From an optimization exercise on the open Yosys and OpenROAD flow, aimed at small area; shortcuts taken in it are not production practice.
RTL that was checked went through simulation tests only; none was proved equivalent to the original.
Some runs may be left out. An edit can pass the tests and still lose a function that they never use.
For run 2, only the layout was checked, not whether the RTL still works.

### flow/design.v
module ALU (
    input [31:0] a,
    input [31:0] b,
    input m, input as, input cin, input h, input l,
    output [31:0] y
);
wire one1;
wire two2;
wire neg3;
wire pp4;
wire pp5;
wire pp6;
wire pp7;
wire pp8;
wire pp9;
wire pp10;
wire pp11;
wire pp12;
wire pp13;
wire pp14;
wire pp15;
wire pp16;
wire pp17;
wire pp18;
wire pp19;
wire pp20;
wire pp21;
wire pp22;
wire pp23;
wire pp24;
wire pp25;
wire pp26;
wire pp27;
wire pp28;
wire pp29;
wire pp30;
wire pp31;
wire pp32;
wire pp33;
wire pp34;
wire pp35;
wire pp36;
wire c0s37;
wire c0c38;
wire ne39;
wire one40;
wire two41;
wire neg42;
wire pp43;
wire pp44;
wire pp45;
wire pp46;
wire pp47;
wire pp48;
wire pp49;
wire pp50;
wire pp51;
wire pp52;
wire pp53;
wire pp54;
wire pp55;
wire pp56;
wire pp57;
wire pp58;
wire pp59;
wire pp60;
wire pp61;
wire pp62;
wire pp63;
wire pp64;
wire pp65;
wire pp66;
wire pp67;
wire pp68;
wire pp69;
wire pp70;
wire pp71;
wire pp72;
wire pp73;
wire pp74;
wire pp75;
wire ne76;
wire one77;
wire two78;
wire neg79;
wire pp80;
wire pp81;
wire pp82;
wire pp83;
wire pp84;
wire pp85;
wire pp86;
wire pp87;
wire pp88;
wire pp89;
wire pp90;
wire pp91;
wire pp92;
wire pp93;
wire pp94;
wire pp95;
wire pp96;
wire pp97;
wire pp98;
wire pp99;
wire pp100;
wire pp101;
wire pp102;
wire pp103;
wire pp104;
wire pp105;
wire pp106;
wire pp107;
wire pp108;
wire pp109;
wire pp110;
wire pp111;
wire pp112;
wire ne113;
wire one114;
wire two115;
wire neg116;
wire pp117;
wire pp118;
wire pp119;
wire pp120;
wire pp121;
wire pp122;
wire pp123;
wire pp124;
wire pp125;
wire pp126;
wire pp127;
wire pp128;
wire pp129;
wire pp130;
wire pp131;
wire pp132;
wire pp133;
wire pp134;
wire pp135;
wire pp136;
wire pp137;
wire pp138;
wire pp139;
wire pp140;
wire pp141;
wire pp142;
wire pp143;
wire pp144;
wire pp145;
wire pp146;
wire pp147;
wire pp148;
wire pp149;
wire ne150;
wire one151;
wire two152;
wire neg153;
wire pp154;
wire pp155;
wire pp156;
wire pp157;
wire pp158;
wire pp159;
wire pp160;
wire pp161;
wire pp162;
wire pp163;
wire pp164;
wire pp165;
wire pp166;
wire pp167;
wire pp168;
wire pp169;
wire pp170;
wire pp171;
wire pp172;
wire pp173;
wire pp174;
wire pp175;
wire pp176;
wire pp177;
wire pp178;
wire pp179;
wire pp180;
wire pp181;
wire pp182;
wire pp183;
wire pp184;
wire pp185;
wire pp186;
wire ne187;
wire one188;
wire two189;
wire neg190;
wire pp191;
wire pp192;
wire pp193;
wire pp194;
wire pp195;
wire pp196;
wire pp197;
wire pp198;
wire pp199;
wire pp200;
wire pp201;
wire pp202;
wire pp203;
wire pp204;
wire pp205;
wire pp206;
wire pp207;
wire pp208;
wire pp209;
wire pp210;
wire pp211;
wire pp212;
wire pp213;
wire pp214;
wire pp215;
wire pp216;
wire pp217;
wire pp218;
wire pp219;
wire pp220;
wire pp221;
wire pp222;
wire pp223;
wire ne224;
wire one225;
wire two226;
wire neg227;
wire pp228;
wire pp229;
wire pp230;
wire pp231;
wire pp232;
wire pp233;
wire pp234;
wire pp235;
wire pp236;
wire pp237;
wire pp238;
wire pp239;
wire pp240;
wire pp241;
wire pp242;
wire pp243;
wire pp244;
wire pp245;
wire pp246;
wire pp247;
wire pp248;
wire pp249;
wire pp250;
wire pp251;
wire pp252;
wire pp253;
wire pp254;
wire pp255;
wire pp256;
wire pp257;
wire pp258;
wire pp259;
wire pp260;
wire ne261;
wire one262;
wire two263;
wire neg264;
wire pp265;
wire pp266;
wire pp267;
wire pp268;
wire pp269;
wire pp270;
wire pp271;
wire pp272;
wire pp273;
wire pp274;
wire pp275;
wire pp276;
wire pp277;
wire pp278;
wire pp279;
wire pp280;
wire pp281;
wire pp282;
wire pp283;
wire pp284;
wire pp285;
wire pp286;
wire pp287;
wire pp288;
wire pp289;
wire pp290;
wire pp291;
wire pp292;
wire pp293;
wire pp294;
wire pp295;
wire pp296;
wire pp297;
wire ne298;
wire one299;
wire two300;
wire neg301;
wire pp302;
wire pp303;
wire pp304;
wire pp305;
wire pp306;
wire pp307;
wire pp308;
wire pp309;
wire pp310;
wire pp311;
wire pp312;
wire pp313;
wire pp314;
wire pp315;
wire pp316;
wire pp317;
wire pp318;
wire pp319;
wire pp320;
wire pp321;
wire pp322;
wire pp323;
wire pp324;
wire pp325;
wire pp326;
wire pp327;
wire pp328;
wire pp329;
wire pp330;
wire pp331;
wire pp332;
wire pp333;
wire pp334;
wire ne335;
wire one336;
wire two337;
wire neg338;
wire pp339;
wire pp340;
wire pp341;
wire pp342;
wire pp343;
wire pp344;
wire pp345;
wire pp346;
wire pp347;
wire pp348;
wire pp349;
wire pp350;
wire pp351;
wire pp352;
wire pp353;
wire pp354;
wire pp355;
wire pp356;
wire pp357;
wire pp358;
wire pp359;
wire pp360;
wire pp361;
wire pp362;
wire pp363;
wire pp364;
wire pp365;
wire pp366;
wire pp367;
wire pp368;
wire pp369;
wire pp370;
wire pp371;
wire ne372;
wire one373;
wire two374;
wire neg375;
wire pp376;
wire pp377;
wire pp378;
wire pp379;
wire pp380;
wire pp381;
wire pp382;
wire pp383;
wire pp384;
wire pp385;
wire pp386;
wire pp387;
wire pp388;
wire pp389;
wire pp390;
wire pp391;
wire pp392;
wire pp393;
wire pp394;
wire pp395;
wire pp396;
wire pp397;
wire pp398;
wire pp399;
wire pp400;
wire pp401;
wire pp402;
wire pp403;
wire pp404;
wire pp405;
wire pp406;
wire pp407;
wire pp408;
wire ne409;
wire one410;
wire two411;
wire neg412;
wire pp413;
wire pp414;
wire pp415;
wire pp416;
wire pp417;
wire pp418;
wire pp419;
wire pp420;
wire pp421;
wire pp422;
wire pp423;
wire pp424;
wire pp425;
wire pp426;
wire pp427;
wire pp428;
wire pp429;
wire pp430;
wire pp431;
wire pp432;
wire pp433;
wire pp434;
wire pp435;
wire pp436;
wire pp437;
wire pp438;
wire pp439;
wire pp440;
wire pp441;
wire pp442;
wire pp443;
wire pp444;
wire pp445;
wire ne446;
wire one447;
wire two448;
wire neg449;
wire pp450;
wire pp451;
wire pp452;
wire pp453;
wire pp454;
wire pp455;
wire pp456;
wire pp457;
wire pp458;
wire pp459;
wire pp460;
wire pp461;
wire pp462;
wire pp463;
wire pp464;
wire pp465;
wire pp466;
wire pp467;
wire pp468;
wire pp469;
wire pp470;
wire pp471;
wire pp472;
wire pp473;
wire pp474;
wire pp475;
wire pp476;
wire pp477;
wire pp478;
wire pp479;
wire pp480;
wire pp481;
wire pp482;
wire ne483;
wire one484;
wire two485;
wire neg486;
wire pp487;
wire pp488;
wire pp489;
wire pp490;
wire pp491;
wire pp492;
wire pp493;
wire pp494;
wire pp495;
wire pp496;
wire pp497;
wire pp498;
wire pp499;
wire pp500;
wire pp501;
wire pp502;
wire pp503;
wire pp504;
wire pp505;
wire pp506;
wire pp507;
wire pp508;
wire pp509;
wire pp510;
wire pp511;
wire pp512;
wire pp513;
wire pp514;
wire pp515;
wire pp516;
wire pp517;
wire pp518;
wire pp519;
wire ne520;
wire one521;
wire two522;
wire neg523;
wire pp524;
wire pp525;
wire pp526;
wire pp527;
wire pp528;
wire pp529;
wire pp530;
wire pp531;
wire pp532;
wire pp533;
wire pp534;
wire pp535;
wire pp536;
wire pp537;
wire pp538;
wire pp539;
wire pp540;
wire pp541;
wire pp542;
wire pp543;
wire pp544;
wire pp545;
wire pp546;
wire pp547;
wire pp548;
wire pp549;
wire pp550;
wire pp551;
wire pp552;
wire pp553;
wire pp554;
wire pp555;
wire pp556;
wire ne557;
wire one558;
wire two559;
wire neg560;
wire pp561;
wire pp562;
wire pp563;
wire pp564;
wire pp565;
wire pp566;
wire pp567;
wire pp568;
wire pp569;
wire pp570;
wire pp571;
wire pp572;
wire pp573;
wire pp574;
wire pp575;
wire pp576;
wire pp577;
wire pp578;
wire pp579;
wire pp580;
wire pp581;
wire pp582;
wire pp583;
wire pp584;
wire pp585;
wire pp586;
wire pp587;
wire pp588;
wire pp589;
wire pp590;
wire pp591;
wire pp592;
wire pp593;
wire ne594;
wire pq595;
wire pq596;
wire pq597;
wire pq598;
wire pq599;
wire pq600;
wire pq601;
wire pq602;
wire pq603;
wire pq604;
wire pq605;
wire pq606;
wire pq607;
wire pq608;
wire pq609;
wire pq610;
wire pq611;
wire pq612;
wire pq613;
wire pq614;
wire pq615;
wire pq616;
wire pq617;
wire pq618;
wire pq619;
wire pq620;
wire pq621;
wire pq622;
wire pq623;
wire pq624;
wire pq625;
wire pq626;
wire s627;
wire c628;
wire s629;
wire c630;
wire s631;
wire c632;
wire s633;
wire c634;
wire s635;
wire c636;
wire s637;
wire c638;
wire s639;
wire c640;
wire s641;
wire c642;
wire s643;
wire c644;
wire s645;
wire c646;
wire s647;
wire c648;
wire s649;
wire c650;
wire s651;
wire c652;
wire s653;
wire c654;
wire s655;
wire c656;
wire s657;
wire c658;
wire s659;
wire c660;
wire s661;
wire c662;
wire s663;
wire c664;
wire s665;
wire c666;
wire s667;
wire c668;
wire s669;
wire c670;
wire s671;
wire c672;
wire s673;
wire c674;
wire s675;
wire c676;
wire s677;
wire c678;
wire s679;
wire c680;
wire s681;
wire c682;
wire s683;
wire c684;
wire s685;
wire c686;
wire s687;
wire c688;
wire s689;
wire c690;
wire s691;
wire c692;
wire s693;
wire c694;
wire s695;
wire c696;
wire s697;
wire c698;
wire s699;
wire c700;
wire s701;
wire c702;
wire s703;
wire c704;
wire s705;
wire c706;
wire s707;
wire c708;
wire s709;
wire c710;
wire s711;
wire c712;
wire s713;
wire c714;
wire s715;
wire c716;
wire s717;
wire c718;
wire s719;
wire c720;
wire s721;
wire c722;
wire s723;
wire c724;
wire s725;
wire c726;
wire s727;
wire c728;
wire s729;
wire c730;
wire s731;
wire c732;
wire s733;
wire c734;
wire s735;
wire c736;
wire s737;
wire c738;
wire s739;
wire c740;
wire s741;
wire c742;
wire s743;
wire c744;
wire s745;
wire c746;
wire s747;
wire c748;
wire s749;
wire c750;
wire s751;
wire c752;
wire s753;
wire c754;
wire s755;
wire c756;
wire s757;
wire c758;
wire s759;
wire c760;
wire s761;
wire c762;
wire s763;
wire c764;
wire s765;
wire c766;
wire s767;
wire c768;
wire s769;
wire c770;
wire s771;
wire c772;
wire s773;
wire c774;
wire s775;
wire c776;
wire s777;
wire c778;
wire s779;
wire c780;
wire s781;
wire c782;
wire s783;
wire c784;
wire s785;
wire c786;
wire s787;
wire c788;
wire s789;
wire c790;
wire s791;
wire c792;
wire s793;
wire c794;
wire s795;
wire c796;
wire s797;
wire c798;
wire s799;
wire c800;
wire s801;
wire c802;
wire s803;
wire c804;
wire s805;
wire c806;
wire s807;
wire c808;
wire s809;
wire c810;
wire s811;
wire c812;
wire s813;
wire c814;
wire s815;
wire c816;
wire s817;
wire c818;
wire s819;
wire c820;
wire s821;
wire c822;
wire s823;
wire c824;
wire s825;
wire c826;
wire s827;
wire c828;
wire s829;
wire c830;
wire s831;
wire c832;
wire s833;
wire c834;
wire s835;
wire c836;
wire s837;
wire c838;
wire s839;
wire c840;
wire s841;
wire c842;
wire s843;
wire c844;
wire s845;
wire c846;
wire s847;
wire c848;
wire s849;
wire c850;
wire s851;
wire c852;
wire s853;
wire c854;
wire s855;
wire c856;
wire s857;
wire c858;
wire s859;
wire c860;
wire s861;
wire c862;
wire s863;
wire c864;
wire s865;
wire c866;
wire s867;
wire c868;
wire s869;
wire c870;
wire s871;
wire c872;
wire s873;
wire c874;
wire s875;
wire c876;
wire s877;
wire c878;
wire s879;
wire c880;
wire s881;
wire c882;
wire s883;
wire c884;
wire s885;
wire c886;
wire s887;
wire c888;
wire s889;
wire c890;
wire s891;
wire c892;
wire s893;
wire c894;
wire s895;
wire c896;
wire s897;
wire c898;
wire s899;
wire c900;
wire s901;
wire c902;
wire s903;
wire c904;
wire s905;
wire c906;
wire s907;
wire c908;
wire s909;
wire c910;
wire s911;
wire c912;
wire s913;
wire c914;
wire s915;
wire c916;
wire s917;
wire c918;
wire s919;
wire c920;
wire s921;
wire c922;
wire s923;
wire c924;
wire s925;
wire c926;
wire s927;
wire c928;
wire s929;
wire c930;
wire s931;
wire c932;
wire s933;
wire c934;
wire s935;
wire c936;
wire s937;
wire c938;
wire s939;
wire c940;
wire s941;
wire c942;
wire s943;
wire c944;
wire s945;
wire c946;
wire s947;
wire c948;
wire s949;
wire c950;
wire s951;
wire c952;
wire s953;
wire c954;
wire s955;
wire c956;
wire s957;
wire c958;
wire s959;
wire c960;
wire s961;
wire c962;
wire s963;
wire c964;
wire s965;
wire c966;
wire s967;
wire c968;
wire s969;
wire c970;
wire s971;
wire c972;
wire s973;
wire c974;
wire s975;
wire c976;
wire s977;
wire c978;
wire s979;
wire c980;
wire s981;
wire c982;
wire s983;
wire c984;
wire s985;
wire c986;
wire s987;
wire c988;
wire s989;
wire c990;
wire s991;
wire c992;
wire s993;
wire c994;
wire s995;
wire c996;
wire s997;
wire c998;
wire s999;
wire c1000;
wire s1001;
wire c1002;
wire s1003;
wire c1004;
wire s1005;
wire c1006;
wire s1007;
wire c1008;
wire s1009;
wire c1010;
wire s1011;
wire c1012;
wire s1013;
wire c1014;
wire s1015;
wire c1016;
wire s1017;
wire c1018;
wire s1019;
wire c1020;
wire s1021;
wire c1022;
wire s1023;
wire c1024;
wire s1025;
wire c1026;
wire s1027;
wire c1028;
wire s1029;
wire c1030;
wire s1031;
wire c1032;
wire s1033;
wire c1034;
wire s1035;
wire c1036;
wire s1037;
wire c1038;
wire s1039;
wire c1040;
wire s1041;
wire c1042;
wire s1043;
wire c1044;
wire s1045;
wire c1046;
wire s1047;
wire c1048;
wire s1049;
wire c1050;
wire s1051;
wire c1052;
wire s1053;
wire c1054;
wire s1055;
wire c1056;
wire s1057;
wire c1058;
wire s1059;
wire c1060;
wire s1061;
wire c1062;
wire s1063;
wire c1064;
wire s1065;
wire c1066;
wire s1067;
wire c1068;
wire s1069;
wire c1070;
wire s1071;
wire c1072;
wire s1073;
wire c1074;
wire s1075;
wire c1076;
wire s1077;
wire c1078;
wire s1079;
wire c1080;
wire s1081;
wire c1082;
wire s1083;
wire c1084;
wire s1085;
wire c1086;
wire s1087;
wire c1088;
wire s1089;
wire c1090;
wire s1091;
wire c1092;
wire s1093;
wire c1094;
wire s1095;
wire c1096;
wire s1097;
wire c1098;
wire s1099;
wire c1100;
wire s1101;
wire c1102;
wire s1103;
wire c1104;
wire s1105;
wire c1106;
wire s1107;
wire c1108;
wire s1109;
wire c1110;
wire s1111;
wire c1112;
wire s1113;
wire c1114;
wire s1115;
wire c1116;
wire s1117;
wire c1118;
wire s1119;
wire c1120;
wire s1121;
wire c1122;
wire s1123;
wire c1124;
wire s1125;
wire c1126;
wire s1127;
wire c1128;
wire s1129;
wire c1130;
wire s1131;
wire c1132;
wire s1133;
wire c1134;
wire s1135;
wire c1136;
wire s1137;
wire c1138;
wire s1139;
wire c1140;
wire s1141;
wire c1142;
wire s1143;
wire c1144;
wire s1145;
wire c1146;
wire s1147;
wire c1148;
wire s1149;
wire c1150;
wire s1151;
wire c1152;
wire s1153;
wire c1154;
wire s1155;
wire c1156;
wire s1157;
wire c1158;
wire s1159;
wire c1160;
wire s1161;
wire c1162;
wire s1163;
wire c1164;
wire s1165;
wire c1166;
wire s1167;
wire c1168;
wire s1169;
wire c1170;
wire s1171;
wire c1172;
wire s1173;
wire c1174;
wire s1175;
wire c1176;
wire s1177;
wire c1178;
wire s1179;
wire c1180;
wire s1181;
wire c1182;
wire s1183;
wire c1184;
wire s1185;
wire c1186;
wire s1187;
wire c1188;
wire s1189;
wire c1190;
wire s1191;
wire c1192;
wire s1193;
wire c1194;
wire s1195;
wire c1196;
wire s1197;
wire c1198;
wire s1199;
wire c1200;
wire s1201;
wire c1202;
wire s1203;
wire c1204;
wire s1205;
wire c1206;
wire s1207;
wire c1208;
wire s1209;
wire c1210;
wire s1211;
wire c1212;
wire s1213;
wire c1214;
wire s1215;
wire c1216;
wire s1217;
wire c1218;
wire s1219;
wire c1220;
wire s1221;
wire c1222;
wire s1223;
wire c1224;
wire s1225;
wire c1226;
wire s1227;
wire c1228;
wire s1229;
wire c1230;
wire s1231;
wire c1232;
wire s1233;
wire c1234;
wire s1235;
wire c1236;
wire s1237;
wire c1238;
wire s1239;
wire c1240;
wire s1241;
wire c1242;
wire s1243;
wire c1244;
wire s1245;
wire c1246;
wire s1247;
wire c1248;
wire s1249;
wire c1250;
wire s1251;
wire c1252;
wire s1253;
wire c1254;
wire s1255;
wire c1256;
wire s1257;
wire c1258;
wire s1259;
wire c1260;
wire s1261;
wire c1262;
wire s1263;
wire c1264;
wire s1265;
wire c1266;
wire s1267;
wire c1268;
wire s1269;
wire c1270;
wire s1271;
wire c1272;
wire s1273;
wire c1274;
wire s1275;
wire c1276;
wire s1277;
wire c1278;
wire s1279;
wire c1280;
wire s1281;
wire c1282;
wire s1283;
wire c1284;
wire s1285;
wire c1286;
wire s1287;
wire c1288;
wire s1289;
wire c1290;
wire s1291;
wire c1292;
wire s1293;
wire c1294;
wire s1295;
wire c1296;
wire s1297;
wire c1298;
wire s1299;
wire c1300;
wire s1301;
wire c1302;
wire s1303;
wire c1304;
wire s1305;
wire c1306;
wire s1307;
wire c1308;
wire s1309;
wire c1310;
wire s1311;
wire c1312;
wire s1313;
wire c1314;
wire s1315;
wire c1316;
wire s1317;
wire c1318;
wire s1319;
wire c1320;
wire s1321;
wire c1322;
wire s1323;
wire c1324;
wire s1325;
wire c1326;
wire s1327;
wire c1328;
wire s1329;
wire c1330;
wire s1331;
wire c1332;
wire s1333;
wire c1334;
wire s1335;
wire c1336;
wire s1337;
wire c1338;
wire s1339;
wire c1340;
wire s1341;
wire c1342;
wire s1343;
wire c1344;
wire s1345;
wire c1346;
wire s1347;
wire c1348;
wire s1349;
wire c1350;
wire s1351;
wire c1352;
wire s1353;
wire c1354;
wire s1355;
wire c1356;
wire s1357;
wire c1358;
wire s1359;
wire c1360;
wire s1361;
wire c1362;
wire s1363;
wire c1364;
wire s1365;
wire c1366;
wire s1367;
wire c1368;
wire s1369;
wire c1370;
wire s1371;
wire c1372;
wire s1373;
wire c1374;
wire s1375;
wire c1376;
wire s1377;
wire c1378;
wire s1379;
wire c1380;
wire s1381;
wire c1382;
wire s1383;
wire c1384;
wire s1385;
wire c1386;
wire s1387;
wire c1388;
wire s1389;
wire c1390;
wire s1391;
wire c1392;
wire s1393;
wire c1394;
wire s1395;
wire c1396;
wire s1397;
wire c1398;
wire s1399;
wire c1400;
wire s1401;
wire c1402;
wire s1403;
wire c1404;
wire s1405;
wire c1406;
wire s1407;
wire c1408;
wire s1409;
wire c1410;
wire s1411;
wire c1412;
wire s1413;
wire c1414;
wire s1415;
wire c1416;
wire s1417;
wire c1418;
wire s1419;
wire c1420;
wire s1421;
wire c1422;
wire s1423;
wire c1424;
wire s1425;
wire c1426;
wire s1427;
wire c1428;
wire s1429;
wire c1430;
wire s1431;
wire c1432;
wire s1433;
wire c1434;
wire s1435;
wire c1436;
wire s1437;
wire c1438;
wire s1439;
wire c1440;
wire s1441;
wire c1442;
wire s1443;
wire c1444;
wire s1445;
wire c1446;
wire s1447;
wire c1448;
wire s1449;
wire c1450;
wire s1451;
wire c1452;
wire s1453;
wire c1454;
wire s1455;
wire c1456;
wire s1457;
wire c1458;
wire s1459;
wire c1460;
wire s1461;
wire c1462;
wire s1463;
wire c1464;
wire s1465;
wire c1466;
wire s1467;
wire c1468;
wire s1469;
wire c1470;
wire s1471;
wire c1472;
wire s1473;
wire c1474;
wire s1475;
wire c1476;
wire s1477;
wire c1478;
wire s1479;
wire c1480;
wire s1481;
wire c1482;
wire s1483;
wire c1484;
wire s1485;
wire c1486;
wire s1487;
wire c1488;
wire s1489;
wire c1490;
wire s1491;
wire c1492;
wire s1493;
wire c1494;
wire s1495;
wire c1496;
wire s1497;
wire c1498;
wire s1499;
wire c1500;
wire s1501;
wire c1502;
wire s1503;
wire c1504;
wire s1505;
wire c1506;
wire s1507;
wire c1508;
wire s1509;
wire c1510;
wire s1511;
wire c1512;
wire s1513;
wire c1514;
wire s1515;
wire c1516;
wire s1517;
wire c1518;
wire s1519;
wire c1520;
wire s1521;
wire c1522;
wire s1523;
wire c1524;
wire s1525;
wire c1526;
wire s1527;
wire c1528;
wire s1529;
wire c1530;
wire s1531;
wire c1532;
wire s1533;
wire c1534;
wire s1535;
wire c1536;
wire s1537;
wire c1538;
wire s1539;
wire c1540;
wire s1541;
wire c1542;
wire s1543;
wire c1544;
wire s1545;
wire c1546;
wire s1547;
wire c1548;
wire s1549;
wire c1550;
wire s1551;
wire c1552;
wire s1553;
wire c1554;
wire s1555;
wire c1556;
wire s1557;
wire c1558;
wire s1559;
wire c1560;
wire s1561;
wire c1562;
wire s1563;
wire c1564;
wire s1565;
wire c1566;
wire s1567;
wire c1568;
wire s1569;
wire c1570;
wire s1571;
wire c1572;
wire s1573;
wire c1574;
wire s1575;
wire c1576;
wire s1577;
wire c1578;
wire s1579;
wire c1580;
wire s1581;
wire c1582;
wire s1583;
wire c1584;
wire s1585;
wire c1586;
wire s1587;
wire c1588;
wire s1589;
wire c1590;
wire s1591;
wire c1592;
wire s1593;
wire c1594;
wire s1595;
wire c1596;
wire s1597;
wire c1598;
wire s1599;
wire c1600;
wire s1601;
wire c1602;
wire s1603;
wire c1604;
wire s1605;
wire c1606;
wire s1607;
wire c1608;
wire s1609;
wire c1610;
wire s1611;
wire c1612;
wire s1613;
wire c1614;
wire s1615;
wire c1616;
wire s1617;
wire c1618;
wire s1619;
wire c1620;
wire s1621;
wire c1622;
wire s1623;
wire c1624;
wire s1625;
wire c1626;
wire s1627;
wire c1628;
wire s1629;
wire c1630;
wire s1631;
wire c1632;
wire s1633;
wire c1634;
wire s1635;
wire c1636;
wire s1637;
wire c1638;
wire s1639;
wire c1640;
wire s1641;
wire c1642;
wire s1643;
wire c1644;
wire s1645;
wire c1646;
wire s1647;
wire c1648;
wire s1649;
wire c1650;
wire s1651;
wire c1652;
wire s1653;
wire c1654;
wire s1655;
wire c1656;
wire s1657;
wire c1658;
wire s1659;
wire c1660;
wire s1661;
wire c1662;
wire s1663;
wire c1664;
wire s1665;
wire c1666;
wire s1667;
wire c1668;
wire s1669;
wire c1670;
wire s1671;
wire c1672;
wire s1673;
wire c1674;
wire s1675;
wire c1676;
wire s1677;
wire c1678;
wire fx1679;
wire fy1680;
wire fx1681;
wire fy1682;
wire fx1683;
wire fy1684;
wire fx1685;
wire fy1686;
wire fx1687;
wire fy1688;
wire fx1689;
wire fy1690;
wire fx1691;
wire fy1692;
wire fx1693;
wire fy1694;
wire fx1695;
wire fy1696;
wire fx1697;
wire fy1698;
wire fx1699;
wire fy1700;
wire fx1701;
wire fy1702;
wire fx1703;
wire fy1704;
wire fx1705;
wire fy1706;
wire fx1707;
wire fy1708;
wire fx1709;
wire fy1710;
wire fx1711;
wire fy1712;
wire fx1713;
wire fy1714;
wire fx1715;
wire fy1716;
wire fx1717;
wire fy1718;
wire fx1719;
wire fy1720;
wire fx1721;
wire fy1722;
wire fx1723;
wire fy1724;
wire fx1725;
wire fy1726;
wire fx1727;
wire fy1728;
wire fx1729;
wire fy1730;
wire fx1731;
wire fy1732;
wire fx1733;
wire fy1734;
wire fx1735;
wire fy1736;
wire fx1737;
wire fy1738;
wire fx1739;
wire fy1740;
wire fx1741;
wire fy1742;
wire s1743;
wire c1744;
wire s1745;
wire c1746;
wire s1747;
wire c1748;
wire s1749;
wire c1750;
wire s1751;
wire c1752;
wire s1753;
wire c1754;
wire s1755;
wire c1756;
wire s1757;
wire c1758;
wire s1759;
wire c1760;
wire s1761;
wire c1762;
wire s1763;
wire c1764;
wire s1765;
wire c1766;
wire s1767;
wire c1768;
wire s1769;
wire c1770;
wire s1771;
wire c1772;
wire s1773;
wire c1774;
wire s1775;
wire c1776;
wire s1777;
wire c1778;
wire s1779;
wire c1780;
wire s1781;
wire c1782;
wire s1783;
wire c1784;
wire s1785;
wire c1786;
wire s1787;
wire c1788;
wire s1789;
wire c1790;
wire s1791;
wire c1792;
wire s1793;
wire c1794;
wire s1795;
wire c1796;
wire s1797;
wire c1798;
wire s1799;
wire c1800;
wire s1801;
wire c1802;
wire s1803;
wire c1804;
wire s1805;
wire c1806;
wire s1807;
wire c1808;
wire s1809;
wire c1810;
wire s1811;
wire c1812;
wire s1813;
wire c1814;
wire s1815;
wire c1816;
wire s1817;
wire c1818;
wire s1819;
wire c1820;
wire s1821;
wire c1822;
wire s1823;
wire c1824;
wire s1825;
wire c1826;
wire s1827;
wire c1828;
wire s1829;
wire c1830;
wire s1831;
wire c1832;
wire s1833;
wire c1834;
wire s1835;
wire c1836;
wire s1837;
wire c1838;
wire s1839;
wire c1840;
wire s1841;
wire c1842;
wire s1843;
wire c1844;
wire s1845;
wire c1846;
wire s1847;
wire c1848;
wire s1849;
wire c1850;
wire s1851;
wire c1852;
wire s1853;
wire c1854;
wire s1855;
wire c1856;
wire s1857;
wire c1858;
wire s1859;
wire c1860;
wire s1861;
wire c1862;
wire s1863;
wire c1864;
wire s1865;
wire c1866;
wire s1867;
wire c1868;
wire s1869;
wire c1870;
wire G1871;
wire G1872;
wire P1873;
wire G1874;
wire P1875;
wire G1876;
wire P1877;
wire G1878;
wire P1879;
wire G1880;
wire P1881;
wire G1882;
wire P1883;
wire G1884;
wire P1885;
wire G1886;
wire P1887;
wire G1888;
wire P1889;
wire G1890;
wire P1891;
wire G1892;
wire P1893;
wire G1894;
wire P1895;
wire G1896;
wire P1897;
wire G1898;
wire P1899;
wire G1900;
wire P1901;
wire G1902;
wire P1903;
wire G1904;
wire P1905;
wire G1906;
wire P1907;
wire G1908;
wire P1909;
wire G1910;
wire P1911;
wire G1912;
wire P1913;
wire G1914;
wire P1915;
wire G1916;
wire P1917;
wire G1918;
wire P1919;
wire G1920;
wire P1921;
wire G1922;
wire P1923;
wire G1924;
wire P1925;
wire G1926;
wire P1927;
wire G1928;
wire P1929;
wire G1930;
wire P1931;
wire G1932;
wire P1933;
wire G1934;
wire P1935;
wire G1936;
wire P1937;
wire G1938;
wire P1939;
wire G1940;
wire P1941;
wire G1942;
wire P1943;
wire G1944;
wire P1945;
wire G1946;
wire P1947;
wire G1948;
wire P1949;
wire G1950;
wire P1951;
wire G1952;
wire P1953;
wire G1954;
wire P1955;
wire G1956;
wire P1957;
wire G1958;
wire P1959;
wire G1960;
wire P1961;
wire G1962;
wire P1963;
wire G1964;
wire P1965;
wire G1966;
wire P1967;
wire G1968;
wire P1969;
wire G1970;
wire P1971;
wire G1972;
wire P1973;
wire G1974;
wire P1975;
wire G1976;
wire P1977;
wire G1978;
wire P1979;
wire G1980;
wire P1981;
wire G1982;
wire P1983;
wire G1984;
wire P1985;
wire G1986;
wire P1987;
wire G1988;
wire P1989;
wire G1990;
wire P1991;
wire G1992;
wire P1993;
wire G1994;
wire P1995;
wire G1996;
wire P1997;
wire G1998;
wire P1999;
wire G2000;
wire P2001;
wire G2002;
wire P2003;
wire G2004;
wire P2005;
wire G2006;
wire P2007;
wire G2008;
wire P2009;
wire G2010;
wire P2011;
wire G2012;
wire P2013;
wire G2014;
wire P2015;
wire G2016;
wire P2017;
wire G2018;
wire P2019;
wire G2020;
wire P2021;
wire G2022;
wire P2023;
wire G2024;
wire P2025;
wire G2026;
wire P2027;
wire G2028;
wire P2029;
wire G2030;
wire P2031;
wire G2032;
wire P2033;
wire G2034;
wire P2035;
wire G2036;
wire P2037;
wire G2038;
wire P2039;
wire G2040;
wire P2041;
wire G2042;
wire P2043;
wire G2044;
wire P2045;
wire G2046;
wire P2047;
wire G2048;
wire P2049;
wire G2050;
wire P2051;
wire G2052;
wire P2053;
wire G2054;
wire P2055;
wire G2056;
wire P2057;
wire G2058;
wire P2059;
wire G2060;
wire P2061;
wire G2062;
wire P2063;
wire G2064;
wire P2065;
wire G2066;
wire P2067;
wire G2068;
wire P2069;
wire G2070;
wire P2071;
wire G2072;
wire P2073;
wire G2074;
wire P2075;
wire G2076;
wire P2077;
wire G2078;
wire P2079;
wire G2080;
wire P2081;
wire G2082;
wire P2083;
wire G2084;
wire P2085;
wire G2086;
wire P2087;
wire G2088;
wire P2089;
wire G2090;
wire P2091;
wire G2092;
wire P2093;
wire G2094;
wire P2095;
wire G2096;
wire P2097;
wire G2098;
wire P2099;
wire G2100;
wire P2101;
wire G2102;
wire P2103;
wire G2104;
wire P2105;
wire G2106;
wire P2107;
wire G2108;
wire P2109;
wire G2110;
wire P2111;
wire p2112;
wire p2113;
wire p2114;
wire p2115;
wire p2116;
wire p2117;
wire p2118;
wire p2119;
wire p2120;
wire p2121;
wire p2122;
wire p2123;
wire p2124;
wire p2125;
wire p2126;
wire p2127;
wire p2128;
wire p2129;
wire p2130;
wire p2131;
wire p2132;
wire p2133;
wire p2134;
wire p2135;
wire p2136;
wire p2137;
wire p2138;
wire p2139;
wire p2140;
wire p2141;
wire p2142;
wire p2143;
wire p2144;
wire p2145;
wire p2146;
wire p2147;
wire p2148;
wire p2149;
wire p2150;
wire p2151;
wire p2152;
wire p2153;
wire p2154;
wire p2155;
wire p2156;
wire p2157;
wire p2158;
wire p2159;
wire p2160;
wire p2161;
wire p2162;
wire p2163;
wire p2164;
wire p2165;
wire p2166;
wire p2167;
wire p2168;
wire p2169;
wire p2170;
wire p2171;
wire p2172;
wire p2173;
wire p2174;
wire p2175;
wire o2176;
wire o2177;
wire o2178;
wire o2179;
wire o2180;
wire o2181;
wire o2182;
wire o2183;
wire o2184;
wire o2185;
wire o2186;
wire o2187;
wire o2188;
wire o2189;
wire o2190;
wire o2191;
wire o2192;
wire o2193;
wire o2194;
wire o2195;
wire o2196;
wire o2197;
wire o2198;
wire o2199;
wire o2200;
wire o2201;
wire o2202;
wire o2203;
wire o2204;
wire o2205;
wire o2206;
wire o2207;
assign one1 = m & (b[0] ^ 1'b0);
assign two2 = m & ((b[1] & ~b[0] & ~1'b0) | (~b[1] & b[0] & 1'b0));
assign neg3 = m & b[1] & ~(b[0] & 1'b0);
assign pp4 = (((one1 & a[0])) ^ neg3);
assign pp5 = (((one1 & a[1]) | (two2 & a[0])) ^ neg3);
assign pp6 = (((one1 & a[2]) | (two2 & a[1])) ^ neg3);
assign pp7 = (((one1 & a[3]) | (two2 & a[2])) ^ neg3);
assign pp8 = (((one1 & a[4]) | (two2 & a[3])) ^ neg3);
assign pp9 = (((one1 & a[5]) | (two2 & a[4])) ^ neg3);
assign pp10 = (((one1 & a[6]) | (two2 & a[5])) ^ neg3);
assign pp11 = (((one1 & a[7]) | (two2 & a[6])) ^ neg3);
assign pp12 = (((one1 & a[8]) | (two2 & a[7])) ^ neg3);
assign pp13 = (((one1 & a[9]) | (two2 & a[8])) ^ neg3);
assign pp14 = (((one1 & a[10]) | (two2 & a[9])) ^ neg3);
assign pp15 = (((one1 & a[11]) | (two2 & a[10])) ^ neg3);
assign pp16 = (((one1 & a[12]) | (two2 & a[11])) ^ neg3);
assign pp17 = (((one1 & a[13]) | (two2 & a[12])) ^ neg3);
assign pp18 = (((one1 & a[14]) | (two2 & a[13])) ^ neg3);
assign pp19 = (((one1 & a[15]) | (two2 & a[14])) ^ neg3);
assign pp20 = (((one1 & a[16]) | (two2 & a[15])) ^ neg3);
assign pp21 = (((one1 & a[17]) | (two2 & a[16])) ^ neg3);
assign pp22 = (((one1 & a[18]) | (two2 & a[17])) ^ neg3);
assign pp23 = (((one1 & a[19]) | (two2 & a[18])) ^ neg3);
assign pp24 = (((one1 & a[20]) | (two2 & a[19])) ^ neg3);
assign pp25 = (((one1 & a[21]) | (two2 & a[20])) ^ neg3);
assign pp26 = (((one1 & a[22]) | (two2 & a[21])) ^ neg3);
assign pp27 = (((one1 & a[23]) | (two2 & a[22])) ^ neg3);
assign pp28 = (((one1 & a[24]) | (two2 & a[23])) ^ neg3);
assign pp29 = (((one1 & a[25]) | (two2 & a[24])) ^ neg3);
assign pp30 = (((one1 & a[26]) | (two2 & a[25])) ^ neg3);
assign pp31 = (((one1 & a[27]) | (two2 & a[26])) ^ neg3);
assign pp32 = (((one1 & a[28]) | (two2 & a[27])) ^ neg3);
assign pp33 = (((one1 & a[29]) | (two2 & a[28])) ^ neg3);
assign pp34 = (((one1 & a[30]) | (two2 & a[29])) ^ neg3);
assign pp35 = (((one1 & a[31]) | (two2 & a[30])) ^ neg3);
assign pp36 = (((two2 & a[31])) ^ neg3);
assign c0s37 = pp4 ^ neg3;
assign c0c38 = pp4 & neg3;
assign ne39 = ~neg3;
assign one40 = m & (b[2] ^ b[1]);
assign two41 = m & ((b[3] & ~b[2] & ~b[1]) | (~b[3] & b[2] & b[1]));
assign neg42 = m & b[3] & ~(b[2] & b[1]);
assign pp43 = (((one40 & a[0])) ^ neg42);
assign pp44 = (((one40 & a[1]) | (two41 & a[0])) ^ neg42);
assign pp45 = (((one40 & a[2]) | (two41 & a[1])) ^ neg42);
assign pp46 = (((one40 & a[3]) | (two41 & a[2])) ^ neg42);
assign pp47 = (((one40 & a[4]) | (two41 & a[3])) ^ neg42);
assign pp48 = (((one40 & a[5]) | (two41 & a[4])) ^ neg42);
assign pp49 = (((one40 & a[6]) | (two41 & a[5])) ^ neg42);
assign pp50 = (((one40 & a[7]) | (two41 & a[6])) ^ neg42);
assign pp51 = (((one40 & a[8]) | (two41 & a[7])) ^ neg42);
assign pp52 = (((one40 & a[9]) | (two41 & a[8])) ^ neg42);
assign pp53 = (((one40 & a[10]) | (two41 & a[9])) ^ neg42);
assign pp54 = (((one40 & a[11]) | (two41 & a[10])) ^ neg42);
assign pp55 = (((one40 & a[12]) | (two41 & a[11])) ^ neg42);
assign pp56 = (((one40 & a[13]) | (two41 & a[12])) ^ neg42);
assign pp57 = (((one40 & a[14]) | (two41 & a[13])) ^ neg42);
assign pp58 = (((one40 & a[15]) | (two41 & a[14])) ^ neg42);
assign pp59 = (((one40 & a[16]) | (two41 & a[15])) ^ neg42);
assign pp60 = (((one40 & a[17]) | (two41 & a[16])) ^ neg42);
assign pp61 = (((one40 & a[18]) | (two41 & a[17])) ^ neg42);
assign pp62 = (((one40 & a[19]) | (two41 & a[18])) ^ neg42);
assign pp63 = (((one40 & a[20]) | (two41 & a[19])) ^ neg42);
assign pp64 = (((one40 & a[21]) | (two41 & a[20])) ^ neg42);
assign pp65 = (((one40 & a[22]) | (two41 & a[21])) ^ neg42);
assign pp66 = (((one40 & a[23]) | (two41 & a[22])) ^ neg42);
assign pp67 = (((one40 & a[24]) | (two41 & a[23])) ^ neg42);
assign pp68 = (((one40 & a[25]) | (two41 & a[24])) ^ neg42);
assign pp69 = (((one40 & a[26]) | (two41 & a[25])) ^ neg42);
assign pp70 = (((one40 & a[27]) | (two41 & a[26])) ^ neg42);
assign pp71 = (((one40 & a[28]) | (two41 & a[27])) ^ neg42);
assign pp72 = (((one40 & a[29]) | (two41 & a[28])) ^ neg42);
assign pp73 = (((one40 & a[30]) | (two41 & a[29])) ^ neg42);
assign pp74 = (((one40 & a[31]) | (two41 & a[30])) ^ neg42);
assign pp75 = (((two41 & a[31])) ^ neg42);
assign ne76 = ~neg42;
assign one77 = m & (b[4] ^ b[3]);
assign two78 = m & ((b[5] & ~b[4] & ~b[3]) | (~b[5] & b[4] & b[3]));
assign neg79 = m & b[5] & ~(b[4] & b[3]);
assign pp80 = (((one77 & a[0])) ^ neg79);
assign pp81 = (((one77 & a[1]) | (two78 & a[0])) ^ neg79);
assign pp82 = (((one77 & a[2]) | (two78 & a[1])) ^ neg79);
assign pp83 = (((one77 & a[3]) | (two78 & a[2])) ^ neg79);
assign pp84 = (((one77 & a[4]) | (two78 & a[3])) ^ neg79);
assign pp85 = (((one77 & a[5]) | (two78 & a[4])) ^ neg79);
assign pp86 = (((one77 & a[6]) | (two78 & a[5])) ^ neg79);
assign pp87 = (((one77 & a[7]) | (two78 & a[6])) ^ neg79);
assign pp88 = (((one77 & a[8]) | (two78 & a[7])) ^ neg79);
assign pp89 = (((one77 & a[9]) | (two78 & a[8])) ^ neg79);
assign pp90 = (((one77 & a[10]) | (two78 & a[9])) ^ neg79);
assign pp91 = (((one77 & a[11]) | (two78 & a[10])) ^ neg79);
assign pp92 = (((one77 & a[12]) | (two78 & a[11])) ^ neg79);
assign pp93 = (((one77 & a[13]) | (two78 & a[12])) ^ neg79);
assign pp94 = (((one77 & a[14]) | (two78 & a[13])) ^ neg79);
assign pp95 = (((one77 & a[15]) | (two78 & a[14])) ^ neg79);
assign pp96 = (((one77 & a[16]) | (two78 & a[15])) ^ neg79);
assign pp97 = (((one77 & a[17]) | (two78 & a[16])) ^ neg79);
assign pp98 = (((one77 & a[18]) | (two78 & a[17])) ^ neg79);
assign pp99 = (((one77 & a[19]) | (two78 & a[18])) ^ neg79);
assign pp100 = (((one77 & a[20]) | (two78 & a[19])) ^ neg79);
assign pp101 = (((one77 & a[21]) | (two78 & a[20])) ^ neg79);
assign pp102 = (((one77 & a[22]) | (two78 & a[21])) ^ neg79);
assign pp103 = (((one77 & a[23]) | (two78 & a[22])) ^ neg79);
assign pp104 = (((one77 & a[24]) | (two78 & a[23])) ^ neg79);
assign pp105 = (((one77 & a[25]) | (two78 & a[24])) ^ neg79);
assign pp106 = (((one77 & a[26]) | (two78 & a[25])) ^ neg79);
assign pp107 = (((one77 & a[27]) | (two78 & a[26])) ^ neg79);
assign pp108 = (((one77 & a[28]) | (two78 & a[27])) ^ neg79);
assign pp109 = (((one77 & a[29]) | (two78 & a[28])) ^ neg79);
assign pp110 = (((one77 & a[30]) | (two78 & a[29])) ^ neg79);
assign pp111 = (((one77 & a[31]) | (two78 & a[30])) ^ neg79);
assign pp112 = (((two78 & a[31])) ^ neg79);
assign ne113 = ~neg79;
assign one114 = m & (b[6] ^ b[5]);
assign two115 = m & ((b[7] & ~b[6] & ~b[5]) | (~b[7] & b[6] & b[5]));
assign neg116 = m & b[7] & ~(b[6] & b[5]);
assign pp117 = (((one114 & a[0])) ^ neg116);
assign pp118 = (((one114 & a[1]) | (two115 & a[0])) ^ neg116);
assign pp119 = (((one114 & a[2]) | (two115 & a[1])) ^ neg116);
assign pp120 = (((one114 & a[3]) | (two115 & a[2])) ^ neg116);
assign pp121 = (((one114 & a[4]) | (two115 & a[3])) ^ neg116);
assign pp122 = (((one114 & a[5]) | (two115 & a[4])) ^ neg116);
assign pp123 = (((one114 & a[6]) | (two115 & a[5])) ^ neg116);
assign pp124 = (((one114 & a[7]) | (two115 & a[6])) ^ neg116);
assign pp125 = (((one114 & a[8]) | (two115 & a[7])) ^ neg116);
assign pp126 = (((one114 & a[9]) | (two115 & a[8])) ^ neg116);
assign pp127 = (((one114 & a[10]) | (two115 & a[9])) ^ neg116);
assign pp128 = (((one114 & a[11]) | (two115 & a[10])) ^ neg116);
assign pp129 = (((one114 & a[12]) | (two115 & a[11])) ^ neg116);
assign pp130 = (((one114 & a[13]) | (two115 & a[12])) ^ neg116);
assign pp131 = (((one114 & a[14]) | (two115 & a[13])) ^ neg116);
assign pp132 = (((one114 & a[15]) | (two115 & a[14])) ^ neg116);
assign pp133 = (((one114 & a[16]) | (two115 & a[15])) ^ neg116);
assign pp134 = (((one114 & a[17]) | (two115 & a[16])) ^ neg116);
assign pp135 = (((one114 & a[18]) | (two115 & a[17])) ^ neg116);
assign pp136 = (((one114 & a[19]) | (two115 & a[18])) ^ neg116);
assign pp137 = (((one114 & a[20]) | (two115 & a[19])) ^ neg116);
assign pp138 = (((one114 & a[21]) | (two115 & a[20])) ^ neg116);
assign pp139 = (((one114 & a[22]) | (two115 & a[21])) ^ neg116);
assign pp140 = (((one114 & a[23]) | (two115 & a[22])) ^ neg116);
assign pp141 = (((one114 & a[24]) | (two115 & a[23])) ^ neg116);
assign pp142 = (((one114 & a[25]) | (two115 & a[24])) ^ neg116);
assign pp143 = (((one114 & a[26]) | (two115 & a[25])) ^ neg116);
assign pp144 = (((one114 & a[27]) | (two115 & a[26])) ^ neg116);
assign pp145 = (((one114 & a[28]) | (two115 & a[27])) ^ neg116);
assign pp146 = (((one114 & a[29]) | (two115 & a[28])) ^ neg116);
assign pp147 = (((one114 & a[30]) | (two115 & a[29])) ^ neg116);
assign pp148 = (((one114 & a[31]) | (two115 & a[30])) ^ neg116);
assign pp149 = (((two115 & a[31])) ^ neg116);
assign ne150 = ~neg116;
assign one151 = m & (b[8] ^ b[7]);
assign two152 = m & ((b[9] & ~b[8] & ~b[7]) | (~b[9] & b[8] & b[7]));
assign neg153 = m & b[9] & ~(b[8] & b[7]);
assign pp154 = (((one151 & a[0])) ^ neg153);
assign pp155 = (((one151 & a[1]) | (two152 & a[0])) ^ neg153);
assign pp156 = (((one151 & a[2]) | (two152 & a[1])) ^ neg153);
assign pp157 = (((one151 & a[3]) | (two152 & a[2])) ^ neg153);
assign pp158 = (((one151 & a[4]) | (two152 & a[3])) ^ neg153);
assign pp159 = (((one151 & a[5]) | (two152 & a[4])) ^ neg153);
assign pp160 = (((one151 & a[6]) | (two152 & a[5])) ^ neg153);
assign pp161 = (((one151 & a[7]) | (two152 & a[6])) ^ neg153);
assign pp162 = (((one151 & a[8]) | (two152 & a[7])) ^ neg153);
assign pp163 = (((one151 & a[9]) | (two152 & a[8])) ^ neg153);
assign pp164 = (((one151 & a[10]) | (two152 & a[9])) ^ neg153);
assign pp165 = (((one151 & a[11]) | (two152 & a[10])) ^ neg153);
assign pp166 = (((one151 & a[12]) | (two152 & a[11])) ^ neg153);
assign pp167 = (((one151 & a[13]) | (two152 & a[12])) ^ neg153);
assign pp168 = (((one151 & a[14]) | (two152 & a[13])) ^ neg153);
assign pp169 = (((one151 & a[15]) | (two152 & a[14])) ^ neg153);
assign pp170 = (((one151 & a[16]) | (two152 & a[15])) ^ neg153);
assign pp171 = (((one151 & a[17]) | (two152 & a[16])) ^ neg153);
assign pp172 = (((one151 & a[18]) | (two152 & a[17])) ^ neg153);
assign pp173 = (((one151 & a[19]) | (two152 & a[18])) ^ neg153);
assign pp174 = (((one151 & a[20]) | (two152 & a[19])) ^ neg153);
assign pp175 = (((one151 & a[21]) | (two152 & a[20])) ^ neg153);
assign pp176 = (((one151 & a[22]) | (two152 & a[21])) ^ neg153);
assign pp177 = (((one151 & a[23]) | (two152 & a[22])) ^ neg153);
assign pp178 = (((one151 & a[24]) | (two152 & a[23])) ^ neg153);
assign pp179 = (((one151 & a[25]) | (two152 & a[24])) ^ neg153);
assign pp180 = (((one151 & a[26]) | (two152 & a[25])) ^ neg153);
assign pp181 = (((one151 & a[27]) | (two152 & a[26])) ^ neg153);
assign pp182 = (((one151 & a[28]) | (two152 & a[27])) ^ neg153);
assign pp183 = (((one151 & a[29]) | (two152 & a[28])) ^ neg153);
assign pp184 = (((one151 & a[30]) | (two152 & a[29])) ^ neg153);
assign pp185 = (((one151 & a[31]) | (two152 & a[30])) ^ neg153);
assign pp186 = (((two152 & a[31])) ^ neg153);
assign ne187 = ~neg153;
assign one188 = m & (b[10] ^ b[9]);
assign two189 = m & ((b[11] & ~b[10] & ~b[9]) | (~b[11] & b[10] & b[9]));
assign neg190 = m & b[11] & ~(b[10] & b[9]);
assign pp191 = (((one188 & a[0])) ^ neg190);
assign pp192 = (((one188 & a[1]) | (two189 & a[0])) ^ neg190);
assign pp193 = (((one188 & a[2]) | (two189 & a[1])) ^ neg190);
assign pp194 = (((one188 & a[3]) | (two189 & a[2])) ^ neg190);
assign pp195 = (((one188 & a[4]) | (two189 & a[3])) ^ neg190);
assign pp196 = (((one188 & a[5]) | (two189 & a[4])) ^ neg190);
assign pp197 = (((one188 & a[6]) | (two189 & a[5])) ^ neg190);
assign pp198 = (((one188 & a[7]) | (two189 & a[6])) ^ neg190);
assign pp199 = (((one188 & a[8]) | (two189 & a[7])) ^ neg190);
assign pp200 = (((one188 & a[9]) | (two189 & a[8])) ^ neg190);
assign pp201 = (((one188 & a[10]) | (two189 & a[9])) ^ neg190);
assign pp202 = (((one188 & a[11]) | (two189 & a[10])) ^ neg190);
assign pp203 = (((one188 & a[12]) | (two189 & a[11])) ^ neg190);
assign pp204 = (((one188 & a[13]) | (two189 & a[12])) ^ neg190);
assign pp205 = (((one188 & a[14]) | (two189 & a[13])) ^ neg190);
assign pp206 = (((one188 & a[15]) | (two189 & a[14])) ^ neg190);
assign pp207 = (((one188 & a[16]) | (two189 & a[15])) ^ neg190);
assign pp208 = (((one188 & a[17]) | (two189 & a[16])) ^ neg190);
assign pp209 = (((one188 & a[18]) | (two189 & a[17])) ^ neg190);
assign pp210 = (((one188 & a[19]) | (two189 & a[18])) ^ neg190);
assign pp211 = (((one188 & a[20]) | (two189 & a[19])) ^ neg190);
assign pp212 = (((one188 & a[21]) | (two189 & a[20])) ^ neg190);
assign pp213 = (((one188 & a[22]) | (two189 & a[21])) ^ neg190);
assign pp214 = (((one188 & a[23]) | (two189 & a[22])) ^ neg190);
assign pp215 = (((one188 & a[24]) | (two189 & a[23])) ^ neg190);
assign pp216 = (((one188 & a[25]) | (two189 & a[24])) ^ neg190);
assign pp217 = (((one188 & a[26]) | (two189 & a[25])) ^ neg190);
assign pp218 = (((one188 & a[27]) | (two189 & a[26])) ^ neg190);
assign pp219 = (((one188 & a[28]) | (two189 & a[27])) ^ neg190);
assign pp220 = (((one188 & a[29]) | (two189 & a[28])) ^ neg190);
assign pp221 = (((one188 & a[30]) | (two189 & a[29])) ^ neg190);
assign pp222 = (((one188 & a[31]) | (two189 & a[30])) ^ neg190);
assign pp223 = (((two189 & a[31])) ^ neg190);
assign ne224 = ~neg190;
assign one225 = m & (b[12] ^ b[11]);
assign two226 = m & ((b[13] & ~b[12] & ~b[11]) | (~b[13] & b[12] & b[11]));
assign neg227 = m & b[13] & ~(b[12] & b[11]);
assign pp228 = (((one225 & a[0])) ^ neg227);
assign pp229 = (((one225 & a[1]) | (two226 & a[0])) ^ neg227);
assign pp230 = (((one225 & a[2]) | (two226 & a[1])) ^ neg227);
assign pp231 = (((one225 & a[3]) | (two226 & a[2])) ^ neg227);
assign pp232 = (((one225 & a[4]) | (two226 & a[3])) ^ neg227);
assign pp233 = (((one225 & a[5]) | (two226 & a[4])) ^ neg227);
assign pp234 = (((one225 & a[6]) | (two226 & a[5])) ^ neg227);
assign pp235 = (((one225 & a[7]) | (two226 & a[6])) ^ neg227);
assign pp236 = (((one225 & a[8]) | (two226 & a[7])) ^ neg227);
assign pp237 = (((one225 & a[9]) | (two226 & a[8])) ^ neg227);
assign pp238 = (((one225 & a[10]) | (two226 & a[9])) ^ neg227);
assign pp239 = (((one225 & a[11]) | (two226 & a[10])) ^ neg227);
assign pp240 = (((one225 & a[12]) | (two226 & a[11])) ^ neg227);
assign pp241 = (((one225 & a[13]) | (two226 & a[12])) ^ neg227);
assign pp242 = (((one225 & a[14]) | (two226 & a[13])) ^ neg227);
assign pp243 = (((one225 & a[15]) | (two226 & a[14])) ^ neg227);
assign pp244 = (((one225 & a[16]) | (two226 & a[15])) ^ neg227);
assign pp245 = (((one225 & a[17]) | (two226 & a[16])) ^ neg227);
assign pp246 = (((one225 & a[18]) | (two226 & a[17])) ^ neg227);
assign pp247 = (((one225 & a[19]) | (two226 & a[18])) ^ neg227);
assign pp248 = (((one225 & a[20]) | (two226 & a[19])) ^ neg227);
assign pp249 = (((one225 & a[21]) | (two226 & a[20])) ^ neg227);
assign pp250 = (((one225 & a[22]) | (two226 & a[21])) ^ neg227);
assign pp251 = (((one225 & a[23]) | (two226 & a[22])) ^ neg227);
assign pp252 = (((one225 & a[24]) | (two226 & a[23])) ^ neg227);
assign pp253 = (((one225 & a[25]) | (two226 & a[24])) ^ neg227);
assign pp254 = (((one225 & a[26]) | (two226 & a[25])) ^ neg227);
assign pp255 = (((one225 & a[27]) | (two226 & a[26])) ^ neg227);
assign pp256 = (((one225 & a[28]) | (two226 & a[27])) ^ neg227);
assign pp257 = (((one225 & a[29]) | (two226 & a[28])) ^ neg227);
assign pp258 = (((one225 & a[30]) | (two226 & a[29])) ^ neg227);
assign pp259 = (((one225 & a[31]) | (two226 & a[30])) ^ neg227);
assign pp260 = (((two226 & a[31])) ^ neg227);
assign ne261 = ~neg227;
assign one262 = m & (b[14] ^ b[13]);
assign two263 = m & ((b[15] & ~b[14] & ~b[13]) | (~b[15] & b[14] & b[13]));
assign neg264 = m & b[15] & ~(b[14] & b[13]);
assign pp265 = (((one262 & a[0])) ^ neg264);
assign pp266 = (((one262 & a[1]) | (two263 & a[0])) ^ neg264);
assign pp267 = (((one262 & a[2]) | (two263 & a[1])) ^ neg264);
assign pp268 = (((one262 & a[3]) | (two263 & a[2])) ^ neg264);
assign pp269 = (((one262 & a[4]) | (two263 & a[3])) ^ neg264);
assign pp270 = (((one262 & a[5]) | (two263 & a[4])) ^ neg264);
assign pp271 = (((one262 & a[6]) | (two263 & a[5])) ^ neg264);
assign pp272 = (((one262 & a[7]) | (two263 & a[6])) ^ neg264);
assign pp273 = (((one262 & a[8]) | (two263 & a[7])) ^ neg264);
assign pp274 = (((one262 & a[9]) | (two263 & a[8])) ^ neg264);
assign pp275 = (((one262 & a[10]) | (two263 & a[9])) ^ neg264);
assign pp276 = (((one262 & a[11]) | (two263 & a[10])) ^ neg264);
assign pp277 = (((one262 & a[12]) | (two263 & a[11])) ^ neg264);
assign pp278 = (((one262 & a[13]) | (two263 & a[12])) ^ neg264);
assign pp279 = (((one262 & a[14]) | (two263 & a[13])) ^ neg264);
assign pp280 = (((one262 & a[15]) | (two263 & a[14])) ^ neg264);
assign pp281 = (((one262 & a[16]) | (two263 & a[15])) ^ neg264);
assign pp282 = (((one262 & a[17]) | (two263 & a[16])) ^ neg264);
assign pp283 = (((one262 & a[18]) | (two263 & a[17])) ^ neg264);
assign pp284 = (((one262 & a[19]) | (two263 & a[18])) ^ neg264);
assign pp285 = (((one262 & a[20]) | (two263 & a[19])) ^ neg264);
assign pp286 = (((one262 & a[21]) | (two263 & a[20])) ^ neg264);
assign pp287 = (((one262 & a[22]) | (two263 & a[21])) ^ neg264);
assign pp288 = (((one262 & a[23]) | (two263 & a[22])) ^ neg264);
assign pp289 = (((one262 & a[24]) | (two263 & a[23])) ^ neg264);
assign pp290 = (((one262 & a[25]) | (two263 & a[24])) ^ neg264);
assign pp291 = (((one262 & a[26]) | (two263 & a[25])) ^ neg264);
assign pp292 = (((one262 & a[27]) | (two263 & a[26])) ^ neg264);
assign pp293 = (((one262 & a[28]) | (two263 & a[27])) ^ neg264);
assign pp294 = (((one262 & a[29]) | (two263 & a[28])) ^ neg264);
assign pp295 = (((one262 & a[30]) | (two263 & a[29])) ^ neg264);
assign pp296 = (((one262 & a[31]) | (two263 & a[30])) ^ neg264);
assign pp297 = (((two263 & a[31])) ^ neg264);
assign ne298 = ~neg264;
assign one299 = m & (b[16] ^ b[15]);
assign two300 = m & ((b[17] & ~b[16] & ~b[15]) | (~b[17] & b[16] & b[15]));
assign neg301 = m & b[17] & ~(b[16] & b[15]);
assign pp302 = (((one299 & a[0])) ^ neg301);
assign pp303 = (((one299 & a[1]) | (two300 & a[0])) ^ neg301);
assign pp304 = (((one299 & a[2]) | (two300 & a[1])) ^ neg301);
assign pp305 = (((one299 & a[3]) | (two300 & a[2])) ^ neg301);
assign pp306 = (((one299 & a[4]) | (two300 & a[3])) ^ neg301);
assign pp307 = (((one299 & a[5]) | (two300 & a[4])) ^ neg301);
assign pp308 = (((one299 & a[6]) | (two300 & a[5])) ^ neg301);
assign pp309 = (((one299 & a[7]) | (two300 & a[6])) ^ neg301);
assign pp310 = (((one299 & a[8]) | (two300 & a[7])) ^ neg301);
assign pp311 = (((one299 & a[9]) | (two300 & a[8])) ^ neg301);
assign pp312 = (((one299 & a[10]) | (two300 & a[9])) ^ neg301);
assign pp313 = (((one299 & a[11]) | (two300 & a[10])) ^ neg301);
assign pp314 = (((one299 & a[12]) | (two300 & a[11])) ^ neg301);
assign pp315 = (((one299 & a[13]) | (two300 & a[12])) ^ neg301);
assign pp316 = (((one299 & a[14]) | (two300 & a[13])) ^ neg301);
assign pp317 = (((one299 & a[15]) | (two300 & a[14])) ^ neg301);
assign pp318 = (((one299 & a[16]) | (two300 & a[15])) ^ neg301);
assign pp319 = (((one299 & a[17]) | (two300 & a[16])) ^ neg301);
assign pp320 = (((one299 & a[18]) | (two300 & a[17])) ^ neg301);
assign pp321 = (((one299 & a[19]) | (two300 & a[18])) ^ neg301);
assign pp322 = (((one299 & a[20]) | (two300 & a[19])) ^ neg301);
assign pp323 = (((one299 & a[21]) | (two300 & a[20])) ^ neg301);
assign pp324 = (((one299 & a[22]) | (two300 & a[21])) ^ neg301);
assign pp325 = (((one299 & a[23]) | (two300 & a[22])) ^ neg301);
assign pp326 = (((one299 & a[24]) | (two300 & a[23])) ^ neg301);
assign pp327 = (((one299 & a[25]) | (two300 & a[24])) ^ neg301);
assign pp328 = (((one299 & a[26]) | (two300 & a[25])) ^ neg301);
assign pp329 = (((one299 & a[27]) | (two300 & a[26])) ^ neg301);
assign pp330 = (((one299 & a[28]) | (two300 & a[27])) ^ neg301);
assign pp331 = (((one299 & a[29]) | (two300 & a[28])) ^ neg301);
assign pp332 = (((one299 & a[30]) | (two300 & a[29])) ^ neg301);
assign pp333 = (((one299 & a[31]) | (two300 & a[30])) ^ neg301);
assign pp334 = (((two300 & a[31])) ^ neg301);
assign ne335 = ~neg301;
assign one336 = m & (b[18] ^ b[17]);
assign two337 = m & ((b[19] & ~b[18] & ~b[17]) | (~b[19] & b[18] & b[17]));
assign neg338 = m & b[19] & ~(b[18] & b[17]);
assign pp339 = (((one336 & a[0])) ^ neg338);
assign pp340 = (((one336 & a[1]) | (two337 & a[0])) ^ neg338);
assign pp341 = (((one336 & a[2]) | (two337 & a[1])) ^ neg338);
assign pp342 = (((one336 & a[3]) | (two337 & a[2])) ^ neg338);
assign pp343 = (((one336 & a[4]) | (two337 & a[3])) ^ neg338);
assign pp344 = (((one336 & a[5]) | (two337 & a[4])) ^ neg338);
assign pp345 = (((one336 & a[6]) | (two337 & a[5])) ^ neg338);
assign pp346 = (((one336 & a[7]) | (two337 & a[6])) ^ neg338);
assign pp347 = (((one336 & a[8]) | (two337 & a[7])) ^ neg338);
assign pp348 = (((one336 & a[9]) | (two337 & a[8])) ^ neg338);
assign pp349 = (((one336 & a[10]) | (two337 & a[9])) ^ neg338);
assign pp350 = (((one336 & a[11]) | (two337 & a[10])) ^ neg338);
assign pp351 = (((one336 & a[12]) | (two337 & a[11])) ^ neg338);
assign pp352 = (((one336 & a[13]) | (two337 & a[12])) ^ neg338);
assign pp353 = (((one336 & a[14]) | (two337 & a[13])) ^ neg338);
assign pp354 = (((one336 & a[15]) | (two337 & a[14])) ^ neg338);
assign pp355 = (((one336 & a[16]) | (two337 & a[15])) ^ neg338);
assign pp356 = (((one336 & a[17]) | (two337 & a[16])) ^ neg338);
assign pp357 = (((one336 & a[18]) | (two337 & a[17])) ^ neg338);
assign pp358 = (((one336 & a[19]) | (two337 & a[18])) ^ neg338);
assign pp359 = (((one336 & a[20]) | (two337 & a[19])) ^ neg338);
assign pp360 = (((one336 & a[21]) | (two337 & a[20])) ^ neg338);
assign pp361 = (((one336 & a[22]) | (two337 & a[21])) ^ neg338);
assign pp362 = (((one336 & a[23]) | (two337 & a[22])) ^ neg338);
assign pp363 = (((one336 & a[24]) | (two337 & a[23])) ^ neg338);
assign pp364 = (((one336 & a[25]) | (two337 & a[24])) ^ neg338);
assign pp365 = (((one336 & a[26]) | (two337 & a[25])) ^ neg338);
assign pp366 = (((one336 & a[27]) | (two337 & a[26])) ^ neg338);
assign pp367 = (((one336 & a[28]) | (two337 & a[27])) ^ neg338);
assign pp368 = (((one336 & a[29]) | (two337 & a[28])) ^ neg338);
assign pp369 = (((one336 & a[30]) | (two337 & a[29])) ^ neg338);
assign pp370 = (((one336 & a[31]) | (two337 & a[30])) ^ neg338);
assign pp371 = (((two337 & a[31])) ^ neg338);
assign ne372 = ~neg338;
assign one373 = m & (b[20] ^ b[19]);
assign two374 = m & ((b[21] & ~b[20] & ~b[19]) | (~b[21] & b[20] & b[19]));
assign neg375 = m & b[21] & ~(b[20] & b[19]);
assign pp376 = (((one373 & a[0])) ^ neg375);
assign pp377 = (((one373 & a[1]) | (two374 & a[0])) ^ neg375);
assign pp378 = (((one373 & a[2]) | (two374 & a[1])) ^ neg375);
assign pp379 = (((one373 & a[3]) | (two374 & a[2])) ^ neg375);
assign pp380 = (((one373 & a[4]) | (two374 & a[3])) ^ neg375);
assign pp381 = (((one373 & a[5]) | (two374 & a[4])) ^ neg375);
assign pp382 = (((one373 & a[6]) | (two374 & a[5])) ^ neg375);
assign pp383 = (((one373 & a[7]) | (two374 & a[6])) ^ neg375);
assign pp384 = (((one373 & a[8]) | (two374 & a[7])) ^ neg375);
assign pp385 = (((one373 & a[9]) | (two374 & a[8])) ^ neg375);
assign pp386 = (((one373 & a[10]) | (two374 & a[9])) ^ neg375);
assign pp387 = (((one373 & a[11]) | (two374 & a[10])) ^ neg375);
assign pp388 = (((one373 & a[12]) | (two374 & a[11])) ^ neg375);
assign pp389 = (((one373 & a[13]) | (two374 & a[12])) ^ neg375);
assign pp390 = (((one373 & a[14]) | (two374 & a[13])) ^ neg375);
assign pp391 = (((one373 & a[15]) | (two374 & a[14])) ^ neg375);
assign pp392 = (((one373 & a[16]) | (two374 & a[15])) ^ neg375);
assign pp393 = (((one373 & a[17]) | (two374 & a[16])) ^ neg375);
assign pp394 = (((one373 & a[18]) | (two374 & a[17])) ^ neg375);
assign pp395 = (((one373 & a[19]) | (two374 & a[18])) ^ neg375);
assign pp396 = (((one373 & a[20]) | (two374 & a[19])) ^ neg375);
assign pp397 = (((one373 & a[21]) | (two374 & a[20])) ^ neg375);
assign pp398 = (((one373 & a[22]) | (two374 & a[21])) ^ neg375);
assign pp399 = (((one373 & a[23]) | (two374 & a[22])) ^ neg375);
assign pp400 = (((one373 & a[24]) | (two374 & a[23])) ^ neg375);
assign pp401 = (((one373 & a[25]) | (two374 & a[24])) ^ neg375);
assign pp402 = (((one373 & a[26]) | (two374 & a[25])) ^ neg375);
assign pp403 = (((one373 & a[27]) | (two374 & a[26])) ^ neg375);
assign pp404 = (((one373 & a[28]) | (two374 & a[27])) ^ neg375);
assign pp405 = (((one373 & a[29]) | (two374 & a[28])) ^ neg375);
assign pp406 = (((one373 & a[30]) | (two374 & a[29])) ^ neg375);
assign pp407 = (((one373 & a[31]) | (two374 & a[30])) ^ neg375);
assign pp408 = (((two374 & a[31])) ^ neg375);
assign ne409 = ~neg375;
assign one410 = m & (b[22] ^ b[21]);
assign two411 = m & ((b[23] & ~b[22] & ~b[21]) | (~b[23] & b[22] & b[21]));
assign neg412 = m & b[23] & ~(b[22] & b[21]);
assign pp413 = (((one410 & a[0])) ^ neg412);
assign pp414 = (((one410 & a[1]) | (two411 & a[0])) ^ neg412);
assign pp415 = (((one410 & a[2]) | (two411 & a[1])) ^ neg412);
assign pp416 = (((one410 & a[3]) | (two411 & a[2])) ^ neg412);
assign pp417 = (((one410 & a[4]) | (two411 & a[3])) ^ neg412);
assign pp418 = (((one410 & a[5]) | (two411 & a[4])) ^ neg412);
assign pp419 = (((one410 & a[6]) | (two411 & a[5])) ^ neg412);
assign pp420 = (((one410 & a[7]) | (two411 & a[6])) ^ neg412);
assign pp421 = (((one410 & a[8]) | (two411 & a[7])) ^ neg412);
assign pp422 = (((one410 & a[9]) | (two411 & a[8])) ^ neg412);
assign pp423 = (((one410 & a[10]) | (two411 & a[9])) ^ neg412);
assign pp424 = (((one410 & a[11]) | (two411 & a[10])) ^ neg412);
assign pp425 = (((one410 & a[12]) | (two411 & a[11])) ^ neg412);
assign pp426 = (((one410 & a[13]) | (two411 & a[12])) ^ neg412);
assign pp427 = (((one410 & a[14]) | (two411 & a[13])) ^ neg412);
assign pp428 = (((one410 & a[15]) | (two411 & a[14])) ^ neg412);
assign pp429 = (((one410 & a[16]) | (two411 & a[15])) ^ neg412);
assign pp430 = (((one410 & a[17]) | (two411 & a[16])) ^ neg412);
assign pp431 = (((one410 & a[18]) | (two411 & a[17])) ^ neg412);
assign pp432 = (((one410 & a[19]) | (two411 & a[18])) ^ neg412);
assign pp433 = (((one410 & a[20]) | (two411 & a[19])) ^ neg412);
assign pp434 = (((one410 & a[21]) | (two411 & a[20])) ^ neg412);
assign pp435 = (((one410 & a[22]) | (two411 & a[21])) ^ neg412);
assign pp436 = (((one410 & a[23]) | (two411 & a[22])) ^ neg412);
assign pp437 = (((one410 & a[24]) | (two411 & a[23])) ^ neg412);
assign pp438 = (((one410 & a[25]) | (two411 & a[24])) ^ neg412);
assign pp439 = (((one410 & a[26]) | (two411 & a[25])) ^ neg412);
assign pp440 = (((one410 & a[27]) | (two411 & a[26])) ^ neg412);
assign pp441 = (((one410 & a[28]) | (two411 & a[27])) ^ neg412);
assign pp442 = (((one410 & a[29]) | (two411 & a[28])) ^ neg412);
assign pp443 = (((one410 & a[30]) | (two411 & a[29])) ^ neg412);
assign pp444 = (((one410 & a[31]) | (two411 & a[30])) ^ neg412);
assign pp445 = (((two411 & a[31])) ^ neg412);
assign ne446 = ~neg412;
assign one447 = m & (b[24] ^ b[23]);
assign two448 = m & ((b[25] & ~b[24] & ~b[23]) | (~b[25] & b[24] & b[23]));
assign neg449 = m & b[25] & ~(b[24] & b[23]);
assign pp450 = (((one447 & a[0])) ^ neg449);
assign pp451 = (((one447 & a[1]) | (two448 & a[0])) ^ neg449);
assign pp452 = (((one447 & a[2]) | (two448 & a[1])) ^ neg449);
assign pp453 = (((one447 & a[3]) | (two448 & a[2])) ^ neg449);
assign pp454 = (((one447 & a[4]) | (two448 & a[3])) ^ neg449);
assign pp455 = (((one447 & a[5]) | (two448 & a[4])) ^ neg449);
assign pp456 = (((one447 & a[6]) | (two448 & a[5])) ^ neg449);
assign pp457 = (((one447 & a[7]) | (two448 & a[6])) ^ neg449);
assign pp458 = (((one447 & a[8]) | (two448 & a[7])) ^ neg449);
assign pp459 = (((one447 & a[9]) | (two448 & a[8])) ^ neg449);
assign pp460 = (((one447 & a[10]) | (two448 & a[9])) ^ neg449);
assign pp461 = (((one447 & a[11]) | (two448 & a[10])) ^ neg449);
assign pp462 = (((one447 & a[12]) | (two448 & a[11])) ^ neg449);
assign pp463 = (((one447 & a[13]) | (two448 & a[12])) ^ neg449);
assign pp464 = (((one447 & a[14]) | (two448 & a[13])) ^ neg449);
assign pp465 = (((one447 & a[15]) | (two448 & a[14])) ^ neg449);
assign pp466 = (((one447 & a[16]) | (two448 & a[15])) ^ neg449);
assign pp467 = (((one447 & a[17]) | (two448 & a[16])) ^ neg449);
assign pp468 = (((one447 & a[18]) | (two448 & a[17])) ^ neg449);
assign pp469 = (((one447 & a[19]) | (two448 & a[18])) ^ neg449);
assign pp470 = (((one447 & a[20]) | (two448 & a[19])) ^ neg449);
assign pp471 = (((one447 & a[21]) | (two448 & a[20])) ^ neg449);
assign pp472 = (((one447 & a[22]) | (two448 & a[21])) ^ neg449);
assign pp473 = (((one447 & a[23]) | (two448 & a[22])) ^ neg449);
assign pp474 = (((one447 & a[24]) | (two448 & a[23])) ^ neg449);
assign pp475 = (((one447 & a[25]) | (two448 & a[24])) ^ neg449);
assign pp476 = (((one447 & a[26]) | (two448 & a[25])) ^ neg449);
assign pp477 = (((one447 & a[27]) | (two448 & a[26])) ^ neg449);
assign pp478 = (((one447 & a[28]) | (two448 & a[27])) ^ neg449);
assign pp479 = (((one447 & a[29]) | (two448 & a[28])) ^ neg449);
assign pp480 = (((one447 & a[30]) | (two448 & a[29])) ^ neg449);
assign pp481 = (((one447 & a[31]) | (two448 & a[30])) ^ neg449);
assign pp482 = (((two448 & a[31])) ^ neg449);
assign ne483 = ~neg449;
assign one484 = m & (b[26] ^ b[25]);
assign two485 = m & ((b[27] & ~b[26] & ~b[25]) | (~b[27] & b[26] & b[25]));
assign neg486 = m & b[27] & ~(b[26] & b[25]);
assign pp487 = (((one484 & a[0])) ^ neg486);
assign pp488 = (((one484 & a[1]) | (two485 & a[0])) ^ neg486);
assign pp489 = (((one484 & a[2]) | (two485 & a[1])) ^ neg486);
assign pp490 = (((one484 & a[3]) | (two485 & a[2])) ^ neg486);
assign pp491 = (((one484 & a[4]) | (two485 & a[3])) ^ neg486);
assign pp492 = (((one484 & a[5]) | (two485 & a[4])) ^ neg486);
assign pp493 = (((one484 & a[6]) | (two485 & a[5])) ^ neg486);
assign pp494 = (((one484 & a[7]) | (two485 & a[6])) ^ neg486);
assign pp495 = (((one484 & a[8]) | (two485 & a[7])) ^ neg486);
assign pp496 = (((one484 & a[9]) | (two485 & a[8])) ^ neg486);
assign pp497 = (((one484 & a[10]) | (two485 & a[9])) ^ neg486);
assign pp498 = (((one484 & a[11]) | (two485 & a[10])) ^ neg486);
assign pp499 = (((one484 & a[12]) | (two485 & a[11])) ^ neg486);
assign pp500 = (((one484 & a[13]) | (two485 & a[12])) ^ neg486);
assign pp501 = (((one484 & a[14]) | (two485 & a[13])) ^ neg486);
assign pp502 = (((one484 & a[15]) | (two485 & a[14])) ^ neg486);
assign pp503 = (((one484 & a[16]) | (two485 & a[15])) ^ neg486);
assign pp504 = (((one484 & a[17]) | (two485 & a[16])) ^ neg486);
assign pp505 = (((one484 & a[18]) | (two485 & a[17])) ^ neg486);
assign pp506 = (((one484 & a[19]) | (two485 & a[18])) ^ neg486);
assign pp507 = (((one484 & a[20]) | (two485 & a[19])) ^ neg486);
assign pp508 = (((one484 & a[21]) | (two485 & a[20])) ^ neg486);
assign pp509 = (((one484 & a[22]) | (two485 & a[21])) ^ neg486);
assign pp510 = (((one484 & a[23]) | (two485 & a[22])) ^ neg486);
assign pp511 = (((one484 & a[24]) | (two485 & a[23])) ^ neg486);
assign pp512 = (((one484 & a[25]) | (two485 & a[24])) ^ neg486);
assign pp513 = (((one484 & a[26]) | (two485 & a[25])) ^ neg486);
assign pp514 = (((one484 & a[27]) | (two485 & a[26])) ^ neg486);
assign pp515 = (((one484 & a[28]) | (two485 & a[27])) ^ neg486);
assign pp516 = (((one484 & a[29]) | (two485 & a[28])) ^ neg486);
assign pp517 = (((one484 & a[30]) | (two485 & a[29])) ^ neg486);
assign pp518 = (((one484 & a[31]) | (two485 & a[30])) ^ neg486);
assign pp519 = (((two485 & a[31])) ^ neg486);
assign ne520 = ~neg486;
assign one521 = m & (b[28] ^ b[27]);
assign two522 = m & ((b[29] & ~b[28] & ~b[27]) | (~b[29] & b[28] & b[27]));
assign neg523 = m & b[29] & ~(b[28] & b[27]);
assign pp524 = (((one521 & a[0])) ^ neg523);
assign pp525 = (((one521 & a[1]) | (two522 & a[0])) ^ neg523);
assign pp526 = (((one521 & a[2]) | (two522 & a[1])) ^ neg523);
assign pp527 = (((one521 & a[3]) | (two522 & a[2])) ^ neg523);
assign pp528 = (((one521 & a[4]) | (two522 & a[3])) ^ neg523);
assign pp529 = (((one521 & a[5]) | (two522 & a[4])) ^ neg523);
assign pp530 = (((one521 & a[6]) | (two522 & a[5])) ^ neg523);
assign pp531 = (((one521 & a[7]) | (two522 & a[6])) ^ neg523);
assign pp532 = (((one521 & a[8]) | (two522 & a[7])) ^ neg523);
assign pp533 = (((one521 & a[9]) | (two522 & a[8])) ^ neg523);
assign pp534 = (((one521 & a[10]) | (two522 & a[9])) ^ neg523);
assign pp535 = (((one521 & a[11]) | (two522 & a[10])) ^ neg523);
assign pp536 = (((one521 & a[12]) | (two522 & a[11])) ^ neg523);
assign pp537 = (((one521 & a[13]) | (two522 & a[12])) ^ neg523);
assign pp538 = (((one521 & a[14]) | (two522 & a[13])) ^ neg523);
assign pp539 = (((one521 & a[15]) | (two522 & a[14])) ^ neg523);
assign pp540 = (((one521 & a[16]) | (two522 & a[15])) ^ neg523);
assign pp541 = (((one521 & a[17]) | (two522 & a[16])) ^ neg523);
assign pp542 = (((one521 & a[18]) | (two522 & a[17])) ^ neg523);
assign pp543 = (((one521 & a[19]) | (two522 & a[18])) ^ neg523);
assign pp544 = (((one521 & a[20]) | (two522 & a[19])) ^ neg523);
assign pp545 = (((one521 & a[21]) | (two522 & a[20])) ^ neg523);
assign pp546 = (((one521 & a[22]) | (two522 & a[21])) ^ neg523);
assign pp547 = (((one521 & a[23]) | (two522 & a[22])) ^ neg523);
assign pp548 = (((one521 & a[24]) | (two522 & a[23])) ^ neg523);
assign pp549 = (((one521 & a[25]) | (two522 & a[24])) ^ neg523);
assign pp550 = (((one521 & a[26]) | (two522 & a[25])) ^ neg523);
assign pp551 = (((one521 & a[27]) | (two522 & a[26])) ^ neg523);
assign pp552 = (((one521 & a[28]) | (two522 & a[27])) ^ neg523);
assign pp553 = (((one521 & a[29]) | (two522 & a[28])) ^ neg523);
assign pp554 = (((one521 & a[30]) | (two522 & a[29])) ^ neg523);
assign pp555 = (((one521 & a[31]) | (two522 & a[30])) ^ neg523);
assign pp556 = (((two522 & a[31])) ^ neg523);
assign ne557 = ~neg523;
assign one558 = m & (b[30] ^ b[29]);
assign two559 = m & ((b[31] & ~b[30] & ~b[29]) | (~b[31] & b[30] & b[29]));
assign neg560 = m & b[31] & ~(b[30] & b[29]);
assign pp561 = (((one558 & a[0])) ^ neg560);
assign pp562 = (((one558 & a[1]) | (two559 & a[0])) ^ neg560);
assign pp563 = (((one558 & a[2]) | (two559 & a[1])) ^ neg560);
assign pp564 = (((one558 & a[3]) | (two559 & a[2])) ^ neg560);
assign pp565 = (((one558 & a[4]) | (two559 & a[3])) ^ neg560);
assign pp566 = (((one558 & a[5]) | (two559 & a[4])) ^ neg560);
assign pp567 = (((one558 & a[6]) | (two559 & a[5])) ^ neg560);
assign pp568 = (((one558 & a[7]) | (two559 & a[6])) ^ neg560);
assign pp569 = (((one558 & a[8]) | (two559 & a[7])) ^ neg560);
assign pp570 = (((one558 & a[9]) | (two559 & a[8])) ^ neg560);
assign pp571 = (((one558 & a[10]) | (two559 & a[9])) ^ neg560);
assign pp572 = (((one558 & a[11]) | (two559 & a[10])) ^ neg560);
assign pp573 = (((one558 & a[12]) | (two559 & a[11])) ^ neg560);
assign pp574 = (((one558 & a[13]) | (two559 & a[12])) ^ neg560);
assign pp575 = (((one558 & a[14]) | (two559 & a[13])) ^ neg560);
assign pp576 = (((one558 & a[15]) | (two559 & a[14])) ^ neg560);
assign pp577 = (((one558 & a[16]) | (two559 & a[15])) ^ neg560);
assign pp578 = (((one558 & a[17]) | (two559 & a[16])) ^ neg560);
assign pp579 = (((one558 & a[18]) | (two559 & a[17])) ^ neg560);
assign pp580 = (((one558 & a[19]) | (two559 & a[18])) ^ neg560);
assign pp581 = (((one558 & a[20]) | (two559 & a[19])) ^ neg560);
assign pp582 = (((one558 & a[21]) | (two559 & a[20])) ^ neg560);
assign pp583 = (((one558 & a[22]) | (two559 & a[21])) ^ neg560);
assign pp584 = (((one558 & a[23]) | (two559 & a[22])) ^ neg560);
assign pp585 = (((one558 & a[24]) | (two559 & a[23])) ^ neg560);
assign pp586 = (((one558 & a[25]) | (two559 & a[24])) ^ neg560);
assign pp587 = (((one558 & a[26]) | (two559 & a[25])) ^ neg560);
assign pp588 = (((one558 & a[27]) | (two559 & a[26])) ^ neg560);
assign pp589 = (((one558 & a[28]) | (two559 & a[27])) ^ neg560);
assign pp590 = (((one558 & a[29]) | (two559 & a[28])) ^ neg560);
assign pp591 = (((one558 & a[30]) | (two559 & a[29])) ^ neg560);
assign pp592 = (((one558 & a[31]) | (two559 & a[30])) ^ neg560);
assign pp593 = (((two559 & a[31])) ^ neg560);
assign ne594 = ~neg560;
assign pq595 = m & b[31] & a[0];
assign pq596 = m & b[31] & a[1];
assign pq597 = m & b[31] & a[2];
assign pq598 = m & b[31] & a[3];
assign pq599 = m & b[31] & a[4];
assign pq600 = m & b[31] & a[5];
assign pq601 = m & b[31] & a[6];
assign pq602 = m & b[31] & a[7];
assign pq603 = m & b[31] & a[8];
assign pq604 = m & b[31] & a[9];
assign pq605 = m & b[31] & a[10];
assign pq606 = m & b[31] & a[11];
assign pq607 = m & b[31] & a[12];
assign pq608 = m & b[31] & a[13];
assign pq609 = m & b[31] & a[14];
assign pq610 = m & b[31] & a[15];
assign pq611 = m & b[31] & a[16];
assign pq612 = m & b[31] & a[17];
assign pq613 = m & b[31] & a[18];
assign pq614 = m & b[31] & a[19];
assign pq615 = m & b[31] & a[20];
assign pq616 = m & b[31] & a[21];
assign pq617 = m & b[31] & a[22];
assign pq618 = m & b[31] & a[23];
assign pq619 = m & b[31] & a[24];
assign pq620 = m & b[31] & a[25];
assign pq621 = m & b[31] & a[26];
assign pq622 = m & b[31] & a[27];
assign pq623 = m & b[31] & a[28];
assign pq624 = m & b[31] & a[29];
assign pq625 = m & b[31] & a[30];
assign pq626 = m & b[31] & a[31];
HA u1 (.a(neg449), .b(pp28), .s(s627), .co(c628));
HA u2 (.a(pp29), .b(pp66), .s(s629), .co(c630));
FA u3 (.a(neg486), .b(pp30), .ci(pp67), .s(s631), .co(c632));
HA u4 (.a(pp102), .b(pp137), .s(s633), .co(c634));
FA u5 (.a(pp31), .b(pp68), .ci(pp103), .s(s635), .co(c636));
HA u6 (.a(pp138), .b(pp173), .s(s637), .co(c638));
FA u7 (.a(neg523), .b(pp32), .ci(pp69), .s(s639), .co(c640));
FA u8 (.a(pp104), .b(pp139), .ci(pp174), .s(s641), .co(c642));
HA u9 (.a(pp209), .b(pp244), .s(s643), .co(c644));
FA u10 (.a(pp33), .b(pp70), .ci(pp105), .s(s645), .co(c646));
FA u11 (.a(pp140), .b(pp175), .ci(pp210), .s(s647), .co(c648));
HA u12 (.a(pp245), .b(pp280), .s(s649), .co(c650));
FA u13 (.a(neg560), .b(pp34), .ci(pp71), .s(s651), .co(c652));
FA u14 (.a(pp106), .b(pp141), .ci(pp176), .s(s653), .co(c654));
FA u15 (.a(pp211), .b(pp246), .ci(pp281), .s(s655), .co(c656));
HA u16 (.a(pp316), .b(pp351), .s(s657), .co(c658));
FA u17 (.a(pp35), .b(pp72), .ci(pp107), .s(s659), .co(c660));
FA u18 (.a(pp142), .b(pp177), .ci(pp212), .s(s661), .co(c662));
FA u19 (.a(pp247), .b(pp282), .ci(pp317), .s(s663), .co(c664));
HA u20 (.a(pp352), .b(pp387), .s(s665), .co(c666));
FA u21 (.a(pq595), .b(pp36), .ci(pp73), .s(s667), .co(c668));
FA u22 (.a(pp108), .b(pp143), .ci(pp178), .s(s669), .co(c670));
FA u23 (.a(pp213), .b(pp248), .ci(pp283), .s(s671), .co(c672));
FA u24 (.a(pp318), .b(pp353), .ci(pp388), .s(s673), .co(c674));
assign s675 = ~(ne39 ^ pq596);
assign c676 = ne39 | pq596;
FA u25 (.a(pp74), .b(pp109), .ci(pp144), .s(s677), .co(c678));
FA u26 (.a(pp179), .b(pp214), .ci(pp249), .s(s679), .co(c680));
FA u27 (.a(pp284), .b(pp319), .ci(pp354), .s(s681), .co(c682));
HA u28 (.a(pp389), .b(pp424), .s(s683), .co(c684));
assign s685 = ~(pq597 ^ pp75);
assign c686 = pq597 | pp75;
FA u29 (.a(pp110), .b(pp145), .ci(pp180), .s(s687), .co(c688));
FA u30 (.a(pp215), .b(pp250), .ci(pp285), .s(s689), .co(c690));
FA u31 (.a(pp320), .b(pp355), .ci(pp390), .s(s691), .co(c692));
HA u32 (.a(pp425), .b(pp460), .s(s693), .co(c694));
FA u33 (.a(ne76), .b(pq598), .ci(pp111), .s(s695), .co(c696));
FA u34 (.a(pp146), .b(pp181), .ci(pp216), .s(s697), .co(c698));
FA u35 (.a(pp251), .b(pp286), .ci(pp321), .s(s699), .co(c700));
FA u36 (.a(pp356), .b(pp391), .ci(pp426), .s(s701), .co(c702));
assign s703 = ~(pq599 ^ pp112);
assign c704 = pq599 | pp112;
FA u37 (.a(pp147), .b(pp182), .ci(pp217), .s(s705), .co(c706));
FA u38 (.a(pp252), .b(pp287), .ci(pp322), .s(s707), .co(c708));
HA u39 (.a(pp357), .b(pp392), .s(s709), .co(c710));
FA u40 (.a(ne113), .b(pq600), .ci(pp148), .s(s711), .co(c712));
FA u41 (.a(pp183), .b(pp218), .ci(pp253), .s(s713), .co(c714));
FA u42 (.a(pp288), .b(pp323), .ci(pp358), .s(s715), .co(c716));
assign s717 = ~(pq601 ^ pp149);
assign c718 = pq601 | pp149;
FA u43 (.a(pp184), .b(pp219), .ci(pp254), .s(s719), .co(c720));
HA u44 (.a(pp289), .b(pp324), .s(s721), .co(c722));
FA u45 (.a(ne150), .b(pq602), .ci(pp185), .s(s723), .co(c724));
FA u46 (.a(pp220), .b(pp255), .ci(pp290), .s(s725), .co(c726));
assign s727 = ~(pq603 ^ pp186);
assign c728 = pq603 | pp186;
HA u47 (.a(pp221), .b(pp256), .s(s729), .co(c730));
FA u48 (.a(ne187), .b(pq604), .ci(pp222), .s(s731), .co(c732));
assign s733 = ~pq605;
assign c734 = pq605;
HA u49 (.a(neg301), .b(pp20), .s(s735), .co(c736));
HA u50 (.a(pp21), .b(pp58), .s(s737), .co(c738));
FA u51 (.a(neg338), .b(pp22), .ci(pp59), .s(s739), .co(c740));
HA u52 (.a(pp94), .b(pp129), .s(s741), .co(c742));
FA u53 (.a(pp23), .b(pp60), .ci(pp95), .s(s743), .co(c744));
HA u54 (.a(pp130), .b(pp165), .s(s745), .co(c746));
FA u55 (.a(neg375), .b(pp24), .ci(pp61), .s(s747), .co(c748));
FA u56 (.a(pp96), .b(pp131), .ci(pp166), .s(s749), .co(c750));
HA u57 (.a(pp201), .b(pp236), .s(s751), .co(c752));
FA u58 (.a(pp25), .b(pp62), .ci(pp97), .s(s753), .co(c754));
FA u59 (.a(pp132), .b(pp167), .ci(pp202), .s(s755), .co(c756));
HA u60 (.a(pp237), .b(pp272), .s(s757), .co(c758));
FA u61 (.a(neg412), .b(pp26), .ci(pp63), .s(s759), .co(c760));
FA u62 (.a(pp98), .b(pp133), .ci(pp168), .s(s761), .co(c762));
FA u63 (.a(pp203), .b(pp238), .ci(pp273), .s(s763), .co(c764));
HA u64 (.a(pp308), .b(pp343), .s(s765), .co(c766));
FA u65 (.a(pp27), .b(pp64), .ci(pp99), .s(s767), .co(c768));
FA u66 (.a(pp134), .b(pp169), .ci(pp204), .s(s769), .co(c770));
FA u67 (.a(pp239), .b(pp274), .ci(pp309), .s(s771), .co(c772));
HA u68 (.a(pp344), .b(pp379), .s(s773), .co(c774));
FA u69 (.a(pp65), .b(pp100), .ci(pp135), .s(s775), .co(c776));
FA u70 (.a(pp170), .b(pp205), .ci(pp240), .s(s777), .co(c778));
FA u71 (.a(pp275), .b(pp310), .ci(pp345), .s(s779), .co(c780));
FA u72 (.a(pp380), .b(pp415), .ci(pp450), .s(s781), .co(c782));
FA u73 (.a(pp101), .b(pp136), .ci(pp171), .s(s783), .co(c784));
FA u74 (.a(pp206), .b(pp241), .ci(pp276), .s(s785), .co(c786));
FA u75 (.a(pp311), .b(pp346), .ci(pp381), .s(s787), .co(c788));
FA u76 (.a(pp416), .b(pp451), .ci(c628), .s(s789), .co(c790));
FA u77 (.a(pp172), .b(pp207), .ci(pp242), .s(s791), .co(c792));
FA u78 (.a(pp277), .b(pp312), .ci(pp347), .s(s793), .co(c794));
FA u79 (.a(pp382), .b(pp417), .ci(pp452), .s(s795), .co(c796));
FA u80 (.a(pp487), .b(c630), .ci(s633), .s(s797), .co(c798));
FA u81 (.a(pp208), .b(pp243), .ci(pp278), .s(s799), .co(c800));
FA u82 (.a(pp313), .b(pp348), .ci(pp383), .s(s801), .co(c802));
FA u83 (.a(pp418), .b(pp453), .ci(pp488), .s(s803), .co(c804));
FA u84 (.a(c634), .b(s637), .ci(c632), .s(s805), .co(c806));
FA u85 (.a(pp279), .b(pp314), .ci(pp349), .s(s807), .co(c808));
FA u86 (.a(pp384), .b(pp419), .ci(pp454), .s(s809), .co(c810));
FA u87 (.a(pp489), .b(pp524), .ci(c638), .s(s811), .co(c812));
FA u88 (.a(s643), .b(c636), .ci(s639), .s(s813), .co(c814));
FA u89 (.a(pp315), .b(pp350), .ci(pp385), .s(s815), .co(c816));
FA u90 (.a(pp420), .b(pp455), .ci(pp490), .s(s817), .co(c818));
FA u91 (.a(pp525), .b(c644), .ci(s649), .s(s819), .co(c820));
FA u92 (.a(c640), .b(c642), .ci(s645), .s(s821), .co(c822));
FA u93 (.a(pp386), .b(pp421), .ci(pp456), .s(s823), .co(c824));
FA u94 (.a(pp491), .b(pp526), .ci(pp561), .s(s825), .co(c826));
FA u95 (.a(c650), .b(s657), .ci(c646), .s(s827), .co(c828));
FA u96 (.a(c648), .b(s651), .ci(s653), .s(s829), .co(c830));
FA u97 (.a(pp422), .b(pp457), .ci(pp492), .s(s831), .co(c832));
FA u98 (.a(pp527), .b(pp562), .ci(c658), .s(s833), .co(c834));
FA u99 (.a(s665), .b(c652), .ci(c654), .s(s835), .co(c836));
FA u100 (.a(c656), .b(s659), .ci(s661), .s(s837), .co(c838));
FA u101 (.a(pp423), .b(pp458), .ci(pp493), .s(s839), .co(c840));
FA u102 (.a(pp528), .b(pp563), .ci(c666), .s(s841), .co(c842));
FA u103 (.a(c660), .b(c662), .ci(c664), .s(s843), .co(c844));
FA u104 (.a(s667), .b(s669), .ci(s671), .s(s845), .co(c846));
FA u105 (.a(pp459), .b(pp494), .ci(pp529), .s(s847), .co(c848));
FA u106 (.a(pp564), .b(s683), .ci(s675), .s(s849), .co(c850));
FA u107 (.a(c668), .b(c670), .ci(c672), .s(s851), .co(c852));
FA u108 (.a(c674), .b(s677), .ci(s679), .s(s853), .co(c854));
FA u109 (.a(pp495), .b(pp530), .ci(pp565), .s(s855), .co(c856));
FA u110 (.a(c684), .b(c676), .ci(s693), .s(s857), .co(c858));
FA u111 (.a(s685), .b(c678), .ci(c680), .s(s859), .co(c860));
FA u112 (.a(c682), .b(s687), .ci(s689), .s(s861), .co(c862));
FA u113 (.a(pp461), .b(pp496), .ci(pp531), .s(s863), .co(c864));
FA u114 (.a(pp566), .b(c694), .ci(c686), .s(s865), .co(c866));
FA u115 (.a(s695), .b(c688), .ci(c690), .s(s867), .co(c868));
FA u116 (.a(c692), .b(s697), .ci(s699), .s(s869), .co(c870));
FA u117 (.a(pp427), .b(pp462), .ci(pp497), .s(s871), .co(c872));
FA u118 (.a(pp532), .b(pp567), .ci(s709), .s(s873), .co(c874));
FA u119 (.a(c696), .b(s703), .ci(c698), .s(s875), .co(c876));
FA u120 (.a(c700), .b(c702), .ci(s705), .s(s877), .co(c878));
FA u121 (.a(pp393), .b(pp428), .ci(pp463), .s(s879), .co(c880));
FA u122 (.a(pp498), .b(pp533), .ci(pp568), .s(s881), .co(c882));
FA u123 (.a(c710), .b(c704), .ci(s711), .s(s883), .co(c884));
FA u124 (.a(c706), .b(c708), .ci(s713), .s(s885), .co(c886));
FA u125 (.a(pp359), .b(pp394), .ci(pp429), .s(s887), .co(c888));
FA u126 (.a(pp464), .b(pp499), .ci(pp534), .s(s889), .co(c890));
FA u127 (.a(pp569), .b(s721), .ci(c712), .s(s891), .co(c892));
FA u128 (.a(s717), .b(c714), .ci(c716), .s(s893), .co(c894));
FA u129 (.a(pp325), .b(pp360), .ci(pp395), .s(s895), .co(c896));
FA u130 (.a(pp430), .b(pp465), .ci(pp500), .s(s897), .co(c898));
FA u131 (.a(pp535), .b(pp570), .ci(c722), .s(s899), .co(c900));
FA u132 (.a(c718), .b(s723), .ci(c720), .s(s901), .co(c902));
FA u133 (.a(pp291), .b(pp326), .ci(pp361), .s(s903), .co(c904));
FA u134 (.a(pp396), .b(pp431), .ci(pp466), .s(s905), .co(c906));
FA u135 (.a(pp501), .b(pp536), .ci(pp571), .s(s907), .co(c908));
FA u136 (.a(s729), .b(c724), .ci(s727), .s(s909), .co(c910));
FA u137 (.a(pp257), .b(pp292), .ci(pp327), .s(s911), .co(c912));
FA u138 (.a(pp362), .b(pp397), .ci(pp432), .s(s913), .co(c914));
FA u139 (.a(pp467), .b(pp502), .ci(pp537), .s(s915), .co(c916));
FA u140 (.a(pp572), .b(c730), .ci(c728), .s(s917), .co(c918));
FA u141 (.a(pp223), .b(pp258), .ci(pp293), .s(s919), .co(c920));
FA u142 (.a(pp328), .b(pp363), .ci(pp398), .s(s921), .co(c922));
FA u143 (.a(pp433), .b(pp468), .ci(pp503), .s(s923), .co(c924));
FA u144 (.a(pp538), .b(pp573), .ci(s733), .s(s925), .co(c926));
FA u145 (.a(ne224), .b(pq606), .ci(pp259), .s(s927), .co(c928));
FA u146 (.a(pp294), .b(pp329), .ci(pp364), .s(s929), .co(c930));
FA u147 (.a(pp399), .b(pp434), .ci(pp469), .s(s931), .co(c932));
FA u148 (.a(pp504), .b(pp539), .ci(pp574), .s(s933), .co(c934));
assign s935 = ~(pq607 ^ pp260);
assign c936 = pq607 | pp260;
FA u149 (.a(pp295), .b(pp330), .ci(pp365), .s(s937), .co(c938));
FA u150 (.a(pp400), .b(pp435), .ci(pp470), .s(s939), .co(c940));
HA u151 (.a(pp505), .b(pp540), .s(s941), .co(c942));
FA u152 (.a(ne261), .b(pq608), .ci(pp296), .s(s943), .co(c944));
FA u153 (.a(pp331), .b(pp366), .ci(pp401), .s(s945), .co(c946));
FA u154 (.a(pp436), .b(pp471), .ci(pp506), .s(s947), .co(c948));
assign s949 = ~(pq609 ^ pp297);
assign c950 = pq609 | pp297;
FA u155 (.a(pp332), .b(pp367), .ci(pp402), .s(s951), .co(c952));
HA u156 (.a(pp437), .b(pp472), .s(s953), .co(c954));
FA u157 (.a(ne298), .b(pq610), .ci(pp333), .s(s955), .co(c956));
FA u158 (.a(pp368), .b(pp403), .ci(pp438), .s(s957), .co(c958));
assign s959 = ~(pq611 ^ pp334);
assign c960 = pq611 | pp334;
HA u159 (.a(pp369), .b(pp404), .s(s961), .co(c962));
FA u160 (.a(ne335), .b(pq612), .ci(pp370), .s(s963), .co(c964));
assign s965 = ~pq613;
assign c966 = pq613;
HA u161 (.a(neg190), .b(pp14), .s(s967), .co(c968));
HA u162 (.a(pp15), .b(pp52), .s(s969), .co(c970));
FA u163 (.a(neg227), .b(pp16), .ci(pp53), .s(s971), .co(c972));
HA u164 (.a(pp88), .b(pp123), .s(s973), .co(c974));
FA u165 (.a(pp17), .b(pp54), .ci(pp89), .s(s975), .co(c976));
HA u166 (.a(pp124), .b(pp159), .s(s977), .co(c978));
FA u167 (.a(neg264), .b(pp18), .ci(pp55), .s(s979), .co(c980));
FA u168 (.a(pp90), .b(pp125), .ci(pp160), .s(s981), .co(c982));
HA u169 (.a(pp195), .b(pp230), .s(s983), .co(c984));
FA u170 (.a(pp19), .b(pp56), .ci(pp91), .s(s985), .co(c986));
FA u171 (.a(pp126), .b(pp161), .ci(pp196), .s(s987), .co(c988));
HA u172 (.a(pp231), .b(pp266), .s(s989), .co(c990));
FA u173 (.a(pp57), .b(pp92), .ci(pp127), .s(s991), .co(c992));
FA u174 (.a(pp162), .b(pp197), .ci(pp232), .s(s993), .co(c994));
FA u175 (.a(pp267), .b(pp302), .ci(s735), .s(s995), .co(c996));
FA u176 (.a(pp93), .b(pp128), .ci(pp163), .s(s997), .co(c998));
FA u177 (.a(pp198), .b(pp233), .ci(pp268), .s(s999), .co(c1000));
FA u178 (.a(pp303), .b(c736), .ci(s737), .s(s1001), .co(c1002));
FA u179 (.a(pp164), .b(pp199), .ci(pp234), .s(s1003), .co(c1004));
FA u180 (.a(pp269), .b(pp304), .ci(pp339), .s(s1005), .co(c1006));
FA u181 (.a(c738), .b(s741), .ci(s739), .s(s1007), .co(c1008));
FA u182 (.a(pp200), .b(pp235), .ci(pp270), .s(s1009), .co(c1010));
FA u183 (.a(pp305), .b(pp340), .ci(c742), .s(s1011), .co(c1012));
FA u184 (.a(s745), .b(c740), .ci(s743), .s(s1013), .co(c1014));
FA u185 (.a(pp271), .b(pp306), .ci(pp341), .s(s1015), .co(c1016));
FA u186 (.a(pp376), .b(c746), .ci(s751), .s(s1017), .co(c1018));
FA u187 (.a(c744), .b(s747), .ci(s749), .s(s1019), .co(c1020));
FA u188 (.a(pp307), .b(pp342), .ci(pp377), .s(s1021), .co(c1022));
FA u189 (.a(c752), .b(s757), .ci(c748), .s(s1023), .co(c1024));
FA u190 (.a(c750), .b(s753), .ci(s755), .s(s1025), .co(c1026));
FA u191 (.a(pp378), .b(pp413), .ci(c758), .s(s1027), .co(c1028));
FA u192 (.a(s765), .b(c754), .ci(c756), .s(s1029), .co(c1030));
FA u193 (.a(s759), .b(s761), .ci(s763), .s(s1031), .co(c1032));
FA u194 (.a(pp414), .b(c766), .ci(s773), .s(s1033), .co(c1034));
FA u195 (.a(c760), .b(c762), .ci(c764), .s(s1035), .co(c1036));
FA u196 (.a(s767), .b(s769), .ci(s771), .s(s1037), .co(c1038));
FA u197 (.a(c774), .b(s627), .ci(c768), .s(s1039), .co(c1040));
FA u198 (.a(c770), .b(c772), .ci(s775), .s(s1041), .co(c1042));
FA u199 (.a(s777), .b(s779), .ci(s781), .s(s1043), .co(c1044));
FA u200 (.a(s629), .b(c776), .ci(c778), .s(s1045), .co(c1046));
FA u201 (.a(c780), .b(c782), .ci(s783), .s(s1047), .co(c1048));
FA u202 (.a(s785), .b(s787), .ci(s789), .s(s1049), .co(c1050));
FA u203 (.a(c784), .b(c786), .ci(c788), .s(s1051), .co(c1052));
FA u204 (.a(s791), .b(s793), .ci(s795), .s(s1053), .co(c1054));
FA u205 (.a(s631), .b(c790), .ci(s797), .s(s1055), .co(c1056));
FA u206 (.a(c792), .b(c794), .ci(c796), .s(s1057), .co(c1058));
FA u207 (.a(s799), .b(s801), .ci(s803), .s(s1059), .co(c1060));
FA u208 (.a(s635), .b(c798), .ci(s805), .s(s1061), .co(c1062));
FA u209 (.a(c800), .b(c802), .ci(c804), .s(s1063), .co(c1064));
FA u210 (.a(s807), .b(s809), .ci(s641), .s(s1065), .co(c1066));
FA u211 (.a(s811), .b(c806), .ci(s813), .s(s1067), .co(c1068));
FA u212 (.a(c808), .b(c810), .ci(s815), .s(s1069), .co(c1070));
FA u213 (.a(s817), .b(s647), .ci(c812), .s(s1071), .co(c1072));
FA u214 (.a(s819), .b(c814), .ci(s821), .s(s1073), .co(c1074));
FA u215 (.a(c816), .b(c818), .ci(s823), .s(s1075), .co(c1076));
FA u216 (.a(s825), .b(s655), .ci(c820), .s(s1077), .co(c1078));
FA u217 (.a(s827), .b(c822), .ci(s829), .s(s1079), .co(c1080));
FA u218 (.a(c824), .b(c826), .ci(s831), .s(s1081), .co(c1082));
FA u219 (.a(s663), .b(s833), .ci(c828), .s(s1083), .co(c1084));
FA u220 (.a(c830), .b(s835), .ci(s837), .s(s1085), .co(c1086));
FA u221 (.a(c832), .b(s839), .ci(s673), .s(s1087), .co(c1088));
FA u222 (.a(c834), .b(s841), .ci(c836), .s(s1089), .co(c1090));
FA u223 (.a(c838), .b(s843), .ci(s845), .s(s1091), .co(c1092));
FA u224 (.a(c840), .b(s847), .ci(s681), .s(s1093), .co(c1094));
FA u225 (.a(c842), .b(s849), .ci(c844), .s(s1095), .co(c1096));
FA u226 (.a(c846), .b(s851), .ci(s853), .s(s1097), .co(c1098));
FA u227 (.a(c848), .b(s855), .ci(s691), .s(s1099), .co(c1100));
FA u228 (.a(c850), .b(s857), .ci(c852), .s(s1101), .co(c1102));
FA u229 (.a(c854), .b(s859), .ci(s861), .s(s1103), .co(c1104));
FA u230 (.a(c856), .b(s863), .ci(s701), .s(s1105), .co(c1106));
FA u231 (.a(c858), .b(s865), .ci(c860), .s(s1107), .co(c1108));
FA u232 (.a(c862), .b(s867), .ci(s869), .s(s1109), .co(c1110));
FA u233 (.a(c864), .b(s871), .ci(s707), .s(s1111), .co(c1112));
FA u234 (.a(s873), .b(c866), .ci(c868), .s(s1113), .co(c1114));
FA u235 (.a(s875), .b(c870), .ci(s877), .s(s1115), .co(c1116));
FA u236 (.a(c872), .b(s879), .ci(s881), .s(s1117), .co(c1118));
FA u237 (.a(s715), .b(c874), .ci(s883), .s(s1119), .co(c1120));
FA u238 (.a(c876), .b(c878), .ci(s885), .s(s1121), .co(c1122));
FA u239 (.a(c880), .b(c882), .ci(s887), .s(s1123), .co(c1124));
FA u240 (.a(s889), .b(s719), .ci(s891), .s(s1125), .co(c1126));
FA u241 (.a(c884), .b(c886), .ci(s893), .s(s1127), .co(c1128));
FA u242 (.a(c888), .b(c890), .ci(s895), .s(s1129), .co(c1130));
FA u243 (.a(s897), .b(s725), .ci(s899), .s(s1131), .co(c1132));
FA u244 (.a(c892), .b(c894), .ci(s901), .s(s1133), .co(c1134));
FA u245 (.a(c896), .b(c898), .ci(c726), .s(s1135), .co(c1136));
FA u246 (.a(s903), .b(s905), .ci(s907), .s(s1137), .co(c1138));
FA u247 (.a(c900), .b(s909), .ci(c902), .s(s1139), .co(c1140));
FA u248 (.a(s731), .b(c904), .ci(c906), .s(s1141), .co(c1142));
FA u249 (.a(c908), .b(s911), .ci(s913), .s(s1143), .co(c1144));
FA u250 (.a(s915), .b(s917), .ci(c910), .s(s1145), .co(c1146));
FA u251 (.a(c732), .b(c912), .ci(c914), .s(s1147), .co(c1148));
FA u252 (.a(c916), .b(s919), .ci(s921), .s(s1149), .co(c1150));
FA u253 (.a(s923), .b(s925), .ci(c918), .s(s1151), .co(c1152));
FA u254 (.a(c734), .b(s927), .ci(c920), .s(s1153), .co(c1154));
FA u255 (.a(c922), .b(c924), .ci(c926), .s(s1155), .co(c1156));
FA u256 (.a(s929), .b(s931), .ci(s933), .s(s1157), .co(c1158));
FA u257 (.a(pp575), .b(s941), .ci(c928), .s(s1159), .co(c1160));
FA u258 (.a(s935), .b(c930), .ci(c932), .s(s1161), .co(c1162));
FA u259 (.a(c934), .b(s937), .ci(s939), .s(s1163), .co(c1164));
FA u260 (.a(pp541), .b(pp576), .ci(c942), .s(s1165), .co(c1166));
FA u261 (.a(c936), .b(s943), .ci(c938), .s(s1167), .co(c1168));
FA u262 (.a(c940), .b(s945), .ci(s947), .s(s1169), .co(c1170));
FA u263 (.a(pp507), .b(pp542), .ci(pp577), .s(s1171), .co(c1172));
FA u264 (.a(s953), .b(c944), .ci(s949), .s(s1173), .co(c1174));
FA u265 (.a(c946), .b(c948), .ci(s951), .s(s1175), .co(c1176));
FA u266 (.a(pp473), .b(pp508), .ci(pp543), .s(s1177), .co(c1178));
FA u267 (.a(pp578), .b(c954), .ci(c950), .s(s1179), .co(c1180));
FA u268 (.a(s955), .b(c952), .ci(s957), .s(s1181), .co(c1182));
FA u269 (.a(pp439), .b(pp474), .ci(pp509), .s(s1183), .co(c1184));
FA u270 (.a(pp544), .b(pp579), .ci(s961), .s(s1185), .co(c1186));
FA u271 (.a(c956), .b(s959), .ci(c958), .s(s1187), .co(c1188));
FA u272 (.a(pp405), .b(pp440), .ci(pp475), .s(s1189), .co(c1190));
FA u273 (.a(pp510), .b(pp545), .ci(pp580), .s(s1191), .co(c1192));
FA u274 (.a(c962), .b(c960), .ci(s963), .s(s1193), .co(c1194));
FA u275 (.a(pp371), .b(pp406), .ci(pp441), .s(s1195), .co(c1196));
FA u276 (.a(pp476), .b(pp511), .ci(pp546), .s(s1197), .co(c1198));
FA u277 (.a(pp581), .b(s965), .ci(c964), .s(s1199), .co(c1200));
FA u278 (.a(ne372), .b(pq614), .ci(pp407), .s(s1201), .co(c1202));
FA u279 (.a(pp442), .b(pp477), .ci(pp512), .s(s1203), .co(c1204));
FA u280 (.a(pp547), .b(pp582), .ci(c966), .s(s1205), .co(c1206));
assign s1207 = ~(pq615 ^ pp408);
assign c1208 = pq615 | pp408;
FA u281 (.a(pp443), .b(pp478), .ci(pp513), .s(s1209), .co(c1210));
HA u282 (.a(pp548), .b(pp583), .s(s1211), .co(c1212));
FA u283 (.a(ne409), .b(pq616), .ci(pp444), .s(s1213), .co(c1214));
FA u284 (.a(pp479), .b(pp514), .ci(pp549), .s(s1215), .co(c1216));
assign s1217 = ~(pq617 ^ pp445);
assign c1218 = pq617 | pp445;
HA u285 (.a(pp480), .b(pp515), .s(s1219), .co(c1220));
FA u286 (.a(ne446), .b(pq618), .ci(pp481), .s(s1221), .co(c1222));
assign s1223 = ~pq619;
assign c1224 = pq619;
HA u287 (.a(neg116), .b(pp10), .s(s1225), .co(c1226));
HA u288 (.a(pp11), .b(pp48), .s(s1227), .co(c1228));
FA u289 (.a(neg153), .b(pp12), .ci(pp49), .s(s1229), .co(c1230));
HA u290 (.a(pp84), .b(pp119), .s(s1231), .co(c1232));
FA u291 (.a(pp13), .b(pp50), .ci(pp85), .s(s1233), .co(c1234));
HA u292 (.a(pp120), .b(pp155), .s(s1235), .co(c1236));
FA u293 (.a(pp51), .b(pp86), .ci(pp121), .s(s1237), .co(c1238));
FA u294 (.a(pp156), .b(pp191), .ci(s967), .s(s1239), .co(c1240));
FA u295 (.a(pp87), .b(pp122), .ci(pp157), .s(s1241), .co(c1242));
FA u296 (.a(pp192), .b(c968), .ci(s969), .s(s1243), .co(c1244));
FA u297 (.a(pp158), .b(pp193), .ci(pp228), .s(s1245), .co(c1246));
FA u298 (.a(c970), .b(s973), .ci(s971), .s(s1247), .co(c1248));
FA u299 (.a(pp194), .b(pp229), .ci(c974), .s(s1249), .co(c1250));
FA u300 (.a(s977), .b(c972), .ci(s975), .s(s1251), .co(c1252));
FA u301 (.a(pp265), .b(c978), .ci(s983), .s(s1253), .co(c1254));
FA u302 (.a(c976), .b(s979), .ci(s981), .s(s1255), .co(c1256));
FA u303 (.a(c984), .b(s989), .ci(c980), .s(s1257), .co(c1258));
FA u304 (.a(c982), .b(s985), .ci(s987), .s(s1259), .co(c1260));
FA u305 (.a(c990), .b(c986), .ci(c988), .s(s1261), .co(c1262));
FA u306 (.a(s991), .b(s993), .ci(s995), .s(s1263), .co(c1264));
FA u307 (.a(c992), .b(c994), .ci(s997), .s(s1265), .co(c1266));
FA u308 (.a(s999), .b(c996), .ci(s1001), .s(s1267), .co(c1268));
FA u309 (.a(c998), .b(c1000), .ci(s1003), .s(s1269), .co(c1270));
FA u310 (.a(s1005), .b(c1002), .ci(s1007), .s(s1271), .co(c1272));
FA u311 (.a(c1004), .b(c1006), .ci(s1009), .s(s1273), .co(c1274));
FA u312 (.a(s1011), .b(c1008), .ci(s1013), .s(s1275), .co(c1276));
FA u313 (.a(c1010), .b(s1015), .ci(c1012), .s(s1277), .co(c1278));
FA u314 (.a(s1017), .b(c1014), .ci(s1019), .s(s1279), .co(c1280));
FA u315 (.a(c1016), .b(s1021), .ci(c1018), .s(s1281), .co(c1282));
FA u316 (.a(s1023), .b(c1020), .ci(s1025), .s(s1283), .co(c1284));
FA u317 (.a(c1022), .b(s1027), .ci(c1024), .s(s1285), .co(c1286));
FA u318 (.a(c1026), .b(s1029), .ci(s1031), .s(s1287), .co(c1288));
FA u319 (.a(c1028), .b(s1033), .ci(c1030), .s(s1289), .co(c1290));
FA u320 (.a(c1032), .b(s1035), .ci(s1037), .s(s1291), .co(c1292));
FA u321 (.a(c1034), .b(s1039), .ci(c1036), .s(s1293), .co(c1294));
FA u322 (.a(c1038), .b(s1041), .ci(s1043), .s(s1295), .co(c1296));
FA u323 (.a(c1040), .b(c1042), .ci(c1044), .s(s1297), .co(c1298));
FA u324 (.a(s1045), .b(s1047), .ci(s1049), .s(s1299), .co(c1300));
FA u325 (.a(c1046), .b(c1048), .ci(s1051), .s(s1301), .co(c1302));
FA u326 (.a(c1050), .b(s1053), .ci(s1055), .s(s1303), .co(c1304));
FA u327 (.a(c1052), .b(c1054), .ci(s1057), .s(s1305), .co(c1306));
FA u328 (.a(s1059), .b(c1056), .ci(s1061), .s(s1307), .co(c1308));
FA u329 (.a(c1058), .b(c1060), .ci(s1063), .s(s1309), .co(c1310));
FA u330 (.a(s1065), .b(c1062), .ci(s1067), .s(s1311), .co(c1312));
FA u331 (.a(c1064), .b(c1066), .ci(s1069), .s(s1313), .co(c1314));
FA u332 (.a(s1071), .b(c1068), .ci(s1073), .s(s1315), .co(c1316));
FA u333 (.a(c1070), .b(c1072), .ci(s1075), .s(s1317), .co(c1318));
FA u334 (.a(s1077), .b(c1074), .ci(s1079), .s(s1319), .co(c1320));
FA u335 (.a(c1076), .b(s1081), .ci(c1078), .s(s1321), .co(c1322));
FA u336 (.a(s1083), .b(c1080), .ci(s1085), .s(s1323), .co(c1324));
FA u337 (.a(c1082), .b(s1087), .ci(c1084), .s(s1325), .co(c1326));
FA u338 (.a(s1089), .b(c1086), .ci(s1091), .s(s1327), .co(c1328));
FA u339 (.a(c1088), .b(s1093), .ci(c1090), .s(s1329), .co(c1330));
FA u340 (.a(s1095), .b(c1092), .ci(s1097), .s(s1331), .co(c1332));
FA u341 (.a(c1094), .b(s1099), .ci(c1096), .s(s1333), .co(c1334));
FA u342 (.a(s1101), .b(c1098), .ci(s1103), .s(s1335), .co(c1336));
FA u343 (.a(c1100), .b(s1105), .ci(c1102), .s(s1337), .co(c1338));
FA u344 (.a(s1107), .b(c1104), .ci(s1109), .s(s1339), .co(c1340));
FA u345 (.a(c1106), .b(s1111), .ci(c1108), .s(s1341), .co(c1342));
FA u346 (.a(s1113), .b(c1110), .ci(s1115), .s(s1343), .co(c1344));
FA u347 (.a(c1112), .b(s1117), .ci(c1114), .s(s1345), .co(c1346));
FA u348 (.a(s1119), .b(c1116), .ci(s1121), .s(s1347), .co(c1348));
FA u349 (.a(c1118), .b(s1123), .ci(s1125), .s(s1349), .co(c1350));
FA u350 (.a(c1120), .b(c1122), .ci(s1127), .s(s1351), .co(c1352));
FA u351 (.a(c1124), .b(s1129), .ci(s1131), .s(s1353), .co(c1354));
FA u352 (.a(c1126), .b(c1128), .ci(s1133), .s(s1355), .co(c1356));
FA u353 (.a(c1130), .b(s1135), .ci(c1132), .s(s1357), .co(c1358));
FA u354 (.a(s1137), .b(c1134), .ci(s1139), .s(s1359), .co(c1360));
FA u355 (.a(c1136), .b(c1138), .ci(s1141), .s(s1361), .co(c1362));
FA u356 (.a(s1143), .b(s1145), .ci(c1140), .s(s1363), .co(c1364));
FA u357 (.a(c1142), .b(c1144), .ci(s1147), .s(s1365), .co(c1366));
FA u358 (.a(s1149), .b(s1151), .ci(c1146), .s(s1367), .co(c1368));
FA u359 (.a(c1148), .b(s1153), .ci(c1150), .s(s1369), .co(c1370));
FA u360 (.a(s1155), .b(s1157), .ci(c1152), .s(s1371), .co(c1372));
FA u361 (.a(s1159), .b(c1154), .ci(c1156), .s(s1373), .co(c1374));
FA u362 (.a(c1158), .b(s1161), .ci(s1163), .s(s1375), .co(c1376));
FA u363 (.a(s1165), .b(c1160), .ci(c1162), .s(s1377), .co(c1378));
FA u364 (.a(s1167), .b(c1164), .ci(s1169), .s(s1379), .co(c1380));
FA u365 (.a(s1171), .b(c1166), .ci(s1173), .s(s1381), .co(c1382));
FA u366 (.a(c1168), .b(c1170), .ci(s1175), .s(s1383), .co(c1384));
FA u367 (.a(c1172), .b(s1177), .ci(s1179), .s(s1385), .co(c1386));
FA u368 (.a(c1174), .b(c1176), .ci(s1181), .s(s1387), .co(c1388));
FA u369 (.a(c1178), .b(s1183), .ci(s1185), .s(s1389), .co(c1390));
FA u370 (.a(c1180), .b(c1182), .ci(s1187), .s(s1391), .co(c1392));
FA u371 (.a(c1184), .b(s1189), .ci(s1191), .s(s1393), .co(c1394));
FA u372 (.a(c1186), .b(s1193), .ci(c1188), .s(s1395), .co(c1396));
FA u373 (.a(c1190), .b(c1192), .ci(s1195), .s(s1397), .co(c1398));
FA u374 (.a(s1197), .b(s1199), .ci(c1194), .s(s1399), .co(c1400));
FA u375 (.a(s1201), .b(c1196), .ci(c1198), .s(s1401), .co(c1402));
FA u376 (.a(s1203), .b(s1205), .ci(c1200), .s(s1403), .co(c1404));
FA u377 (.a(s1211), .b(c1202), .ci(s1207), .s(s1405), .co(c1406));
FA u378 (.a(c1204), .b(c1206), .ci(s1209), .s(s1407), .co(c1408));
FA u379 (.a(pp584), .b(c1212), .ci(c1208), .s(s1409), .co(c1410));
FA u380 (.a(s1213), .b(c1210), .ci(s1215), .s(s1411), .co(c1412));
FA u381 (.a(pp550), .b(pp585), .ci(s1219), .s(s1413), .co(c1414));
FA u382 (.a(c1214), .b(s1217), .ci(c1216), .s(s1415), .co(c1416));
FA u383 (.a(pp516), .b(pp551), .ci(pp586), .s(s1417), .co(c1418));
FA u384 (.a(c1220), .b(c1218), .ci(s1221), .s(s1419), .co(c1420));
FA u385 (.a(pp482), .b(pp517), .ci(pp552), .s(s1421), .co(c1422));
FA u386 (.a(pp587), .b(s1223), .ci(c1222), .s(s1423), .co(c1424));
FA u387 (.a(ne483), .b(pq620), .ci(pp518), .s(s1425), .co(c1426));
FA u388 (.a(pp553), .b(pp588), .ci(c1224), .s(s1427), .co(c1428));
assign s1429 = ~(pq621 ^ pp519);
assign c1430 = pq621 | pp519;
HA u389 (.a(pp554), .b(pp589), .s(s1431), .co(c1432));
FA u390 (.a(ne520), .b(pq622), .ci(pp555), .s(s1433), .co(c1434));
assign s1435 = ~pq623;
assign c1436 = pq623;
HA u391 (.a(neg79), .b(pp8), .s(s1437), .co(c1438));
HA u392 (.a(pp9), .b(pp46), .s(s1439), .co(c1440));
FA u393 (.a(pp47), .b(pp82), .ci(pp117), .s(s1441), .co(c1442));
FA u394 (.a(pp83), .b(pp118), .ci(c1226), .s(s1443), .co(c1444));
FA u395 (.a(pp154), .b(c1228), .ci(s1231), .s(s1445), .co(c1446));
FA u396 (.a(c1232), .b(s1235), .ci(c1230), .s(s1447), .co(c1448));
FA u397 (.a(c1236), .b(c1234), .ci(s1237), .s(s1449), .co(c1450));
FA u398 (.a(c1238), .b(s1241), .ci(c1240), .s(s1451), .co(c1452));
FA u399 (.a(c1242), .b(s1245), .ci(c1244), .s(s1453), .co(c1454));
FA u400 (.a(c1246), .b(s1249), .ci(c1248), .s(s1455), .co(c1456));
FA u401 (.a(c1250), .b(s1253), .ci(c1252), .s(s1457), .co(c1458));
FA u402 (.a(c1254), .b(s1257), .ci(c1256), .s(s1459), .co(c1460));
FA u403 (.a(c1258), .b(c1260), .ci(s1261), .s(s1461), .co(c1462));
FA u404 (.a(c1262), .b(s1265), .ci(c1264), .s(s1463), .co(c1464));
FA u405 (.a(c1266), .b(s1269), .ci(c1268), .s(s1465), .co(c1466));
FA u406 (.a(c1270), .b(s1273), .ci(c1272), .s(s1467), .co(c1468));
FA u407 (.a(c1274), .b(s1277), .ci(c1276), .s(s1469), .co(c1470));
FA u408 (.a(c1278), .b(s1281), .ci(c1280), .s(s1471), .co(c1472));
FA u409 (.a(c1282), .b(s1285), .ci(c1284), .s(s1473), .co(c1474));
FA u410 (.a(c1286), .b(s1289), .ci(c1288), .s(s1475), .co(c1476));
FA u411 (.a(c1290), .b(s1293), .ci(c1292), .s(s1477), .co(c1478));
FA u412 (.a(c1294), .b(c1296), .ci(s1297), .s(s1479), .co(c1480));
FA u413 (.a(c1298), .b(c1300), .ci(s1301), .s(s1481), .co(c1482));
FA u414 (.a(c1302), .b(s1305), .ci(c1304), .s(s1483), .co(c1484));
FA u415 (.a(c1306), .b(s1309), .ci(c1308), .s(s1485), .co(c1486));
FA u416 (.a(c1310), .b(s1313), .ci(c1312), .s(s1487), .co(c1488));
FA u417 (.a(c1314), .b(s1317), .ci(c1316), .s(s1489), .co(c1490));
FA u418 (.a(c1318), .b(s1321), .ci(c1320), .s(s1491), .co(c1492));
FA u419 (.a(c1322), .b(s1325), .ci(c1324), .s(s1493), .co(c1494));
FA u420 (.a(c1326), .b(s1329), .ci(c1328), .s(s1495), .co(c1496));
FA u421 (.a(c1330), .b(s1333), .ci(c1332), .s(s1497), .co(c1498));
FA u422 (.a(c1334), .b(s1337), .ci(c1336), .s(s1499), .co(c1500));
FA u423 (.a(c1338), .b(s1341), .ci(c1340), .s(s1501), .co(c1502));
FA u424 (.a(c1342), .b(s1345), .ci(c1344), .s(s1503), .co(c1504));
FA u425 (.a(s1349), .b(c1346), .ci(c1348), .s(s1505), .co(c1506));
FA u426 (.a(s1353), .b(c1350), .ci(c1352), .s(s1507), .co(c1508));
FA u427 (.a(c1354), .b(s1357), .ci(c1356), .s(s1509), .co(c1510));
FA u428 (.a(c1358), .b(s1361), .ci(s1363), .s(s1511), .co(c1512));
FA u429 (.a(c1362), .b(s1365), .ci(s1367), .s(s1513), .co(c1514));
FA u430 (.a(c1366), .b(s1369), .ci(s1371), .s(s1515), .co(c1516));
FA u431 (.a(c1370), .b(s1373), .ci(c1372), .s(s1517), .co(c1518));
FA u432 (.a(c1374), .b(s1377), .ci(c1376), .s(s1519), .co(c1520));
FA u433 (.a(c1378), .b(s1381), .ci(c1380), .s(s1521), .co(c1522));
FA u434 (.a(s1385), .b(c1382), .ci(c1384), .s(s1523), .co(c1524));
FA u435 (.a(s1389), .b(c1386), .ci(c1388), .s(s1525), .co(c1526));
FA u436 (.a(s1393), .b(c1390), .ci(c1392), .s(s1527), .co(c1528));
FA u437 (.a(c1394), .b(s1397), .ci(s1399), .s(s1529), .co(c1530));
FA u438 (.a(c1398), .b(s1401), .ci(s1403), .s(s1531), .co(c1532));
FA u439 (.a(s1405), .b(c1402), .ci(s1407), .s(s1533), .co(c1534));
FA u440 (.a(s1409), .b(c1406), .ci(c1408), .s(s1535), .co(c1536));
FA u441 (.a(s1413), .b(c1410), .ci(c1412), .s(s1537), .co(c1538));
FA u442 (.a(s1417), .b(c1414), .ci(s1419), .s(s1539), .co(c1540));
FA u443 (.a(c1418), .b(s1421), .ci(s1423), .s(s1541), .co(c1542));
FA u444 (.a(s1425), .b(c1422), .ci(s1427), .s(s1543), .co(c1544));
FA u445 (.a(s1431), .b(c1426), .ci(s1429), .s(s1545), .co(c1546));
FA u446 (.a(pp590), .b(c1432), .ci(c1430), .s(s1547), .co(c1548));
FA u447 (.a(pp556), .b(pp591), .ci(s1435), .s(s1549), .co(c1550));
FA u448 (.a(ne557), .b(pq624), .ci(pp592), .s(s1551), .co(c1552));
assign s1553 = ~pq625;
assign c1554 = pq625;
HA u449 (.a(neg42), .b(pp6), .s(s1555), .co(c1556));
HA u450 (.a(pp7), .b(pp44), .s(s1557), .co(c1558));
FA u451 (.a(pp45), .b(pp80), .ci(s1437), .s(s1559), .co(c1560));
FA u452 (.a(pp81), .b(c1438), .ci(s1439), .s(s1561), .co(c1562));
FA u453 (.a(c1440), .b(s1225), .ci(s1441), .s(s1563), .co(c1564));
FA u454 (.a(s1227), .b(c1442), .ci(s1443), .s(s1565), .co(c1566));
FA u455 (.a(s1229), .b(c1444), .ci(s1445), .s(s1567), .co(c1568));
FA u456 (.a(s1233), .b(c1446), .ci(s1447), .s(s1569), .co(c1570));
FA u457 (.a(s1239), .b(c1448), .ci(s1449), .s(s1571), .co(c1572));
FA u458 (.a(s1243), .b(c1450), .ci(s1451), .s(s1573), .co(c1574));
FA u459 (.a(s1247), .b(c1452), .ci(s1453), .s(s1575), .co(c1576));
FA u460 (.a(s1251), .b(c1454), .ci(s1455), .s(s1577), .co(c1578));
FA u461 (.a(s1255), .b(c1456), .ci(s1457), .s(s1579), .co(c1580));
FA u462 (.a(s1259), .b(c1458), .ci(s1459), .s(s1581), .co(c1582));
FA u463 (.a(s1263), .b(c1460), .ci(s1461), .s(s1583), .co(c1584));
FA u464 (.a(s1267), .b(c1462), .ci(s1463), .s(s1585), .co(c1586));
FA u465 (.a(s1271), .b(c1464), .ci(s1465), .s(s1587), .co(c1588));
FA u466 (.a(s1275), .b(c1466), .ci(s1467), .s(s1589), .co(c1590));
FA u467 (.a(s1279), .b(c1468), .ci(s1469), .s(s1591), .co(c1592));
FA u468 (.a(s1283), .b(c1470), .ci(s1471), .s(s1593), .co(c1594));
FA u469 (.a(s1287), .b(c1472), .ci(s1473), .s(s1595), .co(c1596));
FA u470 (.a(s1291), .b(c1474), .ci(s1475), .s(s1597), .co(c1598));
FA u471 (.a(s1295), .b(c1476), .ci(s1477), .s(s1599), .co(c1600));
FA u472 (.a(s1299), .b(c1478), .ci(s1479), .s(s1601), .co(c1602));
FA u473 (.a(s1303), .b(c1480), .ci(s1481), .s(s1603), .co(c1604));
FA u474 (.a(s1307), .b(c1482), .ci(s1483), .s(s1605), .co(c1606));
FA u475 (.a(s1311), .b(c1484), .ci(s1485), .s(s1607), .co(c1608));
FA u476 (.a(s1315), .b(c1486), .ci(s1487), .s(s1609), .co(c1610));
FA u477 (.a(s1319), .b(c1488), .ci(s1489), .s(s1611), .co(c1612));
FA u478 (.a(s1323), .b(c1490), .ci(s1491), .s(s1613), .co(c1614));
FA u479 (.a(s1327), .b(c1492), .ci(s1493), .s(s1615), .co(c1616));
FA u480 (.a(s1331), .b(c1494), .ci(s1495), .s(s1617), .co(c1618));
FA u481 (.a(s1335), .b(c1496), .ci(s1497), .s(s1619), .co(c1620));
FA u482 (.a(s1339), .b(c1498), .ci(s1499), .s(s1621), .co(c1622));
FA u483 (.a(s1343), .b(c1500), .ci(s1501), .s(s1623), .co(c1624));
FA u484 (.a(s1347), .b(c1502), .ci(s1503), .s(s1625), .co(c1626));
FA u485 (.a(s1351), .b(c1504), .ci(s1505), .s(s1627), .co(c1628));
FA u486 (.a(s1355), .b(c1506), .ci(s1507), .s(s1629), .co(c1630));
FA u487 (.a(s1359), .b(c1508), .ci(s1509), .s(s1631), .co(c1632));
FA u488 (.a(c1360), .b(c1510), .ci(s1511), .s(s1633), .co(c1634));
FA u489 (.a(c1364), .b(s1513), .ci(c1512), .s(s1635), .co(c1636));
FA u490 (.a(c1368), .b(s1515), .ci(c1514), .s(s1637), .co(c1638));
FA u491 (.a(s1375), .b(c1516), .ci(s1517), .s(s1639), .co(c1640));
FA u492 (.a(s1379), .b(c1518), .ci(s1519), .s(s1641), .co(c1642));
FA u493 (.a(s1383), .b(c1520), .ci(s1521), .s(s1643), .co(c1644));
FA u494 (.a(s1387), .b(c1522), .ci(s1523), .s(s1645), .co(c1646));
FA u495 (.a(s1391), .b(c1524), .ci(s1525), .s(s1647), .co(c1648));
FA u496 (.a(s1395), .b(c1526), .ci(s1527), .s(s1649), .co(c1650));
FA u497 (.a(c1396), .b(s1529), .ci(c1528), .s(s1651), .co(c1652));
FA u498 (.a(c1400), .b(s1531), .ci(c1530), .s(s1653), .co(c1654));
FA u499 (.a(c1404), .b(s1533), .ci(c1532), .s(s1655), .co(c1656));
FA u500 (.a(s1411), .b(s1535), .ci(c1534), .s(s1657), .co(c1658));
FA u501 (.a(s1415), .b(c1536), .ci(s1537), .s(s1659), .co(c1660));
FA u502 (.a(c1416), .b(c1538), .ci(s1539), .s(s1661), .co(c1662));
FA u503 (.a(c1420), .b(s1541), .ci(c1540), .s(s1663), .co(c1664));
FA u504 (.a(c1424), .b(s1543), .ci(c1542), .s(s1665), .co(c1666));
FA u505 (.a(c1428), .b(s1545), .ci(c1544), .s(s1667), .co(c1668));
FA u506 (.a(s1433), .b(s1547), .ci(c1546), .s(s1669), .co(c1670));
FA u507 (.a(c1434), .b(s1549), .ci(c1548), .s(s1671), .co(c1672));
FA u508 (.a(c1436), .b(s1551), .ci(c1550), .s(s1673), .co(c1674));
FA u509 (.a(pp593), .b(s1553), .ci(c1552), .s(s1675), .co(c1676));
FA u510 (.a(ne594), .b(pq626), .ci(c1554), .s(s1677), .co(c1678));
assign fx1679 = c0s37 | (as & a[0]);
assign fy1680 = 1'b0 | (as & b[0]);
assign fx1681 = pp5 | (as & a[1]);
assign fy1682 = c0c38 | (as & b[1]);
assign fx1683 = s1555 | (as & a[2]);
assign fy1684 = pp43 | (as & b[2]);
assign fx1685 = c1556 | (as & a[3]);
assign fy1686 = s1557 | (as & b[3]);
assign fx1687 = c1558 | (as & a[4]);
assign fy1688 = s1559 | (as & b[4]);
assign fx1689 = c1560 | (as & a[5]);
assign fy1690 = s1561 | (as & b[5]);
assign fx1691 = c1562 | (as & a[6]);
assign fy1692 = s1563 | (as & b[6]);
assign fx1693 = c1564 | (as & a[7]);
assign fy1694 = s1565 | (as & b[7]);
assign fx1695 = c1566 | (as & a[8]);
assign fy1696 = s1567 | (as & b[8]);
assign fx1697 = c1568 | (as & a[9]);
assign fy1698 = s1569 | (as & b[9]);
assign fx1699 = c1570 | (as & a[10]);
assign fy1700 = s1571 | (as & b[10]);
assign fx1701 = c1572 | (as & a[11]);
assign fy1702 = s1573 | (as & b[11]);
assign fx1703 = c1574 | (as & a[12]);
assign fy1704 = s1575 | (as & b[12]);
assign fx1705 = c1576 | (as & a[13]);
assign fy1706 = s1577 | (as & b[13]);
assign fx1707 = c1578 | (as & a[14]);
assign fy1708 = s1579 | (as & b[14]);
assign fx1709 = c1580 | (as & a[15]);
assign fy1710 = s1581 | (as & b[15]);
assign fx1711 = c1582 | (as & a[16]);
assign fy1712 = s1583 | (as & b[16]);
assign fx1713 = c1584 | (as & a[17]);
assign fy1714 = s1585 | (as & b[17]);
assign fx1715 = c1586 | (as & a[18]);
assign fy1716 = s1587 | (as & b[18]);
assign fx1717 = c1588 | (as & a[19]);
assign fy1718 = s1589 | (as & b[19]);
assign fx1719 = c1590 | (as & a[20]);
assign fy1720 = s1591 | (as & b[20]);
assign fx1721 = c1592 | (as & a[21]);
assign fy1722 = s1593 | (as & b[21]);
assign fx1723 = c1594 | (as & a[22]);
assign fy1724 = s1595 | (as & b[22]);
assign fx1725 = c1596 | (as & a[23]);
assign fy1726 = s1597 | (as & b[23]);
assign fx1727 = c1598 | (as & a[24]);
assign fy1728 = s1599 | (as & b[24]);
assign fx1729 = c1600 | (as & a[25]);
assign fy1730 = s1601 | (as & b[25]);
assign fx1731 = c1602 | (as & a[26]);
assign fy1732 = s1603 | (as & b[26]);
assign fx1733 = c1604 | (as & a[27]);
assign fy1734 = s1605 | (as & b[27]);
assign fx1735 = c1606 | (as & a[28]);
assign fy1736 = s1607 | (as & b[28]);
assign fx1737 = c1608 | (as & a[29]);
assign fy1738 = s1609 | (as & b[29]);
assign fx1739 = c1610 | (as & a[30]);
assign fy1740 = s1611 | (as & b[30]);
assign fx1741 = c1612 | (as & a[31]);
assign fy1742 = s1613 | (as & b[31]);
HA u511 (.a(fx1679), .b(fy1680), .s(s1743), .co(c1744));
HA u512 (.a(fx1681), .b(fy1682), .s(s1745), .co(c1746));
HA u513 (.a(fx1683), .b(fy1684), .s(s1747), .co(c1748));
HA u514 (.a(fx1685), .b(fy1686), .s(s1749), .co(c1750));
HA u515 (.a(fx1687), .b(fy1688), .s(s1751), .co(c1752));
HA u516 (.a(fx1689), .b(fy1690), .s(s1753), .co(c1754));
HA u517 (.a(fx1691), .b(fy1692), .s(s1755), .co(c1756));
HA u518 (.a(fx1693), .b(fy1694), .s(s1757), .co(c1758));
HA u519 (.a(fx1695), .b(fy1696), .s(s1759), .co(c1760));
HA u520 (.a(fx1697), .b(fy1698), .s(s1761), .co(c1762));
HA u521 (.a(fx1699), .b(fy1700), .s(s1763), .co(c1764));
HA u522 (.a(fx1701), .b(fy1702), .s(s1765), .co(c1766));
HA u523 (.a(fx1703), .b(fy1704), .s(s1767), .co(c1768));
HA u524 (.a(fx1705), .b(fy1706), .s(s1769), .co(c1770));
HA u525 (.a(fx1707), .b(fy1708), .s(s1771), .co(c1772));
HA u526 (.a(fx1709), .b(fy1710), .s(s1773), .co(c1774));
HA u527 (.a(fx1711), .b(fy1712), .s(s1775), .co(c1776));
HA u528 (.a(fx1713), .b(fy1714), .s(s1777), .co(c1778));
HA u529 (.a(fx1715), .b(fy1716), .s(s1779), .co(c1780));
HA u530 (.a(fx1717), .b(fy1718), .s(s1781), .co(c1782));
HA u531 (.a(fx1719), .b(fy1720), .s(s1783), .co(c1784));
HA u532 (.a(fx1721), .b(fy1722), .s(s1785), .co(c1786));
HA u533 (.a(fx1723), .b(fy1724), .s(s1787), .co(c1788));
HA u534 (.a(fx1725), .b(fy1726), .s(s1789), .co(c1790));
HA u535 (.a(fx1727), .b(fy1728), .s(s1791), .co(c1792));
HA u536 (.a(fx1729), .b(fy1730), .s(s1793), .co(c1794));
HA u537 (.a(fx1731), .b(fy1732), .s(s1795), .co(c1796));
HA u538 (.a(fx1733), .b(fy1734), .s(s1797), .co(c1798));
HA u539 (.a(fx1735), .b(fy1736), .s(s1799), .co(c1800));
HA u540 (.a(fx1737), .b(fy1738), .s(s1801), .co(c1802));
HA u541 (.a(fx1739), .b(fy1740), .s(s1803), .co(c1804));
HA u542 (.a(fx1741), .b(fy1742), .s(s1805), .co(c1806));
HA u543 (.a(c1614), .b(s1615), .s(s1807), .co(c1808));
HA u544 (.a(c1616), .b(s1617), .s(s1809), .co(c1810));
HA u545 (.a(c1618), .b(s1619), .s(s1811), .co(c1812));
HA u546 (.a(c1620), .b(s1621), .s(s1813), .co(c1814));
HA u547 (.a(c1622), .b(s1623), .s(s1815), .co(c1816));
HA u548 (.a(c1624), .b(s1625), .s(s1817), .co(c1818));
HA u549 (.a(c1626), .b(s1627), .s(s1819), .co(c1820));
HA u550 (.a(c1628), .b(s1629), .s(s1821), .co(c1822));
HA u551 (.a(c1630), .b(s1631), .s(s1823), .co(c1824));
HA u552 (.a(c1632), .b(s1633), .s(s1825), .co(c1826));
HA u553 (.a(c1634), .b(s1635), .s(s1827), .co(c1828));
HA u554 (.a(c1636), .b(s1637), .s(s1829), .co(c1830));
HA u555 (.a(c1638), .b(s1639), .s(s1831), .co(c1832));
HA u556 (.a(c1640), .b(s1641), .s(s1833), .co(c1834));
HA u557 (.a(c1642), .b(s1643), .s(s1835), .co(c1836));
HA u558 (.a(c1644), .b(s1645), .s(s1837), .co(c1838));
HA u559 (.a(c1646), .b(s1647), .s(s1839), .co(c1840));
HA u560 (.a(c1648), .b(s1649), .s(s1841), .co(c1842));
HA u561 (.a(c1650), .b(s1651), .s(s1843), .co(c1844));
HA u562 (.a(c1652), .b(s1653), .s(s1845), .co(c1846));
HA u563 (.a(c1654), .b(s1655), .s(s1847), .co(c1848));
HA u564 (.a(c1656), .b(s1657), .s(s1849), .co(c1850));
HA u565 (.a(c1658), .b(s1659), .s(s1851), .co(c1852));
HA u566 (.a(c1660), .b(s1661), .s(s1853), .co(c1854));
HA u567 (.a(c1662), .b(s1663), .s(s1855), .co(c1856));
HA u568 (.a(c1664), .b(s1665), .s(s1857), .co(c1858));
HA u569 (.a(c1666), .b(s1667), .s(s1859), .co(c1860));
HA u570 (.a(c1668), .b(s1669), .s(s1861), .co(c1862));
HA u571 (.a(c1670), .b(s1671), .s(s1863), .co(c1864));
HA u572 (.a(c1672), .b(s1673), .s(s1865), .co(c1866));
HA u573 (.a(c1674), .b(s1675), .s(s1867), .co(c1868));
HA u574 (.a(c1676), .b(s1677), .s(s1869), .co(c1870));
assign G1871 = c1744 | (s1743 & cin);
assign G1872 = c1746 | (s1745 & G1871);
assign P1873 = s1745 & s1743;
assign G1874 = c1750 | (s1749 & c1748);
assign P1875 = s1749 & s1747;
assign G1876 = c1754 | (s1753 & c1752);
assign P1877 = s1753 & s1751;
assign G1878 = c1758 | (s1757 & c1756);
assign P1879 = s1757 & s1755;
assign G1880 = c1762 | (s1761 & c1760);
assign P1881 = s1761 & s1759;
assign G1882 = c1766 | (s1765 & c1764);
assign P1883 = s1765 & s1763;
assign G1884 = c1770 | (s1769 & c1768);
assign P1885 = s1769 & s1767;
assign G1886 = c1774 | (s1773 & c1772);
assign P1887 = s1773 & s1771;
assign G1888 = c1778 | (s1777 & c1776);
assign P1889 = s1777 & s1775;
assign G1890 = c1782 | (s1781 & c1780);
assign P1891 = s1781 & s1779;
assign G1892 = c1786 | (s1785 & c1784);
assign P1893 = s1785 & s1783;
assign G1894 = c1790 | (s1789 & c1788);
assign P1895 = s1789 & s1787;
assign G1896 = c1794 | (s1793 & c1792);
assign P1897 = s1793 & s1791;
assign G1898 = c1798 | (s1797 & c1796);
assign P1899 = s1797 & s1795;
assign G1900 = c1802 | (s1801 & c1800);
assign P1901 = s1801 & s1799;
assign G1902 = c1806 | (s1805 & c1804);
assign P1903 = s1805 & s1803;
assign G1904 = c1810 | (s1809 & c1808);
assign P1905 = s1809 & s1807;
assign G1906 = c1814 | (s1813 & c1812);
assign P1907 = s1813 & s1811;
assign G1908 = c1818 | (s1817 & c1816);
assign P1909 = s1817 & s1815;
assign G1910 = c1822 | (s1821 & c1820);
assign P1911 = s1821 & s1819;
assign G1912 = c1826 | (s1825 & c1824);
assign P1913 = s1825 & s1823;
assign G1914 = c1830 | (s1829 & c1828);
assign P1915 = s1829 & s1827;
assign G1916 = c1834 | (s1833 & c1832);
assign P1917 = s1833 & s1831;
assign G1918 = c1838 | (s1837 & c1836);
assign P1919 = s1837 & s1835;
assign G1920 = c1842 | (s1841 & c1840);
assign P1921 = s1841 & s1839;
assign G1922 = c1846 | (s1845 & c1844);
assign P1923 = s1845 & s1843;
assign G1924 = c1850 | (s1849 & c1848);
assign P1925 = s1849 & s1847;
assign G1926 = c1854 | (s1853 & c1852);
assign P1927 = s1853 & s1851;
assign G1928 = c1858 | (s1857 & c1856);
assign P1929 = s1857 & s1855;
assign G1930 = c1862 | (s1861 & c1860);
assign P1931 = s1861 & s1859;
assign G1932 = c1866 | (s1865 & c1864);
assign P1933 = s1865 & s1863;
assign G1934 = c1870 | (s1869 & c1868);
assign P1935 = s1869 & s1867;
assign G1936 = G1874 | (P1875 & G1872);
assign P1937 = P1875 & P1873;
assign G1938 = G1878 | (P1879 & G1876);
assign P1939 = P1879 & P1877;
assign G1940 = G1882 | (P1883 & G1880);
assign P1941 = P1883 & P1881;
assign G1942 = G1886 | (P1887 & G1884);
assign P1943 = P1887 & P1885;
assign G1944 = G1890 | (P1891 & G1888);
assign P1945 = P1891 & P1889;
assign G1946 = G1894 | (P1895 & G1892);
assign P1947 = P1895 & P1893;
assign G1948 = G1898 | (P1899 & G1896);
assign P1949 = P1899 & P1897;
assign G1950 = G1902 | (P1903 & G1900);
assign P1951 = P1903 & P1901;
assign G1952 = G1906 | (P1907 & G1904);
assign P1953 = P1907 & P1905;
assign G1954 = G1910 | (P1911 & G1908);
assign P1955 = P1911 & P1909;
assign G1956 = G1914 | (P1915 & G1912);
assign P1957 = P1915 & P1913;
assign G1958 = G1918 | (P1919 & G1916);
assign P1959 = P1919 & P1917;
assign G1960 = G1922 | (P1923 & G1920);
assign P1961 = P1923 & P1921;
assign G1962 = G1926 | (P1927 & G1924);
assign P1963 = P1927 & P1925;
assign G1964 = G1930 | (P1931 & G1928);
assign P1965 = P1931 & P1929;
assign G1966 = G1934 | (P1935 & G1932);
assign P1967 = P1935 & P1933;
assign G1968 = G1938 | (P1939 & G1936);
assign P1969 = P1939 & P1937;
assign G1970 = G1942 | (P1943 & G1940);
assign P1971 = P1943 & P1941;
assign G1972 = G1946 | (P1947 & G1944);
assign P1973 = P1947 & P1945;
assign G1974 = G1950 | (P1951 & G1948);
assign P1975 = P1951 & P1949;
assign G1976 = G1954 | (P1955 & G1952);
assign P1977 = P1955 & P1953;
assign G1978 = G1958 | (P1959 & G1956);
assign P1979 = P1959 & P1957;
assign G1980 = G1962 | (P1963 & G1960);
assign P1981 = P1963 & P1961;
assign G1982 = G1966 | (P1967 & G1964);
assign P1983 = P1967 & P1965;
assign G1984 = G1970 | (P1971 & G1968);
assign P1985 = P1971 & P1969;
assign G1986 = G1974 | (P1975 & G1972);
assign P1987 = P1975 & P1973;
assign G1988 = G1978 | (P1979 & G1976);
assign P1989 = P1979 & P1977;
assign G1990 = G1982 | (P1983 & G1980);
assign P1991 = P1983 & P1981;
assign G1992 = G1986 | (P1987 & G1984);
assign P1993 = P1987 & P1985;
assign G1994 = G1990 | (P1991 & G1988);
assign P1995 = P1991 & P1989;
assign G1996 = G1994 | (P1995 & G1992);
assign P1997 = P1995 & P1993;
assign G1998 = G1988 | (P1989 & G1992);
assign P1999 = P1989 & P1993;
assign G2000 = G1972 | (P1973 & G1984);
assign P2001 = P1973 & P1985;
assign G2002 = G1976 | (P1977 & G1992);
assign P2003 = P1977 & P1993;
assign G2004 = G1980 | (P1981 & G1998);
assign P2005 = P1981 & P1999;
assign G2006 = G1940 | (P1941 & G1968);
assign P2007 = P1941 & P1969;
assign G2008 = G1944 | (P1945 & G1984);
assign P2009 = P1945 & P1985;
assign G2010 = G1948 | (P1949 & G2000);
assign P2011 = P1949 & P2001;
assign G2012 = G1952 | (P1953 & G1992);
assign P2013 = P1953 & P1993;
assign G2014 = G1956 | (P1957 & G2002);
assign P2015 = P1957 & P2003;
assign G2016 = G1960 | (P1961 & G1998);
assign P2017 = P1961 & P1999;
assign G2018 = G1964 | (P1965 & G2004);
assign P2019 = P1965 & P2005;
assign G2020 = G1876 | (P1877 & G1936);
assign P2021 = P1877 & P1937;
assign G2022 = G1880 | (P1881 & G1968);
assign P2023 = P1881 & P1969;
assign G2024 = G1884 | (P1885 & G2006);
assign P2025 = P1885 & P2007;
assign G2026 = G1888 | (P1889 & G1984);
assign P2027 = P1889 & P1985;
assign G2028 = G1892 | (P1893 & G2008);
assign P2029 = P1893 & P2009;
assign G2030 = G1896 | (P1897 & G2000);
assign P2031 = P1897 & P2001;
assign G2032 = G1900 | (P1901 & G2010);
assign P2033 = P1901 & P2011;
assign G2034 = G1904 | (P1905 & G1992);
assign P2035 = P1905 & P1993;
assign G2036 = G1908 | (P1909 & G2012);
assign P2037 = P1909 & P2013;
assign G2038 = G1912 | (P1913 & G2002);
assign P2039 = P1913 & P2003;
assign G2040 = G1916 | (P1917 & G2014);
assign P2041 = P1917 & P2015;
assign G2042 = G1920 | (P1921 & G1998);
assign P2043 = P1921 & P1999;
assign G2044 = G1924 | (P1925 & G2016);
assign P2045 = P1925 & P2017;
assign G2046 = G1928 | (P1929 & G2004);
assign P2047 = P1929 & P2005;
assign G2048 = G1932 | (P1933 & G2018);
assign P2049 = P1933 & P2019;
assign G2050 = c1748 | (s1747 & G1872);
assign P2051 = s1747 & P1873;
assign G2052 = c1752 | (s1751 & G1936);
assign P2053 = s1751 & P1937;
assign G2054 = c1756 | (s1755 & G2020);
assign P2055 = s1755 & P2021;
assign G2056 = c1760 | (s1759 & G1968);
assign P2057 = s1759 & P1969;
assign G2058 = c1764 | (s1763 & G2022);
assign P2059 = s1763 & P2023;
assign G2060 = c1768 | (s1767 & G2006);
assign P2061 = s1767 & P2007;
assign G2062 = c1772 | (s1771 & G2024);
assign P2063 = s1771 & P2025;
assign G2064 = c1776 | (s1775 & G1984);
assign P2065 = s1775 & P1985;
assign G2066 = c1780 | (s1779 & G2026);
assign P2067 = s1779 & P2027;
assign G2068 = c1784 | (s1783 & G2008);
assign P2069 = s1783 & P2009;
assign G2070 = c1788 | (s1787 & G2028);
assign P2071 = s1787 & P2029;
assign G2072 = c1792 | (s1791 & G2000);
assign P2073 = s1791 & P2001;
assign G2074 = c1796 | (s1795 & G2030);
assign P2075 = s1795 & P2031;
assign G2076 = c1800 | (s1799 & G2010);
assign P2077 = s1799 & P2011;
assign G2078 = c1804 | (s1803 & G2032);
assign P2079 = s1803 & P2033;
assign G2080 = c1808 | (s1807 & G1992);
assign P2081 = s1807 & P1993;
assign G2082 = c1812 | (s1811 & G2034);
assign P2083 = s1811 & P2035;
assign G2084 = c1816 | (s1815 & G2012);
assign P2085 = s1815 & P2013;
assign G2086 = c1820 | (s1819 & G2036);
assign P2087 = s1819 & P2037;
assign G2088 = c1824 | (s1823 & G2002);
assign P2089 = s1823 & P2003;
assign G2090 = c1828 | (s1827 & G2038);
assign P2091 = s1827 & P2039;
assign G2092 = c1832 | (s1831 & G2014);
assign P2093 = s1831 & P2015;
assign G2094 = c1836 | (s1835 & G2040);
assign P2095 = s1835 & P2041;
assign G2096 = c1840 | (s1839 & G1998);
assign P2097 = s1839 & P1999;
assign G2098 = c1844 | (s1843 & G2042);
assign P2099 = s1843 & P2043;
assign G2100 = c1848 | (s1847 & G2016);
assign P2101 = s1847 & P2017;
assign G2102 = c1852 | (s1851 & G2044);
assign P2103 = s1851 & P2045;
assign G2104 = c1856 | (s1855 & G2004);
assign P2105 = s1855 & P2005;
assign G2106 = c1860 | (s1859 & G2046);
assign P2107 = s1859 & P2047;
assign G2108 = c1864 | (s1863 & G2018);
assign P2109 = s1863 & P2019;
assign G2110 = c1868 | (s1867 & G2048);
assign P2111 = s1867 & P2049;
assign p2112 = s1743 ^ cin;
assign p2113 = s1745 ^ G1871;
assign p2114 = s1747 ^ G1872;
assign p2115 = s1749 ^ G2050;
assign p2116 = s1751 ^ G1936;
assign p2117 = s1753 ^ G2052;
assign p2118 = s1755 ^ G2020;
assign p2119 = s1757 ^ G2054;
assign p2120 = s1759 ^ G1968;
assign p2121 = s1761 ^ G2056;
assign p2122 = s1763 ^ G2022;
assign p2123 = s1765 ^ G2058;
assign p2124 = s1767 ^ G2006;
assign p2125 = s1769 ^ G2060;
assign p2126 = s1771 ^ G2024;
assign p2127 = s1773 ^ G2062;
assign p2128 = s1775 ^ G1984;
assign p2129 = s1777 ^ G2064;
assign p2130 = s1779 ^ G2026;
assign p2131 = s1781 ^ G2066;
assign p2132 = s1783 ^ G2008;
assign p2133 = s1785 ^ G2068;
assign p2134 = s1787 ^ G2028;
assign p2135 = s1789 ^ G2070;
assign p2136 = s1791 ^ G2000;
assign p2137 = s1793 ^ G2072;
assign p2138 = s1795 ^ G2030;
assign p2139 = s1797 ^ G2074;
assign p2140 = s1799 ^ G2010;
assign p2141 = s1801 ^ G2076;
assign p2142 = s1803 ^ G2032;
assign p2143 = s1805 ^ G2078;
assign p2144 = s1807 ^ G1992;
assign p2145 = s1809 ^ G2080;
assign p2146 = s1811 ^ G2034;
assign p2147 = s1813 ^ G2082;
assign p2148 = s1815 ^ G2012;
assign p2149 = s1817 ^ G2084;
assign p2150 = s1819 ^ G2036;
assign p2151 = s1821 ^ G2086;
assign p2152 = s1823 ^ G2002;
assign p2153 = s1825 ^ G2088;
assign p2154 = s1827 ^ G2038;
assign p2155 = s1829 ^ G2090;
assign p2156 = s1831 ^ G2014;
assign p2157 = s1833 ^ G2092;
assign p2158 = s1835 ^ G2040;
assign p2159 = s1837 ^ G2094;
assign p2160 = s1839 ^ G1998;
assign p2161 = s1841 ^ G2096;
assign p2162 = s1843 ^ G2042;
assign p2163 = s1845 ^ G2098;
assign p2164 = s1847 ^ G2016;
assign p2165 = s1849 ^ G2100;
assign p2166 = s1851 ^ G2044;
assign p2167 = s1853 ^ G2102;
assign p2168 = s1855 ^ G2004;
assign p2169 = s1857 ^ G2104;
assign p2170 = s1859 ^ G2046;
assign p2171 = s1861 ^ G2106;
assign p2172 = s1863 ^ G2018;
assign p2173 = s1865 ^ G2108;
assign p2174 = s1867 ^ G2048;
assign p2175 = s1869 ^ G2110;
assign o2176 = (h & p2144) | (l & p2112);
assign o2177 = (h & p2145) | (l & p2113);
assign o2178 = (h & p2146) | (l & p2114);
assign o2179 = (h & p2147) | (l & p2115);
assign o2180 = (h & p2148) | (l & p2116);
assign o2181 = (h & p2149) | (l & p2117);
assign o2182 = (h & p2150) | (l & p2118);
assign o2183 = (h & p2151) | (l & p2119);
assign o2184 = (h & p2152) | (l & p2120);
assign o2185 = (h & p2153) | (l & p2121);
assign o2186 = (h & p2154) | (l & p2122);
assign o2187 = (h & p2155) | (l & p2123);
assign o2188 = (h & p2156) | (l & p2124);
assign o2189 = (h & p2157) | (l & p2125);
assign o2190 = (h & p2158) | (l & p2126);
assign o2191 = (h & p2159) | (l & p2127);
assign o2192 = (h & p2160) | (l & p2128);
assign o2193 = (h & p2161) | (l & p2129);
assign o2194 = (h & p2162) | (l & p2130);
assign o2195 = (h & p2163) | (l & p2131);
assign o2196 = (h & p2164) | (l & p2132);
assign o2197 = (h & p2165) | (l & p2133);
assign o2198 = (h & p2166) | (l & p2134);
assign o2199 = (h & p2167) | (l & p2135);
assign o2200 = (h & p2168) | (l & p2136);
assign o2201 = (h & p2169) | (l & p2137);
assign o2202 = (h & p2170) | (l & p2138);
assign o2203 = (h & p2171) | (l & p2139);
assign o2204 = (h & p2172) | (l & p2140);
assign o2205 = (h & p2173) | (l & p2141);
assign o2206 = (h & p2174) | (l & p2142);
assign o2207 = (h & p2175) | (l & p2143);
assign y = {o2207, o2206, o2205, o2204, o2203, o2202, o2201, o2200, o2199, o2198, o2197, o2196, o2195, o2194, o2193, o2192, o2191, o2190, o2189, o2188, o2187, o2186, o2185, o2184, o2183, o2182, o2181, o2180, o2179, o2178, o2177, o2176};
endmodule
module FA (input a, input b, input ci, output s, output co);
assign s = a ^ b ^ ci;
assign co = (a & b) | (a & ci) | (b & ci);
endmodule
module HA (input a, input b, output s, output co);
assign s = a ^ b;
assign co = a & b;
endmodule
module BMX (input one, input two, input neg, input a1, input a0, output y);
assign y = ((one & a1) | (two & a0)) ^ neg;
endmodule
module alu_top (
    input             clk,
    input      [31:0] A,
    input      [31:0] B,
    input      [3:0]  ALU_Sel,
    output reg [31:0] ALU_Out,
    output            Carryout,
    output            Overflow
);
reg [31:0] a_q, b_q;
reg        hi_q, lo_q, as_q, sub_q;
wire [31:0] out_d;
wire sub = (ALU_Sel == 4'd1);
ALU u_alu (
    .a(a_q), .b(b_q),
    .m(hi_q | lo_q), .as(as_q), .cin(sub_q),
    .h(hi_q), .l(lo_q | as_q),
    .y(out_d)
);
always @(posedge clk) begin
    a_q     <= A;
    b_q     <= B ^ {32{sub}};
    hi_q    <= (ALU_Sel == 4'd2);
    lo_q    <= (ALU_Sel == 4'd3);
    as_q    <= (ALU_Sel[3:1] == 3'd0);
    sub_q   <= sub;
    ALU_Out <= out_d;
end
assign Carryout = 1'b0;
assign Overflow = 1'b0;
endmodule
### flow/run.sh
#!/bin/bash
# synth_recipe.tcl (not shown) runs the flow's synth.tcl, then flattens the netlist and writes it again
# the make line also repeats each setting of config.mk as NAME=value (left out here)
make -C /OpenROAD-flow-scripts/flow DESIGN_CONFIG=/design/flow/config.mk WORK_HOME=/design/flow/orfs CLKGATE_MAP_FILE= SYNTH_SCRIPT=/design/flow/synth_recipe.tcl finish
### flow/config.mk
export PLATFORM = sky130hd
export DESIGN_NAME = alu_top
export DESIGN_NICKNAME = alu_top
export VERILOG_FILES = /design/flow/design.v
export SDC_FILE = /design/flow/constraint.sdc
export NUM_CORES = 4
export LEC_CHECK = 0
export CAP_MARGIN = 20
export CORE_MARGIN = 2
export CORE_UTILIZATION = 40
export SLEW_MARGIN = 20
export SYNTH_HIERARCHICAL = 1
export SYNTH_MINIMUM_KEEP_SIZE = 0
### flow/constraint.sdc
create_clock -name core_clock -period 9.0 [get_ports {clk}]
set_input_delay 1.8000 -clock core_clock [delete_from_list [all_inputs] [get_ports {clk}]]
set_output_delay 1.8000 -clock core_clock [all_outputs]
set_load 0.01 [all_outputs]
==> metrics.csv, run 1 <==
metric,value,unit
"most used cell, CP",fa_1,
cts hold-fix bufs,0,
fillers,6416,
Layout area overhead,7.23,%
RSZ-0062 raised after global routing,false,
Final GP Congestion,1.02,
Initial Util,40.3,%
Vias/cell,6.32,
post-CTS setup buffer count,0,
kind of critical path,flip-flop to flip-flop,
routed length per instance,29.1,um
Max Slew Vio Count,0,
Detailed Route WL,102000,um
maxcap violations,0,
syn_area_per_cell,9.82,um2
"FF+latch count, synth",100,
CTS Buf Count,9,
WP data required,9.30,ns
CTS tree,yes,
post-synth cell types,57,
Post-route DRC,0,
vias post-DR,22200,
first-pass GRT wire length,153000,um
Netlist Area Pre-Place,27000,um2
slew margin rel.,23.2,%
# diodes,0,
slowest cell on the critical path,and2_1,
CP endpoint kind,flip-flop,
Fin Hold WS,0.618,ns
Peak Freq,115,MHz
clock slew at reported path FFs,0.08,ns
clock skew,0.0193,ns
Post-Syn Instances,2744,
post-cts gate resize count,0,
area of the die,69500,um2
xor/xnor share of the synthesized area,18.8,%
number of flops mapped to enable cells by yosys,0,
Cell Rows,95,
initial drt markers,2801,
Tmin final,8.68,ns
WP data arrival,8.98,ns
placed inst area,28600,um2
dpl ws,0.558,ns
YS warnings,7,
CTS H-tree lvls,3,
largest family of logic cells by synthesized area,adder cells,
status,finished clean,
placed cells,3490,
worst skew pair latency,0.42,ns
simple-gate share of the synthesized area,5.74,%
drt first pass iters,7,
Final Setup Violations,0,
"commonest non-fill, non-tap cell in the layout",xnor2_1,
Adder-Cell Fraction of Synth Area,42.5,%
Post-DRT Antenna Nets,0,
GRT overflow,0,
most frequent cells in the layout,"xnor2_1, fa_1, a22oi_1",
clk root buf,clkbuf_16,
Hold WC Path Type,flip-flop to flip-flop,
DIE WIDTH,264,um
post-layout util,43.2,%
asr flop ratio synth,0,%
Setup TNS,0,ns
post-synthesis sequential area ratio,7.43,%
period utilization,96.4,%
Crit Path Max Fanout,72,
Layout Cells excl Fill,3507,
Core Footprint,66900,um2
gr usage total,29.5,%
Fin. Hold Viols,0,
fraction of layout cells with a size suffix above 1,7.37,%
largest net degree at the start of global routing,73,
Post-DP HPWL,76500,um
initial antenna violation count,1,
Worst Tran Pin Value,1.15,ns
Synth Area in Compound Gates,19.0,%
final net count,3332,
CP bufs+invs,2,
Buffers on Ports,100,
mux cell area share after synthesis,0,%
top_reg_cell synth,dfxtp_1,
crit-path max cell delay,0.93,ns
CP top delay family,compound AO/OA/AOI/OAI gates,
clock buffer depth,2,
crit start category,flip-flop,
# clock sinks,100,
number of global-route vias before repair,23300,
-- run 1: flip-flops by register name, summed over array words and instances (netlist names) --
name / flops
lo_q: 1
b_q: 32
ALU_Out: 32
sub_q: 1
a_q: 32
hi_q: 1
as_q: 1
-- run 1: Yosys stat by module, one instance, submodules excluded --
module,flip-flops and latches,times used
ALU,0,1
alu_top,100,1
FA,0,469
HA,0,105
-- run 1: synthesized netlist by cell type, types with 3 or more instances --
library cell | number | area (um2)
nor3_1 | 4 | 20.0
a211oi_1 | 7 | 52.6
inv_1 | 35 | 131
a22o_1 | 33 | 289
buf_2 | 4 | 20.0
a21o_1 | 82 | 616
and2_1 | 61 | 382
nand2b_1 | 4 | 25.0
nand3b_1 | 13 | 97.6
inv_2 | 15 | 56.3
xor2_1 | 34 | 298
buf_1 | 54 | 203
dfxtp_1 | 100 | 2000
xnor2_1 | 544 | 4760
a22oi_1 | 465 | 3490
a21oi_1 | 23 | 115
fa_1 | 469 | 9390
nand3_1 | 16 | 80.1
or2_2 | 5 | 31.3
clkbuf_1 | 273 | 1020
nand4_1 | 5 | 31.3
ha_1 | 165 | 2060
buf_4 | 34 | 255
o22ai_1 | 20 | 125
nor2_1 | 58 | 218
and3_1 | 16 | 100
buf_12 | 3 | 60.1
o21ai_0 | 42 | 210
nand2_1 | 126 | 473
-- run 1: worst paths after layout --
check	startpoint	endpoint	slack [ns]	cells after the start
setup / recovery	lo_q	ALU_Out[19]	0.32	25
hold / removal	sub_q	ALU_Out[0]	0.62	2
setup reg to reg	lo_q	ALU_Out[19]	0.32	25
hold reg to reg	sub_q	ALU_Out[0]	0.62	2
-- run 1: layer usage --
metal / vias to the layer above / global-route usage, % / wire (um)
met1: 11200 / 39.1 / 40500
met2: 1572 / 44.0 / 43800
li1: 9085 / - / -
met4: 2 / 16.5 / 6340
met5: - / 0 / 7
met3: 299 / 7.16 / 11300
-- run 1: layout make-up --
type | count | area [um2] | share of cell area [%]
clock buffers | 9 | 225 | 0.779
well taps | 873 | 1090 | 3.78
flip-flops and latches | 100 | 2010 | 6.94
inverters | 50 | 188 | 0.649
multi-input cells | 2226 | 23200 | 80.3
clock inverters | 7 | 81.3 | 0.281
repair buffers | 242 | 2100 | 7.28
**Run 1: drive-strength map**

(2 px per um)
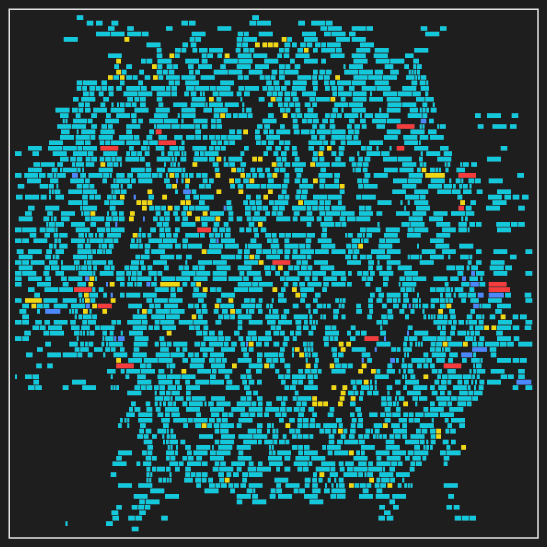
size	colour	cells	share
_6 and larger	red	16	0.61%
_0 and _1 cells	cyan	2,440	93%
_2 cells	blue	33	1.3%
_3 and _4 cells	yellow	145	5.5%
min setup slack post-route: 0.320 ns
fin area: 28,900 um2

**Run 1: final layout**

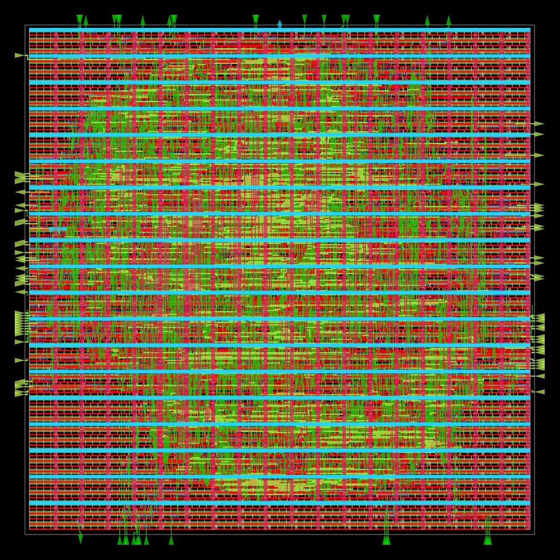
die height: 264 um
IO Pins: 103

**Run 1: local utilization**

(1.5 px per um) 26 x 26 tiles, from black (low) to pale yellow (high), 0 to 100% covered.
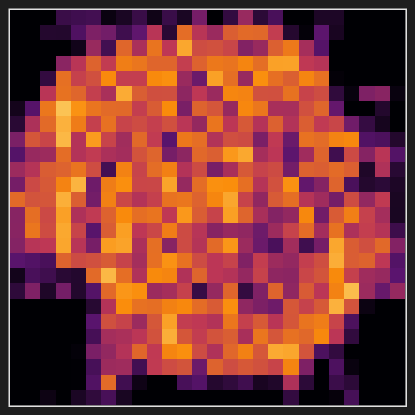
emptiest ninth of the die	lower left
tiles over 75% full	6.8%
fullest tile	87%
mean over tiles	40%
nearly empty tiles	18%

## Run 2: files that changed since run 1, shown whole
==> flow/design.v <==
module ALU (A, B, ALU_Sel, ALU_Out, Carryout, Overflow);
parameter ADD  = 0;
parameter SUB  = 1;
parameter MUL_HIGH = 2;
parameter MUL_LOW = 3;
input [31:0] A;
input [31:0] B;
input [3:0] ALU_Sel;
output [31:0] ALU_Out;
output Carryout;
output Overflow;
reg[31:0] ALU_32Result;
reg[63:0] ALU_64Result;
always @(*)
begin
    ALU_32Result = 32'h00000000;
    ALU_64Result = 64'h0000000000000000;
    case(ALU_Sel)
        ADD:        ALU_32Result = A + B;
        SUB:        ALU_32Result = A - B;
        MUL_HIGH:	ALU_64Result = A * B;
        MUL_LOW:	ALU_64Result = A * B;
        default:
        begin
            ALU_32Result = 32'h00000000;
            ALU_64Result = 64'h0000000000000000;
        end
    endcase
end
assign ALU_Out = (ALU_Sel == MUL_LOW)? ALU_64Result[31:0]: (ALU_Sel == MUL_HIGH)? ALU_64Result[63:32]:ALU_32Result[31:0];
assign Carryout = 1'b0;
assign Overflow = 1'b0;
endmodule
module alu_top (
    input             clk,
    input      [31:0] A,
    input      [31:0] B,
    input      [3:0]  ALU_Sel,
    output reg [31:0] ALU_Out,
    output reg        Carryout,
    output reg        Overflow
);
reg [31:0] a_q, b_q;
reg [3:0]  sel_q;
wire [31:0] out_d;
wire        carry_d, ovf_d;
ALU u_alu (
    .A(a_q), .B(b_q), .ALU_Sel(sel_q),
    .ALU_Out(out_d), .Carryout(carry_d), .Overflow(ovf_d)
);
always @(posedge clk) begin
    a_q      <= A;
    b_q      <= B;
    sel_q    <= ALU_Sel;
    ALU_Out  <= out_d;
    Carryout <= carry_d;
    Overflow <= ovf_d;
end
endmodule
==> flow/config.mk <==
export PLATFORM = sky130hd
export DESIGN_NAME = alu_top
export DESIGN_NICKNAME = alu_top
export VERILOG_FILES = /design/flow/design.v
export SDC_FILE = /design/flow/constraint.sdc
export NUM_CORES = 4
export LEC_CHECK = 0
export CAP_MARGIN = 20
export CORE_MARGIN = 2
export CORE_UTILIZATION = 40
export SLEW_MARGIN = 20
**Run 2: placement by cell class**

(1.5 px per um)
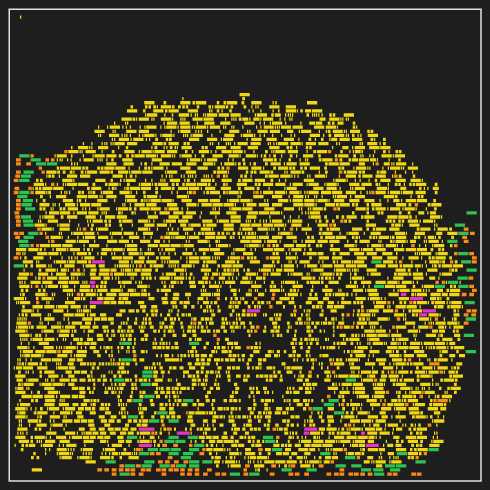
class	colour	cells
flops	green	100
combinational and other logic	yellow	3,895
clock drivers and dummy loads	magenta	16
other buffers and delay cells	orange	211
Cell Rows: 113
sequential cell area share: 4.87%
fin area: 41,100 um2

**Run 2: local utilization**

(1 px per um) 31 x 31 tiles, from black (low) to pale yellow (high), 0 to 100% covered.
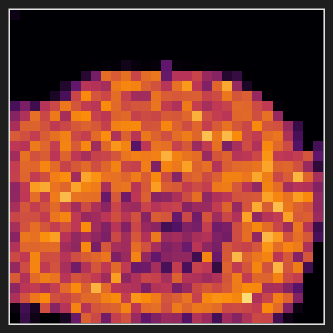
mean over tiles	40%
fullest tile	92%
nearly empty tiles	26%
Initial Util: 40.3%
post-layout util: 43.2%
Core Footprint: 95,000 um2

==> metrics.csv, run 2 <==
metric,value,unit,change
YS warnings,2,,-5
Netlist Area Pre-Place,38300,um2,+42%
largest net degree at the start of global routing,36,,-51%
Buffers on Ports,100,,unchanged
kind of critical path,flip-flop to flip-flop,,
period utilization,94.1,%,-2.4 points
cell with the most instances after synthesis,inv_1,,
cts hold-fix bufs,0,,unchanged
CTS Buf Count,9,,unchanged
maxcap violations,0,,unchanged
asr flop ratio synth,0,%,unchanged
Detailed Route WL,108000,um,+5.7%
first-pass GRT wire length,176000,um,+15%
DIE WIDTH,313,um,+19%
post-synth cell types,74,,+30%
Post-Syn Instances,4257,,+55%
IO Pins,103,,unchanged
initial drt markers,1589,,-43%
gr usage total,23.1,%,-6.4 points
"FF+latch count, synth",100,,unchanged
initial antenna violation count,2,,+1
Final Setup Violations,0,,unchanged
slew margin rel.,26.6,%,+3.4 points
# clock sinks,100,,unchanged
Max Slew Vio Count,0,,unchanged
Hold WC Path Type,flip-flop to flip-flop,,
CP Launch Point,b_q[11],,
Crit Path Max Fanout,24,,-67%
Worst Tran Pin Value,1.10,ns,-0.0510 ns
Fin. Hold Viols,0,,unchanged
GRT overflow,0,,unchanged
crit start category,flip-flop,,
clock buffer depth,2,,unchanged
CP endpoint kind,flip-flop,,
CTS tree,yes,,
drt first pass iters,5,,-2
"top cells by area, synth","fa_1, ha_1, and2_1, inv_1, dfxtp_1",,
WP data arrival,8.77,ns,-0.21 ns
clk root buf,clkbuf_16,,
most frequent cells after synthesis,"inv_1, fa_1, and2_1",,
clock slew at reported path FFs,0.08,ns,about the same
number of global-route vias before repair,31100,,+33%
final net count,5479,,+64%
worst reg2reg path startpoint,b_q[11],,
Vias/cell,5.16,,-18%
Post-DP HPWL,91400,um,+19%
"commonest non-fill, non-tap cell in the layout",inv_1,,
top_reg_cell synth,dfxtp_1,,
largest area contributor in the synthesized netlist,fa_1,,
Worst R2R Path Depth,20,,-20%
worst hold path startpoint,sel_q[2],,
min setup slack post-route,0.533,ns,+0.214 ns
die height,313,um,+19%
routed length per instance,19.6,um,-32%
placed inst area,40700,um2,+43%
area of the die,98200,um2,+41%
Setup TNS,0,ns,unchanged
Post-DRT Antenna Nets,0,,unchanged
Final GP Congestion,0.935,,-8.2%
worst skew pair latency,0.42,ns,about the same
top cell type's share of synthesized area,46.9,%,+12 points
RSZ-0062 raised after global routing,false,,
fraction of layout cells with a size suffix above 1,3.46,%,-3.9 points
vias post-DR,28300,,+28%
Hold Path Stages,2,,unchanged
top flop regs,"ALU_Out (32), a_q (32), b_q (32)",,
CTS H-tree lvls,3,,unchanged
number of flops mapped to enable cells by yosys,0,,unchanged
syn_area_per_cell,9.00,um2,-8.4%
Layout area overhead,7.22,%,about the same
status,finished clean,,
clock skew,0.0193,ns,+0.0000494 ns
post-cts gate resize count,0,,unchanged
Tmin final,8.47,ns,-0.214 ns
Peak Freq,118,MHz,+2.5%
WP data required,9.30,ns,about the same
post-CTS setup buffer count,0,,unchanged
post-synthesis sequential area ratio,5.23,%,-2.2 points
most frequent cells in the layout,"inv_1, fa_1, and2_1",,
Post-route DRC,0,,unchanged
dpl ws,0.647,ns,+0.0897 ns
## run 2: cell types whose count changed after synthesis, moves of 33 or more
cell     delta
and2_1    +519
a21oi_1    +92
inv_1     +864
xnor2_1   -486
a22oi_1   -443
nand2_1   +398
fa_1      +428
buf_1      -50
ha_1      +131
a22o_1     -33
a21o_1     -37
## run 2: kinds of logic after synthesis
group / synth area share, %
AO/OA/AOI/OAI: 6.40
XOR/XNOR: 2.49
adder cells (fa/ha/maj): 56.6
buffers and inverters: 11.5
flip-flops: 5.23
multiplexers: 0.287
other: 0.00979
AND/OR/NAND/NOR: 17.6
## run 2: final timing paths
check                      to  slack, ns
setup / recovery  ALU_Out[31]       0.53
hold / removal    ALU_Out[27]       0.85
setup reg to reg  ALU_Out[31]       0.53
hold reg to reg   ALU_Out[27]       0.85
## run 2: routing by layer
layer | up-vias | global-route usage, % | wire length [um]
met3 | 143 | 3.50 | 6500
met5 | - | 0 | 30
li1 | 12600 | - | -
met4 | 4 | 5.52 | 2640
met1 | 14800 | 31.8 | 47000
met2 | 816 | 38.5 | 51600
## run 2: final cells by class
cell class / instances / area [um2]
Antenna cell: 1 / 2.50
Clock buffer: 9 / 225
Clock inverter: 7 / 97.6
Fill cell: 9513 / 53900
Inverter: 899 / 3370
Multi-Input combinational cell: 2996 / 31900
Sequential cell: 100 / 2000
Tap cell: 1265 / 1580
Timing Repair Buffer: 211 / 1860
## run 2: metrics by stage
step	instances	hold slack (ns)
floorplan	4258	0.597
global placement	5471	0.811
detailed placement	5471	0.820
CTS	5487	0.835
global route	5487	0.882
finish	5488	0.851
## run 2: worst max-delay path, cell delays in order, from the launching register on
cell     delay (ns)
dfxtp_1        1.03
and2_1         0.27
fa_1           0.41
fa_1           0.49
inv_1          0.05
fa_1           0.55
fa_1           0.45
fa_1           0.57
inv_1          0.05
fa_1           0.48
fa_1           0.57
fa_1           0.45
ha_1           0.50
nand2_1        0.17
nor3_1         0.23
a41oi_1        0.20
buf_4          0.20
o31ai_1        0.70
a31o_2         0.36
nor3_1         0.06
or4_1          0.51
==> run 3: too many edits to list; what changed since run 2 <==
flow/design.v: 59 -> 3666 lines; modules unchanged: 0
  PRE: new, 281 lines
  ALU: edited, 33 -> 3299 lines
  ENC: new, 5 lines
  FA: new, 4 lines
  GN: new, 3 lines
  GP: new, 4 lines
  HA: new, 4 lines
  INV: new, 3 lines
  ND2: new, 3 lines
  OM: new, 3 lines
  OR2: new, 3 lines
  PP: new, 3 lines
  PP2: new, 3 lines
  XN2: new, 3 lines
  XNS: new, 3 lines
  XS: new, 3 lines
  YPG: new, 5 lines
  alu_top: edited, 26 -> 34 lines
==> module GP as of run 3 <==
module GP (input g, input p, input gi, input pi, output go, output po);
assign go = g | (p & gi);
assign po = p & pi;
endmodule
==> module PP as of run 3 <==
module PP (input s1, input s2, input s3, input a1, input a0, input t, output z);
assign z = ~((s1 & a1) | (s2 & a0) | (s3 & t));
endmodule
==> module PRE as of run 3 <==
module PRE (
    input [31:0] A,
    input [31:0] B,
    input as, input sub,
    output [33:0] t
);
wire n1;
wire n2;
wire n3;
wire n4;
wire n5;
wire n6;
wire n7;
wire n8;
wire n9;
wire n10;
wire n11;
wire n12;
wire n13;
wire n14;
wire n15;
wire n16;
wire n17;
wire n18;
wire n19;
wire n20;
wire n21;
wire n22;
wire n23;
wire n24;
wire n25;
wire n26;
wire n27;
wire n28;
wire n29;
wire n30;
wire n31;
wire n32;
wire n33;
wire n34;
wire n35;
wire n36;
wire n37;
wire n38;
wire n39;
wire n40;
wire n41;
wire n42;
wire n43;
wire n44;
wire n45;
wire n46;
wire n47;
wire n48;
wire n49;
wire n50;
wire n51;
wire n52;
wire n53;
wire n54;
wire n55;
wire n56;
wire n57;
wire n58;
wire n59;
wire n60;
wire n61;
wire n62;
wire n63;
wire n64;
wire y65;
wire n66;
wire G67;
wire G68;
wire G69;
wire G70;
wire G71;
wire G72;
wire G73;
wire G74;
wire G75;
wire G76;
wire G77;
wire G78;
wire G79;
wire G80;
wire G81;
wire G82;
wire G83;
wire G84;
wire G85;
wire G86;
wire G87;
wire G88;
wire G89;
wire G90;
wire G91;
wire G92;
wire G93;
wire G94;
wire G95;
wire G96;
wire G97;
wire G98;
wire G99;
wire G100;
wire G101;
wire G102;
wire G103;
wire G104;
wire G105;
wire G106;
wire G107;
wire G108;
wire G109;
wire G110;
wire G111;
wire G112;
wire G113;
wire G114;
wire G115;
wire G116;
wire G117;
wire G118;
wire G119;
wire G120;
wire G121;
wire G122;
wire G123;
wire G124;
wire G125;
wire G126;
wire G127;
wire G128;
wire G129;
wire G130;
wire G131;
wire G132;
wire G133;
wire G134;
wire G135;
wire G136;
wire G137;
wire G138;
wire G139;
wire G140;
wire G141;
wire G142;
wire G143;
wire G144;
wire G145;
wire G146;
wire G147;
wire G148;
wire G149;
YPG u1 (.a(A[0]), .a1(1'b0), .b(B[0]), .as(as), .sub(sub), .p(n1), .g(n2));
YPG u2 (.a(A[1]), .a1(A[0]), .b(B[1]), .as(as), .sub(sub), .p(n3), .g(n4));
YPG u3 (.a(A[2]), .a1(A[1]), .b(B[2]), .as(as), .sub(sub), .p(n5), .g(n6));
YPG u4 (.a(A[3]), .a1(A[2]), .b(B[3]), .as(as), .sub(sub), .p(n7), .g(n8));
YPG u5 (.a(A[4]), .a1(A[3]), .b(B[4]), .as(as), .sub(sub), .p(n9), .g(n10));
YPG u6 (.a(A[5]), .a1(A[4]), .b(B[5]), .as(as), .sub(sub), .p(n11), .g(n12));
YPG u7 (.a(A[6]), .a1(A[5]), .b(B[6]), .as(as), .sub(sub), .p(n13), .g(n14));
YPG u8 (.a(A[7]), .a1(A[6]), .b(B[7]), .as(as), .sub(sub), .p(n15), .g(n16));
YPG u9 (.a(A[8]), .a1(A[7]), .b(B[8]), .as(as), .sub(sub), .p(n17), .g(n18));
YPG u10 (.a(A[9]), .a1(A[8]), .b(B[9]), .as(as), .sub(sub), .p(n19), .g(n20));
YPG u11 (.a(A[10]), .a1(A[9]), .b(B[10]), .as(as), .sub(sub), .p(n21), .g(n22));
YPG u12 (.a(A[11]), .a1(A[10]), .b(B[11]), .as(as), .sub(sub), .p(n23), .g(n24));
YPG u13 (.a(A[12]), .a1(A[11]), .b(B[12]), .as(as), .sub(sub), .p(n25), .g(n26));
YPG u14 (.a(A[13]), .a1(A[12]), .b(B[13]), .as(as), .sub(sub), .p(n27), .g(n28));
YPG u15 (.a(A[14]), .a1(A[13]), .b(B[14]), .as(as), .sub(sub), .p(n29), .g(n30));
YPG u16 (.a(A[15]), .a1(A[14]), .b(B[15]), .as(as), .sub(sub), .p(n31), .g(n32));
YPG u17 (.a(A[16]), .a1(A[15]), .b(B[16]), .as(as), .sub(sub), .p(n33), .g(n34));
YPG u18 (.a(A[17]), .a1(A[16]), .b(B[17]), .as(as), .sub(sub), .p(n35), .g(n36));
YPG u19 (.a(A[18]), .a1(A[17]), .b(B[18]), .as(as), .sub(sub), .p(n37), .g(n38));
YPG u20 (.a(A[19]), .a1(A[18]), .b(B[19]), .as(as), .sub(sub), .p(n39), .g(n40));
YPG u21 (.a(A[20]), .a1(A[19]), .b(B[20]), .as(as), .sub(sub), .p(n41), .g(n42));
YPG u22 (.a(A[21]), .a1(A[20]), .b(B[21]), .as(as), .sub(sub), .p(n43), .g(n44));
YPG u23 (.a(A[22]), .a1(A[21]), .b(B[22]), .as(as), .sub(sub), .p(n45), .g(n46));
YPG u24 (.a(A[23]), .a1(A[22]), .b(B[23]), .as(as), .sub(sub), .p(n47), .g(n48));
YPG u25 (.a(A[24]), .a1(A[23]), .b(B[24]), .as(as), .sub(sub), .p(n49), .g(n50));
YPG u26 (.a(A[25]), .a1(A[24]), .b(B[25]), .as(as), .sub(sub), .p(n51), .g(n52));
YPG u27 (.a(A[26]), .a1(A[25]), .b(B[26]), .as(as), .sub(sub), .p(n53), .g(n54));
YPG u28 (.a(A[27]), .a1(A[26]), .b(B[27]), .as(as), .sub(sub), .p(n55), .g(n56));
YPG u29 (.a(A[28]), .a1(A[27]), .b(B[28]), .as(as), .sub(sub), .p(n57), .g(n58));
YPG u30 (.a(A[29]), .a1(A[28]), .b(B[29]), .as(as), .sub(sub), .p(n59), .g(n60));
YPG u31 (.a(A[30]), .a1(A[29]), .b(B[30]), .as(as), .sub(sub), .p(n61), .g(n62));
YPG u32 (.a(A[31]), .a1(A[30]), .b(B[31]), .as(as), .sub(sub), .p(n63), .g(n64));
assign y65 = ~as & A[31];
GN u33 (.g(n2), .p(n1), .gi(sub), .go(n66));
GN u34 (.g(n4), .p(n3), .gi(n66), .go(G67));
GP u35 (.g(n8), .p(n7), .gi(n6), .pi(n5), .go(G68), .po(G69));
GP u36 (.g(n12), .p(n11), .gi(n10), .pi(n9), .go(G70), .po(G71));
GP u37 (.g(n16), .p(n15), .gi(n14), .pi(n13), .go(G72), .po(G73));
GP u38 (.g(n20), .p(n19), .gi(n18), .pi(n17), .go(G74), .po(G75));
GP u39 (.g(n24), .p(n23), .gi(n22), .pi(n21), .go(G76), .po(G77));
GP u40 (.g(n28), .p(n27), .gi(n26), .pi(n25), .go(G78), .po(G79));
GP u41 (.g(n32), .p(n31), .gi(n30), .pi(n29), .go(G80), .po(G81));
GP u42 (.g(n36), .p(n35), .gi(n34), .pi(n33), .go(G82), .po(G83));
GP u43 (.g(n40), .p(n39), .gi(n38), .pi(n37), .go(G84), .po(G85));
GP u44 (.g(n44), .p(n43), .gi(n42), .pi(n41), .go(G86), .po(G87));
GP u45 (.g(n48), .p(n47), .gi(n46), .pi(n45), .go(G88), .po(G89));
GP u46 (.g(n52), .p(n51), .gi(n50), .pi(n49), .go(G90), .po(G91));
GP u47 (.g(n56), .p(n55), .gi(n54), .pi(n53), .go(G92), .po(G93));
GP u48 (.g(n60), .p(n59), .gi(n58), .pi(n57), .go(G94), .po(G95));
GP u49 (.g(n64), .p(n63), .gi(n62), .pi(n61), .go(G96), .po(G97));
GN u50 (.g(G68), .p(G69), .gi(G67), .go(G98));
GP u51 (.g(G72), .p(G73), .gi(G70), .pi(G71), .go(G99), .po(G100));
GP u52 (.g(G76), .p(G77), .gi(G74), .pi(G75), .go(G101), .po(G102));
GP u53 (.g(G80), .p(G81), .gi(G78), .pi(G79), .go(G103), .po(G104));
GP u54 (.g(G84), .p(G85), .gi(G82), .pi(G83), .go(G105), .po(G106));
GP u55 (.g(G88), .p(G89), .gi(G86), .pi(G87), .go(G107), .po(G108));
GP u56 (.g(G92), .p(G93), .gi(G90), .pi(G91), .go(G109), .po(G110));
GP u57 (.g(G96), .p(G97), .gi(G94), .pi(G95), .go(G111), .po(G112));
GN u58 (.g(G99), .p(G100), .gi(G98), .go(G113));
GP u59 (.g(G103), .p(G104), .gi(G101), .pi(G102), .go(G114), .po(G115));
GP u60 (.g(G107), .p(G108), .gi(G105), .pi(G106), .go(G116), .po(G117));
GP u61 (.g(G111), .p(G112), .gi(G109), .pi(G110), .go(G118), .po(G119));
GN u62 (.g(G114), .p(G115), .gi(G113), .go(G120));
GP u63 (.g(G118), .p(G119), .gi(G116), .pi(G117), .go(G121), .po(G122));
GN u64 (.g(G121), .p(G122), .gi(G120), .go(G123));
GN u65 (.g(G116), .p(G117), .gi(G120), .go(G124));
GN u66 (.g(G101), .p(G102), .gi(G113), .go(G125));
GN u67 (.g(G105), .p(G106), .gi(G120), .go(G126));
GN u68 (.g(G109), .p(G110), .gi(G124), .go(G127));
GN u69 (.g(G70), .p(G71), .gi(G98), .go(G128));
GN u70 (.g(G74), .p(G75), .gi(G113), .go(G129));
GN u71 (.g(G78), .p(G79), .gi(G125), .go(G130));
GN u72 (.g(G82), .p(G83), .gi(G120), .go(G131));
GN u73 (.g(G86), .p(G87), .gi(G126), .go(G132));
GN u74 (.g(G90), .p(G91), .gi(G124), .go(G133));
GN u75 (.g(G94), .p(G95), .gi(G127), .go(G134));
GN u76 (.g(n6), .p(n5), .gi(G67), .go(G135));
GN u77 (.g(n10), .p(n9), .gi(G98), .go(G136));
GN u78 (.g(n14), .p(n13), .gi(G128), .go(G137));
GN u79 (.g(n18), .p(n17), .gi(G113), .go(G138));
GN u80 (.g(n22), .p(n21), .gi(G129), .go(G139));
GN u81 (.g(n26), .p(n25), .gi(G125), .go(G140));
GN u82 (.g(n30), .p(n29), .gi(G130), .go(G141));
GN u83 (.g(n34), .p(n33), .gi(G120), .go(G142));
GN u84 (.g(n38), .p(n37), .gi(G131), .go(G143));
GN u85 (.g(n42), .p(n41), .gi(G126), .go(G144));
GN u86 (.g(n46), .p(n45), .gi(G132), .go(G145));
GN u87 (.g(n50), .p(n49), .gi(G124), .go(G146));
GN u88 (.g(n54), .p(n53), .gi(G133), .go(G147));
GN u89 (.g(n58), .p(n57), .gi(G127), .go(G148));
GN u90 (.g(n62), .p(n61), .gi(G134), .go(G149));
GN u91 (.g(1'b0), .p(y65), .gi(G123), .go(t[33]));
XS u92 (.p(n1), .c(sub), .s(t[0]));
XS u93 (.p(n3), .c(n66), .s(t[1]));
XS u94 (.p(n5), .c(G67), .s(t[2]));
XS u95 (.p(n7), .c(G135), .s(t[3]));
XS u96 (.p(n9), .c(G98), .s(t[4]));
XS u97 (.p(n11), .c(G136), .s(t[5]));
XS u98 (.p(n13), .c(G128), .s(t[6]));
XS u99 (.p(n15), .c(G137), .s(t[7]));
XS u100 (.p(n17), .c(G113), .s(t[8]));
XS u101 (.p(n19), .c(G138), .s(t[9]));
XS u102 (.p(n21), .c(G129), .s(t[10]));
XS u103 (.p(n23), .c(G139), .s(t[11]));
XS u104 (.p(n25), .c(G125), .s(t[12]));
XS u105 (.p(n27), .c(G140), .s(t[13]));
XS u106 (.p(n29), .c(G130), .s(t[14]));
XS u107 (.p(n31), .c(G141), .s(t[15]));
XS u108 (.p(n33), .c(G120), .s(t[16]));
XS u109 (.p(n35), .c(G142), .s(t[17]));
XS u110 (.p(n37), .c(G131), .s(t[18]));
XS u111 (.p(n39), .c(G143), .s(t[19]));
XS u112 (.p(n41), .c(G126), .s(t[20]));
XS u113 (.p(n43), .c(G144), .s(t[21]));
XS u114 (.p(n45), .c(G132), .s(t[22]));
XS u115 (.p(n47), .c(G145), .s(t[23]));
XS u116 (.p(n49), .c(G124), .s(t[24]));
XS u117 (.p(n51), .c(G146), .s(t[25]));
XS u118 (.p(n53), .c(G133), .s(t[26]));
XS u119 (.p(n55), .c(G147), .s(t[27]));
XS u120 (.p(n57), .c(G127), .s(t[28]));
XS u121 (.p(n59), .c(G148), .s(t[29]));
XS u122 (.p(n61), .c(G134), .s(t[30]));
XS u123 (.p(n63), .c(G149), .s(t[31]));
XS u124 (.p(y65), .c(G123), .s(t[32]));
endmodule
==> module INV as of run 3 <==
module INV (input a, output z);
assign z = ~a;
endmodule
==> module OM as of run 3 <==
module OM (input h, input l, input as, input x, input y, input t, output o);
assign o = (h & x) | (l & y) | (as & t);
endmodule
==> module XN2 as of run 3 <==
module XN2 (input a, input b, output z);
assign z = ~(a ^ b);
endmodule
==> module GN as of run 3 <==
module GN (input g, input p, input gi, output go);
assign go = g | (p & gi);
endmodule
==> module OR2 as of run 3 <==
module OR2 (input a, input b, output z);
assign z = a | b;
endmodule
==> module ND2 as of run 3 <==
module ND2 (input a, input b, output z);
assign z = ~(a & b);
endmodule
==> module HA as of run 3 <==
module HA (input a, input b, output s, output co);
assign s = a ^ b;
assign co = a & b;
endmodule
==> module XNS as of run 3 <==
module XNS (input p, input c, output s);
assign s = ~(p ^ c);
endmodule
==> module FA as of run 3 <==
module FA (input a, input b, input ci, output s, output co);
assign s = a ^ b ^ ci;
assign co = (a & b) | (a & ci) | (b & ci);
endmodule
==> module alu_top as of run 3 <==
module alu_top (
    input             clk,
    input      [31:0] A,
    input      [31:0] B,
    input      [3:0]  ALU_Sel,
    output reg [31:0] ALU_Out,
    output            Carryout,
    output            Overflow
);
reg [31:0] a_q, b_q;
reg [33:0] t_q;
reg        hi_q, lo_q, as_q;
wire [33:0] t_d;
wire [31:0] out_d;
wire as  = (ALU_Sel[3:1] == 3'd0);
wire sub = (ALU_Sel == 4'd1);
PRE u_pre (.A(A), .B(B), .as(as), .sub(sub), .t(t_d));
ALU u_alu (
    .a(a_q), .b(b_q), .t(t_q),
    .h(hi_q), .l(lo_q), .as(as_q),
    .y(out_d)
);
always @(posedge clk) begin
    a_q     <= A;
    b_q     <= B;
    t_q     <= t_d;
    hi_q    <= (ALU_Sel == 4'd2);
    lo_q    <= (ALU_Sel == 4'd3);
    as_q    <= as;
    ALU_Out <= out_d;
end
assign Carryout = 1'b0;
assign Overflow = 1'b0;
endmodule
==> module PP2 as of run 3 <==
module PP2 (input s1, input s2, input a1, input a0, output z);
assign z = ~((s1 & a1) | (s2 & a0));
endmodule
==> module ENC as of run 3 <==
module ENC (input b1, input b0, output s1, output s2, output s3);
assign s1 = ~b1 & b0;
assign s2 = b1 & ~b0;
assign s3 = b1 & b0;
endmodule
==> module YPG as of run 3 <==
module YPG (input a, input a1, input b, input as, input sub, output p, output g);
wire y = as ? (b ^ sub) : a1;
assign p = a ^ y;
assign g = a & y;
endmodule
==> module XS as of run 3 <==
module XS (input p, input c, output s);
assign s = p ^ c;
endmodule
--- a/flow/config.mk
+++ b/flow/config.mk
@@ -7,5 +7,9 @@
 export LEC_CHECK = 0
 export CAP_MARGIN = 20
+export CELL_PAD_IN_SITES_DETAIL_PLACEMENT = 1
+export CELL_PAD_IN_SITES_GLOBAL_PLACEMENT = 1
 export CORE_MARGIN = 2
 export CORE_UTILIZATION = 40
 export SLEW_MARGIN = 20
+export SYNTH_HIERARCHICAL = 1
+export SYNTH_MINIMUM_KEEP_SIZE = 0
**Run 3: placement by cell class**

(2 px per um)
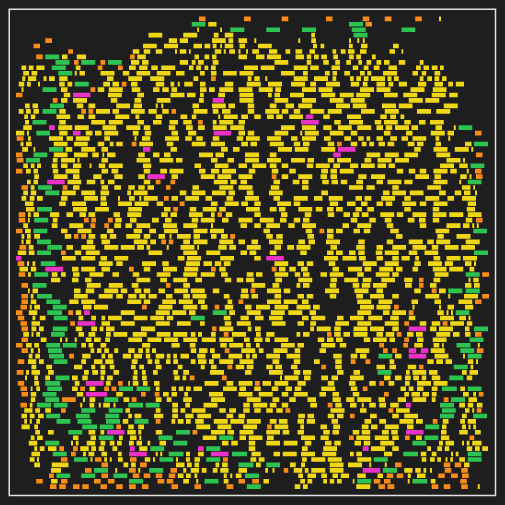
class	colour	cells
combinational and other logic	yellow	1,711
flops	green	133
other buffers and delay cells	orange	206
clock drivers and dummy loads	magenta	32
fin area: 26,200 um2
Cell Rows: 87
sequential cell area share: 10.3%

**Run 3: final layout**

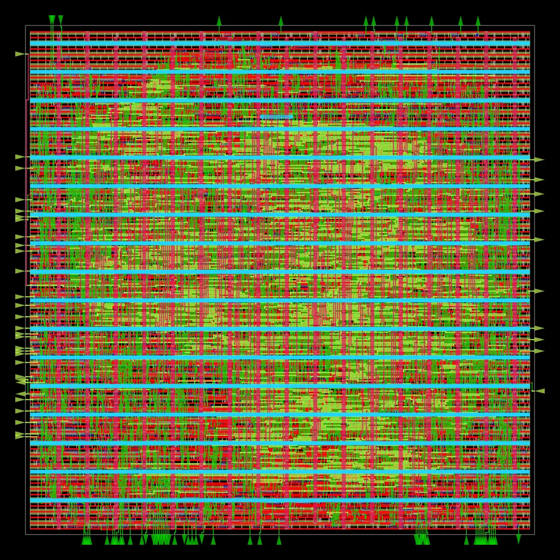
die height: 242 um
Layout Cells excl Fill: 2,840
DIE WIDTH: 242 um
area of the die: 58,800 um2
Detailed Route WL: 116,000 um

==> metrics.csv, run 3 <==
metric,value,unit,change
status,finished clean,,
kind of critical path,flip-flop to flip-flop,,
routed length per instance,40.8,um,+110%
fillers,5956,,-37%
Worst Tran Pin Value,1.16,ns,+0.0627 ns
CP endpoint kind,flip-flop,,
"reg-to-reg slack, setup",1.46,ns,+0.93 ns
syn_area_per_cell,12.3,um2,+37%
Vias/cell,8.09,,+57%
Setup TNS,0,ns,unchanged
gr usage total,39.1,%,+16 points
Hold WC Path Type,flip-flop to flip-flop,,
placed inst area,25600,um2,-37%
CTS tree,yes,,
Post-Syn Instances,1844,,-57%
Fin. Hold Viols,0,,unchanged
clock skew,0.0235,ns,+0.00417 ns
placed cells,2806,,-49%
R2R Path End,ALU_Out[31],,
"commonest non-fill, non-tap cell in the layout",a222oi_1,,
Reg area,2690,um2,+34%
CTS H-tree lvls,4,,+1
initial drt markers,6753,,+320%
Buffers on Ports,100,,unchanged
Post-DP HPWL,77900,um,-15%
final net count,2711,,-51%
vias post-DR,23000,,-19%
Adder-Cell Fraction of Synth Area,45.9,%,-11 points
clock slew at reported path FFs,0.07,ns,about the same
most frequent cells in the layout,"a222oi_1, fa_1, a21o_1",,
dpl ws,1.66,ns,+1.02 ns
xor/xnor share of the synthesized area,5.39,%,+2.9 points
largest family of logic cells by synthesized area,adder cells,,
Peak Freq,133,MHz,+12%
drt first pass iters,17,,+12
Tmin final,7.54,ns,-0.929 ns
RSZ-0062 raised after global routing,false,,
worst hold path startpoint,t_q[1],,
mux cell area share after synthesis,0,%,-0.29 points
maxcap violations,0,,unchanged
post-CTS setup buffer count,0,,unchanged
min setup slack post-route,1.46,ns,+0.929 ns
post-synth cell types,23,,-69%
Layout area overhead,15.2,%,
worst reg2reg path startpoint,b_q[7],,
Core Footprint,56300,um2,-41%
worst skew pair latency,0.52,ns,+0.10 ns
Fin Hold WS,0.843,ns,-0.00776 ns
Worst R2R Path Depth,21,,+5.0%
period utilization,83.8,%,-10 points
IO Pins,103,,unchanged
GRT overflow,0,,unchanged
simple-gate share of the synthesized area,5.12,%,-12 points
CTS Buf Count,17,,+8
number of flops mapped to enable cells by yosys,0,,unchanged
Final GP Congestion,0.970,,+3.7%
first-pass GRT wire length,169000,um,-4.0%
# clock sinks,133,,+33%
largest net degree at the start of global routing,67,,+86%
footprint of the multi-input gates,20000,um2,-37%
Netlist Area Pre-Place,22700,um2,-41%
Crit Path Max Fanout,34,,+42%
Synth Area in Compound Gates,31.0,%,+25 points
[run 3: cell count changes in the layout (fill, tap and decap cells not counted), sizes merged, moves of 26 or more]
| cell | delta |
|---|---|
| nor2 | -26 |
| ha | -157 |
| and2 | -493 |
| a21oi | -83 |
| a21o | +114 |
| nand2 | -508 |
| xnor2 | +48 |
| o21ai | -71 |
| dfxtp | +33 |
| a222oi | +528 |
| fa | -463 |
| inv | -842 |
[run 3: worst max-delay path, cell delays in order, from the launching register on]
cell and delay, ns:
dfxtp_1 0.37, and2_2 0.92, a222oi_1 0.32, fa_1 0.51
fa_1 0.46, fa_1 0.50, fa_1 0.45, fa_1 0.58
fa_1 0.43, ha_1 0.35, and2_1 0.18, and2_1 0.17
and2_1 0.17, and2_1 0.15, a21o_1 0.44, a21o_1 0.32
a21o_1 0.21, a21o_1 0.19, a21o_1 0.17, xnor2_1 0.12
a222oi_1 0.31, inv_1 0.07
[run 3: layout make-up]
| class | instances | area share (%) |
|---|---|---|
| timing repair buffer | 206 | 6.91 |
| multi-input combinational | 1659 | 76.2 |
| antenna | 2 | 0.0191 |
| clock buffer | 17 | 1.62 |
| inverter | 52 | 0.745 |
| tap | 756 | 3.61 |
| sequential | 133 | 10.3 |
| clock inverter | 15 | 0.659 |
[run 3: metal layers]
layer  global-route usage [%]  up-vias  routed length, um
met5                        0        -                 13
met4                     24.3        2               8110
met3                     13.3      528              16700
met2                     57.7     2299              49700
met1                     49.1    11700              41300
li1                         -     8485                  -
[run 3: worst max path at each step]
stage | start | endpoint | slack, ns
finish | b_q[7] | ALU_Out[31] | 1.46
global route | b_q[6] | ALU_Out[31] | 1.37
CTS | b_q[13] | ALU_Out[31] | 1.64
detailed placement | b_q[13] | ALU_Out[23] | 1.66
global placement | b_q[13] | ALU_Out[23] | 1.78
floorplan | ALU_Sel[1] | t_q[31] | 1.08
[run 3: modules after synthesis (local to each module, per instance), excerpt]
module,copies in the design,cells
alu_top,1,140
FA,434,1
INV,20,1
XNS,56,1
OM,32,2
PRE,1,2
GN,88,1
ND2,16,1
HA,107,1
**Run 3: local utilization**

(1.5 px per um) 24 x 24 tiles, from black (low) to pale yellow (high), 0 to 100% covered.
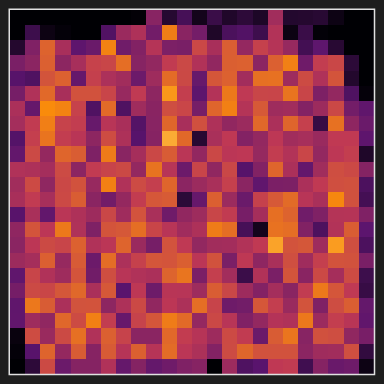

## Run 4: what changed since run 3
==> flow/flow/run.sh (new file) <==
#!/bin/bash
# The standard layout, except that the port buffers buffer_ports inserts are
# sky130_fd_sc_hd__buf_1 cells (every input and output port still gets one).
set -euo pipefail
bash standard.sh BUFFER_PORTS_ARGS="-buffer_cell sky130_fd_sc_hd__buf_1" finish > standard.log 2>&1
==> flow/standard.sh (new file) <==
#!/bin/bash
# synth_recipe.tcl (not shown) runs the flow's synth.tcl, then flattens the netlist and writes it again
# the make line also repeats each setting of config.mk as NAME=value (left out here)
make -C /OpenROAD-flow-scripts/flow DESIGN_CONFIG=/design/flow/config.mk WORK_HOME=/design/flow/orfs CLKGATE_MAP_FILE= SYNTH_SCRIPT=/design/flow/synth_recipe.tcl "${@:-finish}"
removed: flow/run.sh
**Run 4: local utilization**

(1.5 px per um) 24 x 24 tiles, from black (low) to pale yellow (high), 0 to 100% covered.
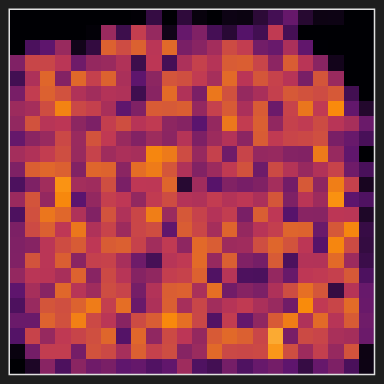
emptiest ninth of the die	upper right
mean over tiles	42%
fullest tile	82%
tiles over 75% full	0.70%
nearly empty tiles	6.2%

==> metrics.csv, run 4 <==
metric,value,unit,change
# diodes,0,,-2
CP Launch Point,b_q[7],,
"most used cell, CP",fa_1,,
worst reg2reg path startpoint,b_q[7],,
Post-DP HPWL,76600,um,-1.6%
Vias/cell,8.01,,-0.92%
routed length per instance,40.2,um,-1.3%
Netlist Area Pre-Place,22700,um2,unchanged
DIE WIDTH,242,um,unchanged
status,finished clean,,
area of the die,58800,um2,unchanged
worst hold path startpoint,t_q[8],,
# clock sinks,133,,unchanged
drt first pass iters,15,,-2
Fin. Hold Viols,0,,unchanged
initial drt markers,6577,,-2.6%
CTS H-tree lvls,4,,unchanged
crit-path max cell delay,0.87,ns,-0.05 ns
fillers,5982,,+0.44%
largest net degree at the start of global routing,67,,unchanged
Layout area overhead,12.5,%,
Hold WC Path Type,flip-flop to flip-flop,,
slowest cell on the critical path,and2_2,,
"reg-to-reg slack, setup",1.45,ns,about the same
Peak Freq,132,MHz,-0.12%
first-pass GRT wire length,165000,um,-2.0%
worst-path cell chain,"and2_2, a222oi_1, fa_1, fa_1, fa_1, fa_1, fa_1, fa_1, ha_1, and2_1, and2_1, and2_1, and2_1, a21o_1, a21o_1, a21o_1, a21o_1, a21o_1, xnor2_1, a222oi_1, inv_1",,
Tmin final,7.55,ns,+0.00931 ns
maxcap violations,0,,unchanged
placed cells,2804,,-0.071%
dpl ws,1.66,ns,-0.00120 ns
min setup slack post-route,1.45,ns,-0.00931 ns
syn_area_per_cell,12.3,um2,unchanged
post-CTS setup buffer count,0,,unchanged
number of flops mapped to enable cells by yosys,0,,unchanged
Buffers on Ports,100,,unchanged
gr usage total,38.1,%,-0.95 points
die height,242,um,unchanged
Worst Tran Pin Value,1.28,ns,+0.114 ns
Crit Path Max Fanout,29,,-15%
period utilization,83.9,%,+0.10 points
**Run 4: final layout**

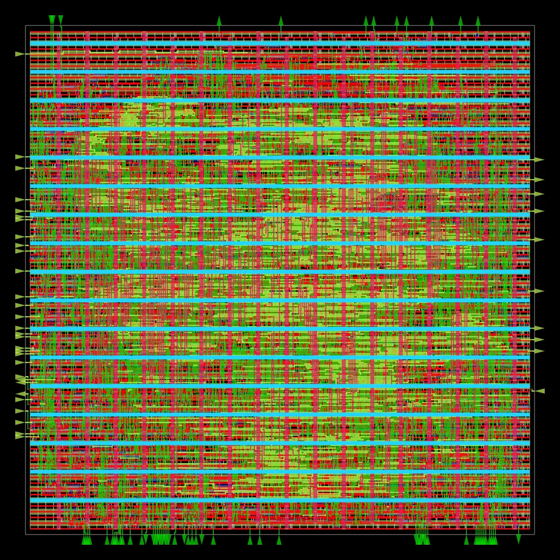
post-layout util: 45.4%
Layout Cells excl Fill: 2,836
Detailed Route WL: 114,000 um

==> run 4: metal layers <==
metal | up-vias | GRT usage [%] | share of wire (%)
li1 | 8467 | - | -
met3 | 478 | 11.8 | 14
met1 | 11600 | 47.1 | 35
met4 | 0 | 22.5 | 6.7
met5 | - | 0.0817 | 0
met2 | 2210 | 58.7 | 44
==> run 4: kinds of logic after synthesis <==
family / synth area share [%]
AO/OA/AOI/OAI: 31.0
adder cells (fa/ha/maj): 45.9
AND/OR/NAND/NOR: 5.12
XOR/XNOR: 5.39
flip-flops: 11.7
buffers and inverters: 0.924
other: 0.0330
==> run 4: cell type report <==
cell class / instances / area [um2] / share of cell area [%]
well taps: 756 / 946 / 3.70
inverters: 52 / 195 / 0.763
repair buffers: 204 / 1160 / 4.52
flip-flops and latches: 133 / 2680 / 10.5
multi-input cells: 1659 / 20000 / 78.0
clock buffers: 18 / 439 / 1.72
clock inverters: 14 / 206 / 0.807
==> run 4: metrics by stage <==
| stage | cell area (um2) | hold WS [ns] |
|---|---|---|
| finish | 25600 | 0.746 |
| global route | 25600 | 0.783 |
| CTS | 25600 | 0.729 |
| detailed placement | 24900 | 0.699 |
| global placement | 24900 | 0.696 |
| floorplan | 22700 | 0.745 |
==> run 4: critical path, delay by kind of cell, from the launching register on <==
family / cells / cell delay [ns]
AO/OA/AOI/OAI: 7 / 1.95
XOR/XNOR: 1 / 0.13
flip-flops: 1 / 0.36
adder cells (fa/ha/maj): 7 / 3.30
buffers and inverters: 1 / 0.07
AND/OR/NAND/NOR: 5 / 1.58
==> run 4: path summary, 6_finish.rpt <==
| check | endpoint |
|---|---|
| min reg2reg | ALU_Out[8] |
| max reg2reg | ALU_Out[31] |
| max | ALU_Out[31] |
| min | ALU_Out[8] |

## what the ideal ports hide
The results above use ideal ports. As a check the final layouts listed here were re-extracted and re-timed, cells and wires unchanged.
Step 1: set_driving_cell puts a clkbuf_16 on clk and a buf_2 on each other input, an assumption about the parent block.
Step 2 adds t to the input delays and takes it off the output delays; t is the mean of the earliest and latest rising clock arrival at the registers after step 1. Input paths then give back, and output paths get back, about the clock's delay inside the block.
Slacks: ideal ports / drivers / drivers and shift; pairs: ideal ports / drivers.
| run | t (ns) | setup slack, ns | worst hold slack (ns) | worst slew at a driven data input, ns |
|---|---|---|---|---|
| run 1 | 0.474 | 0.320 / 0.320 / 0.320 | 0.618 / 0.618 / 0.618 | 0.04 |
| run 2 | 0.473 | 0.533 / 0.533 / 0.533 | 0.851 / 0.851 / 0.851 | 0.06 |
| run 3 | 0.572 | 1.462 / 1.462 / 1.462 | 0.843 / 0.843 / 0.843 | 0.04 |
| run 4 | 0.557 | 1.453 / 1.453 / 1.453 | 0.746 / 0.746 / 0.746 | 0.04 |
After both steps every run listed still meets setup and hold.
